This is an optimization exercise on Yosys and OpenROAD, whose aim is small area, a short achievable clock period and few clock cycles per item, not a production implementation. RTL that was checked went through simulation tests only; none was proved equivalent to the original. The series may have gaps, and a smaller design here may also do less where the tests do not look. Only the layout flow was run in runs 10 and 11; the RTL was not checked for function there.

run_1/layer_met1.png
(2 px per um) Supply wires on this layer in grey.
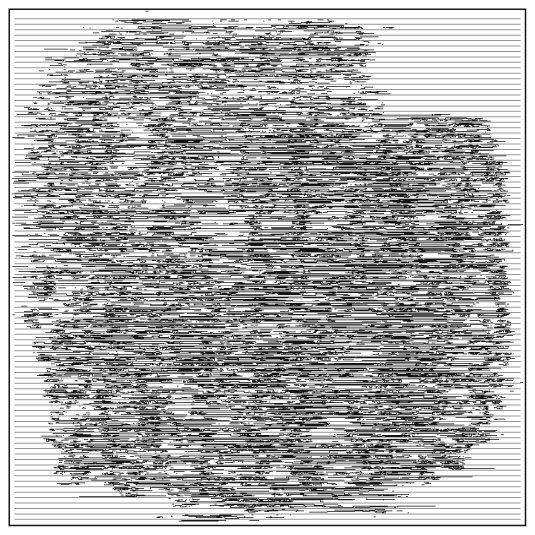
run_1/layer_met2.png
(1.5 px per um)
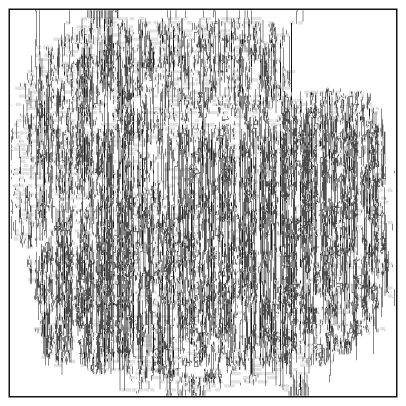
run_1/layer_met3.png
(1.5 px per um)
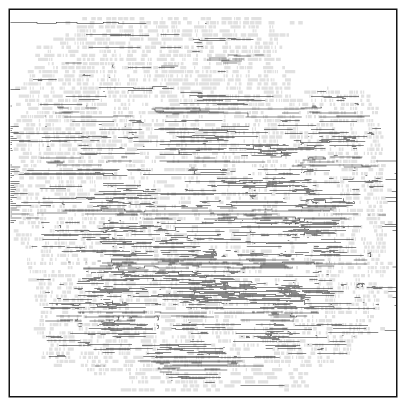
File: design.v
module top(input [31:0] p,q,
           output [31:0] gcd,y,
           output done,
           input clk,start);
  reg [31:0] u, v, x, w;
  reg        d;
  assign gcd  = u;
  assign y    = x;
  assign done = d;
  wire [31:0] uv = u | v;
  wire [31:0] below;
  assign below[0] = 1'b0;
  genvar i;
  generate for (i = 1; i < 32; i = i + 1) begin : g_pre
    assign below[i] = below[i-1] | uv[i-1];
  end endgenerate
  wire [31:0] m0 = uv & ~below;
  wire [31:0] m1 = {m0[30:0], 1'b0};
  wire s0_pu = |(u & m0);
  wire s0_pv = |(v & m0);
  wire [31:0] s0_nu = ~u;
  wire [31:0] s0_c_g = v & s0_nu;
  wire [31:0] s0_c_p = v ^ s0_nu;
  wire s0_c_n1g = s0_c_g[1] | (s0_c_p[1] & s0_c_g[0]);
  wire s0_c_n1p = s0_c_p[1] & s0_c_p[0];
  wire s0_c_n2g = s0_c_g[3] | (s0_c_p[3] & s0_c_g[2]);
  wire s0_c_n2p = s0_c_p[3] & s0_c_p[2];
  wire s0_c_n3g = s0_c_g[5] | (s0_c_p[5] & s0_c_g[4]);
  wire s0_c_n3p = s0_c_p[5] & s0_c_p[4];
  wire s0_c_n4g = s0_c_g[7] | (s0_c_p[7] & s0_c_g[6]);
  wire s0_c_n4p = s0_c_p[7] & s0_c_p[6];
  wire s0_c_n5g = s0_c_g[9] | (s0_c_p[9] & s0_c_g[8]);
  wire s0_c_n5p = s0_c_p[9] & s0_c_p[8];
  wire s0_c_n6g = s0_c_g[11] | (s0_c_p[11] & s0_c_g[10]);
  wire s0_c_n6p = s0_c_p[11] & s0_c_p[10];
  wire s0_c_n7g = s0_c_g[13] | (s0_c_p[13] & s0_c_g[12]);
  wire s0_c_n7p = s0_c_p[13] & s0_c_p[12];
  wire s0_c_n8g = s0_c_g[15] | (s0_c_p[15] & s0_c_g[14]);
  wire s0_c_n8p = s0_c_p[15] & s0_c_p[14];
  wire s0_c_n9g = s0_c_g[17] | (s0_c_p[17] & s0_c_g[16]);
  wire s0_c_n9p = s0_c_p[17] & s0_c_p[16];
  wire s0_c_n10g = s0_c_g[19] | (s0_c_p[19] & s0_c_g[18]);
  wire s0_c_n10p = s0_c_p[19] & s0_c_p[18];
  wire s0_c_n11g = s0_c_g[21] | (s0_c_p[21] & s0_c_g[20]);
  wire s0_c_n11p = s0_c_p[21] & s0_c_p[20];
  wire s0_c_n12g = s0_c_g[23] | (s0_c_p[23] & s0_c_g[22]);
  wire s0_c_n12p = s0_c_p[23] & s0_c_p[22];
  wire s0_c_n13g = s0_c_g[25] | (s0_c_p[25] & s0_c_g[24]);
  wire s0_c_n13p = s0_c_p[25] & s0_c_p[24];
  wire s0_c_n14g = s0_c_g[27] | (s0_c_p[27] & s0_c_g[26]);
  wire s0_c_n14p = s0_c_p[27] & s0_c_p[26];
  wire s0_c_n15g = s0_c_g[29] | (s0_c_p[29] & s0_c_g[28]);
  wire s0_c_n15p = s0_c_p[29] & s0_c_p[28];
  wire s0_c_n16g = s0_c_g[31] | (s0_c_p[31] & s0_c_g[30]);
  wire s0_c_n16p = s0_c_p[31] & s0_c_p[30];
  wire s0_c_n17g = s0_c_n2g | (s0_c_n2p & s0_c_n1g);
  wire s0_c_n17p = s0_c_n2p & s0_c_n1p;
  wire s0_c_n18g = s0_c_n4g | (s0_c_n4p & s0_c_n3g);
  wire s0_c_n18p = s0_c_n4p & s0_c_n3p;
  wire s0_c_n19g = s0_c_n6g | (s0_c_n6p & s0_c_n5g);
  wire s0_c_n19p = s0_c_n6p & s0_c_n5p;
  wire s0_c_n20g = s0_c_n8g | (s0_c_n8p & s0_c_n7g);
  wire s0_c_n20p = s0_c_n8p & s0_c_n7p;
  wire s0_c_n21g = s0_c_n10g | (s0_c_n10p & s0_c_n9g);
  wire s0_c_n21p = s0_c_n10p & s0_c_n9p;
  wire s0_c_n22g = s0_c_n12g | (s0_c_n12p & s0_c_n11g);
  wire s0_c_n22p = s0_c_n12p & s0_c_n11p;
  wire s0_c_n23g = s0_c_n14g | (s0_c_n14p & s0_c_n13g);
  wire s0_c_n23p = s0_c_n14p & s0_c_n13p;
  wire s0_c_n24g = s0_c_n16g | (s0_c_n16p & s0_c_n15g);
  wire s0_c_n24p = s0_c_n16p & s0_c_n15p;
  wire s0_c_n25g = s0_c_n18g | (s0_c_n18p & s0_c_n17g);
  wire s0_c_n25p = s0_c_n18p & s0_c_n17p;
  wire s0_c_n26g = s0_c_n20g | (s0_c_n20p & s0_c_n19g);
  wire s0_c_n26p = s0_c_n20p & s0_c_n19p;
  wire s0_c_n27g = s0_c_n22g | (s0_c_n22p & s0_c_n21g);
  wire s0_c_n27p = s0_c_n22p & s0_c_n21p;
  wire s0_c_n28g = s0_c_n24g | (s0_c_n24p & s0_c_n23g);
  wire s0_c_n28p = s0_c_n24p & s0_c_n23p;
  wire s0_c_n29g = s0_c_n26g | (s0_c_n26p & s0_c_n25g);
  wire s0_c_n29p = s0_c_n26p & s0_c_n25p;
  wire s0_c_n30g = s0_c_n28g | (s0_c_n28p & s0_c_n27g);
  wire s0_c_n30p = s0_c_n28p & s0_c_n27p;
  wire s0_c_n31g = s0_c_n30g | (s0_c_n30p & s0_c_n29g);
  wire s0_c_n31p = s0_c_n30p & s0_c_n29p;
  wire s0_c_n32g = s0_c_n27g | (s0_c_n27p & s0_c_n29g);
  wire s0_c_n32p = s0_c_n27p & s0_c_n29p;
  wire s0_c_n33g = s0_c_n19g | (s0_c_n19p & s0_c_n25g);
  wire s0_c_n33p = s0_c_n19p & s0_c_n25p;
  wire s0_c_n34g = s0_c_n21g | (s0_c_n21p & s0_c_n29g);
  wire s0_c_n34p = s0_c_n21p & s0_c_n29p;
  wire s0_c_n35g = s0_c_n23g | (s0_c_n23p & s0_c_n32g);
  wire s0_c_n35p = s0_c_n23p & s0_c_n32p;
  wire s0_c_n36g = s0_c_n3g | (s0_c_n3p & s0_c_n17g);
  wire s0_c_n36p = s0_c_n3p & s0_c_n17p;
  wire s0_c_n37g = s0_c_n5g | (s0_c_n5p & s0_c_n25g);
  wire s0_c_n37p = s0_c_n5p & s0_c_n25p;
  wire s0_c_n38g = s0_c_n7g | (s0_c_n7p & s0_c_n33g);
  wire s0_c_n38p = s0_c_n7p & s0_c_n33p;
  wire s0_c_n39g = s0_c_n9g | (s0_c_n9p & s0_c_n29g);
  wire s0_c_n39p = s0_c_n9p & s0_c_n29p;
  wire s0_c_n40g = s0_c_n11g | (s0_c_n11p & s0_c_n34g);
  wire s0_c_n40p = s0_c_n11p & s0_c_n34p;
  wire s0_c_n41g = s0_c_n13g | (s0_c_n13p & s0_c_n32g);
  wire s0_c_n41p = s0_c_n13p & s0_c_n32p;
  wire s0_c_n42g = s0_c_n15g | (s0_c_n15p & s0_c_n35g);
  wire s0_c_n42p = s0_c_n15p & s0_c_n35p;
  wire s0_c_n43g = s0_c_g[2] | (s0_c_p[2] & s0_c_n1g);
  wire s0_c_n43p = s0_c_p[2] & s0_c_n1p;
  wire s0_c_n44g = s0_c_g[4] | (s0_c_p[4] & s0_c_n17g);
  wire s0_c_n44p = s0_c_p[4] & s0_c_n17p;
  wire s0_c_n45g = s0_c_g[6] | (s0_c_p[6] & s0_c_n36g);
  wire s0_c_n45p = s0_c_p[6] & s0_c_n36p;
  wire s0_c_n46g = s0_c_g[8] | (s0_c_p[8] & s0_c_n25g);
  wire s0_c_n46p = s0_c_p[8] & s0_c_n25p;
  wire s0_c_n47g = s0_c_g[10] | (s0_c_p[10] & s0_c_n37g);
  wire s0_c_n47p = s0_c_p[10] & s0_c_n37p;
  wire s0_c_n48g = s0_c_g[12] | (s0_c_p[12] & s0_c_n33g);
  wire s0_c_n48p = s0_c_p[12] & s0_c_n33p;
  wire s0_c_n49g = s0_c_g[14] | (s0_c_p[14] & s0_c_n38g);
  wire s0_c_n49p = s0_c_p[14] & s0_c_n38p;
  wire s0_c_n50g = s0_c_g[16] | (s0_c_p[16] & s0_c_n29g);
  wire s0_c_n50p = s0_c_p[16] & s0_c_n29p;
  wire s0_c_n51g = s0_c_g[18] | (s0_c_p[18] & s0_c_n39g);
  wire s0_c_n51p = s0_c_p[18] & s0_c_n39p;
  wire s0_c_n52g = s0_c_g[20] | (s0_c_p[20] & s0_c_n34g);
  wire s0_c_n52p = s0_c_p[20] & s0_c_n34p;
  wire s0_c_n53g = s0_c_g[22] | (s0_c_p[22] & s0_c_n40g);
  wire s0_c_n53p = s0_c_p[22] & s0_c_n40p;
  wire s0_c_n54g = s0_c_g[24] | (s0_c_p[24] & s0_c_n32g);
  wire s0_c_n54p = s0_c_p[24] & s0_c_n32p;
  wire s0_c_n55g = s0_c_g[26] | (s0_c_p[26] & s0_c_n41g);
  wire s0_c_n55p = s0_c_p[26] & s0_c_n41p;
  wire s0_c_n56g = s0_c_g[28] | (s0_c_p[28] & s0_c_n35g);
  wire s0_c_n56p = s0_c_p[28] & s0_c_n35p;
  wire s0_c_n57g = s0_c_g[30] | (s0_c_p[30] & s0_c_n42g);
  wire s0_c_n57p = s0_c_p[30] & s0_c_n42p;
  wire [31:0] s0_c_G = {s0_c_n31g, s0_c_n57g, s0_c_n42g, s0_c_n56g, s0_c_n35g, s0_c_n55g, s0_c_n41g, s0_c_n54g, s0_c_n32g, s0_c_n53g, s0_c_n40g, s0_c_n52g, s0_c_n34g, s0_c_n51g, s0_c_n39g, s0_c_n50g, s0_c_n29g, s0_c_n49g, s0_c_n38g, s0_c_n48g, s0_c_n33g, s0_c_n47g, s0_c_n37g, s0_c_n46g, s0_c_n25g, s0_c_n45g, s0_c_n36g, s0_c_n44g, s0_c_n17g, s0_c_n43g, s0_c_n1g, s0_c_g[0]};
  wire [31:0] s0_c_P = {s0_c_n31p, s0_c_n57p, s0_c_n42p, s0_c_n56p, s0_c_n35p, s0_c_n55p, s0_c_n41p, s0_c_n54p, s0_c_n32p, s0_c_n53p, s0_c_n40p, s0_c_n52p, s0_c_n34p, s0_c_n51p, s0_c_n39p, s0_c_n50p, s0_c_n29p, s0_c_n49p, s0_c_n38p, s0_c_n48p, s0_c_n33p, s0_c_n47p, s0_c_n37p, s0_c_n46p, s0_c_n25p, s0_c_n45p, s0_c_n36p, s0_c_n44p, s0_c_n17p, s0_c_n43p, s0_c_n1p, s0_c_p[0]};
  wire s0_ge = s0_c_G[31] | s0_c_P[31];   
  wire [31:0] s0_c0 = {s0_c_G[30:0], 1'b0};
  wire [31:0] s0_c1 = {s0_c_G[30:0] | s0_c_P[30:0], 1'b1};
  wire [31:0] s0_dd = s0_c_p ^ (s0_ge ? s0_c1 : ~s0_c0);   
  wire s0_sw = s0_pv & ~s0_ge;
  wire [31:0] s0_wa = w & {32{s0_pv}};
  wire [31:0] s0_a_g = x & s0_wa;
  wire [31:0] s0_a_p = x ^ s0_wa;
  wire s0_a_n1g = s0_a_g[1] | (s0_a_p[1] & s0_a_g[0]);
  wire s0_a_n1p = s0_a_p[1] & s0_a_p[0];
  wire s0_a_n2g = s0_a_g[3] | (s0_a_p[3] & s0_a_g[2]);
  wire s0_a_n2p = s0_a_p[3] & s0_a_p[2];
  wire s0_a_n3g = s0_a_g[5] | (s0_a_p[5] & s0_a_g[4]);
  wire s0_a_n3p = s0_a_p[5] & s0_a_p[4];
  wire s0_a_n4g = s0_a_g[7] | (s0_a_p[7] & s0_a_g[6]);
  wire s0_a_n4p = s0_a_p[7] & s0_a_p[6];
  wire s0_a_n5g = s0_a_g[9] | (s0_a_p[9] & s0_a_g[8]);
  wire s0_a_n5p = s0_a_p[9] & s0_a_p[8];
  wire s0_a_n6g = s0_a_g[11] | (s0_a_p[11] & s0_a_g[10]);
  wire s0_a_n6p = s0_a_p[11] & s0_a_p[10];
  wire s0_a_n7g = s0_a_g[13] | (s0_a_p[13] & s0_a_g[12]);
  wire s0_a_n7p = s0_a_p[13] & s0_a_p[12];
  wire s0_a_n8g = s0_a_g[15] | (s0_a_p[15] & s0_a_g[14]);
  wire s0_a_n8p = s0_a_p[15] & s0_a_p[14];
  wire s0_a_n9g = s0_a_g[17] | (s0_a_p[17] & s0_a_g[16]);
  wire s0_a_n9p = s0_a_p[17] & s0_a_p[16];
  wire s0_a_n10g = s0_a_g[19] | (s0_a_p[19] & s0_a_g[18]);
  wire s0_a_n10p = s0_a_p[19] & s0_a_p[18];
  wire s0_a_n11g = s0_a_g[21] | (s0_a_p[21] & s0_a_g[20]);
  wire s0_a_n11p = s0_a_p[21] & s0_a_p[20];
  wire s0_a_n12g = s0_a_g[23] | (s0_a_p[23] & s0_a_g[22]);
  wire s0_a_n12p = s0_a_p[23] & s0_a_p[22];
  wire s0_a_n13g = s0_a_g[25] | (s0_a_p[25] & s0_a_g[24]);
  wire s0_a_n13p = s0_a_p[25] & s0_a_p[24];
  wire s0_a_n14g = s0_a_g[27] | (s0_a_p[27] & s0_a_g[26]);
  wire s0_a_n14p = s0_a_p[27] & s0_a_p[26];
  wire s0_a_n15g = s0_a_g[29] | (s0_a_p[29] & s0_a_g[28]);
  wire s0_a_n15p = s0_a_p[29] & s0_a_p[28];
  wire s0_a_n16g = s0_a_g[31] | (s0_a_p[31] & s0_a_g[30]);
  wire s0_a_n16p = s0_a_p[31] & s0_a_p[30];
  wire s0_a_n17g = s0_a_n2g | (s0_a_n2p & s0_a_n1g);
  wire s0_a_n17p = s0_a_n2p & s0_a_n1p;
  wire s0_a_n18g = s0_a_n4g | (s0_a_n4p & s0_a_n3g);
  wire s0_a_n18p = s0_a_n4p & s0_a_n3p;
  wire s0_a_n19g = s0_a_n6g | (s0_a_n6p & s0_a_n5g);
  wire s0_a_n19p = s0_a_n6p & s0_a_n5p;
  wire s0_a_n20g = s0_a_n8g | (s0_a_n8p & s0_a_n7g);
  wire s0_a_n20p = s0_a_n8p & s0_a_n7p;
  wire s0_a_n21g = s0_a_n10g | (s0_a_n10p & s0_a_n9g);
  wire s0_a_n21p = s0_a_n10p & s0_a_n9p;
  wire s0_a_n22g = s0_a_n12g | (s0_a_n12p & s0_a_n11g);
  wire s0_a_n22p = s0_a_n12p & s0_a_n11p;
  wire s0_a_n23g = s0_a_n14g | (s0_a_n14p & s0_a_n13g);
  wire s0_a_n23p = s0_a_n14p & s0_a_n13p;
  wire s0_a_n24g = s0_a_n16g | (s0_a_n16p & s0_a_n15g);
  wire s0_a_n24p = s0_a_n16p & s0_a_n15p;
  wire s0_a_n25g = s0_a_n18g | (s0_a_n18p & s0_a_n17g);
  wire s0_a_n25p = s0_a_n18p & s0_a_n17p;
  wire s0_a_n26g = s0_a_n20g | (s0_a_n20p & s0_a_n19g);
  wire s0_a_n26p = s0_a_n20p & s0_a_n19p;
  wire s0_a_n27g = s0_a_n22g | (s0_a_n22p & s0_a_n21g);
  wire s0_a_n27p = s0_a_n22p & s0_a_n21p;
  wire s0_a_n28g = s0_a_n24g | (s0_a_n24p & s0_a_n23g);
  wire s0_a_n28p = s0_a_n24p & s0_a_n23p;
  wire s0_a_n29g = s0_a_n26g | (s0_a_n26p & s0_a_n25g);
  wire s0_a_n29p = s0_a_n26p & s0_a_n25p;
  wire s0_a_n30g = s0_a_n28g | (s0_a_n28p & s0_a_n27g);
  wire s0_a_n30p = s0_a_n28p & s0_a_n27p;
  wire s0_a_n31g = s0_a_n30g | (s0_a_n30p & s0_a_n29g);
  wire s0_a_n31p = s0_a_n30p & s0_a_n29p;
  wire s0_a_n32g = s0_a_n27g | (s0_a_n27p & s0_a_n29g);
  wire s0_a_n32p = s0_a_n27p & s0_a_n29p;
  wire s0_a_n33g = s0_a_n19g | (s0_a_n19p & s0_a_n25g);
  wire s0_a_n33p = s0_a_n19p & s0_a_n25p;
  wire s0_a_n34g = s0_a_n21g | (s0_a_n21p & s0_a_n29g);
  wire s0_a_n34p = s0_a_n21p & s0_a_n29p;
  wire s0_a_n35g = s0_a_n23g | (s0_a_n23p & s0_a_n32g);
  wire s0_a_n35p = s0_a_n23p & s0_a_n32p;
  wire s0_a_n36g = s0_a_n3g | (s0_a_n3p & s0_a_n17g);
  wire s0_a_n36p = s0_a_n3p & s0_a_n17p;
  wire s0_a_n37g = s0_a_n5g | (s0_a_n5p & s0_a_n25g);
  wire s0_a_n37p = s0_a_n5p & s0_a_n25p;
  wire s0_a_n38g = s0_a_n7g | (s0_a_n7p & s0_a_n33g);
  wire s0_a_n38p = s0_a_n7p & s0_a_n33p;
  wire s0_a_n39g = s0_a_n9g | (s0_a_n9p & s0_a_n29g);
  wire s0_a_n39p = s0_a_n9p & s0_a_n29p;
  wire s0_a_n40g = s0_a_n11g | (s0_a_n11p & s0_a_n34g);
  wire s0_a_n40p = s0_a_n11p & s0_a_n34p;
  wire s0_a_n41g = s0_a_n13g | (s0_a_n13p & s0_a_n32g);
  wire s0_a_n41p = s0_a_n13p & s0_a_n32p;
  wire s0_a_n42g = s0_a_n15g | (s0_a_n15p & s0_a_n35g);
  wire s0_a_n42p = s0_a_n15p & s0_a_n35p;
  wire s0_a_n43g = s0_a_g[2] | (s0_a_p[2] & s0_a_n1g);
  wire s0_a_n43p = s0_a_p[2] & s0_a_n1p;
  wire s0_a_n44g = s0_a_g[4] | (s0_a_p[4] & s0_a_n17g);
  wire s0_a_n44p = s0_a_p[4] & s0_a_n17p;
  wire s0_a_n45g = s0_a_g[6] | (s0_a_p[6] & s0_a_n36g);
  wire s0_a_n45p = s0_a_p[6] & s0_a_n36p;
  wire s0_a_n46g = s0_a_g[8] | (s0_a_p[8] & s0_a_n25g);
  wire s0_a_n46p = s0_a_p[8] & s0_a_n25p;
  wire s0_a_n47g = s0_a_g[10] | (s0_a_p[10] & s0_a_n37g);
  wire s0_a_n47p = s0_a_p[10] & s0_a_n37p;
  wire s0_a_n48g = s0_a_g[12] | (s0_a_p[12] & s0_a_n33g);
  wire s0_a_n48p = s0_a_p[12] & s0_a_n33p;
  wire s0_a_n49g = s0_a_g[14] | (s0_a_p[14] & s0_a_n38g);
  wire s0_a_n49p = s0_a_p[14] & s0_a_n38p;
  wire s0_a_n50g = s0_a_g[16] | (s0_a_p[16] & s0_a_n29g);
  wire s0_a_n50p = s0_a_p[16] & s0_a_n29p;
  wire s0_a_n51g = s0_a_g[18] | (s0_a_p[18] & s0_a_n39g);
  wire s0_a_n51p = s0_a_p[18] & s0_a_n39p;
  wire s0_a_n52g = s0_a_g[20] | (s0_a_p[20] & s0_a_n34g);
  wire s0_a_n52p = s0_a_p[20] & s0_a_n34p;
  wire s0_a_n53g = s0_a_g[22] | (s0_a_p[22] & s0_a_n40g);
  wire s0_a_n53p = s0_a_p[22] & s0_a_n40p;
  wire s0_a_n54g = s0_a_g[24] | (s0_a_p[24] & s0_a_n32g);
  wire s0_a_n54p = s0_a_p[24] & s0_a_n32p;
  wire s0_a_n55g = s0_a_g[26] | (s0_a_p[26] & s0_a_n41g);
  wire s0_a_n55p = s0_a_p[26] & s0_a_n41p;
  wire s0_a_n56g = s0_a_g[28] | (s0_a_p[28] & s0_a_n35g);
  wire s0_a_n56p = s0_a_p[28] & s0_a_n35p;
  wire s0_a_n57g = s0_a_g[30] | (s0_a_p[30] & s0_a_n42g);
  wire s0_a_n57p = s0_a_p[30] & s0_a_n42p;
  wire [31:0] s0_a_G = {s0_a_n31g, s0_a_n57g, s0_a_n42g, s0_a_n56g, s0_a_n35g, s0_a_n55g, s0_a_n41g, s0_a_n54g, s0_a_n32g, s0_a_n53g, s0_a_n40g, s0_a_n52g, s0_a_n34g, s0_a_n51g, s0_a_n39g, s0_a_n50g, s0_a_n29g, s0_a_n49g, s0_a_n38g, s0_a_n48g, s0_a_n33g, s0_a_n47g, s0_a_n37g, s0_a_n46g, s0_a_n25g, s0_a_n45g, s0_a_n36g, s0_a_n44g, s0_a_n17g, s0_a_n43g, s0_a_n1g, s0_a_g[0]};
  wire [31:0] s0_xs = s0_a_p ^ {s0_a_G[30:0], 1'b0};
  wire [31:0] s0_un = !s0_pu ? v : s0_sw ? v : u;
  wire [31:0] s0_vn = !s0_pu ? u : s0_pv ? s0_dd : v;
  wire [31:0] s0_xn = !s0_pu ? w : s0_xs;
  wire [31:0] s0_wn = !s0_pu ? x : s0_sw ? x : w;
  wire s0_h1 = ~|(s0_vn & m1);
  reg [31:0] s0_vh, s0_wh;
  always @* begin
    s0_vh = {1'b0, s0_vn[31:1]}; s0_wh = {s0_wn[30:0], 1'b0};
    if (s0_h1) begin s0_vh = {2'b0, s0_vn[31:2]}; s0_wh = {s0_wn[29:0], 2'b0}; end
  end
  wire [31:0] u1 = s0_un;
  wire [31:0] v1 = s0_vh;
  wire [31:0] w1 = s0_wh;
  wire [31:0] x1 = s0_xn;
  wire s1_pu = |(u1 & m0);
  wire s1_pv = |(v1 & m0);
  wire [31:0] s1_nu = ~u1;
  wire [31:0] s1_c_g = v1 & s1_nu;
  wire [31:0] s1_c_p = v1 ^ s1_nu;
  wire s1_c_n1g = s1_c_g[1] | (s1_c_p[1] & s1_c_g[0]);
  wire s1_c_n1p = s1_c_p[1] & s1_c_p[0];
  wire s1_c_n2g = s1_c_g[3] | (s1_c_p[3] & s1_c_g[2]);
  wire s1_c_n2p = s1_c_p[3] & s1_c_p[2];
  wire s1_c_n3g = s1_c_g[5] | (s1_c_p[5] & s1_c_g[4]);
  wire s1_c_n3p = s1_c_p[5] & s1_c_p[4];
  wire s1_c_n4g = s1_c_g[7] | (s1_c_p[7] & s1_c_g[6]);
  wire s1_c_n4p = s1_c_p[7] & s1_c_p[6];
  wire s1_c_n5g = s1_c_g[9] | (s1_c_p[9] & s1_c_g[8]);
  wire s1_c_n5p = s1_c_p[9] & s1_c_p[8];
  wire s1_c_n6g = s1_c_g[11] | (s1_c_p[11] & s1_c_g[10]);
  wire s1_c_n6p = s1_c_p[11] & s1_c_p[10];
  wire s1_c_n7g = s1_c_g[13] | (s1_c_p[13] & s1_c_g[12]);
  wire s1_c_n7p = s1_c_p[13] & s1_c_p[12];
  wire s1_c_n8g = s1_c_g[15] | (s1_c_p[15] & s1_c_g[14]);
  wire s1_c_n8p = s1_c_p[15] & s1_c_p[14];
  wire s1_c_n9g = s1_c_g[17] | (s1_c_p[17] & s1_c_g[16]);
  wire s1_c_n9p = s1_c_p[17] & s1_c_p[16];
  wire s1_c_n10g = s1_c_g[19] | (s1_c_p[19] & s1_c_g[18]);
  wire s1_c_n10p = s1_c_p[19] & s1_c_p[18];
  wire s1_c_n11g = s1_c_g[21] | (s1_c_p[21] & s1_c_g[20]);
  wire s1_c_n11p = s1_c_p[21] & s1_c_p[20];
  wire s1_c_n12g = s1_c_g[23] | (s1_c_p[23] & s1_c_g[22]);
  wire s1_c_n12p = s1_c_p[23] & s1_c_p[22];
  wire s1_c_n13g = s1_c_g[25] | (s1_c_p[25] & s1_c_g[24]);
  wire s1_c_n13p = s1_c_p[25] & s1_c_p[24];
  wire s1_c_n14g = s1_c_g[27] | (s1_c_p[27] & s1_c_g[26]);
  wire s1_c_n14p = s1_c_p[27] & s1_c_p[26];
  wire s1_c_n15g = s1_c_g[29] | (s1_c_p[29] & s1_c_g[28]);
  wire s1_c_n15p = s1_c_p[29] & s1_c_p[28];
  wire s1_c_n16g = s1_c_g[31] | (s1_c_p[31] & s1_c_g[30]);
  wire s1_c_n16p = s1_c_p[31] & s1_c_p[30];
  wire s1_c_n17g = s1_c_n2g | (s1_c_n2p & s1_c_n1g);
  wire s1_c_n17p = s1_c_n2p & s1_c_n1p;
  wire s1_c_n18g = s1_c_n4g | (s1_c_n4p & s1_c_n3g);
  wire s1_c_n18p = s1_c_n4p & s1_c_n3p;
  wire s1_c_n19g = s1_c_n6g | (s1_c_n6p & s1_c_n5g);
  wire s1_c_n19p = s1_c_n6p & s1_c_n5p;
  wire s1_c_n20g = s1_c_n8g | (s1_c_n8p & s1_c_n7g);
  wire s1_c_n20p = s1_c_n8p & s1_c_n7p;
  wire s1_c_n21g = s1_c_n10g | (s1_c_n10p & s1_c_n9g);
  wire s1_c_n21p = s1_c_n10p & s1_c_n9p;
  wire s1_c_n22g = s1_c_n12g | (s1_c_n12p & s1_c_n11g);
  wire s1_c_n22p = s1_c_n12p & s1_c_n11p;
  wire s1_c_n23g = s1_c_n14g | (s1_c_n14p & s1_c_n13g);
  wire s1_c_n23p = s1_c_n14p & s1_c_n13p;
  wire s1_c_n24g = s1_c_n16g | (s1_c_n16p & s1_c_n15g);
  wire s1_c_n24p = s1_c_n16p & s1_c_n15p;
  wire s1_c_n25g = s1_c_n18g | (s1_c_n18p & s1_c_n17g);
  wire s1_c_n25p = s1_c_n18p & s1_c_n17p;
  wire s1_c_n26g = s1_c_n20g | (s1_c_n20p & s1_c_n19g);
  wire s1_c_n26p = s1_c_n20p & s1_c_n19p;
  wire s1_c_n27g = s1_c_n22g | (s1_c_n22p & s1_c_n21g);
  wire s1_c_n27p = s1_c_n22p & s1_c_n21p;
  wire s1_c_n28g = s1_c_n24g | (s1_c_n24p & s1_c_n23g);
  wire s1_c_n28p = s1_c_n24p & s1_c_n23p;
  wire s1_c_n29g = s1_c_n26g | (s1_c_n26p & s1_c_n25g);
  wire s1_c_n29p = s1_c_n26p & s1_c_n25p;
  wire s1_c_n30g = s1_c_n28g | (s1_c_n28p & s1_c_n27g);
  wire s1_c_n30p = s1_c_n28p & s1_c_n27p;
  wire s1_c_n31g = s1_c_n30g | (s1_c_n30p & s1_c_n29g);
  wire s1_c_n31p = s1_c_n30p & s1_c_n29p;
  wire s1_c_n32g = s1_c_n27g | (s1_c_n27p & s1_c_n29g);
  wire s1_c_n32p = s1_c_n27p & s1_c_n29p;
  wire s1_c_n33g = s1_c_n19g | (s1_c_n19p & s1_c_n25g);
  wire s1_c_n33p = s1_c_n19p & s1_c_n25p;
  wire s1_c_n34g = s1_c_n21g | (s1_c_n21p & s1_c_n29g);
  wire s1_c_n34p = s1_c_n21p & s1_c_n29p;
  wire s1_c_n35g = s1_c_n23g | (s1_c_n23p & s1_c_n32g);
  wire s1_c_n35p = s1_c_n23p & s1_c_n32p;
  wire s1_c_n36g = s1_c_n3g | (s1_c_n3p & s1_c_n17g);
  wire s1_c_n36p = s1_c_n3p & s1_c_n17p;
  wire s1_c_n37g = s1_c_n5g | (s1_c_n5p & s1_c_n25g);
  wire s1_c_n37p = s1_c_n5p & s1_c_n25p;
  wire s1_c_n38g = s1_c_n7g | (s1_c_n7p & s1_c_n33g);
  wire s1_c_n38p = s1_c_n7p & s1_c_n33p;
  wire s1_c_n39g = s1_c_n9g | (s1_c_n9p & s1_c_n29g);
  wire s1_c_n39p = s1_c_n9p & s1_c_n29p;
  wire s1_c_n40g = s1_c_n11g | (s1_c_n11p & s1_c_n34g);
  wire s1_c_n40p = s1_c_n11p & s1_c_n34p;
  wire s1_c_n41g = s1_c_n13g | (s1_c_n13p & s1_c_n32g);
  wire s1_c_n41p = s1_c_n13p & s1_c_n32p;
  wire s1_c_n42g = s1_c_n15g | (s1_c_n15p & s1_c_n35g);
  wire s1_c_n42p = s1_c_n15p & s1_c_n35p;
  wire s1_c_n43g = s1_c_g[2] | (s1_c_p[2] & s1_c_n1g);
  wire s1_c_n43p = s1_c_p[2] & s1_c_n1p;
  wire s1_c_n44g = s1_c_g[4] | (s1_c_p[4] & s1_c_n17g);
  wire s1_c_n44p = s1_c_p[4] & s1_c_n17p;
  wire s1_c_n45g = s1_c_g[6] | (s1_c_p[6] & s1_c_n36g);
  wire s1_c_n45p = s1_c_p[6] & s1_c_n36p;
  wire s1_c_n46g = s1_c_g[8] | (s1_c_p[8] & s1_c_n25g);
  wire s1_c_n46p = s1_c_p[8] & s1_c_n25p;
  wire s1_c_n47g = s1_c_g[10] | (s1_c_p[10] & s1_c_n37g);
  wire s1_c_n47p = s1_c_p[10] & s1_c_n37p;
  wire s1_c_n48g = s1_c_g[12] | (s1_c_p[12] & s1_c_n33g);
  wire s1_c_n48p = s1_c_p[12] & s1_c_n33p;
  wire s1_c_n49g = s1_c_g[14] | (s1_c_p[14] & s1_c_n38g);
  wire s1_c_n49p = s1_c_p[14] & s1_c_n38p;
  wire s1_c_n50g = s1_c_g[16] | (s1_c_p[16] & s1_c_n29g);
  wire s1_c_n50p = s1_c_p[16] & s1_c_n29p;
  wire s1_c_n51g = s1_c_g[18] | (s1_c_p[18] & s1_c_n39g);
  wire s1_c_n51p = s1_c_p[18] & s1_c_n39p;
  wire s1_c_n52g = s1_c_g[20] | (s1_c_p[20] & s1_c_n34g);
  wire s1_c_n52p = s1_c_p[20] & s1_c_n34p;
  wire s1_c_n53g = s1_c_g[22] | (s1_c_p[22] & s1_c_n40g);
  wire s1_c_n53p = s1_c_p[22] & s1_c_n40p;
  wire s1_c_n54g = s1_c_g[24] | (s1_c_p[24] & s1_c_n32g);
  wire s1_c_n54p = s1_c_p[24] & s1_c_n32p;
  wire s1_c_n55g = s1_c_g[26] | (s1_c_p[26] & s1_c_n41g);
  wire s1_c_n55p = s1_c_p[26] & s1_c_n41p;
  wire s1_c_n56g = s1_c_g[28] | (s1_c_p[28] & s1_c_n35g);
  wire s1_c_n56p = s1_c_p[28] & s1_c_n35p;
  wire s1_c_n57g = s1_c_g[30] | (s1_c_p[30] & s1_c_n42g);
  wire s1_c_n57p = s1_c_p[30] & s1_c_n42p;
  wire [31:0] s1_c_G = {s1_c_n31g, s1_c_n57g, s1_c_n42g, s1_c_n56g, s1_c_n35g, s1_c_n55g, s1_c_n41g, s1_c_n54g, s1_c_n32g, s1_c_n53g, s1_c_n40g, s1_c_n52g, s1_c_n34g, s1_c_n51g, s1_c_n39g, s1_c_n50g, s1_c_n29g, s1_c_n49g, s1_c_n38g, s1_c_n48g, s1_c_n33g, s1_c_n47g, s1_c_n37g, s1_c_n46g, s1_c_n25g, s1_c_n45g, s1_c_n36g, s1_c_n44g, s1_c_n17g, s1_c_n43g, s1_c_n1g, s1_c_g[0]};
  wire [31:0] s1_c_P = {s1_c_n31p, s1_c_n57p, s1_c_n42p, s1_c_n56p, s1_c_n35p, s1_c_n55p, s1_c_n41p, s1_c_n54p, s1_c_n32p, s1_c_n53p, s1_c_n40p, s1_c_n52p, s1_c_n34p, s1_c_n51p, s1_c_n39p, s1_c_n50p, s1_c_n29p, s1_c_n49p, s1_c_n38p, s1_c_n48p, s1_c_n33p, s1_c_n47p, s1_c_n37p, s1_c_n46p, s1_c_n25p, s1_c_n45p, s1_c_n36p, s1_c_n44p, s1_c_n17p, s1_c_n43p, s1_c_n1p, s1_c_p[0]};
  wire s1_ge = s1_c_G[31] | s1_c_P[31];   
  wire [31:0] s1_c0 = {s1_c_G[30:0], 1'b0};
  wire [31:0] s1_c1 = {s1_c_G[30:0] | s1_c_P[30:0], 1'b1};
  wire [31:0] s1_dd = s1_c_p ^ (s1_ge ? s1_c1 : ~s1_c0);   
  wire s1_sw = s1_pv & ~s1_ge;
  wire [31:0] s1_wa = w1 & {32{s1_pv}};
  wire [31:0] s1_a_g = x1 & s1_wa;
  wire [31:0] s1_a_p = x1 ^ s1_wa;
  wire s1_a_n1g = s1_a_g[1] | (s1_a_p[1] & s1_a_g[0]);
  wire s1_a_n1p = s1_a_p[1] & s1_a_p[0];
  wire s1_a_n2g = s1_a_g[3] | (s1_a_p[3] & s1_a_g[2]);
  wire s1_a_n2p = s1_a_p[3] & s1_a_p[2];
  wire s1_a_n3g = s1_a_g[5] | (s1_a_p[5] & s1_a_g[4]);
  wire s1_a_n3p = s1_a_p[5] & s1_a_p[4];
  wire s1_a_n4g = s1_a_g[7] | (s1_a_p[7] & s1_a_g[6]);
  wire s1_a_n4p = s1_a_p[7] & s1_a_p[6];
  wire s1_a_n5g = s1_a_g[9] | (s1_a_p[9] & s1_a_g[8]);
  wire s1_a_n5p = s1_a_p[9] & s1_a_p[8];
  wire s1_a_n6g = s1_a_g[11] | (s1_a_p[11] & s1_a_g[10]);
  wire s1_a_n6p = s1_a_p[11] & s1_a_p[10];
  wire s1_a_n7g = s1_a_g[13] | (s1_a_p[13] & s1_a_g[12]);
  wire s1_a_n7p = s1_a_p[13] & s1_a_p[12];
  wire s1_a_n8g = s1_a_g[15] | (s1_a_p[15] & s1_a_g[14]);
  wire s1_a_n8p = s1_a_p[15] & s1_a_p[14];
  wire s1_a_n9g = s1_a_g[17] | (s1_a_p[17] & s1_a_g[16]);
  wire s1_a_n9p = s1_a_p[17] & s1_a_p[16];
  wire s1_a_n10g = s1_a_g[19] | (s1_a_p[19] & s1_a_g[18]);
  wire s1_a_n10p = s1_a_p[19] & s1_a_p[18];
  wire s1_a_n11g = s1_a_g[21] | (s1_a_p[21] & s1_a_g[20]);
  wire s1_a_n11p = s1_a_p[21] & s1_a_p[20];
  wire s1_a_n12g = s1_a_g[23] | (s1_a_p[23] & s1_a_g[22]);
  wire s1_a_n12p = s1_a_p[23] & s1_a_p[22];
  wire s1_a_n13g = s1_a_g[25] | (s1_a_p[25] & s1_a_g[24]);
  wire s1_a_n13p = s1_a_p[25] & s1_a_p[24];
  wire s1_a_n14g = s1_a_g[27] | (s1_a_p[27] & s1_a_g[26]);
  wire s1_a_n14p = s1_a_p[27] & s1_a_p[26];
  wire s1_a_n15g = s1_a_g[29] | (s1_a_p[29] & s1_a_g[28]);
  wire s1_a_n15p = s1_a_p[29] & s1_a_p[28];
  wire s1_a_n16g = s1_a_g[31] | (s1_a_p[31] & s1_a_g[30]);
  wire s1_a_n16p = s1_a_p[31] & s1_a_p[30];
  wire s1_a_n17g = s1_a_n2g | (s1_a_n2p & s1_a_n1g);
  wire s1_a_n17p = s1_a_n2p & s1_a_n1p;
  wire s1_a_n18g = s1_a_n4g | (s1_a_n4p & s1_a_n3g);
  wire s1_a_n18p = s1_a_n4p & s1_a_n3p;
  wire s1_a_n19g = s1_a_n6g | (s1_a_n6p & s1_a_n5g);
  wire s1_a_n19p = s1_a_n6p & s1_a_n5p;
  wire s1_a_n20g = s1_a_n8g | (s1_a_n8p & s1_a_n7g);
  wire s1_a_n20p = s1_a_n8p & s1_a_n7p;
  wire s1_a_n21g = s1_a_n10g | (s1_a_n10p & s1_a_n9g);
  wire s1_a_n21p = s1_a_n10p & s1_a_n9p;
  wire s1_a_n22g = s1_a_n12g | (s1_a_n12p & s1_a_n11g);
  wire s1_a_n22p = s1_a_n12p & s1_a_n11p;
  wire s1_a_n23g = s1_a_n14g | (s1_a_n14p & s1_a_n13g);
  wire s1_a_n23p = s1_a_n14p & s1_a_n13p;
  wire s1_a_n24g = s1_a_n16g | (s1_a_n16p & s1_a_n15g);
  wire s1_a_n24p = s1_a_n16p & s1_a_n15p;
  wire s1_a_n25g = s1_a_n18g | (s1_a_n18p & s1_a_n17g);
  wire s1_a_n25p = s1_a_n18p & s1_a_n17p;
  wire s1_a_n26g = s1_a_n20g | (s1_a_n20p & s1_a_n19g);
  wire s1_a_n26p = s1_a_n20p & s1_a_n19p;
  wire s1_a_n27g = s1_a_n22g | (s1_a_n22p & s1_a_n21g);
  wire s1_a_n27p = s1_a_n22p & s1_a_n21p;
  wire s1_a_n28g = s1_a_n24g | (s1_a_n24p & s1_a_n23g);
  wire s1_a_n28p = s1_a_n24p & s1_a_n23p;
  wire s1_a_n29g = s1_a_n26g | (s1_a_n26p & s1_a_n25g);
  wire s1_a_n29p = s1_a_n26p & s1_a_n25p;
  wire s1_a_n30g = s1_a_n28g | (s1_a_n28p & s1_a_n27g);
  wire s1_a_n30p = s1_a_n28p & s1_a_n27p;
  wire s1_a_n31g = s1_a_n30g | (s1_a_n30p & s1_a_n29g);
  wire s1_a_n31p = s1_a_n30p & s1_a_n29p;
  wire s1_a_n32g = s1_a_n27g | (s1_a_n27p & s1_a_n29g);
  wire s1_a_n32p = s1_a_n27p & s1_a_n29p;
  wire s1_a_n33g = s1_a_n19g | (s1_a_n19p & s1_a_n25g);
  wire s1_a_n33p = s1_a_n19p & s1_a_n25p;
  wire s1_a_n34g = s1_a_n21g | (s1_a_n21p & s1_a_n29g);
  wire s1_a_n34p = s1_a_n21p & s1_a_n29p;
  wire s1_a_n35g = s1_a_n23g | (s1_a_n23p & s1_a_n32g);
  wire s1_a_n35p = s1_a_n23p & s1_a_n32p;
  wire s1_a_n36g = s1_a_n3g | (s1_a_n3p & s1_a_n17g);
  wire s1_a_n36p = s1_a_n3p & s1_a_n17p;
  wire s1_a_n37g = s1_a_n5g | (s1_a_n5p & s1_a_n25g);
  wire s1_a_n37p = s1_a_n5p & s1_a_n25p;
  wire s1_a_n38g = s1_a_n7g | (s1_a_n7p & s1_a_n33g);
  wire s1_a_n38p = s1_a_n7p & s1_a_n33p;
  wire s1_a_n39g = s1_a_n9g | (s1_a_n9p & s1_a_n29g);
  wire s1_a_n39p = s1_a_n9p & s1_a_n29p;
  wire s1_a_n40g = s1_a_n11g | (s1_a_n11p & s1_a_n34g);
  wire s1_a_n40p = s1_a_n11p & s1_a_n34p;
  wire s1_a_n41g = s1_a_n13g | (s1_a_n13p & s1_a_n32g);
  wire s1_a_n41p = s1_a_n13p & s1_a_n32p;
  wire s1_a_n42g = s1_a_n15g | (s1_a_n15p & s1_a_n35g);
  wire s1_a_n42p = s1_a_n15p & s1_a_n35p;
  wire s1_a_n43g = s1_a_g[2] | (s1_a_p[2] & s1_a_n1g);
  wire s1_a_n43p = s1_a_p[2] & s1_a_n1p;
  wire s1_a_n44g = s1_a_g[4] | (s1_a_p[4] & s1_a_n17g);
  wire s1_a_n44p = s1_a_p[4] & s1_a_n17p;
  wire s1_a_n45g = s1_a_g[6] | (s1_a_p[6] & s1_a_n36g);
  wire s1_a_n45p = s1_a_p[6] & s1_a_n36p;
  wire s1_a_n46g = s1_a_g[8] | (s1_a_p[8] & s1_a_n25g);
  wire s1_a_n46p = s1_a_p[8] & s1_a_n25p;
  wire s1_a_n47g = s1_a_g[10] | (s1_a_p[10] & s1_a_n37g);
  wire s1_a_n47p = s1_a_p[10] & s1_a_n37p;
  wire s1_a_n48g = s1_a_g[12] | (s1_a_p[12] & s1_a_n33g);
  wire s1_a_n48p = s1_a_p[12] & s1_a_n33p;
  wire s1_a_n49g = s1_a_g[14] | (s1_a_p[14] & s1_a_n38g);
  wire s1_a_n49p = s1_a_p[14] & s1_a_n38p;
  wire s1_a_n50g = s1_a_g[16] | (s1_a_p[16] & s1_a_n29g);
  wire s1_a_n50p = s1_a_p[16] & s1_a_n29p;
  wire s1_a_n51g = s1_a_g[18] | (s1_a_p[18] & s1_a_n39g);
  wire s1_a_n51p = s1_a_p[18] & s1_a_n39p;
  wire s1_a_n52g = s1_a_g[20] | (s1_a_p[20] & s1_a_n34g);
  wire s1_a_n52p = s1_a_p[20] & s1_a_n34p;
  wire s1_a_n53g = s1_a_g[22] | (s1_a_p[22] & s1_a_n40g);
  wire s1_a_n53p = s1_a_p[22] & s1_a_n40p;
  wire s1_a_n54g = s1_a_g[24] | (s1_a_p[24] & s1_a_n32g);
  wire s1_a_n54p = s1_a_p[24] & s1_a_n32p;
  wire s1_a_n55g = s1_a_g[26] | (s1_a_p[26] & s1_a_n41g);
  wire s1_a_n55p = s1_a_p[26] & s1_a_n41p;
  wire s1_a_n56g = s1_a_g[28] | (s1_a_p[28] & s1_a_n35g);
  wire s1_a_n56p = s1_a_p[28] & s1_a_n35p;
  wire s1_a_n57g = s1_a_g[30] | (s1_a_p[30] & s1_a_n42g);
  wire s1_a_n57p = s1_a_p[30] & s1_a_n42p;
  wire [31:0] s1_a_G = {s1_a_n31g, s1_a_n57g, s1_a_n42g, s1_a_n56g, s1_a_n35g, s1_a_n55g, s1_a_n41g, s1_a_n54g, s1_a_n32g, s1_a_n53g, s1_a_n40g, s1_a_n52g, s1_a_n34g, s1_a_n51g, s1_a_n39g, s1_a_n50g, s1_a_n29g, s1_a_n49g, s1_a_n38g, s1_a_n48g, s1_a_n33g, s1_a_n47g, s1_a_n37g, s1_a_n46g, s1_a_n25g, s1_a_n45g, s1_a_n36g, s1_a_n44g, s1_a_n17g, s1_a_n43g, s1_a_n1g, s1_a_g[0]};
  wire [31:0] s1_xs = s1_a_p ^ {s1_a_G[30:0], 1'b0};
  wire [31:0] s1_un = s1_sw ? v1 : u1;
  wire [31:0] s1_vn = s1_pv ? s1_dd : v1;
  wire [31:0] s1_xn = s1_xs;
  wire [31:0] s1_wn = s1_sw ? x1 : w1;
  wire s1_h1 = ~|(s1_vn & m1);
  reg [31:0] s1_vh, s1_wh;
  always @* begin
    s1_vh = {1'b0, s1_vn[31:1]}; s1_wh = {s1_wn[30:0], 1'b0};
    if (s1_h1) begin s1_vh = {2'b0, s1_vn[31:2]}; s1_wh = {s1_wn[29:0], 2'b0}; end
  end
  wire [31:0] u2 = s1_un;
  wire [31:0] v2 = s1_vh;
  wire [31:0] w2 = s1_wh;
  wire [31:0] x2 = s1_xn;
  wire s2_pu = |(u2 & m0);
  wire s2_pv = |(v2 & m0);
  wire [31:0] s2_nu = ~u2;
  wire [31:0] s2_c_g = v2 & s2_nu;
  wire [31:0] s2_c_p = v2 ^ s2_nu;
  wire s2_c_n1g = s2_c_g[1] | (s2_c_p[1] & s2_c_g[0]);
  wire s2_c_n1p = s2_c_p[1] & s2_c_p[0];
  wire s2_c_n2g = s2_c_g[3] | (s2_c_p[3] & s2_c_g[2]);
  wire s2_c_n2p = s2_c_p[3] & s2_c_p[2];
  wire s2_c_n3g = s2_c_g[5] | (s2_c_p[5] & s2_c_g[4]);
  wire s2_c_n3p = s2_c_p[5] & s2_c_p[4];
  wire s2_c_n4g = s2_c_g[7] | (s2_c_p[7] & s2_c_g[6]);
  wire s2_c_n4p = s2_c_p[7] & s2_c_p[6];
  wire s2_c_n5g = s2_c_g[9] | (s2_c_p[9] & s2_c_g[8]);
  wire s2_c_n5p = s2_c_p[9] & s2_c_p[8];
  wire s2_c_n6g = s2_c_g[11] | (s2_c_p[11] & s2_c_g[10]);
  wire s2_c_n6p = s2_c_p[11] & s2_c_p[10];
  wire s2_c_n7g = s2_c_g[13] | (s2_c_p[13] & s2_c_g[12]);
  wire s2_c_n7p = s2_c_p[13] & s2_c_p[12];
  wire s2_c_n8g = s2_c_g[15] | (s2_c_p[15] & s2_c_g[14]);
  wire s2_c_n8p = s2_c_p[15] & s2_c_p[14];
  wire s2_c_n9g = s2_c_g[17] | (s2_c_p[17] & s2_c_g[16]);
  wire s2_c_n9p = s2_c_p[17] & s2_c_p[16];
  wire s2_c_n10g = s2_c_g[19] | (s2_c_p[19] & s2_c_g[18]);
  wire s2_c_n10p = s2_c_p[19] & s2_c_p[18];
  wire s2_c_n11g = s2_c_g[21] | (s2_c_p[21] & s2_c_g[20]);
  wire s2_c_n11p = s2_c_p[21] & s2_c_p[20];
  wire s2_c_n12g = s2_c_g[23] | (s2_c_p[23] & s2_c_g[22]);
  wire s2_c_n12p = s2_c_p[23] & s2_c_p[22];
  wire s2_c_n13g = s2_c_g[25] | (s2_c_p[25] & s2_c_g[24]);
  wire s2_c_n13p = s2_c_p[25] & s2_c_p[24];
  wire s2_c_n14g = s2_c_g[27] | (s2_c_p[27] & s2_c_g[26]);
  wire s2_c_n14p = s2_c_p[27] & s2_c_p[26];
  wire s2_c_n15g = s2_c_g[29] | (s2_c_p[29] & s2_c_g[28]);
  wire s2_c_n15p = s2_c_p[29] & s2_c_p[28];
  wire s2_c_n16g = s2_c_g[31] | (s2_c_p[31] & s2_c_g[30]);
  wire s2_c_n16p = s2_c_p[31] & s2_c_p[30];
  wire s2_c_n17g = s2_c_n2g | (s2_c_n2p & s2_c_n1g);
  wire s2_c_n17p = s2_c_n2p & s2_c_n1p;
  wire s2_c_n18g = s2_c_n4g | (s2_c_n4p & s2_c_n3g);
  wire s2_c_n18p = s2_c_n4p & s2_c_n3p;
  wire s2_c_n19g = s2_c_n6g | (s2_c_n6p & s2_c_n5g);
  wire s2_c_n19p = s2_c_n6p & s2_c_n5p;
  wire s2_c_n20g = s2_c_n8g | (s2_c_n8p & s2_c_n7g);
  wire s2_c_n20p = s2_c_n8p & s2_c_n7p;
  wire s2_c_n21g = s2_c_n10g | (s2_c_n10p & s2_c_n9g);
  wire s2_c_n21p = s2_c_n10p & s2_c_n9p;
  wire s2_c_n22g = s2_c_n12g | (s2_c_n12p & s2_c_n11g);
  wire s2_c_n22p = s2_c_n12p & s2_c_n11p;
  wire s2_c_n23g = s2_c_n14g | (s2_c_n14p & s2_c_n13g);
  wire s2_c_n23p = s2_c_n14p & s2_c_n13p;
  wire s2_c_n24g = s2_c_n16g | (s2_c_n16p & s2_c_n15g);
  wire s2_c_n24p = s2_c_n16p & s2_c_n15p;
  wire s2_c_n25g = s2_c_n18g | (s2_c_n18p & s2_c_n17g);
  wire s2_c_n25p = s2_c_n18p & s2_c_n17p;
  wire s2_c_n26g = s2_c_n20g | (s2_c_n20p & s2_c_n19g);
  wire s2_c_n26p = s2_c_n20p & s2_c_n19p;
  wire s2_c_n27g = s2_c_n22g | (s2_c_n22p & s2_c_n21g);
  wire s2_c_n27p = s2_c_n22p & s2_c_n21p;
  wire s2_c_n28g = s2_c_n24g | (s2_c_n24p & s2_c_n23g);
  wire s2_c_n28p = s2_c_n24p & s2_c_n23p;
  wire s2_c_n29g = s2_c_n26g | (s2_c_n26p & s2_c_n25g);
  wire s2_c_n29p = s2_c_n26p & s2_c_n25p;
  wire s2_c_n30g = s2_c_n28g | (s2_c_n28p & s2_c_n27g);
  wire s2_c_n30p = s2_c_n28p & s2_c_n27p;
  wire s2_c_n31g = s2_c_n30g | (s2_c_n30p & s2_c_n29g);
  wire s2_c_n31p = s2_c_n30p & s2_c_n29p;
  wire s2_c_n32g = s2_c_n27g | (s2_c_n27p & s2_c_n29g);
  wire s2_c_n32p = s2_c_n27p & s2_c_n29p;
  wire s2_c_n33g = s2_c_n19g | (s2_c_n19p & s2_c_n25g);
  wire s2_c_n33p = s2_c_n19p & s2_c_n25p;
  wire s2_c_n34g = s2_c_n21g | (s2_c_n21p & s2_c_n29g);
  wire s2_c_n34p = s2_c_n21p & s2_c_n29p;
  wire s2_c_n35g = s2_c_n23g | (s2_c_n23p & s2_c_n32g);
  wire s2_c_n35p = s2_c_n23p & s2_c_n32p;
  wire s2_c_n36g = s2_c_n3g | (s2_c_n3p & s2_c_n17g);
  wire s2_c_n36p = s2_c_n3p & s2_c_n17p;
  wire s2_c_n37g = s2_c_n5g | (s2_c_n5p & s2_c_n25g);
  wire s2_c_n37p = s2_c_n5p & s2_c_n25p;
  wire s2_c_n38g = s2_c_n7g | (s2_c_n7p & s2_c_n33g);
  wire s2_c_n38p = s2_c_n7p & s2_c_n33p;
  wire s2_c_n39g = s2_c_n9g | (s2_c_n9p & s2_c_n29g);
  wire s2_c_n39p = s2_c_n9p & s2_c_n29p;
  wire s2_c_n40g = s2_c_n11g | (s2_c_n11p & s2_c_n34g);
  wire s2_c_n40p = s2_c_n11p & s2_c_n34p;
  wire s2_c_n41g = s2_c_n13g | (s2_c_n13p & s2_c_n32g);
  wire s2_c_n41p = s2_c_n13p & s2_c_n32p;
  wire s2_c_n42g = s2_c_n15g | (s2_c_n15p & s2_c_n35g);
  wire s2_c_n42p = s2_c_n15p & s2_c_n35p;
  wire s2_c_n43g = s2_c_g[2] | (s2_c_p[2] & s2_c_n1g);
  wire s2_c_n43p = s2_c_p[2] & s2_c_n1p;
  wire s2_c_n44g = s2_c_g[4] | (s2_c_p[4] & s2_c_n17g);
  wire s2_c_n44p = s2_c_p[4] & s2_c_n17p;
  wire s2_c_n45g = s2_c_g[6] | (s2_c_p[6] & s2_c_n36g);
  wire s2_c_n45p = s2_c_p[6] & s2_c_n36p;
  wire s2_c_n46g = s2_c_g[8] | (s2_c_p[8] & s2_c_n25g);
  wire s2_c_n46p = s2_c_p[8] & s2_c_n25p;
  wire s2_c_n47g = s2_c_g[10] | (s2_c_p[10] & s2_c_n37g);
  wire s2_c_n47p = s2_c_p[10] & s2_c_n37p;
  wire s2_c_n48g = s2_c_g[12] | (s2_c_p[12] & s2_c_n33g);
  wire s2_c_n48p = s2_c_p[12] & s2_c_n33p;
  wire s2_c_n49g = s2_c_g[14] | (s2_c_p[14] & s2_c_n38g);
  wire s2_c_n49p = s2_c_p[14] & s2_c_n38p;
  wire s2_c_n50g = s2_c_g[16] | (s2_c_p[16] & s2_c_n29g);
  wire s2_c_n50p = s2_c_p[16] & s2_c_n29p;
  wire s2_c_n51g = s2_c_g[18] | (s2_c_p[18] & s2_c_n39g);
  wire s2_c_n51p = s2_c_p[18] & s2_c_n39p;
  wire s2_c_n52g = s2_c_g[20] | (s2_c_p[20] & s2_c_n34g);
  wire s2_c_n52p = s2_c_p[20] & s2_c_n34p;
  wire s2_c_n53g = s2_c_g[22] | (s2_c_p[22] & s2_c_n40g);
  wire s2_c_n53p = s2_c_p[22] & s2_c_n40p;
  wire s2_c_n54g = s2_c_g[24] | (s2_c_p[24] & s2_c_n32g);
  wire s2_c_n54p = s2_c_p[24] & s2_c_n32p;
  wire s2_c_n55g = s2_c_g[26] | (s2_c_p[26] & s2_c_n41g);
  wire s2_c_n55p = s2_c_p[26] & s2_c_n41p;
  wire s2_c_n56g = s2_c_g[28] | (s2_c_p[28] & s2_c_n35g);
  wire s2_c_n56p = s2_c_p[28] & s2_c_n35p;
  wire s2_c_n57g = s2_c_g[30] | (s2_c_p[30] & s2_c_n42g);
  wire s2_c_n57p = s2_c_p[30] & s2_c_n42p;
  wire [31:0] s2_c_G = {s2_c_n31g, s2_c_n57g, s2_c_n42g, s2_c_n56g, s2_c_n35g, s2_c_n55g, s2_c_n41g, s2_c_n54g, s2_c_n32g, s2_c_n53g, s2_c_n40g, s2_c_n52g, s2_c_n34g, s2_c_n51g, s2_c_n39g, s2_c_n50g, s2_c_n29g, s2_c_n49g, s2_c_n38g, s2_c_n48g, s2_c_n33g, s2_c_n47g, s2_c_n37g, s2_c_n46g, s2_c_n25g, s2_c_n45g, s2_c_n36g, s2_c_n44g, s2_c_n17g, s2_c_n43g, s2_c_n1g, s2_c_g[0]};
  wire [31:0] s2_c_P = {s2_c_n31p, s2_c_n57p, s2_c_n42p, s2_c_n56p, s2_c_n35p, s2_c_n55p, s2_c_n41p, s2_c_n54p, s2_c_n32p, s2_c_n53p, s2_c_n40p, s2_c_n52p, s2_c_n34p, s2_c_n51p, s2_c_n39p, s2_c_n50p, s2_c_n29p, s2_c_n49p, s2_c_n38p, s2_c_n48p, s2_c_n33p, s2_c_n47p, s2_c_n37p, s2_c_n46p, s2_c_n25p, s2_c_n45p, s2_c_n36p, s2_c_n44p, s2_c_n17p, s2_c_n43p, s2_c_n1p, s2_c_p[0]};
  wire s2_ge = s2_c_G[31] | s2_c_P[31];   
  wire [31:0] s2_c0 = {s2_c_G[30:0], 1'b0};
  wire [31:0] s2_c1 = {s2_c_G[30:0] | s2_c_P[30:0], 1'b1};
  wire [31:0] s2_dd = s2_c_p ^ (s2_ge ? s2_c1 : ~s2_c0);   
  wire s2_sw = s2_pv & ~s2_ge;
  wire [31:0] s2_wa = w2 & {32{s2_pv}};
  wire [31:0] s2_a_g = x2 & s2_wa;
  wire [31:0] s2_a_p = x2 ^ s2_wa;
  wire s2_a_n1g = s2_a_g[1] | (s2_a_p[1] & s2_a_g[0]);
  wire s2_a_n1p = s2_a_p[1] & s2_a_p[0];
  wire s2_a_n2g = s2_a_g[3] | (s2_a_p[3] & s2_a_g[2]);
  wire s2_a_n2p = s2_a_p[3] & s2_a_p[2];
  wire s2_a_n3g = s2_a_g[5] | (s2_a_p[5] & s2_a_g[4]);
  wire s2_a_n3p = s2_a_p[5] & s2_a_p[4];
  wire s2_a_n4g = s2_a_g[7] | (s2_a_p[7] & s2_a_g[6]);
  wire s2_a_n4p = s2_a_p[7] & s2_a_p[6];
  wire s2_a_n5g = s2_a_g[9] | (s2_a_p[9] & s2_a_g[8]);
  wire s2_a_n5p = s2_a_p[9] & s2_a_p[8];
  wire s2_a_n6g = s2_a_g[11] | (s2_a_p[11] & s2_a_g[10]);
  wire s2_a_n6p = s2_a_p[11] & s2_a_p[10];
  wire s2_a_n7g = s2_a_g[13] | (s2_a_p[13] & s2_a_g[12]);
  wire s2_a_n7p = s2_a_p[13] & s2_a_p[12];
  wire s2_a_n8g = s2_a_g[15] | (s2_a_p[15] & s2_a_g[14]);
  wire s2_a_n8p = s2_a_p[15] & s2_a_p[14];
  wire s2_a_n9g = s2_a_g[17] | (s2_a_p[17] & s2_a_g[16]);
  wire s2_a_n9p = s2_a_p[17] & s2_a_p[16];
  wire s2_a_n10g = s2_a_g[19] | (s2_a_p[19] & s2_a_g[18]);
  wire s2_a_n10p = s2_a_p[19] & s2_a_p[18];
  wire s2_a_n11g = s2_a_g[21] | (s2_a_p[21] & s2_a_g[20]);
  wire s2_a_n11p = s2_a_p[21] & s2_a_p[20];
  wire s2_a_n12g = s2_a_g[23] | (s2_a_p[23] & s2_a_g[22]);
  wire s2_a_n12p = s2_a_p[23] & s2_a_p[22];
  wire s2_a_n13g = s2_a_g[25] | (s2_a_p[25] & s2_a_g[24]);
  wire s2_a_n13p = s2_a_p[25] & s2_a_p[24];
  wire s2_a_n14g = s2_a_g[27] | (s2_a_p[27] & s2_a_g[26]);
  wire s2_a_n14p = s2_a_p[27] & s2_a_p[26];
  wire s2_a_n15g = s2_a_g[29] | (s2_a_p[29] & s2_a_g[28]);
  wire s2_a_n15p = s2_a_p[29] & s2_a_p[28];
  wire s2_a_n16g = s2_a_g[31] | (s2_a_p[31] & s2_a_g[30]);
  wire s2_a_n16p = s2_a_p[31] & s2_a_p[30];
  wire s2_a_n17g = s2_a_n2g | (s2_a_n2p & s2_a_n1g);
  wire s2_a_n17p = s2_a_n2p & s2_a_n1p;
  wire s2_a_n18g = s2_a_n4g | (s2_a_n4p & s2_a_n3g);
  wire s2_a_n18p = s2_a_n4p & s2_a_n3p;
  wire s2_a_n19g = s2_a_n6g | (s2_a_n6p & s2_a_n5g);
  wire s2_a_n19p = s2_a_n6p & s2_a_n5p;
  wire s2_a_n20g = s2_a_n8g | (s2_a_n8p & s2_a_n7g);
  wire s2_a_n20p = s2_a_n8p & s2_a_n7p;
  wire s2_a_n21g = s2_a_n10g | (s2_a_n10p & s2_a_n9g);
  wire s2_a_n21p = s2_a_n10p & s2_a_n9p;
  wire s2_a_n22g = s2_a_n12g | (s2_a_n12p & s2_a_n11g);
  wire s2_a_n22p = s2_a_n12p & s2_a_n11p;
  wire s2_a_n23g = s2_a_n14g | (s2_a_n14p & s2_a_n13g);
  wire s2_a_n23p = s2_a_n14p & s2_a_n13p;
  wire s2_a_n24g = s2_a_n16g | (s2_a_n16p & s2_a_n15g);
  wire s2_a_n24p = s2_a_n16p & s2_a_n15p;
  wire s2_a_n25g = s2_a_n18g | (s2_a_n18p & s2_a_n17g);
  wire s2_a_n25p = s2_a_n18p & s2_a_n17p;
  wire s2_a_n26g = s2_a_n20g | (s2_a_n20p & s2_a_n19g);
  wire s2_a_n26p = s2_a_n20p & s2_a_n19p;
  wire s2_a_n27g = s2_a_n22g | (s2_a_n22p & s2_a_n21g);
  wire s2_a_n27p = s2_a_n22p & s2_a_n21p;
  wire s2_a_n28g = s2_a_n24g | (s2_a_n24p & s2_a_n23g);
  wire s2_a_n28p = s2_a_n24p & s2_a_n23p;
  wire s2_a_n29g = s2_a_n26g | (s2_a_n26p & s2_a_n25g);
  wire s2_a_n29p = s2_a_n26p & s2_a_n25p;
  wire s2_a_n30g = s2_a_n28g | (s2_a_n28p & s2_a_n27g);
  wire s2_a_n30p = s2_a_n28p & s2_a_n27p;
  wire s2_a_n31g = s2_a_n30g | (s2_a_n30p & s2_a_n29g);
  wire s2_a_n31p = s2_a_n30p & s2_a_n29p;
  wire s2_a_n32g = s2_a_n27g | (s2_a_n27p & s2_a_n29g);
  wire s2_a_n32p = s2_a_n27p & s2_a_n29p;
  wire s2_a_n33g = s2_a_n19g | (s2_a_n19p & s2_a_n25g);
  wire s2_a_n33p = s2_a_n19p & s2_a_n25p;
  wire s2_a_n34g = s2_a_n21g | (s2_a_n21p & s2_a_n29g);
  wire s2_a_n34p = s2_a_n21p & s2_a_n29p;
  wire s2_a_n35g = s2_a_n23g | (s2_a_n23p & s2_a_n32g);
  wire s2_a_n35p = s2_a_n23p & s2_a_n32p;
  wire s2_a_n36g = s2_a_n3g | (s2_a_n3p & s2_a_n17g);
  wire s2_a_n36p = s2_a_n3p & s2_a_n17p;
  wire s2_a_n37g = s2_a_n5g | (s2_a_n5p & s2_a_n25g);
  wire s2_a_n37p = s2_a_n5p & s2_a_n25p;
  wire s2_a_n38g = s2_a_n7g | (s2_a_n7p & s2_a_n33g);
  wire s2_a_n38p = s2_a_n7p & s2_a_n33p;
  wire s2_a_n39g = s2_a_n9g | (s2_a_n9p & s2_a_n29g);
  wire s2_a_n39p = s2_a_n9p & s2_a_n29p;
  wire s2_a_n40g = s2_a_n11g | (s2_a_n11p & s2_a_n34g);
  wire s2_a_n40p = s2_a_n11p & s2_a_n34p;
  wire s2_a_n41g = s2_a_n13g | (s2_a_n13p & s2_a_n32g);
  wire s2_a_n41p = s2_a_n13p & s2_a_n32p;
  wire s2_a_n42g = s2_a_n15g | (s2_a_n15p & s2_a_n35g);
  wire s2_a_n42p = s2_a_n15p & s2_a_n35p;
  wire s2_a_n43g = s2_a_g[2] | (s2_a_p[2] & s2_a_n1g);
  wire s2_a_n43p = s2_a_p[2] & s2_a_n1p;
  wire s2_a_n44g = s2_a_g[4] | (s2_a_p[4] & s2_a_n17g);
  wire s2_a_n44p = s2_a_p[4] & s2_a_n17p;
  wire s2_a_n45g = s2_a_g[6] | (s2_a_p[6] & s2_a_n36g);
  wire s2_a_n45p = s2_a_p[6] & s2_a_n36p;
  wire s2_a_n46g = s2_a_g[8] | (s2_a_p[8] & s2_a_n25g);
  wire s2_a_n46p = s2_a_p[8] & s2_a_n25p;
  wire s2_a_n47g = s2_a_g[10] | (s2_a_p[10] & s2_a_n37g);
  wire s2_a_n47p = s2_a_p[10] & s2_a_n37p;
  wire s2_a_n48g = s2_a_g[12] | (s2_a_p[12] & s2_a_n33g);
  wire s2_a_n48p = s2_a_p[12] & s2_a_n33p;
  wire s2_a_n49g = s2_a_g[14] | (s2_a_p[14] & s2_a_n38g);
  wire s2_a_n49p = s2_a_p[14] & s2_a_n38p;
  wire s2_a_n50g = s2_a_g[16] | (s2_a_p[16] & s2_a_n29g);
  wire s2_a_n50p = s2_a_p[16] & s2_a_n29p;
  wire s2_a_n51g = s2_a_g[18] | (s2_a_p[18] & s2_a_n39g);
  wire s2_a_n51p = s2_a_p[18] & s2_a_n39p;
  wire s2_a_n52g = s2_a_g[20] | (s2_a_p[20] & s2_a_n34g);
  wire s2_a_n52p = s2_a_p[20] & s2_a_n34p;
  wire s2_a_n53g = s2_a_g[22] | (s2_a_p[22] & s2_a_n40g);
  wire s2_a_n53p = s2_a_p[22] & s2_a_n40p;
  wire s2_a_n54g = s2_a_g[24] | (s2_a_p[24] & s2_a_n32g);
  wire s2_a_n54p = s2_a_p[24] & s2_a_n32p;
  wire s2_a_n55g = s2_a_g[26] | (s2_a_p[26] & s2_a_n41g);
  wire s2_a_n55p = s2_a_p[26] & s2_a_n41p;
  wire s2_a_n56g = s2_a_g[28] | (s2_a_p[28] & s2_a_n35g);
  wire s2_a_n56p = s2_a_p[28] & s2_a_n35p;
  wire s2_a_n57g = s2_a_g[30] | (s2_a_p[30] & s2_a_n42g);
  wire s2_a_n57p = s2_a_p[30] & s2_a_n42p;
  wire [31:0] s2_a_G = {s2_a_n31g, s2_a_n57g, s2_a_n42g, s2_a_n56g, s2_a_n35g, s2_a_n55g, s2_a_n41g, s2_a_n54g, s2_a_n32g, s2_a_n53g, s2_a_n40g, s2_a_n52g, s2_a_n34g, s2_a_n51g, s2_a_n39g, s2_a_n50g, s2_a_n29g, s2_a_n49g, s2_a_n38g, s2_a_n48g, s2_a_n33g, s2_a_n47g, s2_a_n37g, s2_a_n46g, s2_a_n25g, s2_a_n45g, s2_a_n36g, s2_a_n44g, s2_a_n17g, s2_a_n43g, s2_a_n1g, s2_a_g[0]};
  wire [31:0] s2_xs = s2_a_p ^ {s2_a_G[30:0], 1'b0};
  wire [31:0] s2_un = s2_sw ? v2 : u2;
  wire [31:0] s2_vn = s2_pv ? s2_dd : v2;
  wire [31:0] s2_xn = s2_xs;
  wire [31:0] s2_wn = s2_sw ? x2 : w2;
  wire s2_h1 = ~|(s2_vn & m1);
  reg [31:0] s2_vh, s2_wh;
  always @* begin
    s2_vh = {1'b0, s2_vn[31:1]}; s2_wh = {s2_wn[30:0], 1'b0};
    if (s2_h1) begin s2_vh = {2'b0, s2_vn[31:2]}; s2_wh = {s2_wn[29:0], 2'b0}; end
  end
  wire [31:0] nu_f = s2_un;
  wire [31:0] nv_f = s2_vh;
  wire [31:0] nw_f = s2_wh;
  wire [31:0] nx_f = s2_xn;
  wire fin = (v2 == 32'd0) | (v2 == u2);
  always @(posedge clk) begin
    if (start) begin
      u <= p - 32'd1;
      v <= q - 32'd1;
      x <= q - 32'd1;
      w <= 32'd0;
    end else begin
      u <= nu_f;
      v <= nv_f;
      x <= nx_f;
      w <= nw_f;
    end
    d <= !start & fin;
  end
endmodule
File: constraint.sdc
create_clock -name core_clock -period 85.0 [get_ports {clk}]
set_input_delay 17.0000 -clock core_clock [delete_from_list [all_inputs] [get_ports {clk}]]
set_output_delay 17.0000 -clock core_clock [all_outputs]
set_load 0.01 [all_outputs]
File: config.mk
export PLATFORM = sky130hd
export DESIGN_NAME = top
export DESIGN_NICKNAME = top
export VERILOG_FILES = /design/flow/design.v
export SDC_FILE = /design/flow/constraint.sdc
export NUM_CORES = 4
export LEC_CHECK = 0
export CAP_MARGIN = 20
export CORE_MARGIN = 2
export CORE_UTILIZATION = 40
export SLEW_MARGIN = 20
File: run.sh
#!/bin/bash
# synth_recipe.tcl (not shown) runs the flow's synth.tcl, then flattens the netlist and writes it again
# the make line also repeats each setting of config.mk as NAME=value (left out here)
make -C /OpenROAD-flow-scripts/flow DESIGN_CONFIG=/design/flow/config.mk WORK_HOME=/design/flow/orfs CLKGATE_MAP_FILE= SYNTH_SCRIPT=/design/flow/synth_recipe.tcl finish
==> flow_summary_export.csv, run 1 <==
group,metric,value,unit
finish,num-fill-cells,6604,
global_route,grt_usage,36.4,%
finish,diodes,0,
synthesis,synth_most_common_cell,"nor2_1",
finish,multiInputGateArea,21500,um2
setup_path,cp.buffers_inverters,1,
placement,routabilityCongestion,1.06,
setup_path,cp_cell_sequence,"clkdlybuf4s50_1 > or4_1 > or3_1 > or4_1 > or4_1 > or4_1 > or3_1 > or4_1 > nor3b_1 > xor2_1 > nand2_1 > o31ai_1",
global_route,antenna_found_initial,4,
clocking,cts_resized,0,
clocking,cts.sinks,128,
synthesis,synth_area,25700,um2
synthesis,ys.flop_type,"dfxtp_1",
die,io_pins,131,
clocking,holdBufCountCts,0,
synthesis,synth_cell_type_count,104,
finish,fin_cells,4546,
global_route,grt-ovfl-total,0,
synthesis,ys_ff_latch,128,
sta,max_freq,46.9,MHz
placement,dp_cells,4514,
die,die_w,257,um
setup_path,r2r_cells,81,
setup_path,cpMostUsedCell,"or4_1",
status,status,"complete, no violations",
sta,finalCritPeriodShare,25.1,%
setup_path,critPathMaxFanout,5,
worst_hold_path,hp-class,"reg2reg",
synthesis,synth_top_family_by_area,"compound AO/OA/AOI/OAI gates",
worst_hold_path,holdPathStages,2,
finish,area_growth,11.1,%
synthesis,synth-xor-area-share,5.55,%
finish,drive_gt1_share,7.05,%
sta,maxSlewHeadroom,13.3,%
synthesis,synth_top_area_share,11.0,%
setup_path,cp.arrival,21.66,ns
routing,route.detailed.drc,0,
placement,place.detailed.hpwl,101,mm
synthesis,yosysWarningCount,1,
sta,finalHoldViolations,0,
placement,numPortBuffers,130,
setup_path,cp_slowest_cell,"or4_1",
synthesis,ys_async_sr_fraction,0,%
flow_run,max_cap_violations,0,
clocking,cts_tree,"done",
global_route,grt_first_pass_wirelength,182,mm
die,die_h,257,um
synthesis,synth_seq_area_share,9.98,%
synthesis,synth_edf_count,0,
sta,maxSlewViolCount,0,
sta,fin_skew,0.0249,ns
global_route,grt_pass1_vias,27000,
routing,wl_per_cell,27.5,um
setup_path,worst_ep_required_time,85.36,ns
Testbench counts for the RTL of run 1, summed over its fixed seeds: cycles 4,252, items 384.
-- layer_met1.png (at the start) --
nets with wire on the layer	3,806
wire length on this layer	52.9 mm
met1 usage: 50.7%
Vias: 29,700
Routed WL: 125 mm

-- layer_met2.png (at the start) --
wire length on this layer	51.0 mm
main direction	vertical
nets with wire on the layer	3,270
GR Layer Usage met2: 53.4%

-- layer_met3.png (at the start) --
longest straight run	132 um
nets with wire on the layer	632
main direction	horizontal
share of all routed wire	11%
met3 usage: 7.33%

## run 1: routing by layer
metal | share of wire, % | wire [um] | global-route usage [%] | up-vias
met5 | 0.010 | 13 | 0 | -
met4 | 5.6 | 6990 | 17.2 | 2
met3 | 11 | 14300 | 7.33 | 337
met2 | 41 | 51000 | 53.4 | 1845
met1 | 42 | 52900 | 50.7 | 14100
li1 | - | - | - | 13400
## run 1: sequential cells by signal (all words and copies together) (netlist names)
signal,flops
v,32
x,32
d,1
u,32
w,31
## run 1: final cells by class
cell class	count	area share (%)
clock buffer	17	1.49
tap	846	3.71
timing repair buffer	218	6.86
sequential	128	8.98
multi-input combinational	3096	75.4
clock inverter	15	0.610
inverter	226	2.97
## run 1: cells by family after synthesis
group	Yosys count
simple gates	1313
compound gates	1118
xor+xnor	162
fa+ha+maj	270
flops	128
buf+inv	418
mux	233
## run 1: worst min-delay path, delay by kind of cell, from the launching register on
kind            cells  cell delay [ns]
flops               1             0.38
compound gates      1             0.06
simple gates        1             0.11
## run 1: placed cells by master (no fill, tap or decap), types with 18 or more instances in the layout
cell / instances
inv_1: 223
ha_1: 225
and3_1: 37
o21a_1: 18
or3_1: 46
nand3b_1: 19
nand4_1: 33
o21ai_0: 185
or4_1: 20
a31oi_1: 43
a21oi_1: 345
nor2_1: 352
a211oi_1: 53
or2_2: 22
xnor2_1: 94
o31ai_1: 25
dfxtp_1: 128
mux2_2: 55
nor3_1: 123
nor2b_1: 25
o211ai_1: 38
nor4_1: 49
and2_1: 81
clkdlybuf4s50_1: 129
mux2i_1: 171
xor2_1: 67
a21o_1: 102
o21bai_1: 27
a221oi_1: 21
a22oi_1: 26
nand2b_1: 65
nand3_1: 77
nand2_1: 309
fa_1: 45
o22ai_1: 28
buf_4: 88
## run 1: worst paths after layout
check / endpoint / from / slack [ns]
worst max-delay path: u[31] / p[4] / 63.70
worst max register to register: x[31] / u[0] / 63.86
worst min register to register: x[0] / x[0] / 0.59
worst min-delay path: x[0] / x[0] / 0.59
## run 1: metrics by stage
stage          hold WS [ns]  setup slack, ns  cell area (um2)
2_1_floorplan         0.530            64.24            25700
3_3_place_gp          0.589            63.34            27900
3_5_place_dp          0.574            63.30            27900
4_1_cts               0.588            63.75            28500
5_1_grt               0.624            62.50            28500
6_report              0.592            63.70            28500
run_1/layer_met4.png
(2 px per um) Supply wires on this layer in grey.
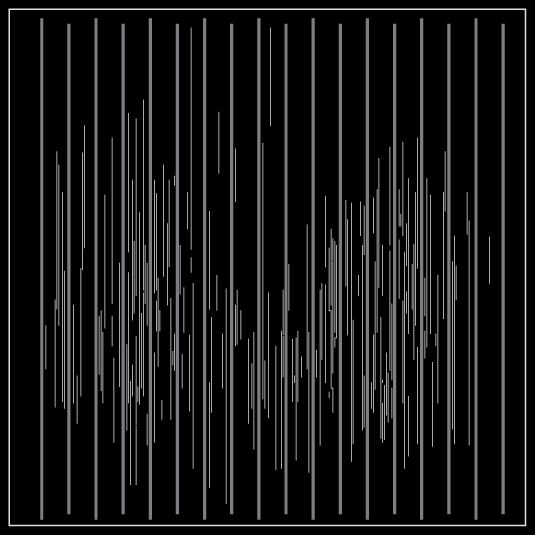

## Run 2: what changed since run 1
--- a/design.v
+++ b/design.v
@@ -16,6 +16,7 @@
   end endgenerate
   wire [31:0] m0 = uv & ~below;
   wire [31:0] m1 = {m0[30:0], 1'b0};
+  wire [31:0] m2 = {m1[30:0], 1'b0};
   wire s0_pu = |(u & m0);
   wire s0_pv = |(v & m0);
   wire [31:0] s0_nu = ~u;
@@ -266,10 +267,12 @@
   wire [31:0] s0_xn = !s0_pu ? w : s0_xs;
   wire [31:0] s0_wn = !s0_pu ? x : s0_sw ? x : w;
   wire s0_h1 = ~|(s0_vn & m1);
+  wire s0_h2 = ~|(s0_vn & m2);
   reg [31:0] s0_vh, s0_wh;
   always @* begin
     s0_vh = {1'b0, s0_vn[31:1]}; s0_wh = {s0_wn[30:0], 1'b0};
     if (s0_h1) begin s0_vh = {2'b0, s0_vn[31:2]}; s0_wh = {s0_wn[29:0], 2'b0}; end
+    if (s0_h1 & s0_h2) begin s0_vh = {3'b0, s0_vn[31:3]}; s0_wh = {s0_wn[28:0], 3'b0}; end
   end
   wire [31:0] u1 = s0_un;
   wire [31:0] v1 = s0_vh;
@@ -525,10 +528,12 @@
   wire [31:0] s1_xn = s1_xs;
   wire [31:0] s1_wn = s1_sw ? x1 : w1;
   wire s1_h1 = ~|(s1_vn & m1);
+  wire s1_h2 = ~|(s1_vn & m2);
   reg [31:0] s1_vh, s1_wh;
   always @* begin
     s1_vh = {1'b0, s1_vn[31:1]}; s1_wh = {s1_wn[30:0], 1'b0};
     if (s1_h1) begin s1_vh = {2'b0, s1_vn[31:2]}; s1_wh = {s1_wn[29:0], 2'b0}; end
+    if (s1_h1 & s1_h2) begin s1_vh = {3'b0, s1_vn[31:3]}; s1_wh = {s1_wn[28:0], 3'b0}; end
   end
   wire [31:0] u2 = s1_un;
   wire [31:0] v2 = s1_vh;
@@ -784,21 +789,26 @@
   wire [31:0] s2_xn = s2_xs;
   wire [31:0] s2_wn = s2_sw ? x2 : w2;
   wire s2_h1 = ~|(s2_vn & m1);
+  wire s2_h2 = ~|(s2_vn & m2);
   reg [31:0] s2_vh, s2_wh;
   always @* begin
     s2_vh = {1'b0, s2_vn[31:1]}; s2_wh = {s2_wn[30:0], 1'b0};
     if (s2_h1) begin s2_vh = {2'b0, s2_vn[31:2]}; s2_wh = {s2_wn[29:0], 2'b0}; end
+    if (s2_h1 & s2_h2) begin s2_vh = {3'b0, s2_vn[31:3]}; s2_wh = {s2_wn[28:0], 3'b0}; end
   end
   wire [31:0] nu_f = s2_un;
   wire [31:0] nv_f = s2_vh;
   wire [31:0] nw_f = s2_wh;
   wire [31:0] nx_f = s2_xn;
+  wire [31:0] pm1, qm1;
+  dec32 dec_p (.a(p), .y(pm1));
+  dec32 dec_q (.a(q), .y(qm1));
   wire fin = (v2 == 32'd0) | (v2 == u2);
   always @(posedge clk) begin
     if (start) begin
-      u <= p - 32'd1;
-      v <= q - 32'd1;
-      x <= q - 32'd1;
+      u <= pm1;
+      v <= qm1;
+      x <= qm1;
       w <= 32'd0;
     end else begin
       u <= nu_f;
@@ -809,3 +819,12 @@
     d <= !start & fin;
   end
 endmodule
+module dec32(input [31:0] a, output [31:0] y);
+  wire [31:0] z;   
+  assign z[0] = 1'b1;
+  genvar i;
+  generate for (i = 1; i < 32; i = i + 1) begin : g_z
+    assign z[i] = ~|a[i-1:0];
+  end endgenerate
+  assign y = a ^ z;
+endmodule
--- a/config.mk
+++ b/config.mk
@@ -5,7 +5,9 @@
 export SDC_FILE = /design/flow/constraint.sdc
 export NUM_CORES = 4
 export LEC_CHECK = 0
+export ABC_AREA = 1
 export CAP_MARGIN = 20
 export CORE_MARGIN = 2
 export CORE_UTILIZATION = 40
 export SLEW_MARGIN = 20
+export SYNTH_HIERARCHICAL = 1
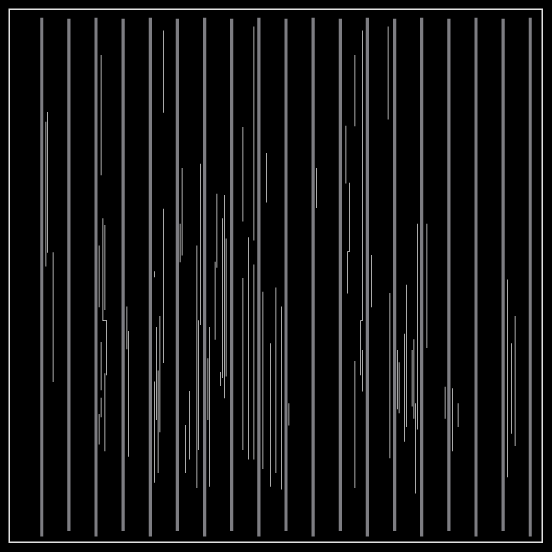
run_2/layer_met4.png
(2 px per um) Supply wires on this layer in grey.
longest straight run	145 um
wire length on this layer	3,840 um
main direction	vertical
Vias: 32,000
Routed WL: 120 mm

==> flow_summary_export.csv, run 2 <==
group,metric,value,unit
routing,route.detailed.drc,0,
global_route,antenna_found_initial,2,
finish,layout_common_cells,"nand2_1, inv_1, nand3_1",
clocking,insertion_delay,0.51,ns
placement,place_area,28700,um2
synthesis,yosysWarningCount,7,
die,rows,95,
sta,finalCritPeriodShare,28.8,%
die,die_w,266,um
synthesis,synth_seq_area_share,9.35,%
clocking,clock-root-buffer,"clkbuf_16",
sta,hold_slack,0.649,ns
placement,numPortBuffers,130,
sta,fin_skew,0.0168,ns
setup_path,worst_ep_required_time,85.35,ns
die,die_h,266,um
finish,drive_gt1_share,5.56,%
sta,finalHoldViolations,0,
synthesis,synth_most_common_cell,"nand2_1",
sta,setup_slack,60.52,ns
sta,maxSlewHeadroom,20.3,%
setup_path,crit_type,"reg2reg",
worst_hold_path,hp-class,"reg2reg",
synthesis,ys.flop_type,"dfxtp_1",
clocking,cts-htree-levels,4,
finish,area_growth,6.87,%
synthesis,ys_ff_latch,128,
setup_path,critPathMaxFanout,72,
status,status,"complete, no violations",
global_route,grt_first_pass_wirelength,178,mm
flow_run,max_cap_violations,0,
global_route,grt-ovfl-total,0,
finish,layout_commonest_cell,"nand2_1",
finish,postLayoutCellArea,29300,um2
synthesis,synth_cell_type_count,68,
placement,place.detailed.hpwl,98.5,mm
synthesis,synth_area_leaders,"nand2_1, ha_1, dfxtp_1, nand3_1, o21ai_0",
finish,reg_top3,"u x32, v x32, x x32",
setup_path,cp.arrival,24.83,ns
clocking,cts_resized,0,
die,io_pins,131,
synthesis,syn_avg_cell_area,5.69,um2
clocking,cts_setup_buffers,0,
placement,routabilityCongestion,1.01,
global_route,grt_usage,33.4,%
sta,max_freq,40.9,MHz
synthesis,ys_async_sr_fraction,0,%
setup_path,r2r_setup_slack,60.52,ns
finish,diodes,0,
placement,dp_worst_setup_slack,60.93,ns
clocking,holdBufCountCts,0,
clocking,cts.sinks,128,
routing,via_per_inst,5.63,
routing,wl_per_cell,21.2,um
setup_path,cpMostUsedCell,"nand2_1",
finish,num-fill-cells,7485,
synthesis,synth_area,27400,um2
synthesis,synth_top_area_share,20.5,%
setup_path,start_kind,"flop",
sta,maxSlewViolCount,0,
finish,nNetsFinal,5135,
die,die-area,70600,um2
synthesis,synth_edf_count,0,
setup_path,endpoint_kind,"flop",
clocking,cts_tree,"done",
sta,grt_setup_unrepaired,"false",
die,start_util,40.6,%
global_route,grt_pass1_vias,28100,
finish,multiInputGateArea,21400,um2
setup_path,cp_slowest_cell,"o21ai_0",
Testbench counts for the RTL of run 2, summed over its fixed seeds: cycles 3,758, items 384.
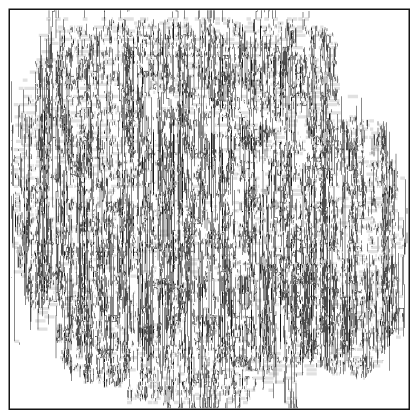
run_2/layer_met2.png
(1.5 px per um)
longest straight run	94.2 um
nets with wire on the layer	3,882
share of all routed wire	39%
wire length on this layer	46.9 mm
main direction	vertical
GR Layer Usage met2: 46.3%

==> run 2: changes by cell type after synthesis, sizes merged, moves of 65 or more <==
cell	before	now
nand3	78	526
a21oi	346	128
o21ai	194	514
mux2i	173	1
inv	225	560
nor3	125	31
and2	81	11
nand2	315	1567
nor2	358	479
nand2b	65	0
a21o	102	7
xnor2	95	25
==> run 2: Yosys stat by module, one instance, submodules excluded <==
module	copies in the design	flops+latches	cells inside
dec32	2	0	140
top	1	128	4533
==> run 2: worst paths after layout <==
kind,startpoint,end,cells after the start
setup / recovery,u[0],x[31],113
hold / removal,x[0],x[0],2
setup reg to reg,u[0],x[31],113
hold reg to reg,x[0],x[0],2
==> run 2: cells by family after synthesis <==
| kind of cell | Yosys count | share of synthesized area, % |
|---|---|---|
| buffers and inverters | 771 | 13.0 |
| flip-flops | 128 | 9.35 |
| multiplexers | 1 | 0.0365 |
| AO/OA/AOI/OAI | 770 | 15.2 |
| AND/OR/NAND/NOR | 2739 | 44.5 |
| XOR/XNOR | 126 | 4.03 |
| adder cells (fa/ha/maj) | 278 | 13.9 |
==> run 2: worst max-delay path: cells and delay by family (launching register included) <==
family,cells,cell delay (ns)
fa+ha+maj,4,1.36
xor+xnor,3,0.50
compound gates,32,8.20
simple gates,62,10.24
buf+inv,12,3.45
flops,1,0.36
==> run 2: per-layer routing <==
layer	up-vias	global-route usage [%]	routed length, um
met5	-	0	0
met3	153	7.17	14100
met4	0	10.4	3840
met2	1598	46.3	46900
met1	14600	50.5	55500
li1	15600	-	-
==> run 2: area by class of cell <==
class / instances / area share (%)
inverter: 566 / 7.32
multi-input combinational: 3914 / 72.9
timing repair buffer: 164 / 5.37
tap: 873 / 3.73
sequential: 128 / 8.75
clock buffer: 18 / 1.47
clock inverter: 14 / 0.449
==> run 2: through the flow <==
| stage | std cells |
|---|---|
| after floorplan | 4813 |
| after detailed placement | 5645 |
| after global placement | 5644 |
| after CTS | 5677 |
| final | 5677 |
| after global routing | 5677 |
run_2/layer_met3.png
(1.5 px per um)
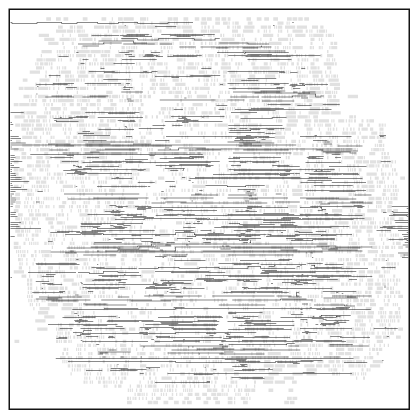

## Run 3: what changed since run 2
==> flow/run.sh (new file) <==
#!/bin/bash
# The standard layout, with two changes in how it is made:
#  - repair_timing aims for 66.5 ns of setup slack at the design's 85 ns clock
#    (the SDC is unchanged), so the resizer works on the real critical paths;
#  - ports are buffered with buf_4 instead of the slow default delay buffer.
set -euo pipefail
bash standard.sh SETUP_SLACK_MARGIN=66.5 "BUFFER_PORTS_ARGS=-buffer_cell sky130_fd_sc_hd__buf_4" finish > standard_flow.log 2>&1
==> standard.sh (new file) <==
#!/bin/bash
# synth_recipe.tcl (not shown) runs the flow's synth.tcl, then flattens the netlist and writes it again
# the make line also repeats each setting of config.mk as NAME=value (left out here)
make -C /OpenROAD-flow-scripts/flow DESIGN_CONFIG=/design/flow/config.mk WORK_HOME=/design/flow/orfs CLKGATE_MAP_FILE= SYNTH_SCRIPT=/design/flow/synth_recipe.tcl "${@:-finish}"
removed: run.sh
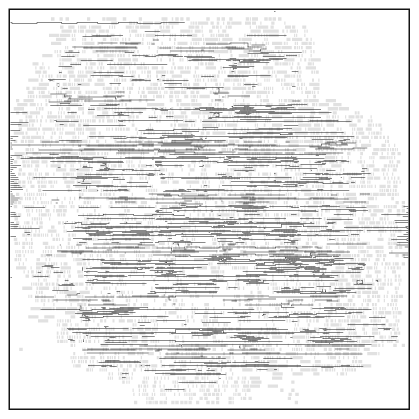
run_3/layer_met3.png
(1.5 px per um)
main direction	horizontal
nets with wire on the layer	637
share of all routed wire	12%
wire length on this layer	15,600 um
met3 usage: 7.74%
Vias: 33,000
Routed WL: 125 mm

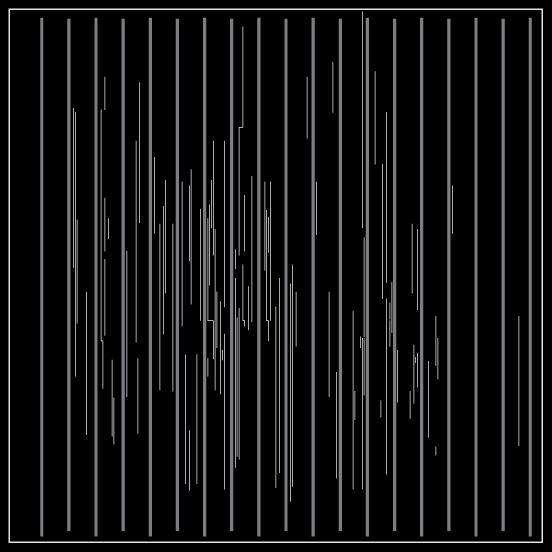
run_3/layer_met4.png
(2 px per um) Supply wires on this layer in grey.
longest straight run	132 um
wire length on this layer	4,540 um
nets with wire on the layer	80

==> flow_summary_export.csv, run 3 <==
group,metric,value,unit
sta,max_freq,53.7,MHz
sta,finalCritPeriodShare,21.9,%
worst_hold_path,hp-class,"reg2reg",
routing,first_iter_violations,4585,
routing,firstDrtPassIters,9,
synthesis,synth_seq_area_share,9.35,%
sta,setup_slack,66.39,ns
setup_path,endpoint_kind,"flop",
status,status,"failed layout checks",
placement,dp_worst_setup_slack,61.33,ns
synthesis,synth_largest_area_cell,"nand2_1",
sta,max_slew.worst_pin.slew,1.27,ns
sta,maxSlewViolCount,0,
sta,fin_crit,18.61,ns
setup_path,r2r_setup_slack,67.44,ns
finish,post-route-util,45.3,%
setup_path,worst_ep_required_time,85.33,ns
clocking,cts_tree,"done",
sta,finalHoldViolations,0,
finish,area_growth,11.5,%
synthesis,synth_top_area_share,20.5,%
die,start_util,40.6,%
die,die_h,266,um
routing,via_per_inst,5.71,
sta,fin_skew,0.0372,ns
global_route,grt_usage,34.0,%
setup_path,crit_type,"in2reg",
setup_path,critPathMaxFanout,47,
synthesis,ys.flop_type,"dfxtp_1",
die,rows,95,
synthesis,ys_ff_latch,128,
global_route,grt_first_pass_wirelength,181,mm
clocking,clock-root-buffer,"clkbuf_16",
setup_path,start_kind,"input pin",
synthesis,synth_area,27400,um2
global_route,antenna_found_initial,4,
placement,dp_cells,5646,
placement,place.detailed.hpwl,97.2,mm
synthesis,yosysWarningCount,7,
finish,nNetsFinal,5226,
finish,fin_cells,5775,
routing,antenna_left,1,
finish,drive_gt1_share,11.3,%
die,die-area,70600,um2
synthesis,synth_edf_count,0,
synthesis,ys_async_sr_fraction,0,%
sta,maxSlewHeadroom,14.7,%
routing,route.detailed.drc,0,
synthesis,synth_most_common_cell,"nand2_1",
flow_run,max_cap_violations,0,
die,io_pins,131,
synthesis,synth_area_leaders,"nand2_1, ha_1, dfxtp_1, nand3_1, o21ai_0",
die,die_w,266,um
clocking,cts_buffers,17,
placement,routabilityCongestion,1.04,
finish,layout_commonest_cell,"nand2_1",
clocking,cts.sinks,128,
synthesis,netlist_instances,4813,
finish,num-fill-cells,7444,
global_route,grt_pass1_vias,28400,
global_route,grt-ovfl-total,0,
clocking,insertion_delay,0.53,ns
finish,reg_top3,"u x32, v x32, x x32",
status,so_faults,"antenna rules",
routing,wl_per_cell,21.7,um
placement,numPortBuffers,130,
synthesis,synth_cell_type_count,68,
setup_path,cp.arrival,18.94,ns
sta,grt_setup_unrepaired,"true",
synthesis,syn_avg_cell_area,5.69,um2
clocking,cts-htree-levels,4,
finish,layout_common_cells,"nand2_1, inv_1, nand3_1",
run 3: metal layers:
layer	track usage (%)	wire length (um)	up-vias
met5	0	13	-
met4	11.5	4540	2
met3	7.74	15600	194
met2	48.8	50400	1840
met1	49.5	54700	15200
li1	-	-	15800
run 3: worst paths after layout:
path,start,depth (start not counted),endpoint
worst max register to register,v[0],103,v[30]
worst min register to register,x[0],2,x[0]
worst min-delay path,x[0],2,x[0]
worst max-delay path,start,6,u[1]
run 3: final cells by class:
class	instances	area (um2)	area share (%)
multi-input cells	3926	21900	71.5
clock buffers	18	429	1.40
well taps	873	1090	3.57
clock inverters	14	204	0.667
repair buffers	242	2180	7.14
diodes	7	17.5	0.0573
flip-flops and latches	128	2560	8.39
inverters	566	2200	7.19
repair inverters	1	8.76	0.0287
run 3: cells by family (layout without fill, tap and decap cells):
logic type / after synthesis / in the layout / share of synthesized area, %
xor+xnor: 126 / 126 / 4.03
fa+ha+maj: 278 / 278 / 13.9
compound gates: 770 / 770 / 15.2
buf+inv: 771 / 841 / 13.0
flops: 128 / 128 / 9.35
simple gates: 2739 / 2751 / 44.5
mux: 1 / 1 / 0.0365
other cells: 0 / 7 / 0
run 3: stage by stage:
stage               hold slack (ns)  area (um2)
finish                        0.668       30600
global route                  0.689       30500
detailed placement            0.631       28400
floorplan                     0.546       27400
global placement              0.633       28400
CTS                           0.657       29600
run 3: critical path, cell delays in order:
cell	delay, ns
buf_4	0.25
clkinvlp_4	0.11
buf_4	0.25
buf_4	0.42
o21ai_0	0.15
o21ai_0	0.69
run 3: Yosys stat by module (local to each module, per instance):
module	area, um2	flops+latches
dec32	703	0
top	26000	128
run 3: repair_timing:
action	CTS	global route
setup buffers	17	52
setup endpoints to repair	122	84
cloned	13	8
hold buffers	0	0
gates resized for setup	63	90
hold endpoints to repair	0	0
pin swaps	14	37
run_3/layer_met1.png
(2 px per um) Supply wires on this layer in grey.
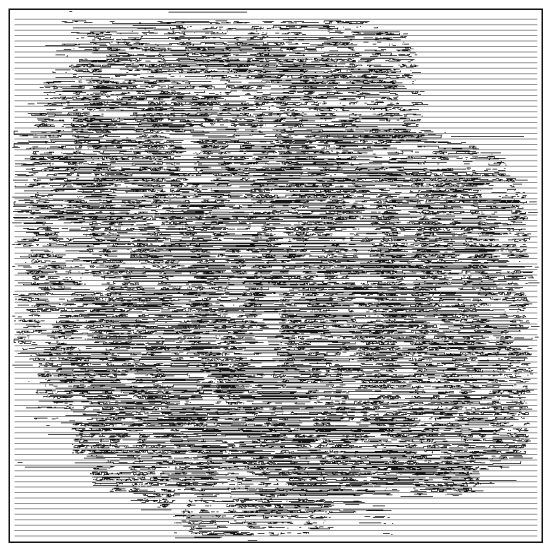

## Run 4: what changed since run 3
--- a/design.v
+++ b/design.v
@@ -535,275 +535,14 @@
     if (s1_h1) begin s1_vh = {2'b0, s1_vn[31:2]}; s1_wh = {s1_wn[29:0], 2'b0}; end
     if (s1_h1 & s1_h2) begin s1_vh = {3'b0, s1_vn[31:3]}; s1_wh = {s1_wn[28:0], 3'b0}; end
   end
-  wire [31:0] u2 = s1_un;
-  wire [31:0] v2 = s1_vh;
-  wire [31:0] w2 = s1_wh;
-  wire [31:0] x2 = s1_xn;
-  wire s2_pu = |(u2 & m0);
-  wire s2_pv = |(v2 & m0);
-  wire [31:0] s2_nu = ~u2;
-  wire [31:0] s2_c_g = v2 & s2_nu;
-  wire [31:0] s2_c_p = v2 ^ s2_nu;
-  wire s2_c_n1g = s2_c_g[1] | (s2_c_p[1] & s2_c_g[0]);
-  wire s2_c_n1p = s2_c_p[1] & s2_c_p[0];
-  wire s2_c_n2g = s2_c_g[3] | (s2_c_p[3] & s2_c_g[2]);
-  wire s2_c_n2p = s2_c_p[3] & s2_c_p[2];
-  wire s2_c_n3g = s2_c_g[5] | (s2_c_p[5] & s2_c_g[4]);
-  wire s2_c_n3p = s2_c_p[5] & s2_c_p[4];
-  wire s2_c_n4g = s2_c_g[7] | (s2_c_p[7] & s2_c_g[6]);
-  wire s2_c_n4p = s2_c_p[7] & s2_c_p[6];
-  wire s2_c_n5g = s2_c_g[9] | (s2_c_p[9] & s2_c_g[8]);
-  wire s2_c_n5p = s2_c_p[9] & s2_c_p[8];
-  wire s2_c_n6g = s2_c_g[11] | (s2_c_p[11] & s2_c_g[10]);
-  wire s2_c_n6p = s2_c_p[11] & s2_c_p[10];
-  wire s2_c_n7g = s2_c_g[13] | (s2_c_p[13] & s2_c_g[12]);
-  wire s2_c_n7p = s2_c_p[13] & s2_c_p[12];
-  wire s2_c_n8g = s2_c_g[15] | (s2_c_p[15] & s2_c_g[14]);
-  wire s2_c_n8p = s2_c_p[15] & s2_c_p[14];
-  wire s2_c_n9g = s2_c_g[17] | (s2_c_p[17] & s2_c_g[16]);
-  wire s2_c_n9p = s2_c_p[17] & s2_c_p[16];
-  wire s2_c_n10g = s2_c_g[19] | (s2_c_p[19] & s2_c_g[18]);
-  wire s2_c_n10p = s2_c_p[19] & s2_c_p[18];
-  wire s2_c_n11g = s2_c_g[21] | (s2_c_p[21] & s2_c_g[20]);
-  wire s2_c_n11p = s2_c_p[21] & s2_c_p[20];
-  wire s2_c_n12g = s2_c_g[23] | (s2_c_p[23] & s2_c_g[22]);
-  wire s2_c_n12p = s2_c_p[23] & s2_c_p[22];
-  wire s2_c_n13g = s2_c_g[25] | (s2_c_p[25] & s2_c_g[24]);
-  wire s2_c_n13p = s2_c_p[25] & s2_c_p[24];
-  wire s2_c_n14g = s2_c_g[27] | (s2_c_p[27] & s2_c_g[26]);
-  wire s2_c_n14p = s2_c_p[27] & s2_c_p[26];
-  wire s2_c_n15g = s2_c_g[29] | (s2_c_p[29] & s2_c_g[28]);
-  wire s2_c_n15p = s2_c_p[29] & s2_c_p[28];
-  wire s2_c_n16g = s2_c_g[31] | (s2_c_p[31] & s2_c_g[30]);
-  wire s2_c_n16p = s2_c_p[31] & s2_c_p[30];
-  wire s2_c_n17g = s2_c_n2g | (s2_c_n2p & s2_c_n1g);
-  wire s2_c_n17p = s2_c_n2p & s2_c_n1p;
-  wire s2_c_n18g = s2_c_n4g | (s2_c_n4p & s2_c_n3g);
-  wire s2_c_n18p = s2_c_n4p & s2_c_n3p;
-  wire s2_c_n19g = s2_c_n6g | (s2_c_n6p & s2_c_n5g);
-  wire s2_c_n19p = s2_c_n6p & s2_c_n5p;
-  wire s2_c_n20g = s2_c_n8g | (s2_c_n8p & s2_c_n7g);
-  wire s2_c_n20p = s2_c_n8p & s2_c_n7p;
-  wire s2_c_n21g = s2_c_n10g | (s2_c_n10p & s2_c_n9g);
-  wire s2_c_n21p = s2_c_n10p & s2_c_n9p;
-  wire s2_c_n22g = s2_c_n12g | (s2_c_n12p & s2_c_n11g);
-  wire s2_c_n22p = s2_c_n12p & s2_c_n11p;
-  wire s2_c_n23g = s2_c_n14g | (s2_c_n14p & s2_c_n13g);
-  wire s2_c_n23p = s2_c_n14p & s2_c_n13p;
-  wire s2_c_n24g = s2_c_n16g | (s2_c_n16p & s2_c_n15g);
-  wire s2_c_n24p = s2_c_n16p & s2_c_n15p;
-  wire s2_c_n25g = s2_c_n18g | (s2_c_n18p & s2_c_n17g);
-  wire s2_c_n25p = s2_c_n18p & s2_c_n17p;
-  wire s2_c_n26g = s2_c_n20g | (s2_c_n20p & s2_c_n19g);
-  wire s2_c_n26p = s2_c_n20p & s2_c_n19p;
-  wire s2_c_n27g = s2_c_n22g | (s2_c_n22p & s2_c_n21g);
-  wire s2_c_n27p = s2_c_n22p & s2_c_n21p;
-  wire s2_c_n28g = s2_c_n24g | (s2_c_n24p & s2_c_n23g);
-  wire s2_c_n28p = s2_c_n24p & s2_c_n23p;
-  wire s2_c_n29g = s2_c_n26g | (s2_c_n26p & s2_c_n25g);
-  wire s2_c_n29p = s2_c_n26p & s2_c_n25p;
-  wire s2_c_n30g = s2_c_n28g | (s2_c_n28p & s2_c_n27g);
-  wire s2_c_n30p = s2_c_n28p & s2_c_n27p;
-  wire s2_c_n31g = s2_c_n30g | (s2_c_n30p & s2_c_n29g);
-  wire s2_c_n31p = s2_c_n30p & s2_c_n29p;
-  wire s2_c_n32g = s2_c_n27g | (s2_c_n27p & s2_c_n29g);
-  wire s2_c_n32p = s2_c_n27p & s2_c_n29p;
-  wire s2_c_n33g = s2_c_n19g | (s2_c_n19p & s2_c_n25g);
-  wire s2_c_n33p = s2_c_n19p & s2_c_n25p;
-  wire s2_c_n34g = s2_c_n21g | (s2_c_n21p & s2_c_n29g);
-  wire s2_c_n34p = s2_c_n21p & s2_c_n29p;
-  wire s2_c_n35g = s2_c_n23g | (s2_c_n23p & s2_c_n32g);
-  wire s2_c_n35p = s2_c_n23p & s2_c_n32p;
-  wire s2_c_n36g = s2_c_n3g | (s2_c_n3p & s2_c_n17g);
-  wire s2_c_n36p = s2_c_n3p & s2_c_n17p;
-  wire s2_c_n37g = s2_c_n5g | (s2_c_n5p & s2_c_n25g);
-  wire s2_c_n37p = s2_c_n5p & s2_c_n25p;
-  wire s2_c_n38g = s2_c_n7g | (s2_c_n7p & s2_c_n33g);
-  wire s2_c_n38p = s2_c_n7p & s2_c_n33p;
-  wire s2_c_n39g = s2_c_n9g | (s2_c_n9p & s2_c_n29g);
-  wire s2_c_n39p = s2_c_n9p & s2_c_n29p;
-  wire s2_c_n40g = s2_c_n11g | (s2_c_n11p & s2_c_n34g);
-  wire s2_c_n40p = s2_c_n11p & s2_c_n34p;
-  wire s2_c_n41g = s2_c_n13g | (s2_c_n13p & s2_c_n32g);
-  wire s2_c_n41p = s2_c_n13p & s2_c_n32p;
-  wire s2_c_n42g = s2_c_n15g | (s2_c_n15p & s2_c_n35g);
-  wire s2_c_n42p = s2_c_n15p & s2_c_n35p;
-  wire s2_c_n43g = s2_c_g[2] | (s2_c_p[2] & s2_c_n1g);
-  wire s2_c_n43p = s2_c_p[2] & s2_c_n1p;
-  wire s2_c_n44g = s2_c_g[4] | (s2_c_p[4] & s2_c_n17g);
-  wire s2_c_n44p = s2_c_p[4] & s2_c_n17p;
-  wire s2_c_n45g = s2_c_g[6] | (s2_c_p[6] & s2_c_n36g);
-  wire s2_c_n45p = s2_c_p[6] & s2_c_n36p;
-  wire s2_c_n46g = s2_c_g[8] | (s2_c_p[8] & s2_c_n25g);
-  wire s2_c_n46p = s2_c_p[8] & s2_c_n25p;
-  wire s2_c_n47g = s2_c_g[10] | (s2_c_p[10] & s2_c_n37g);
-  wire s2_c_n47p = s2_c_p[10] & s2_c_n37p;
-  wire s2_c_n48g = s2_c_g[12] | (s2_c_p[12] & s2_c_n33g);
-  wire s2_c_n48p = s2_c_p[12] & s2_c_n33p;
-  wire s2_c_n49g = s2_c_g[14] | (s2_c_p[14] & s2_c_n38g);
-  wire s2_c_n49p = s2_c_p[14] & s2_c_n38p;
-  wire s2_c_n50g = s2_c_g[16] | (s2_c_p[16] & s2_c_n29g);
-  wire s2_c_n50p = s2_c_p[16] & s2_c_n29p;
-  wire s2_c_n51g = s2_c_g[18] | (s2_c_p[18] & s2_c_n39g);
-  wire s2_c_n51p = s2_c_p[18] & s2_c_n39p;
-  wire s2_c_n52g = s2_c_g[20] | (s2_c_p[20] & s2_c_n34g);
-  wire s2_c_n52p = s2_c_p[20] & s2_c_n34p;
-  wire s2_c_n53g = s2_c_g[22] | (s2_c_p[22] & s2_c_n40g);
-  wire s2_c_n53p = s2_c_p[22] & s2_c_n40p;
-  wire s2_c_n54g = s2_c_g[24] | (s2_c_p[24] & s2_c_n32g);
-  wire s2_c_n54p = s2_c_p[24] & s2_c_n32p;
-  wire s2_c_n55g = s2_c_g[26] | (s2_c_p[26] & s2_c_n41g);
-  wire s2_c_n55p = s2_c_p[26] & s2_c_n41p;
-  wire s2_c_n56g = s2_c_g[28] | (s2_c_p[28] & s2_c_n35g);
-  wire s2_c_n56p = s2_c_p[28] & s2_c_n35p;
-  wire s2_c_n57g = s2_c_g[30] | (s2_c_p[30] & s2_c_n42g);
-  wire s2_c_n57p = s2_c_p[30] & s2_c_n42p;
-  wire [31:0] s2_c_G = {s2_c_n31g, s2_c_n57g, s2_c_n42g, s2_c_n56g, s2_c_n35g, s2_c_n55g, s2_c_n41g, s2_c_n54g, s2_c_n32g, s2_c_n53g, s2_c_n40g, s2_c_n52g, s2_c_n34g, s2_c_n51g, s2_c_n39g, s2_c_n50g, s2_c_n29g, s2_c_n49g, s2_c_n38g, s2_c_n48g, s2_c_n33g, s2_c_n47g, s2_c_n37g, s2_c_n46g, s2_c_n25g, s2_c_n45g, s2_c_n36g, s2_c_n44g, s2_c_n17g, s2_c_n43g, s2_c_n1g, s2_c_g[0]};
-  wire [31:0] s2_c_P = {s2_c_n31p, s2_c_n57p, s2_c_n42p, s2_c_n56p, s2_c_n35p, s2_c_n55p, s2_c_n41p, s2_c_n54p, s2_c_n32p, s2_c_n53p, s2_c_n40p, s2_c_n52p, s2_c_n34p, s2_c_n51p, s2_c_n39p, s2_c_n50p, s2_c_n29p, s2_c_n49p, s2_c_n38p, s2_c_n48p, s2_c_n33p, s2_c_n47p, s2_c_n37p, s2_c_n46p, s2_c_n25p, s2_c_n45p, s2_c_n36p, s2_c_n44p, s2_c_n17p, s2_c_n43p, s2_c_n1p, s2_c_p[0]};
-  wire s2_ge = s2_c_G[31] | s2_c_P[31];   
-  wire [31:0] s2_c0 = {s2_c_G[30:0], 1'b0};
-  wire [31:0] s2_c1 = {s2_c_G[30:0] | s2_c_P[30:0], 1'b1};
-  wire [31:0] s2_dd = s2_c_p ^ (s2_ge ? s2_c1 : ~s2_c0);   
-  wire s2_sw = s2_pv & ~s2_ge;
-  wire [31:0] s2_wa = w2 & {32{s2_pv}};
-  wire [31:0] s2_a_g = x2 & s2_wa;
-  wire [31:0] s2_a_p = x2 ^ s2_wa;
-  wire s2_a_n1g = s2_a_g[1] | (s2_a_p[1] & s2_a_g[0]);
-  wire s2_a_n1p = s2_a_p[1] & s2_a_p[0];
-  wire s2_a_n2g = s2_a_g[3] | (s2_a_p[3] & s2_a_g[2]);
-  wire s2_a_n2p = s2_a_p[3] & s2_a_p[2];
-  wire s2_a_n3g = s2_a_g[5] | (s2_a_p[5] & s2_a_g[4]);
-  wire s2_a_n3p = s2_a_p[5] & s2_a_p[4];
-  wire s2_a_n4g = s2_a_g[7] | (s2_a_p[7] & s2_a_g[6]);
-  wire s2_a_n4p = s2_a_p[7] & s2_a_p[6];
-  wire s2_a_n5g = s2_a_g[9] | (s2_a_p[9] & s2_a_g[8]);
-  wire s2_a_n5p = s2_a_p[9] & s2_a_p[8];
-  wire s2_a_n6g = s2_a_g[11] | (s2_a_p[11] & s2_a_g[10]);
-  wire s2_a_n6p = s2_a_p[11] & s2_a_p[10];
-  wire s2_a_n7g = s2_a_g[13] | (s2_a_p[13] & s2_a_g[12]);
-  wire s2_a_n7p = s2_a_p[13] & s2_a_p[12];
-  wire s2_a_n8g = s2_a_g[15] | (s2_a_p[15] & s2_a_g[14]);
-  wire s2_a_n8p = s2_a_p[15] & s2_a_p[14];
-  wire s2_a_n9g = s2_a_g[17] | (s2_a_p[17] & s2_a_g[16]);
-  wire s2_a_n9p = s2_a_p[17] & s2_a_p[16];
-  wire s2_a_n10g = s2_a_g[19] | (s2_a_p[19] & s2_a_g[18]);
-  wire s2_a_n10p = s2_a_p[19] & s2_a_p[18];
-  wire s2_a_n11g = s2_a_g[21] | (s2_a_p[21] & s2_a_g[20]);
-  wire s2_a_n11p = s2_a_p[21] & s2_a_p[20];
-  wire s2_a_n12g = s2_a_g[23] | (s2_a_p[23] & s2_a_g[22]);
-  wire s2_a_n12p = s2_a_p[23] & s2_a_p[22];
-  wire s2_a_n13g = s2_a_g[25] | (s2_a_p[25] & s2_a_g[24]);
-  wire s2_a_n13p = s2_a_p[25] & s2_a_p[24];
-  wire s2_a_n14g = s2_a_g[27] | (s2_a_p[27] & s2_a_g[26]);
-  wire s2_a_n14p = s2_a_p[27] & s2_a_p[26];
-  wire s2_a_n15g = s2_a_g[29] | (s2_a_p[29] & s2_a_g[28]);
-  wire s2_a_n15p = s2_a_p[29] & s2_a_p[28];
-  wire s2_a_n16g = s2_a_g[31] | (s2_a_p[31] & s2_a_g[30]);
-  wire s2_a_n16p = s2_a_p[31] & s2_a_p[30];
-  wire s2_a_n17g = s2_a_n2g | (s2_a_n2p & s2_a_n1g);
-  wire s2_a_n17p = s2_a_n2p & s2_a_n1p;
-  wire s2_a_n18g = s2_a_n4g | (s2_a_n4p & s2_a_n3g);
-  wire s2_a_n18p = s2_a_n4p & s2_a_n3p;
-  wire s2_a_n19g = s2_a_n6g | (s2_a_n6p & s2_a_n5g);
-  wire s2_a_n19p = s2_a_n6p & s2_a_n5p;
-  wire s2_a_n20g = s2_a_n8g | (s2_a_n8p & s2_a_n7g);
-  wire s2_a_n20p = s2_a_n8p & s2_a_n7p;
-  wire s2_a_n21g = s2_a_n10g | (s2_a_n10p & s2_a_n9g);
-  wire s2_a_n21p = s2_a_n10p & s2_a_n9p;
-  wire s2_a_n22g = s2_a_n12g | (s2_a_n12p & s2_a_n11g);
-  wire s2_a_n22p = s2_a_n12p & s2_a_n11p;
-  wire s2_a_n23g = s2_a_n14g | (s2_a_n14p & s2_a_n13g);
-  wire s2_a_n23p = s2_a_n14p & s2_a_n13p;
-  wire s2_a_n24g = s2_a_n16g | (s2_a_n16p & s2_a_n15g);
-  wire s2_a_n24p = s2_a_n16p & s2_a_n15p;
-  wire s2_a_n25g = s2_a_n18g | (s2_a_n18p & s2_a_n17g);
-  wire s2_a_n25p = s2_a_n18p & s2_a_n17p;
-  wire s2_a_n26g = s2_a_n20g | (s2_a_n20p & s2_a_n19g);
-  wire s2_a_n26p = s2_a_n20p & s2_a_n19p;
-  wire s2_a_n27g = s2_a_n22g | (s2_a_n22p & s2_a_n21g);
-  wire s2_a_n27p = s2_a_n22p & s2_a_n21p;
-  wire s2_a_n28g = s2_a_n24g | (s2_a_n24p & s2_a_n23g);
-  wire s2_a_n28p = s2_a_n24p & s2_a_n23p;
-  wire s2_a_n29g = s2_a_n26g | (s2_a_n26p & s2_a_n25g);
-  wire s2_a_n29p = s2_a_n26p & s2_a_n25p;
-  wire s2_a_n30g = s2_a_n28g | (s2_a_n28p & s2_a_n27g);
-  wire s2_a_n30p = s2_a_n28p & s2_a_n27p;
-  wire s2_a_n31g = s2_a_n30g | (s2_a_n30p & s2_a_n29g);
-  wire s2_a_n31p = s2_a_n30p & s2_a_n29p;
-  wire s2_a_n32g = s2_a_n27g | (s2_a_n27p & s2_a_n29g);
-  wire s2_a_n32p = s2_a_n27p & s2_a_n29p;
-  wire s2_a_n33g = s2_a_n19g | (s2_a_n19p & s2_a_n25g);
-  wire s2_a_n33p = s2_a_n19p & s2_a_n25p;
-  wire s2_a_n34g = s2_a_n21g | (s2_a_n21p & s2_a_n29g);
-  wire s2_a_n34p = s2_a_n21p & s2_a_n29p;
-  wire s2_a_n35g = s2_a_n23g | (s2_a_n23p & s2_a_n32g);
-  wire s2_a_n35p = s2_a_n23p & s2_a_n32p;
-  wire s2_a_n36g = s2_a_n3g | (s2_a_n3p & s2_a_n17g);
-  wire s2_a_n36p = s2_a_n3p & s2_a_n17p;
-  wire s2_a_n37g = s2_a_n5g | (s2_a_n5p & s2_a_n25g);
-  wire s2_a_n37p = s2_a_n5p & s2_a_n25p;
-  wire s2_a_n38g = s2_a_n7g | (s2_a_n7p & s2_a_n33g);
-  wire s2_a_n38p = s2_a_n7p & s2_a_n33p;
-  wire s2_a_n39g = s2_a_n9g | (s2_a_n9p & s2_a_n29g);
-  wire s2_a_n39p = s2_a_n9p & s2_a_n29p;
-  wire s2_a_n40g = s2_a_n11g | (s2_a_n11p & s2_a_n34g);
-  wire s2_a_n40p = s2_a_n11p & s2_a_n34p;
-  wire s2_a_n41g = s2_a_n13g | (s2_a_n13p & s2_a_n32g);
-  wire s2_a_n41p = s2_a_n13p & s2_a_n32p;
-  wire s2_a_n42g = s2_a_n15g | (s2_a_n15p & s2_a_n35g);
-  wire s2_a_n42p = s2_a_n15p & s2_a_n35p;
-  wire s2_a_n43g = s2_a_g[2] | (s2_a_p[2] & s2_a_n1g);
-  wire s2_a_n43p = s2_a_p[2] & s2_a_n1p;
-  wire s2_a_n44g = s2_a_g[4] | (s2_a_p[4] & s2_a_n17g);
-  wire s2_a_n44p = s2_a_p[4] & s2_a_n17p;
-  wire s2_a_n45g = s2_a_g[6] | (s2_a_p[6] & s2_a_n36g);
-  wire s2_a_n45p = s2_a_p[6] & s2_a_n36p;
-  wire s2_a_n46g = s2_a_g[8] | (s2_a_p[8] & s2_a_n25g);
-  wire s2_a_n46p = s2_a_p[8] & s2_a_n25p;
-  wire s2_a_n47g = s2_a_g[10] | (s2_a_p[10] & s2_a_n37g);
-  wire s2_a_n47p = s2_a_p[10] & s2_a_n37p;
-  wire s2_a_n48g = s2_a_g[12] | (s2_a_p[12] & s2_a_n33g);
-  wire s2_a_n48p = s2_a_p[12] & s2_a_n33p;
-  wire s2_a_n49g = s2_a_g[14] | (s2_a_p[14] & s2_a_n38g);
-  wire s2_a_n49p = s2_a_p[14] & s2_a_n38p;
-  wire s2_a_n50g = s2_a_g[16] | (s2_a_p[16] & s2_a_n29g);
-  wire s2_a_n50p = s2_a_p[16] & s2_a_n29p;
-  wire s2_a_n51g = s2_a_g[18] | (s2_a_p[18] & s2_a_n39g);
-  wire s2_a_n51p = s2_a_p[18] & s2_a_n39p;
-  wire s2_a_n52g = s2_a_g[20] | (s2_a_p[20] & s2_a_n34g);
-  wire s2_a_n52p = s2_a_p[20] & s2_a_n34p;
-  wire s2_a_n53g = s2_a_g[22] | (s2_a_p[22] & s2_a_n40g);
-  wire s2_a_n53p = s2_a_p[22] & s2_a_n40p;
-  wire s2_a_n54g = s2_a_g[24] | (s2_a_p[24] & s2_a_n32g);
-  wire s2_a_n54p = s2_a_p[24] & s2_a_n32p;
-  wire s2_a_n55g = s2_a_g[26] | (s2_a_p[26] & s2_a_n41g);
-  wire s2_a_n55p = s2_a_p[26] & s2_a_n41p;
-  wire s2_a_n56g = s2_a_g[28] | (s2_a_p[28] & s2_a_n35g);
-  wire s2_a_n56p = s2_a_p[28] & s2_a_n35p;
-  wire s2_a_n57g = s2_a_g[30] | (s2_a_p[30] & s2_a_n42g);
-  wire s2_a_n57p = s2_a_p[30] & s2_a_n42p;
-  wire [31:0] s2_a_G = {s2_a_n31g, s2_a_n57g, s2_a_n42g, s2_a_n56g, s2_a_n35g, s2_a_n55g, s2_a_n41g, s2_a_n54g, s2_a_n32g, s2_a_n53g, s2_a_n40g, s2_a_n52g, s2_a_n34g, s2_a_n51g, s2_a_n39g, s2_a_n50g, s2_a_n29g, s2_a_n49g, s2_a_n38g, s2_a_n48g, s2_a_n33g, s2_a_n47g, s2_a_n37g, s2_a_n46g, s2_a_n25g, s2_a_n45g, s2_a_n36g, s2_a_n44g, s2_a_n17g, s2_a_n43g, s2_a_n1g, s2_a_g[0]};
-  wire [31:0] s2_xs = s2_a_p ^ {s2_a_G[30:0], 1'b0};
-  wire [31:0] s2_un = s2_sw ? v2 : u2;
-  wire [31:0] s2_vn = s2_pv ? s2_dd : v2;
-  wire [31:0] s2_xn = s2_xs;
-  wire [31:0] s2_wn = s2_sw ? x2 : w2;
-  wire s2_h1 = ~|(s2_vn & m1);
-  wire s2_h2 = ~|(s2_vn & m2);
-  reg [31:0] s2_vh, s2_wh;
-  always @* begin
-    s2_vh = {1'b0, s2_vn[31:1]}; s2_wh = {s2_wn[30:0], 1'b0};
-    if (s2_h1) begin s2_vh = {2'b0, s2_vn[31:2]}; s2_wh = {s2_wn[29:0], 2'b0}; end
-    if (s2_h1 & s2_h2) begin s2_vh = {3'b0, s2_vn[31:3]}; s2_wh = {s2_wn[28:0], 3'b0}; end
-  end
-  wire [31:0] nu_f = s2_un;
-  wire [31:0] nv_f = s2_vh;
-  wire [31:0] nw_f = s2_wh;
-  wire [31:0] nx_f = s2_xn;
+  wire [31:0] nu_f = s1_un;
+  wire [31:0] nv_f = s1_vh;
+  wire [31:0] nw_f = s1_wh;
+  wire [31:0] nx_f = s1_xn;
   wire [31:0] pm1, qm1;
   dec32 dec_p (.a(p), .y(pm1));
   dec32 dec_q (.a(q), .y(qm1));
-  wire fin = (v2 == 32'd0) | (v2 == u2);
+  wire fin = (v1 == 32'd0) | (v1 == u1);
   always @(posedge clk) begin
     if (start) begin
       u <= pm1;
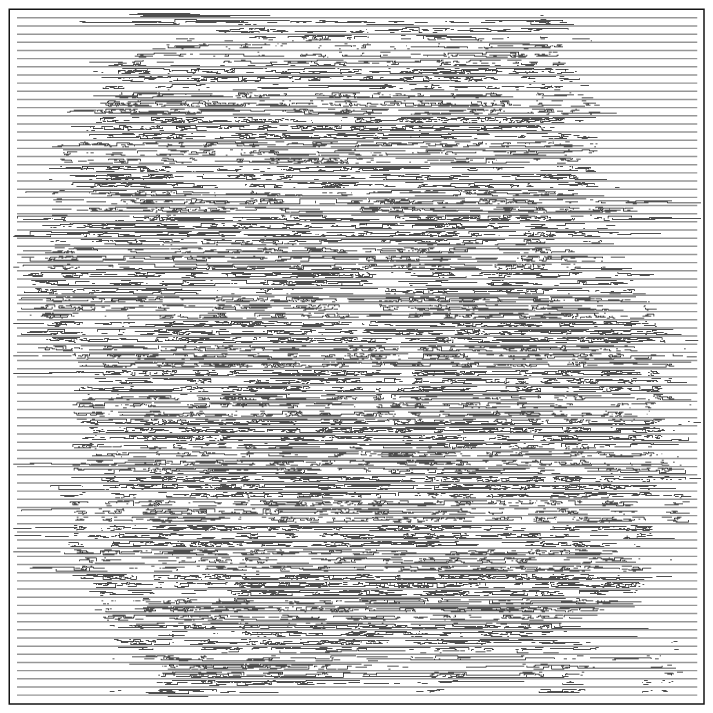
run_4/layer_met1.png
(3 px per um) Supply wires on this layer in grey.
main direction	horizontal
share of all routed wire	45%
wire length on this layer	35.9 mm
met1 usage: 40.8%
Vias: 23,700
Routed WL: 79.6 mm

==> flow_summary_export.csv, run 4 <==
group,metric,value,unit
synthesis,synth_area_leaders,"nand2_1, dfxtp_1, ha_1, nand3_1, inv_1",
clocking,clock-root-buffer,"clkbuf_16",
setup_path,endpoint_kind,"flop",
synthesis,ys_ff_latch,128,
sta,setup_slack,66.81,ns
die,die_h,231,um
setup_path,r2r_start,"u[0]",
synthesis,netlist_instances,3683,
synthesis,synth_most_common_cell,"nand2_1",
status,status,"complete, no violations",
die,core_area,51200,um2
sta,setup_viol,0,
synthesis,synth_cell_type_count,58,
synthesis,synth_area,20600,um2
synthesis,synth_seq_area_share,12.4,%
placement,routabilityCongestion,0.989,
sta,finalCritPeriodShare,21.4,%
finish,reg_top3,"u x32, v x32, x x32",
sta,finalHoldViolations,0,
global_route,antenna_found_initial,0,
synthesis,synthTopCellsByCount,"nand2_1, inv_1, nand3_1",
setup_path,crit_end,"x[17]",
clocking,cts-htree-levels,4,
setup_path,crit_type,"in2reg",
finish,layout_commonest_cell,"nand2_1",
setup_path,r2r_cells,72,
finish,drive_gt1_share,8.14,%
routing,first_iter_violations,2292,
finish,num-fill-cells,5720,
finish,nNetsFinal,3978,
global_route,grt_usage,29.9,%
clocking,clockBufferDepth,2,
clocking,cts_buffers,17,
sta,max_slew.worst_pin.slew,0.970,ns
global_route,grt_pass1_vias,21400,
global_route,grt_first_pass_wirelength,124,mm
sta,tns,0,ns
sta,fin_crit,18.19,ns
synthesis,synth_edf_count,0,
routing,antenna_left,0,
sta,maxSlewViolCount,0,
finish,area_growth,9.27,%
clocking,cts_tree,"done",
worst_hold_path,hp-class,"reg2reg",
die,die-area,53400,um2
routing,route.detailed.drc,0,
die,die_w,231,um
finish,post-route-util,44.0,%
global_route,grt-ovfl-total,0,
setup_path,cp.arrival,18.60,ns
global_route,grt_max_degree,90,
synthesis,yosysWarningCount,7,
synthesis,ys.flop_type,"dfxtp_1",
routing,firstDrtPassIters,7,
finish,diodes,0,
placement,place_area,21900,um2
sta,grt_setup_unrepaired,"false",
sta,hold_slack,0.668,ns
setup_path,r2r-end,"x[31]",
setup_path,worst_ep_required_time,85.41,ns
clocking,clk_pin_slew,0.06,ns
setup_path,critPathMaxFanout,15,
finish,postLayoutCellArea,22500,um2
clocking,cts.sinks,128,
setup_path,start_kind,"input pin",
synthesis,synth_top_area_share,20.1,%
setup_path,r2r_setup_slack,69.98,ns
synthesis,synth_largest_area_cell,"nand2_1",
placement,numPortBuffers,130,
routing,wl_per_cell,18.1,um
placement,dp_cells,4369,
die,rows,83,
placement,dp_worst_setup_slack,66.12,ns
synthesis,syn_avg_cell_area,5.60,um2
die,io_pins,131,
clocking,insertion_delay,0.50,ns
placement,place.detailed.hpwl,62.8,mm
flow_run,max_cap_violations,0,
sta,max_freq,55.0,MHz
setup_path,crit_start,"q[8]",
synthesis,ys_async_sr_fraction,0,%
die,start_util,40.3,%
sta,maxSlewHeadroom,34.8,%
finish,layout_common_cells,"nand2_1, inv_1, nand3_1",
finish,fin_cells,4403,
routing,via_per_inst,5.38,
sta,fin_skew,0.0171,ns
Testbench counts for the RTL of run 4, summed over its fixed seeds: cycles 5,347, items 384.
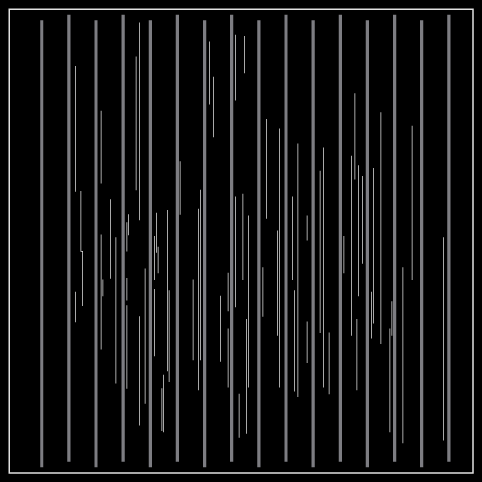
run_4/layer_met4.png
(2 px per um) Supply wires on this layer in grey.
share of all routed wire	4.1%
wire length on this layer	3,260 um
nets with wire on the layer	56
longest straight run	129 um
main direction	vertical

[run 4: changes by cell type after synthesis, sizes merged, moves of 36 or more]
cell    change
clkbuf     -37
o21ai     -172
ha         -61
nand3     -119
inv        -53
nand2     -433
nor2      -108
xor2       -36
[run 4: final cells by class]
| cell class | count | area (um2) | area share [%] |
|---|---|---|---|
| multi-input cells | 2898 | 15400 | 68.4 |
| inverters | 507 | 1920 | 8.50 |
| well taps | 680 | 851 | 3.77 |
| clock inverters | 14 | 153 | 0.677 |
| clock buffers | 18 | 439 | 1.95 |
| flip-flops and latches | 128 | 2560 | 11.4 |
| repair buffers | 158 | 1200 | 5.32 |
[run 4: critical path, cell delays in order]
cell	delay, ns
buf_4	0.12
nor2_1	0.16
nand2_1	0.15
nor2_4	0.29
nand2_4	0.12
inv_6	0.14
ha_1	0.17
xor2_1	0.20
nand2_1	0.12
o21ai_0	0.13
[run 4: kinds of logic (layout without fill, tap and decap cells)]
kind of cell    count (synthesis)  count (layout)  synth area share, %
simple gates                 2065            2065                 43.3
flops                         128             128                 12.4
mux                             2               2               0.0971
compound gates                547             547                 14.4
xor+xnor                       82              82                 3.48
buf+inv                       657             697                 13.0
fa+ha+maj                     202             202                 13.3
[run 4: per-module statistics from Yosys, one instance, submodules excluded]
module,times used,cell area [um2],flip-flops and latches,cells inside
dec32,2,703,0,140
top,1,19200,128,3403
[run 4: routing by layer]
layer / vias to the layer above / global-route usage [%] / wire [um]
met2: 907 / 47.0 / 34900
met3: 144 / 4.24 / 5550
met5: - / 0 / 0
met1: 10700 / 40.8 / 35900
met4: 0 / 12.9 / 3260
li1: 11900 / - / -
[run 4: what timing repair did]
item	4_1_cts	5_1_grt
setup endpoints to repair	0	1
buffers inserted	0	2
resized for setup	0	1
hold buffers	0	0
[run 4: worst min-delay path by stage]
stage / from / endpoint / slack [ns] / cells after the start
6_report: x[0] / x[0] / 0.67 / 2
3_5_place_dp: x[0] / x[0] / 0.66 / 2
3_3_place_gp: x[0] / x[0] / 0.66 / 2
5_1_grt: x[0] / x[0] / 0.69 / 2
2_1_floorplan: x[0] / x[0] / 0.53 / 2
4_1_cts: x[0] / x[0] / 0.67 / 2
run_4/chip.png
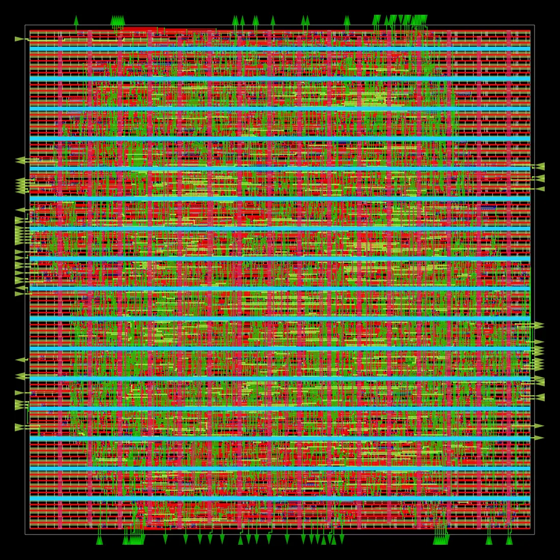

## Run 5: what changed since run 4
==> run.sh (new file) <==
#!/bin/bash
# synth_recipe.tcl (not shown) runs the flow's synth.tcl, then flattens the netlist and writes it again
# the make line also repeats each setting of config.mk as NAME=value (left out here)
make -C /OpenROAD-flow-scripts/flow DESIGN_CONFIG=/design/flow/config.mk WORK_HOME=/design/flow/orfs CLKGATE_MAP_FILE= SYNTH_SCRIPT=/design/flow/synth_recipe.tcl finish
removed: flow/run.sh
removed: standard.sh
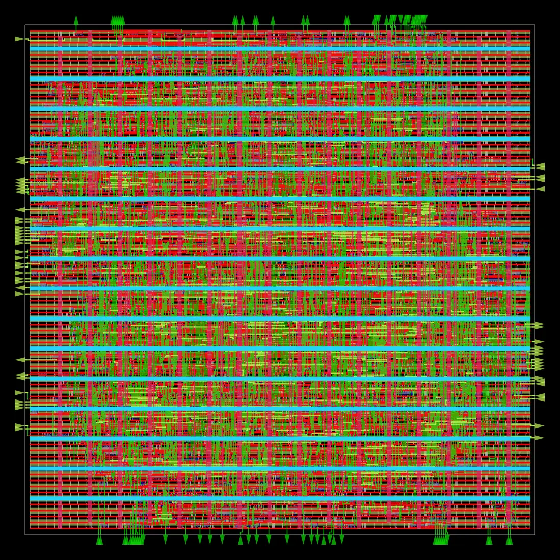
run_5/chip.png
die area: 53,400 um2
DIE WIDTH: 231 um
Core Util, Final: 44.7%

==> flow_summary_export.csv, run 5 <==
group,metric,value,unit
synthesis,synth_most_common_cell,"nand2_1",
finish,layout_common_cells,"nand2_1, inv_1, nand3_1",
finish,area_growth,10.9,%
clocking,cts_buffers,17,
synthesis,yosysWarningCount,7,
setup_path,path_delay_family,"buffers and inverters",
global_route,grt-ovfl-total,0,
routing,first_iter_violations,2371,
sta,setup_slack,66.39,ns
setup_path,cp.arrival,1.61,ns
synthesis,synth_area_leaders,"nand2_1, dfxtp_1, ha_1, nand3_1, inv_1",
sta,max_slew.worst_pin.slew,1.08,ns
synthesis,syn_avg_cell_area,5.60,um2
placement,dp_worst_setup_slack,65.91,ns
clocking,cts-htree-levels,4,
finish,nNetsFinal,3975,
synthesis,ys_ff_latch,128,
routing,antenna_left,0,
sta,setup_viol,0,
sta,fin_crit,18.61,ns
die,start_util,40.3,%
clocking,cts_resized,0,
clocking,cts.sinks,128,
die,rows,83,
status,status,"complete, no violations",
clocking,insertion_delay,0.51,ns
routing,via_per_inst,5.37,
sta,maxSlewHeadroom,28.2,%
setup_path,critPathMaxFanout,4,
finish,num-fill-cells,5699,
synthesis,synth_area,20600,um2
sta,fin_skew,0.0169,ns
placement,routabilityCongestion,0.974,
global_route,grt_first_pass_wirelength,123,mm
synthesis,ys.flop_type,"dfxtp_1",
clocking,clockBufferDepth,2,
synthesis,ys_async_sr_fraction,0,%
synthesis,synth_seq_area_share,12.4,%
clocking,clock-root-buffer,"clkbuf_16",
sta,maxSlewViolCount,0,
finish,layout_commonest_cell,"nand2_1",
routing,wl_per_cell,17.9,um
routing,firstDrtPassIters,7,
placement,place.detailed.hpwl,62.0,mm
global_route,antenna_found_initial,0,
die,core_area,51200,um2
synthesis,synth_edf_count,0,
finish,drive_gt1_share,4.62,%
setup_path,endpoint_kind,"output port",
synthesis,synth_cell_type_count,58,
setup_path,cp.buffers_inverters,1,
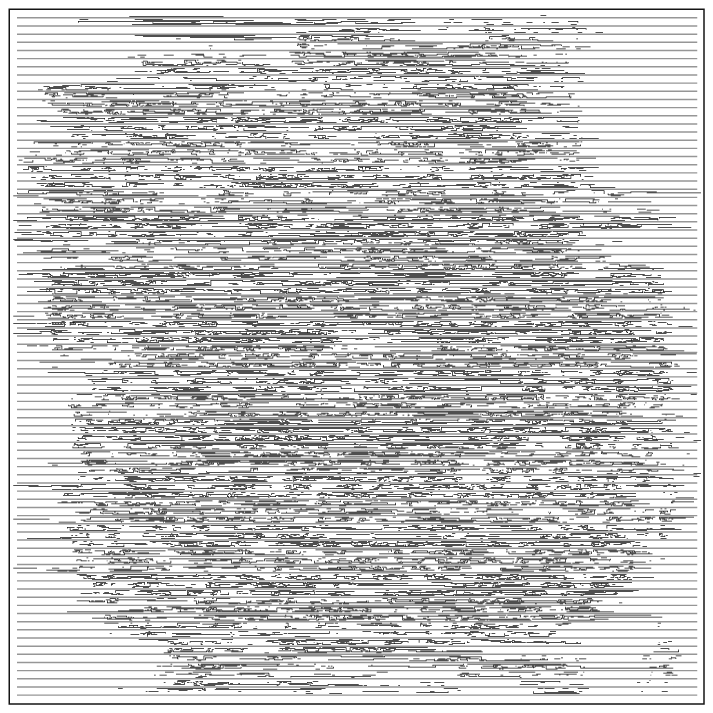
run_5/layer_met1.png
(3 px per um) Supply wires on this layer in grey.
longest straight run	94.3 um
main direction	horizontal
share of all routed wire	45%
wire length on this layer	35.6 mm
nets with wire on the layer	3,717
Routed WL: 79.0 mm
met1 usage: 39.8%
Vias: 23,600

run 5: per-module statistics from Yosys, one instance, submodules excluded:
module  area, um2  flip-flops and latches  cells
top         19200                     128   3403
dec32         703                       0    140
run 5: cell type report:
type                       count  area [um2]  share of cell area (%)
clock buffer                  18         429                    1.88
clock inverter                14         203                   0.886
inverter                     507        1920                    8.37
multi-input combinational   2898       15400                    67.4
sequential                   128        2560                    11.2
tap                          680         851                    3.72
timing repair buffer         155        1510                    6.58
run 5: worst paths after layout:
kind	start	to	slack, ns	cells past startpoint
max	x[2]	y[2]	66.39	1
max reg2reg	u[0]	x[31]	70.07	68
min reg2reg	x[0]	x[0]	0.65	2
min	x[0]	x[0]	0.65	2
run 5: metal layers:
layer,track usage [%],up-vias,wire (um)
met5,0,-,0
met4,13.3,0,3570
met3,3.65,129,5310
met2,47.1,869,34500
met1,39.8,10700,35600
li1,-,11900,-
run 5: kinds of logic after synthesis:
logic type,count (synthesis),share of synthesized area (%)
and+or+nand+nor,2065,43.3
adders and majority gates,202,13.3
AOI/OAI and AO/OA,547,14.4
DFF,128,12.4
buffers and inverters,657,13.0
muxes,2,0.0971
xor gates and xnor gates,82,3.48
run 5: stage by stage:
| stage | instances | hold WS (ns) | instance area, um2 | utilization (%) |
|---|---|---|---|---|
| after floorplan | 3683 | 0.527 | 20600 | - |
| after global placement | 4367 | 0.628 | 22200 | 43.4 |
| after detailed placement | 4368 | 0.629 | 22300 | 43.5 |
| after CTS | 4400 | 0.640 | 22900 | 44.7 |
| after global routing | 4400 | 0.655 | 22900 | 44.7 |
| final | 4400 | 0.647 | 22900 | 44.7 |
run_5/layer_met4.png
(2 px per um) Supply wires on this layer in grey.
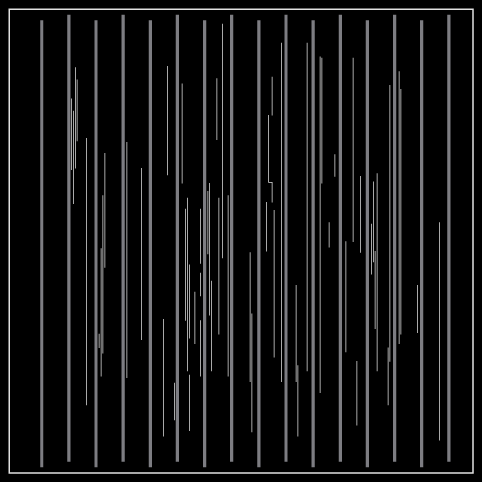

==> run 6: a larger rewrite; changed files in full <==
==> design.v <==
module top(input [31:0] p,q,
           output [31:0] gcd,y,
           output done,
           input clk,start);
  reg [31:0] u, v, x, w;
  reg        d;
  assign gcd  = u;
  assign y    = x;
  assign done = d;
  wire [31:0] uv = u | v;
  wire [31:0] below;
  assign below[0] = 1'b0;
  genvar i;
  generate for (i = 1; i < 32; i = i + 1) begin : g_pre
    assign below[i] = below[i-1] | uv[i-1];
  end endgenerate
  wire [31:0] m0 = uv & ~below;
  wire [31:0] m1 = {m0[30:0], 1'b0};
  wire [31:0] m2 = {m1[30:0], 1'b0};
  wire s0_pu = |(u & m0);
  wire s0_pv = |(v & m0);
  wire s0_ge; wire [31:0] s0_dd, s0_xs;
  absdiff32 s0_cmp (.v(v), .u(u), .dd(s0_dd), .ge(s0_ge));
  wire s0_sw = s0_pv & ~s0_ge;
  add32 s0_add (.a(x), .b(w & {32{s0_pv}}), .s(s0_xs));
  wire [31:0] s0_un = !s0_pu ? v : s0_sw ? v : u;
  wire [31:0] s0_vn = !s0_pu ? u : s0_pv ? s0_dd : v;
  wire [31:0] s0_xn = !s0_pu ? w : s0_xs;
  wire [31:0] s0_wn = !s0_pu ? x : s0_sw ? x : w;
  wire s0_h1 = ~|(s0_vn & m1);
  wire s0_h2 = ~|(s0_vn & m2);
  reg [31:0] s0_vh, s0_wh;
  always @* begin
    s0_vh = {1'b0, s0_vn[31:1]}; s0_wh = {s0_wn[30:0], 1'b0};
    if (s0_h1) begin s0_vh = {2'b0, s0_vn[31:2]}; s0_wh = {s0_wn[29:0], 2'b0}; end
    if (s0_h1 & s0_h2) begin s0_vh = {3'b0, s0_vn[31:3]}; s0_wh = {s0_wn[28:0], 3'b0}; end
  end
  wire [31:0] u1 = s0_un;
  wire [31:0] v1 = s0_vh;
  wire [31:0] w1 = s0_wh;
  wire [31:0] x1 = s0_xn;
  wire s1_pu = |(u1 & m0);
  wire s1_pv = |(v1 & m0);
  wire s1_ge; wire [31:0] s1_dd, s1_xs;
  absdiff32 s1_cmp (.v(v1), .u(u1), .dd(s1_dd), .ge(s1_ge));
  wire s1_sw = s1_pv & ~s1_ge;
  add32 s1_add (.a(x1), .b(w1 & {32{s1_pv}}), .s(s1_xs));
  wire [31:0] s1_un = s1_sw ? v1 : u1;
  wire [31:0] s1_vn = s1_pv ? s1_dd : v1;
  wire [31:0] s1_xn = s1_xs;
  wire [31:0] s1_wn = s1_sw ? x1 : w1;
  wire s1_h1 = ~|(s1_vn & m1);
  wire s1_h2 = ~|(s1_vn & m2);
  reg [31:0] s1_vh, s1_wh;
  always @* begin
    s1_vh = {1'b0, s1_vn[31:1]}; s1_wh = {s1_wn[30:0], 1'b0};
    if (s1_h1) begin s1_vh = {2'b0, s1_vn[31:2]}; s1_wh = {s1_wn[29:0], 2'b0}; end
    if (s1_h1 & s1_h2) begin s1_vh = {3'b0, s1_vn[31:3]}; s1_wh = {s1_wn[28:0], 3'b0}; end
  end
  wire [31:0] u2 = s1_un;
  wire [31:0] v2 = s1_vh;
  wire [31:0] w2 = s1_wh;
  wire [31:0] x2 = s1_xn;
  wire s2_pu = |(u2 & m0);
  wire s2_pv = |(v2 & m0);
  wire s2_ge; wire [31:0] s2_dd, s2_xs;
  absdiff32 s2_cmp (.v(v2), .u(u2), .dd(s2_dd), .ge(s2_ge));
  wire s2_sw = s2_pv & ~s2_ge;
  add32 s2_add (.a(x2), .b(w2 & {32{s2_pv}}), .s(s2_xs));
  wire [31:0] s2_un = s2_sw ? v2 : u2;
  wire [31:0] s2_vn = s2_pv ? s2_dd : v2;
  wire [31:0] s2_xn = s2_xs;
  wire [31:0] s2_wn = s2_sw ? x2 : w2;
  wire s2_h1 = ~|(s2_vn & m1);
  wire s2_h2 = ~|(s2_vn & m2);
  reg [31:0] s2_vh, s2_wh;
  always @* begin
    s2_vh = {1'b0, s2_vn[31:1]}; s2_wh = {s2_wn[30:0], 1'b0};
    if (s2_h1) begin s2_vh = {2'b0, s2_vn[31:2]}; s2_wh = {s2_wn[29:0], 2'b0}; end
    if (s2_h1 & s2_h2) begin s2_vh = {3'b0, s2_vn[31:3]}; s2_wh = {s2_wn[28:0], 3'b0}; end
  end
  wire [31:0] nu_f = s2_un;
  wire [31:0] nv_f = s2_vh;
  wire [31:0] nw_f = s2_wh;
  wire [31:0] nx_f = s2_xn;
  wire [31:0] pm1, qm1;
  dec32 dec_p (.a(p), .y(pm1));
  dec32 dec_q (.a(q), .y(qm1));
  wire fin = (v2 == 32'd0) | (v2 == u2);
  always @(posedge clk) begin
    if (start) begin
      u <= pm1;
      v <= qm1;
      x <= qm1;
      w <= 32'd0;
    end else begin
      u <= nu_f;
      v <= nv_f;
      x <= nx_f;
      w <= nw_f;
    end
    d <= !start & fin;
  end
endmodule
module dec32(input [31:0] a, output [31:0] y);
  wire [31:0] z;   
  assign z[0] = 1'b1;
  genvar i;
  generate for (i = 1; i < 32; i = i + 1) begin : g_z
    assign z[i] = ~|a[i-1:0];
  end endgenerate
  assign y = a ^ z;
endmodule
module absdiff32(input [31:0] v, input [31:0] u, output [31:0] dd, output ge);
  wire [31:0] nu = ~u;
  wire [31:0] c_g = v & nu;
  wire [31:0] c_p = v ^ nu;
  wire c_n1g = c_g[1] | (c_p[1] & c_g[0]);
  wire c_n1p = c_p[1] & c_p[0];
  wire c_n2g = c_g[3] | (c_p[3] & c_g[2]);
  wire c_n2p = c_p[3] & c_p[2];
  wire c_n3g = c_g[5] | (c_p[5] & c_g[4]);
  wire c_n3p = c_p[5] & c_p[4];
  wire c_n4g = c_g[7] | (c_p[7] & c_g[6]);
  wire c_n4p = c_p[7] & c_p[6];
  wire c_n5g = c_g[9] | (c_p[9] & c_g[8]);
  wire c_n5p = c_p[9] & c_p[8];
  wire c_n6g = c_g[11] | (c_p[11] & c_g[10]);
  wire c_n6p = c_p[11] & c_p[10];
  wire c_n7g = c_g[13] | (c_p[13] & c_g[12]);
  wire c_n7p = c_p[13] & c_p[12];
  wire c_n8g = c_g[15] | (c_p[15] & c_g[14]);
  wire c_n8p = c_p[15] & c_p[14];
  wire c_n9g = c_g[17] | (c_p[17] & c_g[16]);
  wire c_n9p = c_p[17] & c_p[16];
  wire c_n10g = c_g[19] | (c_p[19] & c_g[18]);
  wire c_n10p = c_p[19] & c_p[18];
  wire c_n11g = c_g[21] | (c_p[21] & c_g[20]);
  wire c_n11p = c_p[21] & c_p[20];
  wire c_n12g = c_g[23] | (c_p[23] & c_g[22]);
  wire c_n12p = c_p[23] & c_p[22];
  wire c_n13g = c_g[25] | (c_p[25] & c_g[24]);
  wire c_n13p = c_p[25] & c_p[24];
  wire c_n14g = c_g[27] | (c_p[27] & c_g[26]);
  wire c_n14p = c_p[27] & c_p[26];
  wire c_n15g = c_g[29] | (c_p[29] & c_g[28]);
  wire c_n15p = c_p[29] & c_p[28];
  wire c_n16g = c_g[31] | (c_p[31] & c_g[30]);
  wire c_n16p = c_p[31] & c_p[30];
  wire c_n17g = c_g[2] | (c_p[2] & c_n1g);
  wire c_n17p = c_p[2] & c_n1p;
  wire c_n18g = c_n2g | (c_n2p & c_n1g);
  wire c_n18p = c_n2p & c_n1p;
  wire c_n19g = c_g[6] | (c_p[6] & c_n3g);
  wire c_n19p = c_p[6] & c_n3p;
  wire c_n20g = c_n4g | (c_n4p & c_n3g);
  wire c_n20p = c_n4p & c_n3p;
  wire c_n21g = c_g[10] | (c_p[10] & c_n5g);
  wire c_n21p = c_p[10] & c_n5p;
  wire c_n22g = c_n6g | (c_n6p & c_n5g);
  wire c_n22p = c_n6p & c_n5p;
  wire c_n23g = c_g[14] | (c_p[14] & c_n7g);
  wire c_n23p = c_p[14] & c_n7p;
  wire c_n24g = c_n8g | (c_n8p & c_n7g);
  wire c_n24p = c_n8p & c_n7p;
  wire c_n25g = c_g[18] | (c_p[18] & c_n9g);
  wire c_n25p = c_p[18] & c_n9p;
  wire c_n26g = c_n10g | (c_n10p & c_n9g);
  wire c_n26p = c_n10p & c_n9p;
  wire c_n27g = c_g[22] | (c_p[22] & c_n11g);
  wire c_n27p = c_p[22] & c_n11p;
  wire c_n28g = c_n12g | (c_n12p & c_n11g);
  wire c_n28p = c_n12p & c_n11p;
  wire c_n29g = c_g[26] | (c_p[26] & c_n13g);
  wire c_n29p = c_p[26] & c_n13p;
  wire c_n30g = c_n14g | (c_n14p & c_n13g);
  wire c_n30p = c_n14p & c_n13p;
  wire c_n31g = c_g[30] | (c_p[30] & c_n15g);
  wire c_n31p = c_p[30] & c_n15p;
  wire c_n32g = c_n16g | (c_n16p & c_n15g);
  wire c_n32p = c_n16p & c_n15p;
  wire c_n33g = c_g[4] | (c_p[4] & c_n18g);
  wire c_n33p = c_p[4] & c_n18p;
  wire c_n34g = c_n3g | (c_n3p & c_n18g);
  wire c_n34p = c_n3p & c_n18p;
  wire c_n35g = c_n19g | (c_n19p & c_n18g);
  wire c_n35p = c_n19p & c_n18p;
  wire c_n36g = c_n20g | (c_n20p & c_n18g);
  wire c_n36p = c_n20p & c_n18p;
  wire c_n37g = c_g[12] | (c_p[12] & c_n22g);
  wire c_n37p = c_p[12] & c_n22p;
  wire c_n38g = c_n7g | (c_n7p & c_n22g);
  wire c_n38p = c_n7p & c_n22p;
  wire c_n39g = c_n23g | (c_n23p & c_n22g);
  wire c_n39p = c_n23p & c_n22p;
  wire c_n40g = c_n24g | (c_n24p & c_n22g);
  wire c_n40p = c_n24p & c_n22p;
  wire c_n41g = c_g[20] | (c_p[20] & c_n26g);
  wire c_n41p = c_p[20] & c_n26p;
  wire c_n42g = c_n11g | (c_n11p & c_n26g);
  wire c_n42p = c_n11p & c_n26p;
  wire c_n43g = c_n27g | (c_n27p & c_n26g);
  wire c_n43p = c_n27p & c_n26p;
  wire c_n44g = c_n28g | (c_n28p & c_n26g);
  wire c_n44p = c_n28p & c_n26p;
  wire c_n45g = c_g[28] | (c_p[28] & c_n30g);
  wire c_n45p = c_p[28] & c_n30p;
  wire c_n46g = c_n15g | (c_n15p & c_n30g);
  wire c_n46p = c_n15p & c_n30p;
  wire c_n47g = c_n31g | (c_n31p & c_n30g);
  wire c_n47p = c_n31p & c_n30p;
  wire c_n48g = c_n32g | (c_n32p & c_n30g);
  wire c_n48p = c_n32p & c_n30p;
  wire c_n49g = c_g[8] | (c_p[8] & c_n36g);
  wire c_n49p = c_p[8] & c_n36p;
  wire c_n50g = c_n5g | (c_n5p & c_n36g);
  wire c_n50p = c_n5p & c_n36p;
  wire c_n51g = c_n21g | (c_n21p & c_n36g);
  wire c_n51p = c_n21p & c_n36p;
  wire c_n52g = c_n22g | (c_n22p & c_n36g);
  wire c_n52p = c_n22p & c_n36p;
  wire c_n53g = c_n37g | (c_n37p & c_n36g);
  wire c_n53p = c_n37p & c_n36p;
  wire c_n54g = c_n38g | (c_n38p & c_n36g);
  wire c_n54p = c_n38p & c_n36p;
  wire c_n55g = c_n39g | (c_n39p & c_n36g);
  wire c_n55p = c_n39p & c_n36p;
  wire c_n56g = c_n40g | (c_n40p & c_n36g);
  wire c_n56p = c_n40p & c_n36p;
  wire c_n57g = c_g[24] | (c_p[24] & c_n44g);
  wire c_n57p = c_p[24] & c_n44p;
  wire c_n58g = c_n13g | (c_n13p & c_n44g);
  wire c_n58p = c_n13p & c_n44p;
  wire c_n59g = c_n29g | (c_n29p & c_n44g);
  wire c_n59p = c_n29p & c_n44p;
  wire c_n60g = c_n30g | (c_n30p & c_n44g);
  wire c_n60p = c_n30p & c_n44p;
  wire c_n61g = c_n45g | (c_n45p & c_n44g);
  wire c_n61p = c_n45p & c_n44p;
  wire c_n62g = c_n46g | (c_n46p & c_n44g);
  wire c_n62p = c_n46p & c_n44p;
  wire c_n63g = c_n47g | (c_n47p & c_n44g);
  wire c_n63p = c_n47p & c_n44p;
  wire c_n64g = c_n48g | (c_n48p & c_n44g);
  wire c_n64p = c_n48p & c_n44p;
  wire c_n65g = c_g[16] | (c_p[16] & c_n56g);
  wire c_n65p = c_p[16] & c_n56p;
  wire c_n66g = c_n9g | (c_n9p & c_n56g);
  wire c_n66p = c_n9p & c_n56p;
  wire c_n67g = c_n25g | (c_n25p & c_n56g);
  wire c_n67p = c_n25p & c_n56p;
  wire c_n68g = c_n26g | (c_n26p & c_n56g);
  wire c_n68p = c_n26p & c_n56p;
  wire c_n69g = c_n41g | (c_n41p & c_n56g);
  wire c_n69p = c_n41p & c_n56p;
  wire c_n70g = c_n42g | (c_n42p & c_n56g);
  wire c_n70p = c_n42p & c_n56p;
  wire c_n71g = c_n43g | (c_n43p & c_n56g);
  wire c_n71p = c_n43p & c_n56p;
  wire c_n72g = c_n44g | (c_n44p & c_n56g);
  wire c_n72p = c_n44p & c_n56p;
  wire c_n73g = c_n57g | (c_n57p & c_n56g);
  wire c_n73p = c_n57p & c_n56p;
  wire c_n74g = c_n58g | (c_n58p & c_n56g);
  wire c_n74p = c_n58p & c_n56p;
  wire c_n75g = c_n59g | (c_n59p & c_n56g);
  wire c_n75p = c_n59p & c_n56p;
  wire c_n76g = c_n60g | (c_n60p & c_n56g);
  wire c_n76p = c_n60p & c_n56p;
  wire c_n77g = c_n61g | (c_n61p & c_n56g);
  wire c_n77p = c_n61p & c_n56p;
  wire c_n78g = c_n62g | (c_n62p & c_n56g);
  wire c_n78p = c_n62p & c_n56p;
  wire c_n79g = c_n63g | (c_n63p & c_n56g);
  wire c_n79p = c_n63p & c_n56p;
  wire c_n80g = c_n64g | (c_n64p & c_n56g);
  wire c_n80p = c_n64p & c_n56p;
  wire [31:0] c_G = {c_n80g, c_n79g, c_n78g, c_n77g, c_n76g, c_n75g, c_n74g, c_n73g, c_n72g, c_n71g, c_n70g, c_n69g, c_n68g, c_n67g, c_n66g, c_n65g, c_n56g, c_n55g, c_n54g, c_n53g, c_n52g, c_n51g, c_n50g, c_n49g, c_n36g, c_n35g, c_n34g, c_n33g, c_n18g, c_n17g, c_n1g, c_g[0]};
  wire [31:0] c_P = {c_n80p, c_n79p, c_n78p, c_n77p, c_n76p, c_n75p, c_n74p, c_n73p, c_n72p, c_n71p, c_n70p, c_n69p, c_n68p, c_n67p, c_n66p, c_n65p, c_n56p, c_n55p, c_n54p, c_n53p, c_n52p, c_n51p, c_n50p, c_n49p, c_n36p, c_n35p, c_n34p, c_n33p, c_n18p, c_n17p, c_n1p, c_p[0]};
  assign ge = c_G[31] | c_P[31];
  wire [31:0] c0 = {c_G[30:0], 1'b0};
  wire [31:0] c1 = {c_G[30:0] | c_P[30:0], 1'b1};
  assign dd = c_p ^ (ge ? c1 : ~c0);
endmodule
module add32(input [31:0] a, input [31:0] b, output [31:0] s);
  wire [31:0] a_g = a & b;
  wire [31:0] a_p = a ^ b;
  wire a_n1g = a_g[1] | (a_p[1] & a_g[0]);
  wire a_n1p = a_p[1] & a_p[0];
  wire a_n2g = a_g[3] | (a_p[3] & a_g[2]);
  wire a_n2p = a_p[3] & a_p[2];
  wire a_n3g = a_g[5] | (a_p[5] & a_g[4]);
  wire a_n3p = a_p[5] & a_p[4];
  wire a_n4g = a_g[7] | (a_p[7] & a_g[6]);
  wire a_n4p = a_p[7] & a_p[6];
  wire a_n5g = a_g[9] | (a_p[9] & a_g[8]);
  wire a_n5p = a_p[9] & a_p[8];
  wire a_n6g = a_g[11] | (a_p[11] & a_g[10]);
  wire a_n6p = a_p[11] & a_p[10];
  wire a_n7g = a_g[13] | (a_p[13] & a_g[12]);
  wire a_n7p = a_p[13] & a_p[12];
  wire a_n8g = a_g[15] | (a_p[15] & a_g[14]);
  wire a_n8p = a_p[15] & a_p[14];
  wire a_n9g = a_g[17] | (a_p[17] & a_g[16]);
  wire a_n9p = a_p[17] & a_p[16];
  wire a_n10g = a_g[19] | (a_p[19] & a_g[18]);
  wire a_n10p = a_p[19] & a_p[18];
  wire a_n11g = a_g[21] | (a_p[21] & a_g[20]);
  wire a_n11p = a_p[21] & a_p[20];
  wire a_n12g = a_g[23] | (a_p[23] & a_g[22]);
  wire a_n12p = a_p[23] & a_p[22];
  wire a_n13g = a_g[25] | (a_p[25] & a_g[24]);
  wire a_n13p = a_p[25] & a_p[24];
  wire a_n14g = a_g[27] | (a_p[27] & a_g[26]);
  wire a_n14p = a_p[27] & a_p[26];
  wire a_n15g = a_g[29] | (a_p[29] & a_g[28]);
  wire a_n15p = a_p[29] & a_p[28];
  wire a_n16g = a_g[31] | (a_p[31] & a_g[30]);
  wire a_n16p = a_p[31] & a_p[30];
  wire a_n17g = a_g[2] | (a_p[2] & a_n1g);
  wire a_n17p = a_p[2] & a_n1p;
  wire a_n18g = a_n2g | (a_n2p & a_n1g);
  wire a_n18p = a_n2p & a_n1p;
  wire a_n19g = a_g[6] | (a_p[6] & a_n3g);
  wire a_n19p = a_p[6] & a_n3p;
  wire a_n20g = a_n4g | (a_n4p & a_n3g);
  wire a_n20p = a_n4p & a_n3p;
  wire a_n21g = a_g[10] | (a_p[10] & a_n5g);
  wire a_n21p = a_p[10] & a_n5p;
  wire a_n22g = a_n6g | (a_n6p & a_n5g);
  wire a_n22p = a_n6p & a_n5p;
  wire a_n23g = a_g[14] | (a_p[14] & a_n7g);
  wire a_n23p = a_p[14] & a_n7p;
  wire a_n24g = a_n8g | (a_n8p & a_n7g);
  wire a_n24p = a_n8p & a_n7p;
  wire a_n25g = a_g[18] | (a_p[18] & a_n9g);
  wire a_n25p = a_p[18] & a_n9p;
  wire a_n26g = a_n10g | (a_n10p & a_n9g);
  wire a_n26p = a_n10p & a_n9p;
  wire a_n27g = a_g[22] | (a_p[22] & a_n11g);
  wire a_n27p = a_p[22] & a_n11p;
  wire a_n28g = a_n12g | (a_n12p & a_n11g);
  wire a_n28p = a_n12p & a_n11p;
  wire a_n29g = a_g[26] | (a_p[26] & a_n13g);
  wire a_n29p = a_p[26] & a_n13p;
  wire a_n30g = a_n14g | (a_n14p & a_n13g);
  wire a_n30p = a_n14p & a_n13p;
  wire a_n31g = a_g[30] | (a_p[30] & a_n15g);
  wire a_n31p = a_p[30] & a_n15p;
  wire a_n32g = a_n16g | (a_n16p & a_n15g);
  wire a_n32p = a_n16p & a_n15p;
  wire a_n33g = a_g[4] | (a_p[4] & a_n18g);
  wire a_n33p = a_p[4] & a_n18p;
  wire a_n34g = a_n3g | (a_n3p & a_n18g);
  wire a_n34p = a_n3p & a_n18p;
  wire a_n35g = a_n19g | (a_n19p & a_n18g);
  wire a_n35p = a_n19p & a_n18p;
  wire a_n36g = a_n20g | (a_n20p & a_n18g);
  wire a_n36p = a_n20p & a_n18p;
  wire a_n37g = a_g[12] | (a_p[12] & a_n22g);
  wire a_n37p = a_p[12] & a_n22p;
  wire a_n38g = a_n7g | (a_n7p & a_n22g);
  wire a_n38p = a_n7p & a_n22p;
  wire a_n39g = a_n23g | (a_n23p & a_n22g);
  wire a_n39p = a_n23p & a_n22p;
  wire a_n40g = a_n24g | (a_n24p & a_n22g);
  wire a_n40p = a_n24p & a_n22p;
  wire a_n41g = a_g[20] | (a_p[20] & a_n26g);
  wire a_n41p = a_p[20] & a_n26p;
  wire a_n42g = a_n11g | (a_n11p & a_n26g);
  wire a_n42p = a_n11p & a_n26p;
  wire a_n43g = a_n27g | (a_n27p & a_n26g);
  wire a_n43p = a_n27p & a_n26p;
  wire a_n44g = a_n28g | (a_n28p & a_n26g);
  wire a_n44p = a_n28p & a_n26p;
  wire a_n45g = a_g[28] | (a_p[28] & a_n30g);
  wire a_n45p = a_p[28] & a_n30p;
  wire a_n46g = a_n15g | (a_n15p & a_n30g);
  wire a_n46p = a_n15p & a_n30p;
  wire a_n47g = a_n31g | (a_n31p & a_n30g);
  wire a_n47p = a_n31p & a_n30p;
  wire a_n48g = a_n32g | (a_n32p & a_n30g);
  wire a_n48p = a_n32p & a_n30p;
  wire a_n49g = a_g[8] | (a_p[8] & a_n36g);
  wire a_n49p = a_p[8] & a_n36p;
  wire a_n50g = a_n5g | (a_n5p & a_n36g);
  wire a_n50p = a_n5p & a_n36p;
  wire a_n51g = a_n21g | (a_n21p & a_n36g);
  wire a_n51p = a_n21p & a_n36p;
  wire a_n52g = a_n22g | (a_n22p & a_n36g);
  wire a_n52p = a_n22p & a_n36p;
  wire a_n53g = a_n37g | (a_n37p & a_n36g);
  wire a_n53p = a_n37p & a_n36p;
  wire a_n54g = a_n38g | (a_n38p & a_n36g);
  wire a_n54p = a_n38p & a_n36p;
  wire a_n55g = a_n39g | (a_n39p & a_n36g);
  wire a_n55p = a_n39p & a_n36p;
  wire a_n56g = a_n40g | (a_n40p & a_n36g);
  wire a_n56p = a_n40p & a_n36p;
  wire a_n57g = a_g[24] | (a_p[24] & a_n44g);
  wire a_n57p = a_p[24] & a_n44p;
  wire a_n58g = a_n13g | (a_n13p & a_n44g);
  wire a_n58p = a_n13p & a_n44p;
  wire a_n59g = a_n29g | (a_n29p & a_n44g);
  wire a_n59p = a_n29p & a_n44p;
  wire a_n60g = a_n30g | (a_n30p & a_n44g);
  wire a_n60p = a_n30p & a_n44p;
  wire a_n61g = a_n45g | (a_n45p & a_n44g);
  wire a_n61p = a_n45p & a_n44p;
  wire a_n62g = a_n46g | (a_n46p & a_n44g);
  wire a_n62p = a_n46p & a_n44p;
  wire a_n63g = a_n47g | (a_n47p & a_n44g);
  wire a_n63p = a_n47p & a_n44p;
  wire a_n64g = a_n48g | (a_n48p & a_n44g);
  wire a_n64p = a_n48p & a_n44p;
  wire a_n65g = a_g[16] | (a_p[16] & a_n56g);
  wire a_n65p = a_p[16] & a_n56p;
  wire a_n66g = a_n9g | (a_n9p & a_n56g);
  wire a_n66p = a_n9p & a_n56p;
  wire a_n67g = a_n25g | (a_n25p & a_n56g);
  wire a_n67p = a_n25p & a_n56p;
  wire a_n68g = a_n26g | (a_n26p & a_n56g);
  wire a_n68p = a_n26p & a_n56p;
  wire a_n69g = a_n41g | (a_n41p & a_n56g);
  wire a_n69p = a_n41p & a_n56p;
  wire a_n70g = a_n42g | (a_n42p & a_n56g);
  wire a_n70p = a_n42p & a_n56p;
  wire a_n71g = a_n43g | (a_n43p & a_n56g);
  wire a_n71p = a_n43p & a_n56p;
  wire a_n72g = a_n44g | (a_n44p & a_n56g);
  wire a_n72p = a_n44p & a_n56p;
  wire a_n73g = a_n57g | (a_n57p & a_n56g);
  wire a_n73p = a_n57p & a_n56p;
  wire a_n74g = a_n58g | (a_n58p & a_n56g);
  wire a_n74p = a_n58p & a_n56p;
  wire a_n75g = a_n59g | (a_n59p & a_n56g);
  wire a_n75p = a_n59p & a_n56p;
  wire a_n76g = a_n60g | (a_n60p & a_n56g);
  wire a_n76p = a_n60p & a_n56p;
  wire a_n77g = a_n61g | (a_n61p & a_n56g);
  wire a_n77p = a_n61p & a_n56p;
  wire a_n78g = a_n62g | (a_n62p & a_n56g);
  wire a_n78p = a_n62p & a_n56p;
  wire a_n79g = a_n63g | (a_n63p & a_n56g);
  wire a_n79p = a_n63p & a_n56p;
  wire a_n80g = a_n64g | (a_n64p & a_n56g);
  wire a_n80p = a_n64p & a_n56p;
  wire [31:0] a_G = {a_n80g, a_n79g, a_n78g, a_n77g, a_n76g, a_n75g, a_n74g, a_n73g, a_n72g, a_n71g, a_n70g, a_n69g, a_n68g, a_n67g, a_n66g, a_n65g, a_n56g, a_n55g, a_n54g, a_n53g, a_n52g, a_n51g, a_n50g, a_n49g, a_n36g, a_n35g, a_n34g, a_n33g, a_n18g, a_n17g, a_n1g, a_g[0]};
  assign s = a_p ^ {a_G[30:0], 1'b0};
endmodule
==> config.mk <==
export PLATFORM = sky130hd
export DESIGN_NAME = top
export DESIGN_NICKNAME = top
export VERILOG_FILES = /design/flow/design.v
export SDC_FILE = /design/flow/constraint.sdc
export NUM_CORES = 4
export LEC_CHECK = 0
export CAP_MARGIN = 20
export CORE_MARGIN = 2
export CORE_UTILIZATION = 40
export SLEW_MARGIN = 20
export SYNTH_HIERARCHICAL = 1
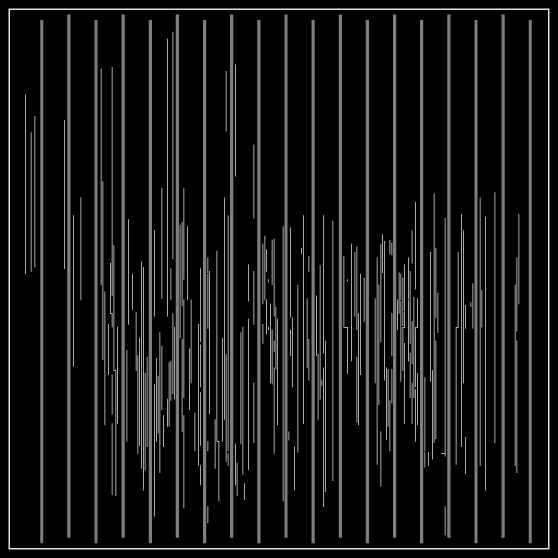
run_6/layer_met4.png
(2 px per um) Supply wires on this layer in grey.
main direction	vertical
wire length on this layer	8,350 um
nets with wire on the layer	149
longest straight run	139 um
Vias: 31,400
Routed WL: 128 mm

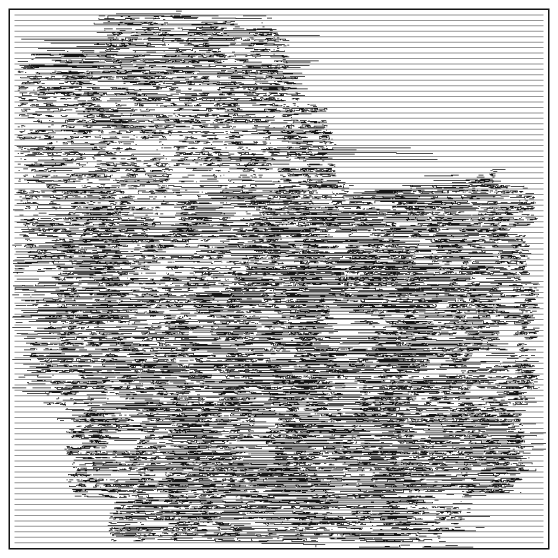
run_6/layer_met1.png
(2 px per um) Supply wires on this layer in grey.
main direction	horizontal
wire length on this layer	52.7 mm
nets with wire on the layer	4,022
met1 usage: 45.4%

==> flow_summary_export.csv, run 6 <==
group,metric,value,unit
finish,nNetsFinal,4252,
die,start_util,40.3,%
finish,reg_top3,"u x32, v x32, x x32",
die,die_w,269,um
worst_hold_path,hp-class,"reg2reg",
placement,dp_cells,4890,
setup_path,critPathMaxFanout,72,
sta,finalCritPeriodShare,22.8,%
setup_path,max_stage_delay,0.73,ns
sta,max_slew.worst_pin.slew,1.22,ns
sta,setup_slack,65.64,ns
sta,fin_skew,0.0222,ns
die,die_h,269,um
global_route,grt_first_pass_wirelength,188,mm
finish,drive_gt1_share,9.36,%
clocking,cts_buffers,17,
setup_path,crit_start,"v[3]",
setup_path,path_delay_family,"compound AO/OA/AOI/OAI gates",
global_route,grt_usage,34.6,%
worst_hold_path,holdCritStartpoint,"w[24]",
status,status,"complete, no violations",
routing,firstDrtPassIters,6,
setup_path,endpoint_kind,"flop",
finish,layout_common_cells,"nand2_1, mux2i_1, nor2_1",
sta,fin_crit,19.36,ns
sta,maxSlewViolCount,0,
clocking,clock-root-buffer,"clkbuf_16",
global_route,grt-ovfl-total,0,
setup_path,start_kind,"flop",
die,rows,97,
global_route,antenna_found_initial,5,
placement,dp_worst_setup_slack,65.50,ns
die,io_pins,131,
clocking,clk_pin_slew,0.07,ns
routing,wl_per_cell,26.0,um
placement,routabilityCongestion,1.09,
clocking,cts.sinks,128,
setup_path,cp_slowest_cell,"a31oi_4",
synthesis,syn_avg_cell_area,7.11,um2
sta,finalHoldViolations,0,
routing,first_iter_violations,4081,
setup_path,r2r_start,"v[3]",
sta,tns,0,ns
die,core_area,69800,um2
clocking,holdBufCountCts,0,
sta,grt_setup_unrepaired,"false",
routing,via_per_inst,6.36,
routing,antenna_left,0,
placement,numPortBuffers,130,
sta,setup_viol,0,
setup_path,worst_ep_required_time,85.36,ns
setup_path,cp.buffers_inverters,6,
finish,layout_commonest_cell,"nand2_1",
clocking,cts-htree-levels,4,
finish,num-fill-cells,7295,
routing,route.detailed.drc,0,
setup_path,cp.arrival,19.72,ns
clocking,clockBufferDepth,2,
placement,place.detailed.hpwl,101,mm
sta,maxSlewHeadroom,18.1,%
synthesis,yosysWarningCount,7,
finish,fin_cells,4928,
clocking,cts_resized,0,
synthesis,netlist_instances,3950,
die,die-area,72400,um2
synthesis,synth_area,28100,um2
finish,area_growth,9.97,%
clocking,insertion_delay,0.52,ns
Testbench counts for the RTL of run 6, summed over its fixed seeds: cycles 3,758, items 384.
run 6: final timing paths:
kind	endpoint	slack [ns]	depth (start not counted)
worst min-delay path	w[26]	1.11	10
worst min register to register	w[26]	1.11	10
worst max-delay path	v[13]	65.64	56
worst max register to register	v[13]	65.64	56
run 6: layout make-up:
| cell class | instances | area, um2 | area share, % |
|---|---|---|---|
| inverters | 274 | 1030 | 3.33 |
| well taps | 940 | 1180 | 3.81 |
| clock inverters | 15 | 214 | 0.692 |
| repair buffers | 211 | 1950 | 6.31 |
| multi-input cells | 3340 | 23500 | 76.2 |
| flip-flops and latches | 128 | 2560 | 8.29 |
| clock buffers | 17 | 425 | 1.38 |
| diodes | 3 | 7.51 | 0.0243 |
run 6: metrics by stage:
step                util, %  hold slack [ns]  cell area, um2
detailed placement     43.2             1.10           30200
CTS                    44.2             1.11           30800
finish                 44.3             1.11           30900
global route           44.3             1.23           30900
global placement       43.2             1.10           30200
floorplan                 -            0.830           28100
run 6: layer usage:
layer,vias to the layer above,wire (um),track usage [%]
met1,14700,52700,45.4
li1,14400,-,-
met3,403,15100,9.91
met2,1851,51800,49.8
met4,4,8350,20.7
met5,-,56,0.473
run 6: tightest hold or removal path, stage by stage, from the launching register on:
cell     delay (ns)
dfxtp_1        0.32
nand2_1        0.05
nand2_1        0.07
nor2_1         0.10
a21oi_1        0.07
nor2_1         0.10
a21oi_1        0.06
nand2_1        0.06
nand2_1        0.08
nand2_1        0.07
o22ai_1        0.07
run_6/routing.png
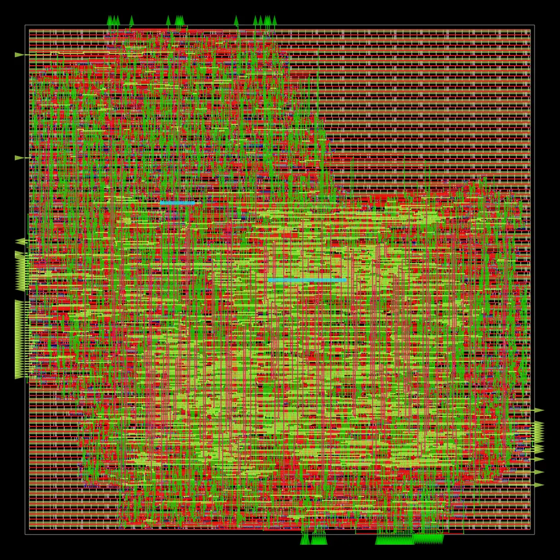

## Run 7: what changed since run 6
--- a/config.mk
+++ b/config.mk
@@ -5,6 +5,7 @@
 export SDC_FILE = /design/flow/constraint.sdc
 export NUM_CORES = 4
 export LEC_CHECK = 0
+export ABC_AREA = 1
 export CAP_MARGIN = 20
 export CORE_MARGIN = 2
 export CORE_UTILIZATION = 40
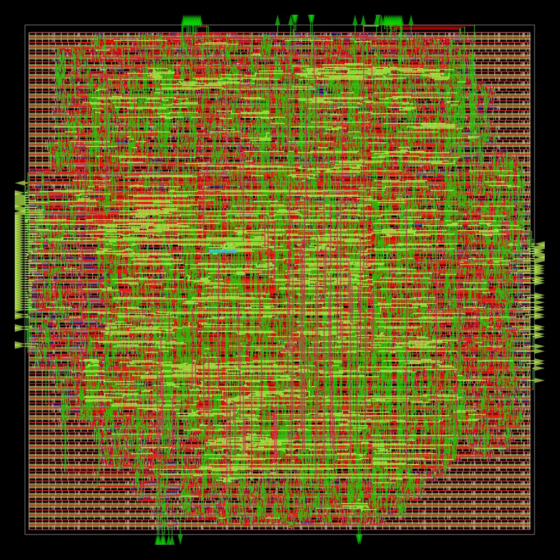
run_7/routing.png
Avg WL per Cell: 19.5 um
wire length on met2: 56.4 mm
routed length on met1: 62.8 mm
GRT Total Usage: 33.5%

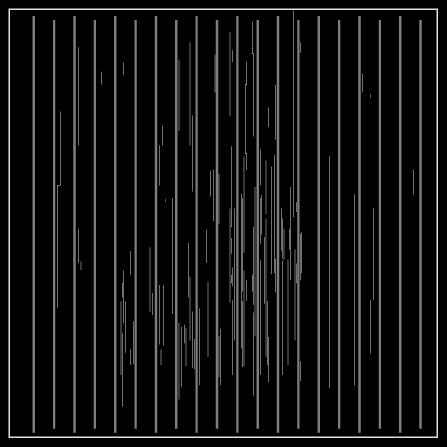
run_7/layer_met4.png
(1.5 px per um) Supply wires on this layer in grey.
main direction	vertical
nets with wire on the layer	89
longest straight run	154 um
Routed WL: 140 mm
Vias: 39,300

==> flow_summary_export.csv, run 7 <==
group,metric,value,unit
setup_path,endpoint_kind,"flop",
die,rows,102,
global_route,grt_pass1_vias,34200,
die,io_pins,131,
worst_hold_path,hp-class,"reg2reg",
sta,maxSlewViolCount,0,
sta,setup_slack,65.72,ns
sta,finalCritPeriodShare,22.7,%
worst_hold_path,holdPathStages,10,
routing,first_iter_violations,4845,
worst_hold_path,whs_endpoint,"x[31]",
clocking,cts_setup_buffers,0,
sta,finalHoldViolations,0,
finish,diodes,0,
setup_path,r2r_setup_slack,65.72,ns
sta,tns,0,ns
die,start_util,40.5,%
routing,via_per_inst,5.49,
setup_path,cp.arrival,19.66,ns
finish,num-fill-cells,8838,
sta,grt_setup_unrepaired,"false",
synthesis,synth_area,31400,um2
status,status,"complete, no violations",
setup_path,start_kind,"flop",
synthesis,yosysWarningCount,7,
setup_path,critPathMaxFanout,94,
setup_path,worst_ep_required_time,85.38,ns
die,die-area,80900,um2
placement,place.detailed.hpwl,114,mm
setup_path,r2r_start,"u[0]",
die,die_w,284,um
global_route,grt_first_pass_wirelength,209,mm
sta,max_slew.worst_pin.slew,1.15,ns
finish,reg_top3,"u x32, v x32, x x32",
routing,firstDrtPassIters,9,
routing,route.detailed.drc,0,
clocking,clock-root-buffer,"clkbuf_16",
placement,dp_worst_setup_slack,66.03,ns
sta,maxSlewHeadroom,22.6,%
worst_hold_path,holdCritStartpoint,"w[31]",
clocking,cts_buffers,17,
clocking,cts_resized,0,
setup_path,cp_slowest_cell,"nand2_2",
finish,area_growth,7.04,%
setup_path,r2r-end,"v[28]",
clocking,cts.sinks,128,
clocking,cts-htree-levels,4,
synthesis,netlist_instances,6118,
sta,fin_crit,19.28,ns
die,core_area,77600,um2
global_route,grt-ovfl-total,0,
clocking,holdBufCountCts,0,
sta,setup_viol,0,
setup_path,path_delay_family,"simple AND/OR/NAND/NOR gates",
synthesis,syn_avg_cell_area,5.14,um2
finish,layout_commonest_cell,"nand2_1",
clocking,clk_pin_slew,0.07,ns
clocking,clockBufferDepth,2,
placement,numPortBuffers,130,
sta,hold_slack,1.27,ns
run 7: worst reg2reg max path: cells and delay by family, from the launching register on:
kind / cells / cell delay, ns
AND/OR/NAND/NOR: 68 / 11.89
buffers and inverters: 15 / 4.81
AO/OA/AOI/OAI: 4 / 1.21
adder cells (fa/ha/maj): 2 / 0.75
flip-flops: 1 / 0.50
run 7: area by class of cell:
type / instances / area (um2) / share of cell area [%]
inverters: 874 / 3300 / 9.81
multi-input cells: 4912 / 24300 / 72.1
clock inverters: 10 / 113 / 0.335
clock buffers: 22 / 454 / 1.35
well taps: 1040 / 1300 / 3.87
repair buffers: 176 / 1640 / 4.88
flip-flops and latches: 128 / 2560 / 7.61
run 7: worst max path at each step:
stage,start,endpoint,slack [ns],depth (start not counted)
finish,u[0],v[28],65.72,89
global route,u[0],w[4],64.58,88
floorplan,p[0],u[17],66.75,11
global placement,q[0],x[17],66.04,11
detailed placement,q[0],v[17],66.03,11
CTS,u[31],gcd[31],66.09,1
run 7: per-layer routing:
layer	part of all wire, %	track usage, %
met5	0.0093	0
met1	45	48.0
met3	12	7.57
met4	3.0	10.1
met2	40	49.4
run 7: per-stage QoR:
| stage | cell area, um2 | utilization (%) | std cells |
|---|---|---|---|
| 3_5_place_dp | 33100 | 42.6 | 7130 |
| 2_1_floorplan | 31500 | - | 6122 |
| 3_3_place_gp | 33100 | 42.6 | 7130 |
| 4_1_cts | 33700 | 43.4 | 7162 |
| 5_1_grt | 33700 | 43.4 | 7162 |
| 6_report | 33700 | 43.4 | 7162 |
run_7/layer_met1.png
(2 px per um) Supply wires on this layer in grey.
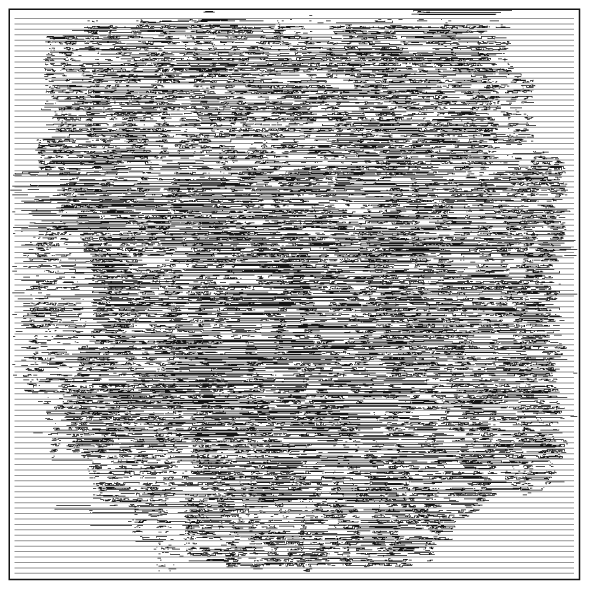

## Run 8: what changed since run 7
==> flow/run.sh (new file) <==
#!/bin/bash
# The standard layout, with two changes in how it is made:
#  - repair_timing aims for 67.5 ns of setup slack at the design's 85 ns clock
#    (the SDC is unchanged), so the resizer works on the real critical paths;
#  - ports are buffered with buf_4 instead of the slow default delay buffer.
set -euo pipefail
bash standard.sh SETUP_SLACK_MARGIN=67.5 "BUFFER_PORTS_ARGS=-buffer_cell sky130_fd_sc_hd__buf_4" finish > standard_flow.log 2>&1
==> standard.sh (new file) <==
#!/bin/bash
# synth_recipe.tcl (not shown) runs the flow's synth.tcl, then flattens the netlist and writes it again
# the make line also repeats each setting of config.mk as NAME=value (left out here)
make -C /OpenROAD-flow-scripts/flow DESIGN_CONFIG=/design/flow/config.mk WORK_HOME=/design/flow/orfs CLKGATE_MAP_FILE= SYNTH_SCRIPT=/design/flow/synth_recipe.tcl "${@:-finish}"
--- a/config.mk
+++ b/config.mk
@@ -5,7 +5,6 @@
 export SDC_FILE = /design/flow/constraint.sdc
 export NUM_CORES = 4
 export LEC_CHECK = 0
-export ABC_AREA = 1
 export CAP_MARGIN = 20
 export CORE_MARGIN = 2
 export CORE_UTILIZATION = 40
removed: run.sh
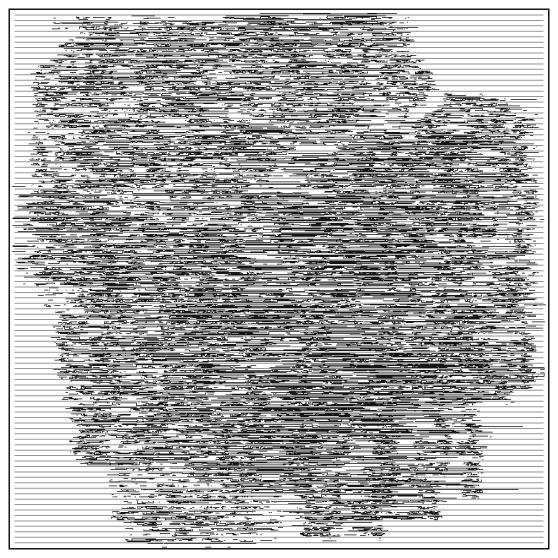
run_8/layer_met1.png
(2 px per um) Supply wires on this layer in grey.
main direction	horizontal
longest straight run	64.4 um
met1 usage: 50.8%
Vias: 33,000
Routed WL: 145 mm

==> flow_summary_export.csv, run 8 <==
group,metric,value,unit
clocking,cts_buffers,17,
finish,multiInputGateArea,24800,um2
die,core_area,69800,um2
sta,maxSlewViolCount,0,
die,io_pins,131,
sta,grt_setup_unrepaired,"true",
sta,setup_viol,0,
clocking,clock-root-buffer,"clkbuf_16",
sta,finalCritPeriodShare,21.6,%
setup_path,path_depth,12,
die,rows,97,
setup_path,crit_end,"v[13]",
setup_path,path_delay_family,"simple AND/OR/NAND/NOR gates",
die,die-area,72400,um2
placement,place.detailed.hpwl,109,mm
sta,hold_slack,1.10,ns
finish,num-fill-cells,6992,
setup_path,worst_ep_required_time,85.41,ns
status,status,"complete, no violations",
routing,route.detailed.drc,0,
global_route,grt_usage,38.5,%
setup_path,r2r-end,"w[31]",
setup_path,r2r_setup_slack,67.88,ns
setup_path,r2r_start,"u[0]",
sta,tns,0,ns
setup_path,endpoint_kind,"flop",
placement,numPortBuffers,130,
global_route,grt-ovfl-total,0,
setup_path,start_kind,"input pin",
routing,wl_per_cell,28.4,um
sta,finalHoldViolations,0,
die,start_util,40.3,%
die,die_w,269,um
setup_path,crit_start,"q[0]",
worst_hold_path,hp-class,"reg2reg",
setup_path,cp_slowest_cell,"nor3b_4",
finish,layout_commonest_cell,"nand2_1",
routing,first_iter_violations,4278,
finish,regArea,2770,um2
synthesis,syn_avg_cell_area,7.11,um2
global_route,grt_pass1_vias,30100,
clocking,cts-htree-levels,4,
synthesis,yosysWarningCount,7,
routing,firstDrtPassIters,7,
finish,reg_top3,"u x32, v x32, x x32",
setup_path,critPathMaxFanout,4,
clocking,clockBufferDepth,2,
global_route,grt_first_pass_wirelength,205,mm
setup_path,cp.arrival,18.79,ns
clocking,cts.sinks,128,
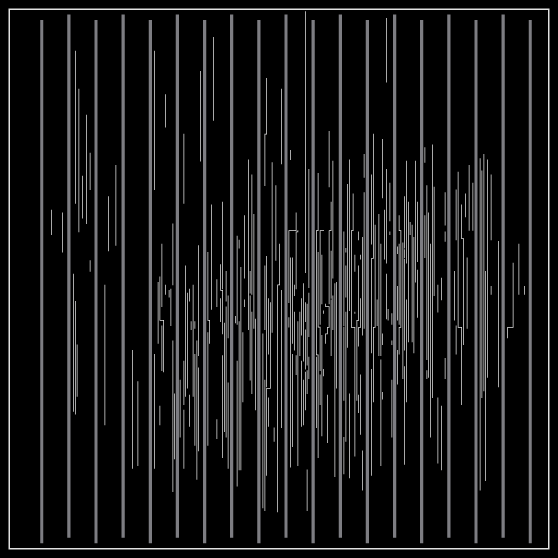
run_8/layer_met4.png
(2 px per um) Supply wires on this layer in grey.
wire length on this layer	9,410 um
share of all routed wire	6.5%

==> run 8: stage by stage <==
stage	setup slack [ns]	instances	cell area [um2]
floorplan	66.60	3954	28600
global placement	65.58	4908	30300
detailed placement	65.61	4908	30300
CTS	66.72	5057	33400
finish	66.62	5097	34100
global route	66.57	5095	34100
==> run 8: final cells by class <==
class                      instances  share of cell area [%]
antenna                            3                  0.0220
clock buffer                      18                    1.26
clock inverter                    14                   0.609
inverter                         274                    3.20
multi-input combinational       3343                    72.8
sequential                       128                    8.11
tap                              940                    3.45
timing repair buffer             377                    10.6
==> run 8: worst min path at each step <==
stage,to,slack (ns),start,cells after the start
after detailed placement,x[1],1.08,w[1],6
after global routing,w[2],1.19,w[1],7
after CTS,x[1],1.09,w[1],6
final,x[1],1.10,w[1],6
after global placement,w[26],1.09,w[24],10
after floorplan,u[31],0.82,v[31],4
==> run 8: what timing repair did <==
item                                    CTS  global route
pin swaps                                54            59
gates resized for setup                 426           111
cloned                                    4             1
hold buffers                              0             0
endpoints found under the setup margin  192           189
setup buffers                           113            36
==> run 8: per-layer routing <==
layer,wire length (um),GRT usage (%),vias to the layer above
li1,-,-,14700
met1,59200,50.8,15700
met2,57600,53.9,2066
met3,18600,13.3,491
met4,9410,22.1,14
met5,104,0,-
==> run 8: worst min-delay path, stage by stage (launching register included) <==
cell     delay [ns]
dfxtp_1        0.34
nand2_1        0.05
nand2_1        0.10
fa_1           0.24
fa_1           0.17
inv_1          0.04
o21ai_1        0.11
run_8/routing.png
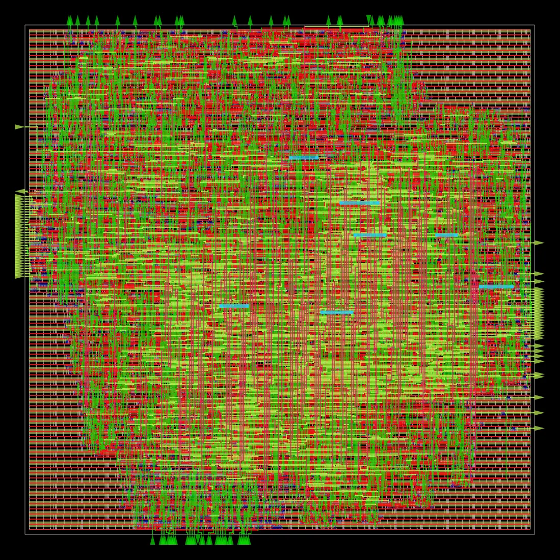

## Run 9: what changed since run 8
==> flow/run.sh (replaced) <==
#!/bin/bash
# The standard layout, with two changes in how it is made:
#  - repair_timing aims for 66.5 ns of setup slack at the design's 85 ns clock
#    (the SDC is unchanged), so the resizer works on the real critical paths;
#  - ports are buffered with buf_4 instead of the slow default delay buffer.
set -euo pipefail
bash standard.sh SETUP_SLACK_MARGIN=66.5 "BUFFER_PORTS_ARGS=-buffer_cell sky130_fd_sc_hd__buf_4" finish > standard_flow.log 2>&1
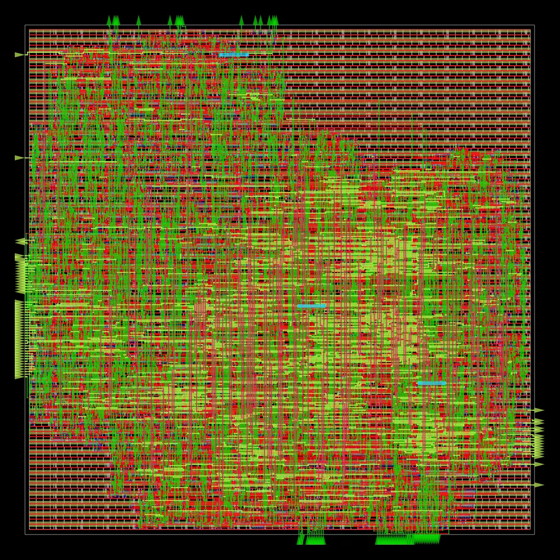
run_9/routing.png
GRT Total Usage: 35.0%
Avg WL per Cell: 26.3 um
DR WL met3: 13.1 mm
Routed WL: 130 mm

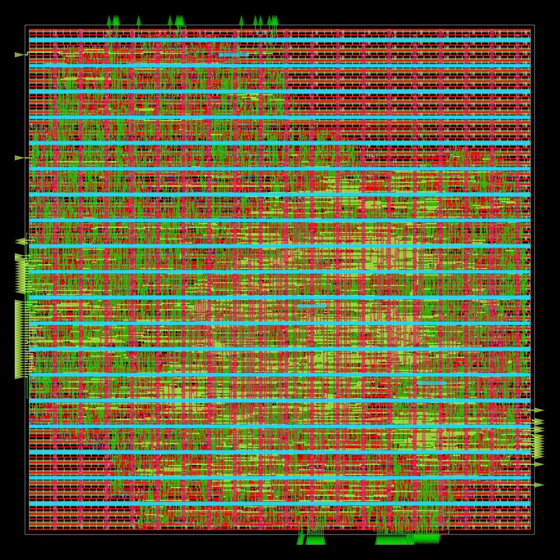
run_9/chip.png
final instance area: 30,600 um2
DIE WIDTH: 269 um

==> flow_summary_export.csv, run 9 <==
group,metric,value,unit
status,status,"complete, no violations",
flow_run,max_cap_violations,0,
routing,route.detailed.drc,0,
sta,setup_viol,0,
placement,routabilityCongestion,1.05,
die,start_util,40.3,%
die,die-area,72400,um2
sta,maxSlewHeadroom,13.8,%
finish,drive_gt1_share,13.0,%
setup_path,r2r-end,"w[29]",
routing,via_per_inst,6.31,
die,core_area,69800,um2
worst_hold_path,whs_endpoint,"w[25]",
setup_path,r2r_setup_slack,66.98,ns
global_route,grt_max_degree,95,
clocking,insertion_delay,0.49,ns
global_route,grt_pass1_vias,29100,
clocking,clock-root-buffer,"clkbuf_16",
finish,num-fill-cells,7370,
sta,fin_skew,0.0162,ns
setup_path,cp.arrival,1.52,ns
sta,max_slew.worst_pin.slew,1.28,ns
finish,nNetsFinal,4262,
sta,maxSlewViolCount,0,
setup_path,path_delay_family,"flip-flops",
setup_path,r2r_start,"v[13]",
routing,vias,31200,
clocking,clockBufferDepth,2,
finish,layout_commonest_cell,"nand2_1",
global_route,antenna_found_initial,6,
global_route,grt_first_pass_wirelength,189,mm
setup_path,cp_cell_sequence,"buf_4",
finish,layout_common_cells,"nand2_1, mux2i_1, nor2_1",
sta,fin_crit,18.52,ns
worst_hold_path,holdCritStartpoint,"w[23]",
placement,dp_worst_setup_slack,65.20,ns
die,io_pins,131,
sta,max_freq,54.0,MHz
clocking,cts-htree-levels,4,
synthesis,netlist_instances,3950,
sta,finalCritPeriodShare,21.8,%
clocking,cts_buffers,17,
placement,place.detailed.hpwl,102,mm
clocking,clk_pin_slew,0.07,ns
setup_path,cp_slowest_cell,"dfxtp_1",
finish,fin_cells,4937,
routing,firstDrtPassIters,6,
sta,setup_slack,66.48,ns
setup_path,max_stage_delay,0.79,ns
clocking,cts.sinks,128,
die,rows,97,
setup_path,r2r_cells,54,
setup_path,worst_ep_required_time,68.00,ns
finish,post-route-util,43.9,%
placement,numPortBuffers,130,
worst_hold_path,hp-class,"reg2reg",
clocking,cts_tree,"done",
setup_path,critPathMaxFanout,7,
placement,dp_cells,4890,
setup_path,start_kind,"flop",
finish,area_growth,8.98,%
global_route,grt-ovfl-total,0,
routing,first_iter_violations,3906,
finish,reg_top3,"u x32, v x32, x x32",
setup_path,crit_type,"reg2out",
sta,finalHoldViolations,0,
sta,tns,0,ns
sta,grt_setup_unrepaired,"true",
synthesis,syn_avg_cell_area,7.11,um2
synthesis,synth_area,28100,um2
routing,antenna_left,0,
setup_path,cp.buffers_inverters,1,
setup_path,endpoint_kind,"output port",
setup_path,crit_start,"u[22]",
worst_hold_path,holdPathStages,10,
synthesis,yosysWarningCount,7,
==> run 9: stage by stage <==
stage / hold slack (ns) / instance area, um2
after floorplan: 0.830 / 28100
after global placement: 1.09 / 29800
after detailed placement: 1.10 / 29800
after CTS: 1.12 / 30500
after global routing: 1.22 / 30600
final: 1.10 / 30600
==> run 9: timing repair <==
action                                  CTS  global route
setup buffers                             5             6
hold buffers                              0             0
cloned                                    1             1
endpoints found under the setup margin   59            69
gates resized for setup                   5            21
pin swaps                                 1             6
==> run 9: cell type report <==
class                           count  area, um2  share of cell area [%]
Clock buffer                       17        425                    1.39
Sequential cell                   128       2560                    8.37
Multi-Input combinational cell   3341      23600                    77.1
Antenna cell                        2       5.00                  0.0163
Inverter                          274       1030                    3.37
Clock inverter                     15        125                   0.409
Timing Repair Buffer              219       1680                    5.50
Tap cell                          940       1180                    3.84
Timing Repair inverter              1       7.51                  0.0245
==> run 9: how the worst max path moves through the flow <==
stage	slack, ns	end	depth (start not counted)
3_5_place_dp	65.20	v[26]	4
3_3_place_gp	65.30	w[29]	4
4_1_cts	66.51	v[22]	11
2_1_floorplan	66.49	v[15]	10
5_1_grt	66.47	w[29]	60
6_report	66.48	gcd[22]	1
==> run 9: layer usage <==
metal  wire [um]  global-route usage (%)
met1       52200                    44.4
met2       55400                    53.8
met3       13100                    7.23
met4        9120                    22.0
met5          39                       0
run_9/layer_met1.png
(2 px per um) Supply wires on this layer in grey.
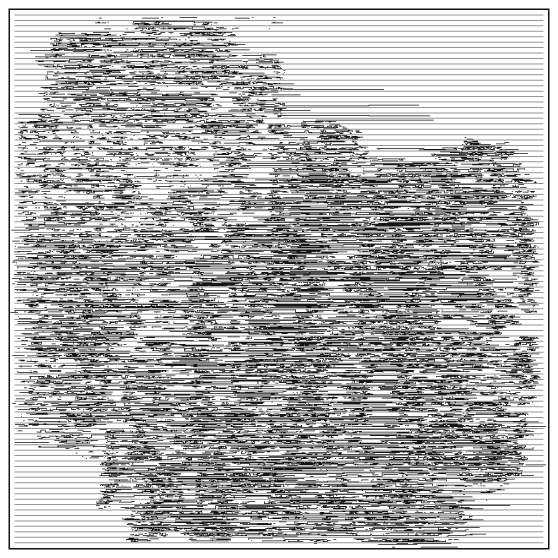

## Run 10: what changed since run 9
--- a/design.v
+++ b/design.v
@@ -19,8 +19,9 @@
   wire [31:0] m2 = {m1[30:0], 1'b0};
   wire s0_pu = |(u & m0);
   wire s0_pv = |(v & m0);
-  wire s0_ge; wire [31:0] s0_dd, s0_xs;
-  absdiff32 s0_cmp (.v(v), .u(u), .dd(s0_dd), .ge(s0_ge));
+  wire s0_ge, s0_eq; wire [31:0] s0_dd, s0_xs;
+  wire [31:0] s0_xq;
+  absdiff32 s0_cmp (.v(v), .u(u), .dd(s0_dd), .ge(s0_ge), .eq(s0_eq), .xq(s0_xq));
   wire s0_sw = s0_pv & ~s0_ge;
   add32 s0_add (.a(x), .b(w & {32{s0_pv}}), .s(s0_xs));
   wire [31:0] s0_un = !s0_pu ? v : s0_sw ? v : u;
@@ -41,8 +42,9 @@
   wire [31:0] x1 = s0_xn;
   wire s1_pu = |(u1 & m0);
   wire s1_pv = |(v1 & m0);
-  wire s1_ge; wire [31:0] s1_dd, s1_xs;
-  absdiff32 s1_cmp (.v(v1), .u(u1), .dd(s1_dd), .ge(s1_ge));
+  wire s1_ge, s1_eq; wire [31:0] s1_dd, s1_xs;
+  wire [31:0] s1_xq;
+  absdiff32 s1_cmp (.v(v1), .u(u1), .dd(s1_dd), .ge(s1_ge), .eq(s1_eq), .xq(s1_xq));
   wire s1_sw = s1_pv & ~s1_ge;
   add32 s1_add (.a(x1), .b(w1 & {32{s1_pv}}), .s(s1_xs));
   wire [31:0] s1_un = s1_sw ? v1 : u1;
@@ -63,8 +65,9 @@
   wire [31:0] x2 = s1_xn;
   wire s2_pu = |(u2 & m0);
   wire s2_pv = |(v2 & m0);
-  wire s2_ge; wire [31:0] s2_dd, s2_xs;
-  absdiff32 s2_cmp (.v(v2), .u(u2), .dd(s2_dd), .ge(s2_ge));
+  wire s2_ge, s2_eq; wire [31:0] s2_dd, s2_xs;
+  wire [31:0] s2_xq;
+  absdiff32 s2_cmp (.v(v2), .u(u2), .dd(s2_dd), .ge(s2_ge), .eq(s2_eq), .xq(s2_xq));
   wire s2_sw = s2_pv & ~s2_ge;
   add32 s2_add (.a(x2), .b(w2 & {32{s2_pv}}), .s(s2_xs));
   wire [31:0] s2_un = s2_sw ? v2 : u2;
@@ -86,7 +89,7 @@
   wire [31:0] pm1, qm1;
   dec32 dec_p (.a(p), .y(pm1));
   dec32 dec_q (.a(q), .y(qm1));
-  wire fin = (v2 == 32'd0) | (v2 == u2);
+  wire fin = (v2 == 32'd0) | s2_eq;
   always @(posedge clk) begin
     if (start) begin
       u <= pm1;
@@ -111,7 +114,8 @@
   end endgenerate
   assign y = a ^ z;
 endmodule
-module absdiff32(input [31:0] v, input [31:0] u, output [31:0] dd, output ge);
+module absdiff32(input [31:0] v, input [31:0] u, output [31:0] dd, output ge, output eq,
+                 output [31:0] xq);
   wire [31:0] nu = ~u;
   wire [31:0] c_g = v & nu;
   wire [31:0] c_p = v ^ nu;
@@ -278,6 +282,8 @@
   wire [31:0] c_G = {c_n80g, c_n79g, c_n78g, c_n77g, c_n76g, c_n75g, c_n74g, c_n73g, c_n72g, c_n71g, c_n70g, c_n69g, c_n68g, c_n67g, c_n66g, c_n65g, c_n56g, c_n55g, c_n54g, c_n53g, c_n52g, c_n51g, c_n50g, c_n49g, c_n36g, c_n35g, c_n34g, c_n33g, c_n18g, c_n17g, c_n1g, c_g[0]};
   wire [31:0] c_P = {c_n80p, c_n79p, c_n78p, c_n77p, c_n76p, c_n75p, c_n74p, c_n73p, c_n72p, c_n71p, c_n70p, c_n69p, c_n68p, c_n67p, c_n66p, c_n65p, c_n56p, c_n55p, c_n54p, c_n53p, c_n52p, c_n51p, c_n50p, c_n49p, c_n36p, c_n35p, c_n34p, c_n33p, c_n18p, c_n17p, c_n1p, c_p[0]};
   assign ge = c_G[31] | c_P[31];
+  assign eq = c_P[31];   
+  assign xq = ~c_p;       
   wire [31:0] c0 = {c_G[30:0], 1'b0};
   wire [31:0] c1 = {c_G[30:0] | c_P[30:0], 1'b1};
   assign dd = c_p ^ (ge ? c1 : ~c0);
--- a/config.mk
+++ b/config.mk
@@ -7,6 +7,6 @@
 export LEC_CHECK = 0
 export CAP_MARGIN = 20
 export CORE_MARGIN = 2
-export CORE_UTILIZATION = 40
+export CORE_UTILIZATION = 35
 export SLEW_MARGIN = 20
 export SYNTH_HIERARCHICAL = 1
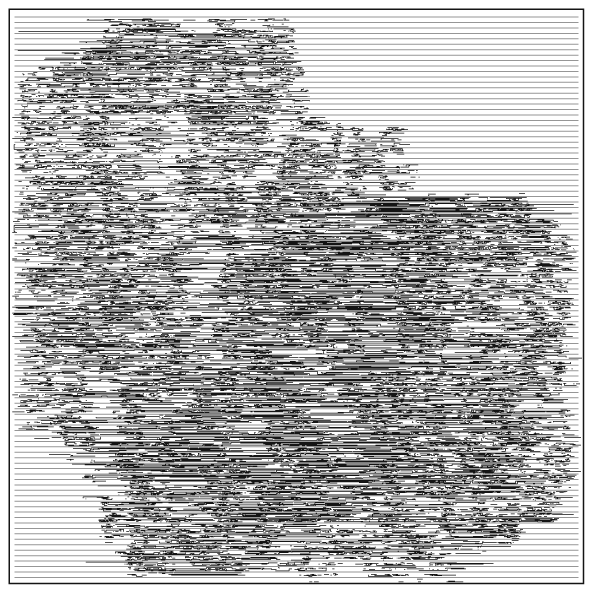
run_10/layer_met1.png
(2 px per um) Supply wires on this layer in grey.
wire length on this layer	60.2 mm
nets with wire on the layer	4,254
main direction	horizontal
share of all routed wire	40%
longest straight run	116 um
Routed WL: 152 mm
met1 usage: 45.1%

==> flow_summary_export.csv, run 10 <==
group,metric,value,unit
worst_hold_path,holdCritStartpoint,"w[31]",
setup_path,r2r_setup_slack,66.87,ns
setup_path,path_depth,1,
global_route,grt_first_pass_wirelength,217,mm
setup_path,crit_type,"reg2out",
routing,route.detailed.drc,0,
sta,fin_skew,0.0232,ns
die,die-area,82000,um2
sta,max_slew.worst_pin.slew,1.37,ns
status,status,"complete, no violations",
routing,firstDrtPassIters,6,
sta,max_freq,54.0,MHz
flow_run,max_cap_violations,0,
clocking,clk_pin_slew,0.07,ns
setup_path,critPathMaxFanout,7,
global_route,grt_pass1_vias,31800,
setup_path,r2r_start,"v[7]",
routing,first_iter_violations,4268,
setup_path,start_kind,"flop",
setup_path,cp_slowest_cell,"dfxtp_1",
die,die_w,286,um
setup_path,crit_start,"u[28]",
setup_path,cp.arrival,1.51,ns
finish,layout_commonest_cell,"nand2_1",
placement,numPortBuffers,130,
global_route,grt_max_degree,106,
clocking,insertion_delay,0.51,ns
clocking,cts-htree-levels,4,
die,start_util,35.3,%
routing,via_per_inst,6.46,
finish,area_growth,12.1,%
setup_path,r2r-end,"v[5]",
setup_path,max_stage_delay,0.76,ns
clocking,clock-root-buffer,"clkbuf_16",
finish,num-fill-cells,8451,
finish,postLayoutCellArea,31300,um2
clocking,cts_buffers,17,
sta,finalHoldViolations,0,
worst_hold_path,hp-class,"reg2reg",
clocking,cts_tree,"done",
routing,wl_met3,16.6,mm
routing,wl_met2,63.6,mm
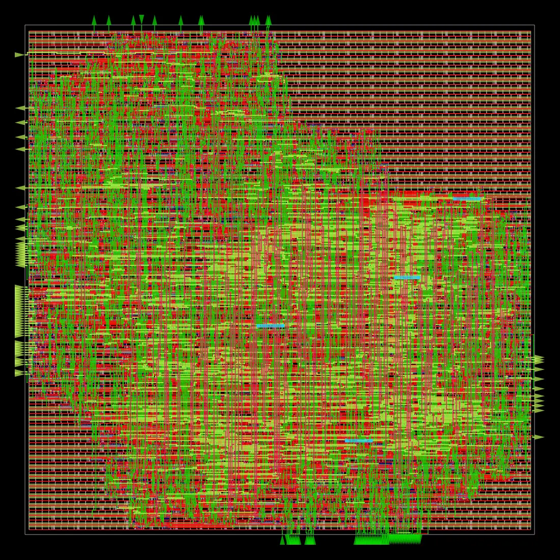
run_10/routing.png
Avg WL per Cell: 28.9 um
Vias: 34,000

run 10: worst min-delay path by stage:
stage	endpoint	slack (ns)	depth (start not counted)
finish	x[31]	1.15	7
global route	u[4]	1.16	4
CTS	u[4]	1.13	4
detailed placement	x[31]	1.10	7
global placement	x[31]	1.13	7
floorplan	u[26]	0.82	4
run 10: layout make-up:
cell class                      count  area share [%]
Sequential cell                   128            8.22
Inverter                          334            4.06
Timing Repair Buffer              275            6.94
Antenna cell                        5          0.0400
Tap cell                         1050            4.20
Multi-Input combinational cell   3433            74.7
Clock inverter                     14           0.476
Clock buffer                       18            1.40
run 10: worst min-delay path, delay by kind of cell (launching register included):
kind,cells,cell delay (ns)
xor+xnor,4,0.58
flops,1,0.32
compound gates,1,0.12
simple gates,2,0.11
run 10: repair_timing:
action | 4_1_cts | 5_1_grt
endpoints found under the setup margin | 93 | 76
hold buffers | 0 | 0
pin swaps | 6 | 13
hold endpoints to repair | 0 | 0
buffers inserted | 6 | 13
cloned | 0 | 4
resized for setup | 27 | 36
run 10: through the flow:
| stage | instances | hold WS (ns) | utilization, % | setup WS [ns] |
|---|---|---|---|---|
| 6_report | 5257 | 1.15 | 39.6 | 66.49 |
| 3_5_place_dp | 5196 | 1.10 | 38.2 | 65.43 |
| 2_1_floorplan | 4129 | 0.818 | - | 66.53 |
| 5_1_grt | 5252 | 1.16 | 39.6 | 66.40 |
| 3_3_place_gp | 5195 | 1.13 | 38.2 | 65.43 |
| 4_1_cts | 5234 | 1.13 | 39.2 | 66.51 |
run 10: layer usage:
layer | global-route usage [%] | vias up
li1 | - | 15200
met3 | 9.17 | 555
met1 | 45.1 | 16100
met2 | 53.8 | 2153
met4 | 22.3 | 8
met5 | 0 | -
run_10/chip.png
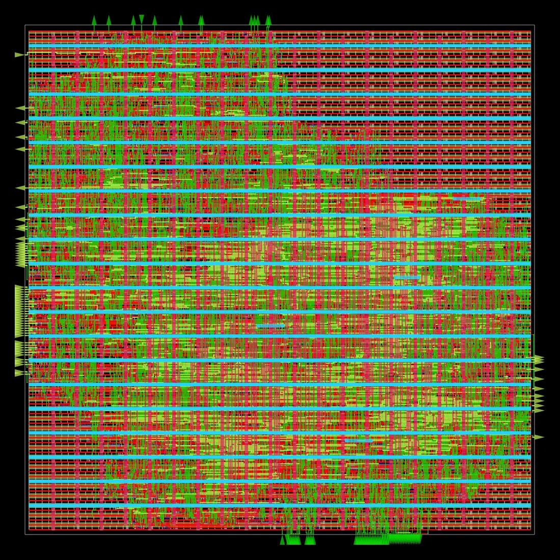

==> run 11: a larger rewrite; changed files in full <==
==> design.v <==
module top(input [31:0] p,q,
           output [31:0] gcd,y,
           output done,
           input clk,start);
  reg [31:0] u, v, x, w;
  reg        d;
  assign gcd  = u;
  assign y    = x;
  assign done = d;
  wire [31:0] uv = u | v;
  wire [31:0] below;
  assign below[0] = 1'b0;
  genvar i;
  generate for (i = 1; i < 32; i = i + 1) begin : g_pre
    assign below[i] = below[i-1] | uv[i-1];
  end endgenerate
  wire [31:0] m0 = uv & ~below;
  wire [31:0] m1 = {m0[30:0], 1'b0};
  wire [31:0] m2 = {m1[30:0], 1'b0};
  wire s0_pu = |(u & m0);
  wire s0_pv = |(v & m0);
  wire s0_ge; wire [31:0] s0_dd, s0_xs;
  absdiff32 s0_cmp (.v(v), .u(u), .dd(s0_dd), .ge(s0_ge));
  wire s0_sw = s0_pv & ~s0_ge;
  add32 s0_add (.a(x), .b(w & {32{s0_pv}}), .s(s0_xs));
  wire [31:0] s0_un = !s0_pu ? v : s0_sw ? v : u;
  wire [31:0] s0_vn = !s0_pu ? u : s0_pv ? s0_dd : v;
  wire [31:0] s0_xn = !s0_pu ? w : s0_xs;
  wire [31:0] s0_wn = !s0_pu ? x : s0_sw ? x : w;
  wire s0_h1 = ~|(s0_vn & m1);
  wire s0_h2 = ~|(s0_vn & m2);
  reg [31:0] s0_vh, s0_wh;
  always @* begin
    s0_vh = {1'b0, s0_vn[31:1]}; s0_wh = {s0_wn[30:0], 1'b0};
    if (s0_h1) begin s0_vh = {2'b0, s0_vn[31:2]}; s0_wh = {s0_wn[29:0], 2'b0}; end
    if (s0_h1 & s0_h2) begin s0_vh = {3'b0, s0_vn[31:3]}; s0_wh = {s0_wn[28:0], 3'b0}; end
  end
  wire [31:0] u1 = s0_un;
  wire [31:0] v1 = s0_vh;
  wire [31:0] w1 = s0_wh;
  wire [31:0] x1 = s0_xn;
  wire s1_pu = |(u1 & m0);
  wire s1_pv = |(v1 & m0);
  wire s1_ge; wire [31:0] s1_dd, s1_xs;
  absdiff32 s1_cmp (.v(v1), .u(u1), .dd(s1_dd), .ge(s1_ge));
  wire s1_sw = s1_pv & ~s1_ge;
  add32 s1_add (.a(x1), .b(w1 & {32{s1_pv}}), .s(s1_xs));
  wire [31:0] s1_un = s1_sw ? v1 : u1;
  wire [31:0] s1_vn = s1_pv ? s1_dd : v1;
  wire [31:0] s1_xn = s1_xs;
  wire [31:0] s1_wn = s1_sw ? x1 : w1;
  wire s1_h1 = ~|(s1_vn & m1);
  wire s1_h2 = ~|(s1_vn & m2);
  reg [31:0] s1_vh, s1_wh;
  always @* begin
    s1_vh = {1'b0, s1_vn[31:1]}; s1_wh = {s1_wn[30:0], 1'b0};
    if (s1_h1) begin s1_vh = {2'b0, s1_vn[31:2]}; s1_wh = {s1_wn[29:0], 2'b0}; end
    if (s1_h1 & s1_h2) begin s1_vh = {3'b0, s1_vn[31:3]}; s1_wh = {s1_wn[28:0], 3'b0}; end
  end
  wire [31:0] u2 = s1_un;
  wire [31:0] v2 = s1_vh;
  wire [31:0] w2 = s1_wh;
  wire [31:0] x2 = s1_xn;
  wire s2_pu = |(u2 & m0);
  wire s2_pv = |(v2 & m0);
  wire s2_ge; wire [31:0] s2_dd, s2_xs;
  absdiff32 s2_cmp (.v(v2), .u(u2), .dd(s2_dd), .ge(s2_ge));
  wire s2_sw = s2_pv & ~s2_ge;
  add32 s2_add (.a(x2), .b(w2 & {32{s2_pv}}), .s(s2_xs));
  wire [31:0] s2_un = s2_sw ? v2 : u2;
  wire [31:0] s2_vn = s2_pv ? s2_dd : v2;
  wire [31:0] s2_xn = s2_xs;
  wire [31:0] s2_wn = s2_sw ? x2 : w2;
  wire s2_h1 = ~|(s2_vn & m1);
  wire s2_h2 = ~|(s2_vn & m2);
  reg [31:0] s2_vh, s2_wh;
  always @* begin
    s2_vh = {1'b0, s2_vn[31:1]}; s2_wh = {s2_wn[30:0], 1'b0};
    if (s2_h1) begin s2_vh = {2'b0, s2_vn[31:2]}; s2_wh = {s2_wn[29:0], 2'b0}; end
    if (s2_h1 & s2_h2) begin s2_vh = {3'b0, s2_vn[31:3]}; s2_wh = {s2_wn[28:0], 3'b0}; end
  end
  wire [31:0] nu_f = s2_un;
  wire [31:0] nv_f = s2_vh;
  wire [31:0] nw_f = s2_wh;
  wire [31:0] nx_f = s2_xn;
  wire [31:0] pm1, qm1;
  dec32 dec_p (.a(p), .y(pm1));
  dec32 dec_q (.a(q), .y(qm1));
  wire fin = (v2 == 32'd0) | (v2 == u2);
  always @(posedge clk) begin
    if (start) begin
      u <= pm1;
      v <= qm1;
      x <= qm1;
      w <= 32'd0;
    end else begin
      u <= nu_f;
      v <= nv_f;
      x <= nx_f;
      w <= nw_f;
    end
    d <= !start & fin;
  end
endmodule
module dec32(input [31:0] a, output [31:0] y);
  wire [31:0] z;   
  assign z[0] = 1'b1;
  genvar i;
  generate for (i = 1; i < 32; i = i + 1) begin : g_z
    assign z[i] = ~|a[i-1:0];
  end endgenerate
  assign y = a ^ z;
endmodule
module absdiff32(input [31:0] v, input [31:0] u, output [31:0] dd, output ge);
  wire [31:0] nu = ~u;
  wire [31:0] c_g = v & nu;
  wire [31:0] c_p = v ^ nu;
  wire c_n1g = c_g[1] | (c_p[1] & c_g[0]);
  wire c_n1p = c_p[1] & c_p[0];
  wire c_n2g = c_g[3] | (c_p[3] & c_g[2]);
  wire c_n2p = c_p[3] & c_p[2];
  wire c_n3g = c_g[5] | (c_p[5] & c_g[4]);
  wire c_n3p = c_p[5] & c_p[4];
  wire c_n4g = c_g[7] | (c_p[7] & c_g[6]);
  wire c_n4p = c_p[7] & c_p[6];
  wire c_n5g = c_g[9] | (c_p[9] & c_g[8]);
  wire c_n5p = c_p[9] & c_p[8];
  wire c_n6g = c_g[11] | (c_p[11] & c_g[10]);
  wire c_n6p = c_p[11] & c_p[10];
  wire c_n7g = c_g[13] | (c_p[13] & c_g[12]);
  wire c_n7p = c_p[13] & c_p[12];
  wire c_n8g = c_g[15] | (c_p[15] & c_g[14]);
  wire c_n8p = c_p[15] & c_p[14];
  wire c_n9g = c_g[17] | (c_p[17] & c_g[16]);
  wire c_n9p = c_p[17] & c_p[16];
  wire c_n10g = c_g[19] | (c_p[19] & c_g[18]);
  wire c_n10p = c_p[19] & c_p[18];
  wire c_n11g = c_g[21] | (c_p[21] & c_g[20]);
  wire c_n11p = c_p[21] & c_p[20];
  wire c_n12g = c_g[23] | (c_p[23] & c_g[22]);
  wire c_n12p = c_p[23] & c_p[22];
  wire c_n13g = c_g[25] | (c_p[25] & c_g[24]);
  wire c_n13p = c_p[25] & c_p[24];
  wire c_n14g = c_g[27] | (c_p[27] & c_g[26]);
  wire c_n14p = c_p[27] & c_p[26];
  wire c_n15g = c_g[29] | (c_p[29] & c_g[28]);
  wire c_n15p = c_p[29] & c_p[28];
  wire c_n16g = c_g[31] | (c_p[31] & c_g[30]);
  wire c_n16p = c_p[31] & c_p[30];
  wire c_n17g = c_n2g | (c_n2p & c_n1g);
  wire c_n17p = c_n2p & c_n1p;
  wire c_n18g = c_n4g | (c_n4p & c_n3g);
  wire c_n18p = c_n4p & c_n3p;
  wire c_n19g = c_n6g | (c_n6p & c_n5g);
  wire c_n19p = c_n6p & c_n5p;
  wire c_n20g = c_n8g | (c_n8p & c_n7g);
  wire c_n20p = c_n8p & c_n7p;
  wire c_n21g = c_n10g | (c_n10p & c_n9g);
  wire c_n21p = c_n10p & c_n9p;
  wire c_n22g = c_n12g | (c_n12p & c_n11g);
  wire c_n22p = c_n12p & c_n11p;
  wire c_n23g = c_n14g | (c_n14p & c_n13g);
  wire c_n23p = c_n14p & c_n13p;
  wire c_n24g = c_n16g | (c_n16p & c_n15g);
  wire c_n24p = c_n16p & c_n15p;
  wire c_n25g = c_n18g | (c_n18p & c_n17g);
  wire c_n25p = c_n18p & c_n17p;
  wire c_n26g = c_n20g | (c_n20p & c_n19g);
  wire c_n26p = c_n20p & c_n19p;
  wire c_n27g = c_n22g | (c_n22p & c_n21g);
  wire c_n27p = c_n22p & c_n21p;
  wire c_n28g = c_n24g | (c_n24p & c_n23g);
  wire c_n28p = c_n24p & c_n23p;
  wire c_n29g = c_n26g | (c_n26p & c_n25g);
  wire c_n29p = c_n26p & c_n25p;
  wire c_n30g = c_n28g | (c_n28p & c_n27g);
  wire c_n30p = c_n28p & c_n27p;
  wire c_n31g = c_n30g | (c_n30p & c_n29g);
  wire c_n31p = c_n30p & c_n29p;
  wire c_n32g = c_n27g | (c_n27p & c_n29g);
  wire c_n32p = c_n27p & c_n29p;
  wire c_n33g = c_n19g | (c_n19p & c_n25g);
  wire c_n33p = c_n19p & c_n25p;
  wire c_n34g = c_n21g | (c_n21p & c_n29g);
  wire c_n34p = c_n21p & c_n29p;
  wire c_n35g = c_n23g | (c_n23p & c_n32g);
  wire c_n35p = c_n23p & c_n32p;
  wire c_n36g = c_n3g | (c_n3p & c_n17g);
  wire c_n36p = c_n3p & c_n17p;
  wire c_n37g = c_n5g | (c_n5p & c_n25g);
  wire c_n37p = c_n5p & c_n25p;
  wire c_n38g = c_n7g | (c_n7p & c_n33g);
  wire c_n38p = c_n7p & c_n33p;
  wire c_n39g = c_n9g | (c_n9p & c_n29g);
  wire c_n39p = c_n9p & c_n29p;
  wire c_n40g = c_n11g | (c_n11p & c_n34g);
  wire c_n40p = c_n11p & c_n34p;
  wire c_n41g = c_n13g | (c_n13p & c_n32g);
  wire c_n41p = c_n13p & c_n32p;
  wire c_n42g = c_n15g | (c_n15p & c_n35g);
  wire c_n42p = c_n15p & c_n35p;
  wire c_n43g = c_g[2] | (c_p[2] & c_n1g);
  wire c_n43p = c_p[2] & c_n1p;
  wire c_n44g = c_g[4] | (c_p[4] & c_n17g);
  wire c_n44p = c_p[4] & c_n17p;
  wire c_n45g = c_g[6] | (c_p[6] & c_n36g);
  wire c_n45p = c_p[6] & c_n36p;
  wire c_n46g = c_g[8] | (c_p[8] & c_n25g);
  wire c_n46p = c_p[8] & c_n25p;
  wire c_n47g = c_g[10] | (c_p[10] & c_n37g);
  wire c_n47p = c_p[10] & c_n37p;
  wire c_n48g = c_g[12] | (c_p[12] & c_n33g);
  wire c_n48p = c_p[12] & c_n33p;
  wire c_n49g = c_g[14] | (c_p[14] & c_n38g);
  wire c_n49p = c_p[14] & c_n38p;
  wire c_n50g = c_g[16] | (c_p[16] & c_n29g);
  wire c_n50p = c_p[16] & c_n29p;
  wire c_n51g = c_g[18] | (c_p[18] & c_n39g);
  wire c_n51p = c_p[18] & c_n39p;
  wire c_n52g = c_g[20] | (c_p[20] & c_n34g);
  wire c_n52p = c_p[20] & c_n34p;
  wire c_n53g = c_g[22] | (c_p[22] & c_n40g);
  wire c_n53p = c_p[22] & c_n40p;
  wire c_n54g = c_g[24] | (c_p[24] & c_n32g);
  wire c_n54p = c_p[24] & c_n32p;
  wire c_n55g = c_g[26] | (c_p[26] & c_n41g);
  wire c_n55p = c_p[26] & c_n41p;
  wire c_n56g = c_g[28] | (c_p[28] & c_n35g);
  wire c_n56p = c_p[28] & c_n35p;
  wire c_n57g = c_g[30] | (c_p[30] & c_n42g);
  wire c_n57p = c_p[30] & c_n42p;
  wire [31:0] c_G = {c_n31g, c_n57g, c_n42g, c_n56g, c_n35g, c_n55g, c_n41g, c_n54g, c_n32g, c_n53g, c_n40g, c_n52g, c_n34g, c_n51g, c_n39g, c_n50g, c_n29g, c_n49g, c_n38g, c_n48g, c_n33g, c_n47g, c_n37g, c_n46g, c_n25g, c_n45g, c_n36g, c_n44g, c_n17g, c_n43g, c_n1g, c_g[0]};
  wire [31:0] c_P = {c_n31p, c_n57p, c_n42p, c_n56p, c_n35p, c_n55p, c_n41p, c_n54p, c_n32p, c_n53p, c_n40p, c_n52p, c_n34p, c_n51p, c_n39p, c_n50p, c_n29p, c_n49p, c_n38p, c_n48p, c_n33p, c_n47p, c_n37p, c_n46p, c_n25p, c_n45p, c_n36p, c_n44p, c_n17p, c_n43p, c_n1p, c_p[0]};
  assign ge = c_G[31] | c_P[31];
  wire [31:0] c0 = {c_G[30:0], 1'b0};
  wire [31:0] c1 = {c_G[30:0] | c_P[30:0], 1'b1};
  assign dd = c_p ^ (ge ? c1 : ~c0);
endmodule
module add32(input [31:0] a, input [31:0] b, output [31:0] s);
  wire [31:0] a_g = a & b;
  wire [31:0] a_p = a ^ b;
  wire a_n1g = a_g[1] | (a_p[1] & a_g[0]);
  wire a_n1p = a_p[1] & a_p[0];
  wire a_n2g = a_g[3] | (a_p[3] & a_g[2]);
  wire a_n2p = a_p[3] & a_p[2];
  wire a_n3g = a_g[5] | (a_p[5] & a_g[4]);
  wire a_n3p = a_p[5] & a_p[4];
  wire a_n4g = a_g[7] | (a_p[7] & a_g[6]);
  wire a_n4p = a_p[7] & a_p[6];
  wire a_n5g = a_g[9] | (a_p[9] & a_g[8]);
  wire a_n5p = a_p[9] & a_p[8];
  wire a_n6g = a_g[11] | (a_p[11] & a_g[10]);
  wire a_n6p = a_p[11] & a_p[10];
  wire a_n7g = a_g[13] | (a_p[13] & a_g[12]);
  wire a_n7p = a_p[13] & a_p[12];
  wire a_n8g = a_g[15] | (a_p[15] & a_g[14]);
  wire a_n8p = a_p[15] & a_p[14];
  wire a_n9g = a_g[17] | (a_p[17] & a_g[16]);
  wire a_n9p = a_p[17] & a_p[16];
  wire a_n10g = a_g[19] | (a_p[19] & a_g[18]);
  wire a_n10p = a_p[19] & a_p[18];
  wire a_n11g = a_g[21] | (a_p[21] & a_g[20]);
  wire a_n11p = a_p[21] & a_p[20];
  wire a_n12g = a_g[23] | (a_p[23] & a_g[22]);
  wire a_n12p = a_p[23] & a_p[22];
  wire a_n13g = a_g[25] | (a_p[25] & a_g[24]);
  wire a_n13p = a_p[25] & a_p[24];
  wire a_n14g = a_g[27] | (a_p[27] & a_g[26]);
  wire a_n14p = a_p[27] & a_p[26];
  wire a_n15g = a_g[29] | (a_p[29] & a_g[28]);
  wire a_n15p = a_p[29] & a_p[28];
  wire a_n16g = a_g[31] | (a_p[31] & a_g[30]);
  wire a_n16p = a_p[31] & a_p[30];
  wire a_n17g = a_n2g | (a_n2p & a_n1g);
  wire a_n17p = a_n2p & a_n1p;
  wire a_n18g = a_n4g | (a_n4p & a_n3g);
  wire a_n18p = a_n4p & a_n3p;
  wire a_n19g = a_n6g | (a_n6p & a_n5g);
  wire a_n19p = a_n6p & a_n5p;
  wire a_n20g = a_n8g | (a_n8p & a_n7g);
  wire a_n20p = a_n8p & a_n7p;
  wire a_n21g = a_n10g | (a_n10p & a_n9g);
  wire a_n21p = a_n10p & a_n9p;
  wire a_n22g = a_n12g | (a_n12p & a_n11g);
  wire a_n22p = a_n12p & a_n11p;
  wire a_n23g = a_n14g | (a_n14p & a_n13g);
  wire a_n23p = a_n14p & a_n13p;
  wire a_n24g = a_n16g | (a_n16p & a_n15g);
  wire a_n24p = a_n16p & a_n15p;
  wire a_n25g = a_n18g | (a_n18p & a_n17g);
  wire a_n25p = a_n18p & a_n17p;
  wire a_n26g = a_n20g | (a_n20p & a_n19g);
  wire a_n26p = a_n20p & a_n19p;
  wire a_n27g = a_n22g | (a_n22p & a_n21g);
  wire a_n27p = a_n22p & a_n21p;
  wire a_n28g = a_n24g | (a_n24p & a_n23g);
  wire a_n28p = a_n24p & a_n23p;
  wire a_n29g = a_n26g | (a_n26p & a_n25g);
  wire a_n29p = a_n26p & a_n25p;
  wire a_n30g = a_n28g | (a_n28p & a_n27g);
  wire a_n30p = a_n28p & a_n27p;
  wire a_n31g = a_n30g | (a_n30p & a_n29g);
  wire a_n31p = a_n30p & a_n29p;
  wire a_n32g = a_n27g | (a_n27p & a_n29g);
  wire a_n32p = a_n27p & a_n29p;
  wire a_n33g = a_n19g | (a_n19p & a_n25g);
  wire a_n33p = a_n19p & a_n25p;
  wire a_n34g = a_n21g | (a_n21p & a_n29g);
  wire a_n34p = a_n21p & a_n29p;
  wire a_n35g = a_n23g | (a_n23p & a_n32g);
  wire a_n35p = a_n23p & a_n32p;
  wire a_n36g = a_n3g | (a_n3p & a_n17g);
  wire a_n36p = a_n3p & a_n17p;
  wire a_n37g = a_n5g | (a_n5p & a_n25g);
  wire a_n37p = a_n5p & a_n25p;
  wire a_n38g = a_n7g | (a_n7p & a_n33g);
  wire a_n38p = a_n7p & a_n33p;
  wire a_n39g = a_n9g | (a_n9p & a_n29g);
  wire a_n39p = a_n9p & a_n29p;
  wire a_n40g = a_n11g | (a_n11p & a_n34g);
  wire a_n40p = a_n11p & a_n34p;
  wire a_n41g = a_n13g | (a_n13p & a_n32g);
  wire a_n41p = a_n13p & a_n32p;
  wire a_n42g = a_n15g | (a_n15p & a_n35g);
  wire a_n42p = a_n15p & a_n35p;
  wire a_n43g = a_g[2] | (a_p[2] & a_n1g);
  wire a_n43p = a_p[2] & a_n1p;
  wire a_n44g = a_g[4] | (a_p[4] & a_n17g);
  wire a_n44p = a_p[4] & a_n17p;
  wire a_n45g = a_g[6] | (a_p[6] & a_n36g);
  wire a_n45p = a_p[6] & a_n36p;
  wire a_n46g = a_g[8] | (a_p[8] & a_n25g);
  wire a_n46p = a_p[8] & a_n25p;
  wire a_n47g = a_g[10] | (a_p[10] & a_n37g);
  wire a_n47p = a_p[10] & a_n37p;
  wire a_n48g = a_g[12] | (a_p[12] & a_n33g);
  wire a_n48p = a_p[12] & a_n33p;
  wire a_n49g = a_g[14] | (a_p[14] & a_n38g);
  wire a_n49p = a_p[14] & a_n38p;
  wire a_n50g = a_g[16] | (a_p[16] & a_n29g);
  wire a_n50p = a_p[16] & a_n29p;
  wire a_n51g = a_g[18] | (a_p[18] & a_n39g);
  wire a_n51p = a_p[18] & a_n39p;
  wire a_n52g = a_g[20] | (a_p[20] & a_n34g);
  wire a_n52p = a_p[20] & a_n34p;
  wire a_n53g = a_g[22] | (a_p[22] & a_n40g);
  wire a_n53p = a_p[22] & a_n40p;
  wire a_n54g = a_g[24] | (a_p[24] & a_n32g);
  wire a_n54p = a_p[24] & a_n32p;
  wire a_n55g = a_g[26] | (a_p[26] & a_n41g);
  wire a_n55p = a_p[26] & a_n41p;
  wire a_n56g = a_g[28] | (a_p[28] & a_n35g);
  wire a_n56p = a_p[28] & a_n35p;
  wire a_n57g = a_g[30] | (a_p[30] & a_n42g);
  wire a_n57p = a_p[30] & a_n42p;
  wire [31:0] a_G = {a_n31g, a_n57g, a_n42g, a_n56g, a_n35g, a_n55g, a_n41g, a_n54g, a_n32g, a_n53g, a_n40g, a_n52g, a_n34g, a_n51g, a_n39g, a_n50g, a_n29g, a_n49g, a_n38g, a_n48g, a_n33g, a_n47g, a_n37g, a_n46g, a_n25g, a_n45g, a_n36g, a_n44g, a_n17g, a_n43g, a_n1g, a_g[0]};
  assign s = a_p ^ {a_G[30:0], 1'b0};
endmodule
==> config.mk <==
export PLATFORM = sky130hd
export DESIGN_NAME = top
export DESIGN_NICKNAME = top
export VERILOG_FILES = /design/flow/design.v
export SDC_FILE = /design/flow/constraint.sdc
export NUM_CORES = 4
export LEC_CHECK = 0
export CAP_MARGIN = 20
export CORE_MARGIN = 2
export CORE_UTILIZATION = 40
export SLEW_MARGIN = 20
export SYNTH_HIERARCHICAL = 1
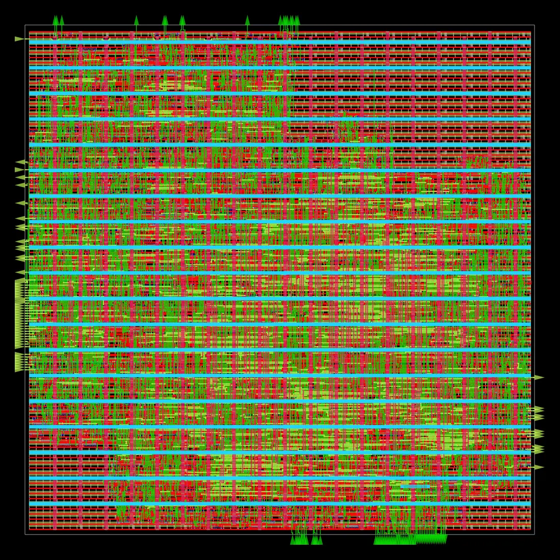
run_11/chip.png
Die Y: 270 um
Core Rows: 97

==> flow_summary_export.csv, run 11 <==
group,metric,value,unit
status,status,"complete, no violations",
die,start_util,40.4,%
sta,fin_crit,18.48,ns
setup_path,path_depth,1,
synthesis,synth_area,28400,um2
global_route,grt_pass1_vias,29000,
setup_path,start_kind,"flop",
setup_path,worst_ep_required_time,68.00,ns
finish,layout_common_cells,"nand2_1, inv_1, nor2_1",
placement,numPortBuffers,130,
synthesis,netlist_instances,3932,
routing,antenna_left,0,
sta,maxSlewViolCount,0,
sta,finalCritPeriodShare,21.7,%
routing,first_iter_violations,3654,
clocking,clock-root-buffer,"clkbuf_16",
sta,grt_setup_unrepaired,"false",
setup_path,cp_slowest_cell,"dfxtp_1",
clocking,insertion_delay,0.49,ns
setup_path,cp.arrival,1.48,ns
finish,drive_gt1_share,13.0,%
finish,diodes,0,
global_route,antenna_found_initial,3,
clocking,clockBufferDepth,2,
routing,route.detailed.drc,0,
placement,place.detailed.hpwl,105,mm
global_route,grt_usage,35.1,%
sta,hold_slack,1.08,ns
synthesis,syn_avg_cell_area,7.21,um2
sta,setup_viol,0,
setup_path,critPathMaxFanout,8,
sta,finalHoldViolations,0,
sta,max_slew.worst_pin.slew,1.31,ns
worst_hold_path,holdPathStages,7,
flow_run,max_cap_violations,0,
finish,layout_commonest_cell,"nand2_1",
placement,place_area,30200,um2
setup_path,cp_cell_sequence,"buf_4",
clocking,cts_buffers,17,
global_route,grt-ovfl-total,0,
finish,num-fill-cells,7508,
routing,firstDrtPassIters,6,
sta,tns,0,ns
die,core_area,70100,um2
setup_path,crit_type,"reg2out",
synthesis,yosysWarningCount,7,
clocking,cts_tree,"done",
finish,area_growth,9.14,%
finish,nNetsFinal,4289,
clocking,cts.sinks,128,
setup_path,endpoint_kind,"output port",
setup_path,cp.buffers_inverters,1,
sta,fin_skew,0.0221,ns
setup_path,path_delay_family,"flip-flops",
routing,via_per_inst,6.34,
setup_path,max_stage_delay,0.77,ns
routing,wl_per_cell,27.0,um
global_route,grt_first_pass_wirelength,193,mm
clocking,clk_pin_slew,0.08,ns
die,die-area,73000,um2
finish,postLayoutCellArea,30900,um2
global_route,grt_max_degree,86,
die,io_pins,131,
setup_path,r2r_cells,50,
die,die_w,270,um
worst_hold_path,hp-class,"reg2reg",
clocking,cts-htree-levels,4,
placement,routabilityCongestion,1.07,
sta,maxSlewHeadroom,12.0,%
sta,max_freq,54.1,MHz
finish,reg_top3,"u x32, v x32, x x32",
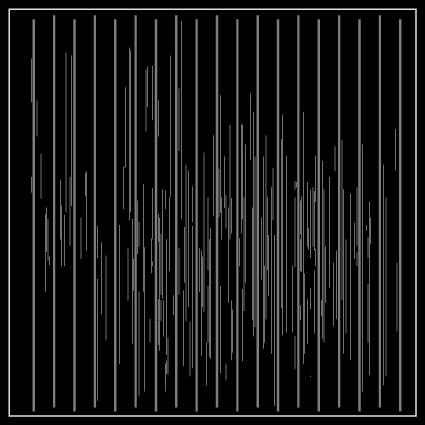
run_11/layer_met4.png
(1.5 px per um) Supply wires on this layer in grey.
share of all routed wire	6.3%
nets with wire on the layer	135
Vias: 31,200
Routed WL: 133 mm

-- run 11: stage by stage --
step / setup WS, ns / instances / util [%]
after floorplan: 66.49 / 3936 / -
after global placement: 65.92 / 4881 / 43.0
after detailed placement: 65.93 / 4882 / 43.0
after CTS: 66.53 / 4918 / 43.9
after global routing: 66.50 / 4932 / 44.1
final: 66.52 / 4932 / 44.1
-- run 11: repair_timing --
| action | in CTS | in global routing |
|---|---|---|
| hold endpoints to repair | 0 | 0 |
| pin swaps | 2 | 5 |
| hold buffers | 0 | 0 |
| setup endpoints to repair | 46 | 71 |
| gates cloned | 1 | 0 |
| resized for setup | 2 | 19 |
| buffers inserted | 3 | 14 |
-- run 11: worst paths after layout --
| check | from | slack [ns] | endpoint |
|---|---|---|---|
| worst max-delay path | u[28] | 66.52 | gcd[28] |
| worst min-delay path | w[31] | 1.08 | x[31] |
| worst max register to register | v[6] | 67.11 | v[26] |
| worst min register to register | w[31] | 1.08 | x[31] |
-- run 11: cell type report --
class / instances / area, um2 / share of cell area, %
multi-input cells: 3293 / 23800 / 76.9
flip-flops and latches: 128 / 2560 / 8.29
repair buffers: 217 / 1660 / 5.35
inverters: 322 / 1220 / 3.93
well taps: 940 / 1180 / 3.80
clock buffers: 19 / 443 / 1.43
clock inverters: 13 / 108 / 0.348
-- run 11: metal layers --
| metal | global-route usage (%) | share of wire (%) |
|---|---|---|
| met2 | 54.7 | 43 |
| met3 | 5.68 | 9.3 |
| met5 | 0 | 0.0098 |
| met1 | 46.1 | 41 |
| met4 | 19.3 | 6.3 |

[what the ideal ports hide]
No port has a modelled driver above. Below, the same layouts with a new extraction and two added sets of constraints.
Step 1 assumes that a clkbuf_16 drives the clock port and a buf_2 every other input.
Step 2 adds t to the input delays and takes it off the output delays; t is the mean of the earliest and latest rising clock arrival at the registers after step 1. Input paths then give back, and output paths get back, about the clock's delay inside the block.
Three values: ideal ports, drivers, drivers and shift; two values: the first two.
| run | shift t [ns] | setup WS [ns] | hold WS [ns] | slew at the worst register clock pin (ns) |
|---|---|---|---|---|
| run 1 | 0.510 | 63.698 / 63.736 / 63.226 | 0.592 / 0.592 / 0.592 | 0.08 / 0.08 |
| run 2 | 0.560 | 60.525 / 60.525 / 60.525 | 0.649 / 0.649 / 0.649 | 0.08 / 0.08 |
| run 3 | 0.575 | 66.387 / 66.425 / 65.850 | 0.668 / 0.668 / 0.668 | 0.10 / 0.10 |
| run 4 | 0.550 | 66.810 / 66.777 / 66.295 | 0.668 / 0.668 / 0.668 | 0.07 / 0.07 |
| run 5 | 0.562 | 66.395 / 66.333 / 65.938 | 0.647 / 0.647 / 0.647 | 0.08 / 0.08 |
| run 6 | 0.574 | 65.642 / 65.642 / 65.471 | 1.113 / 1.113 / 1.113 | 0.08 / 0.08 |
| run 7 | 0.544 | 65.718 / 65.718 / 65.718 | 1.268 / 1.268 / 1.268 | 0.07 / 0.07 |
| run 8 | 0.549 | 66.617 / 66.633 / 66.084 | 1.096 / 1.096 / 1.096 | 0.08 / 0.08 |
| run 9 | 0.548 | 66.482 / 66.413 / 66.092 | 1.104 / 1.104 / 1.104 | 0.07 / 0.07 |
| run 10 | 0.568 | 66.486 / 66.416 / 66.015 | 1.147 / 1.147 / 1.147 | 0.08 / 0.08 |
| run 11 | 0.549 | 66.516 / 66.451 / 66.106 | 1.076 / 1.076 / 1.076 | 0.08 / 0.08 |
For run 3, which loses most, drivers alone change the setup slack by +0.038 ns; drivers and shift together by -0.537 ns.
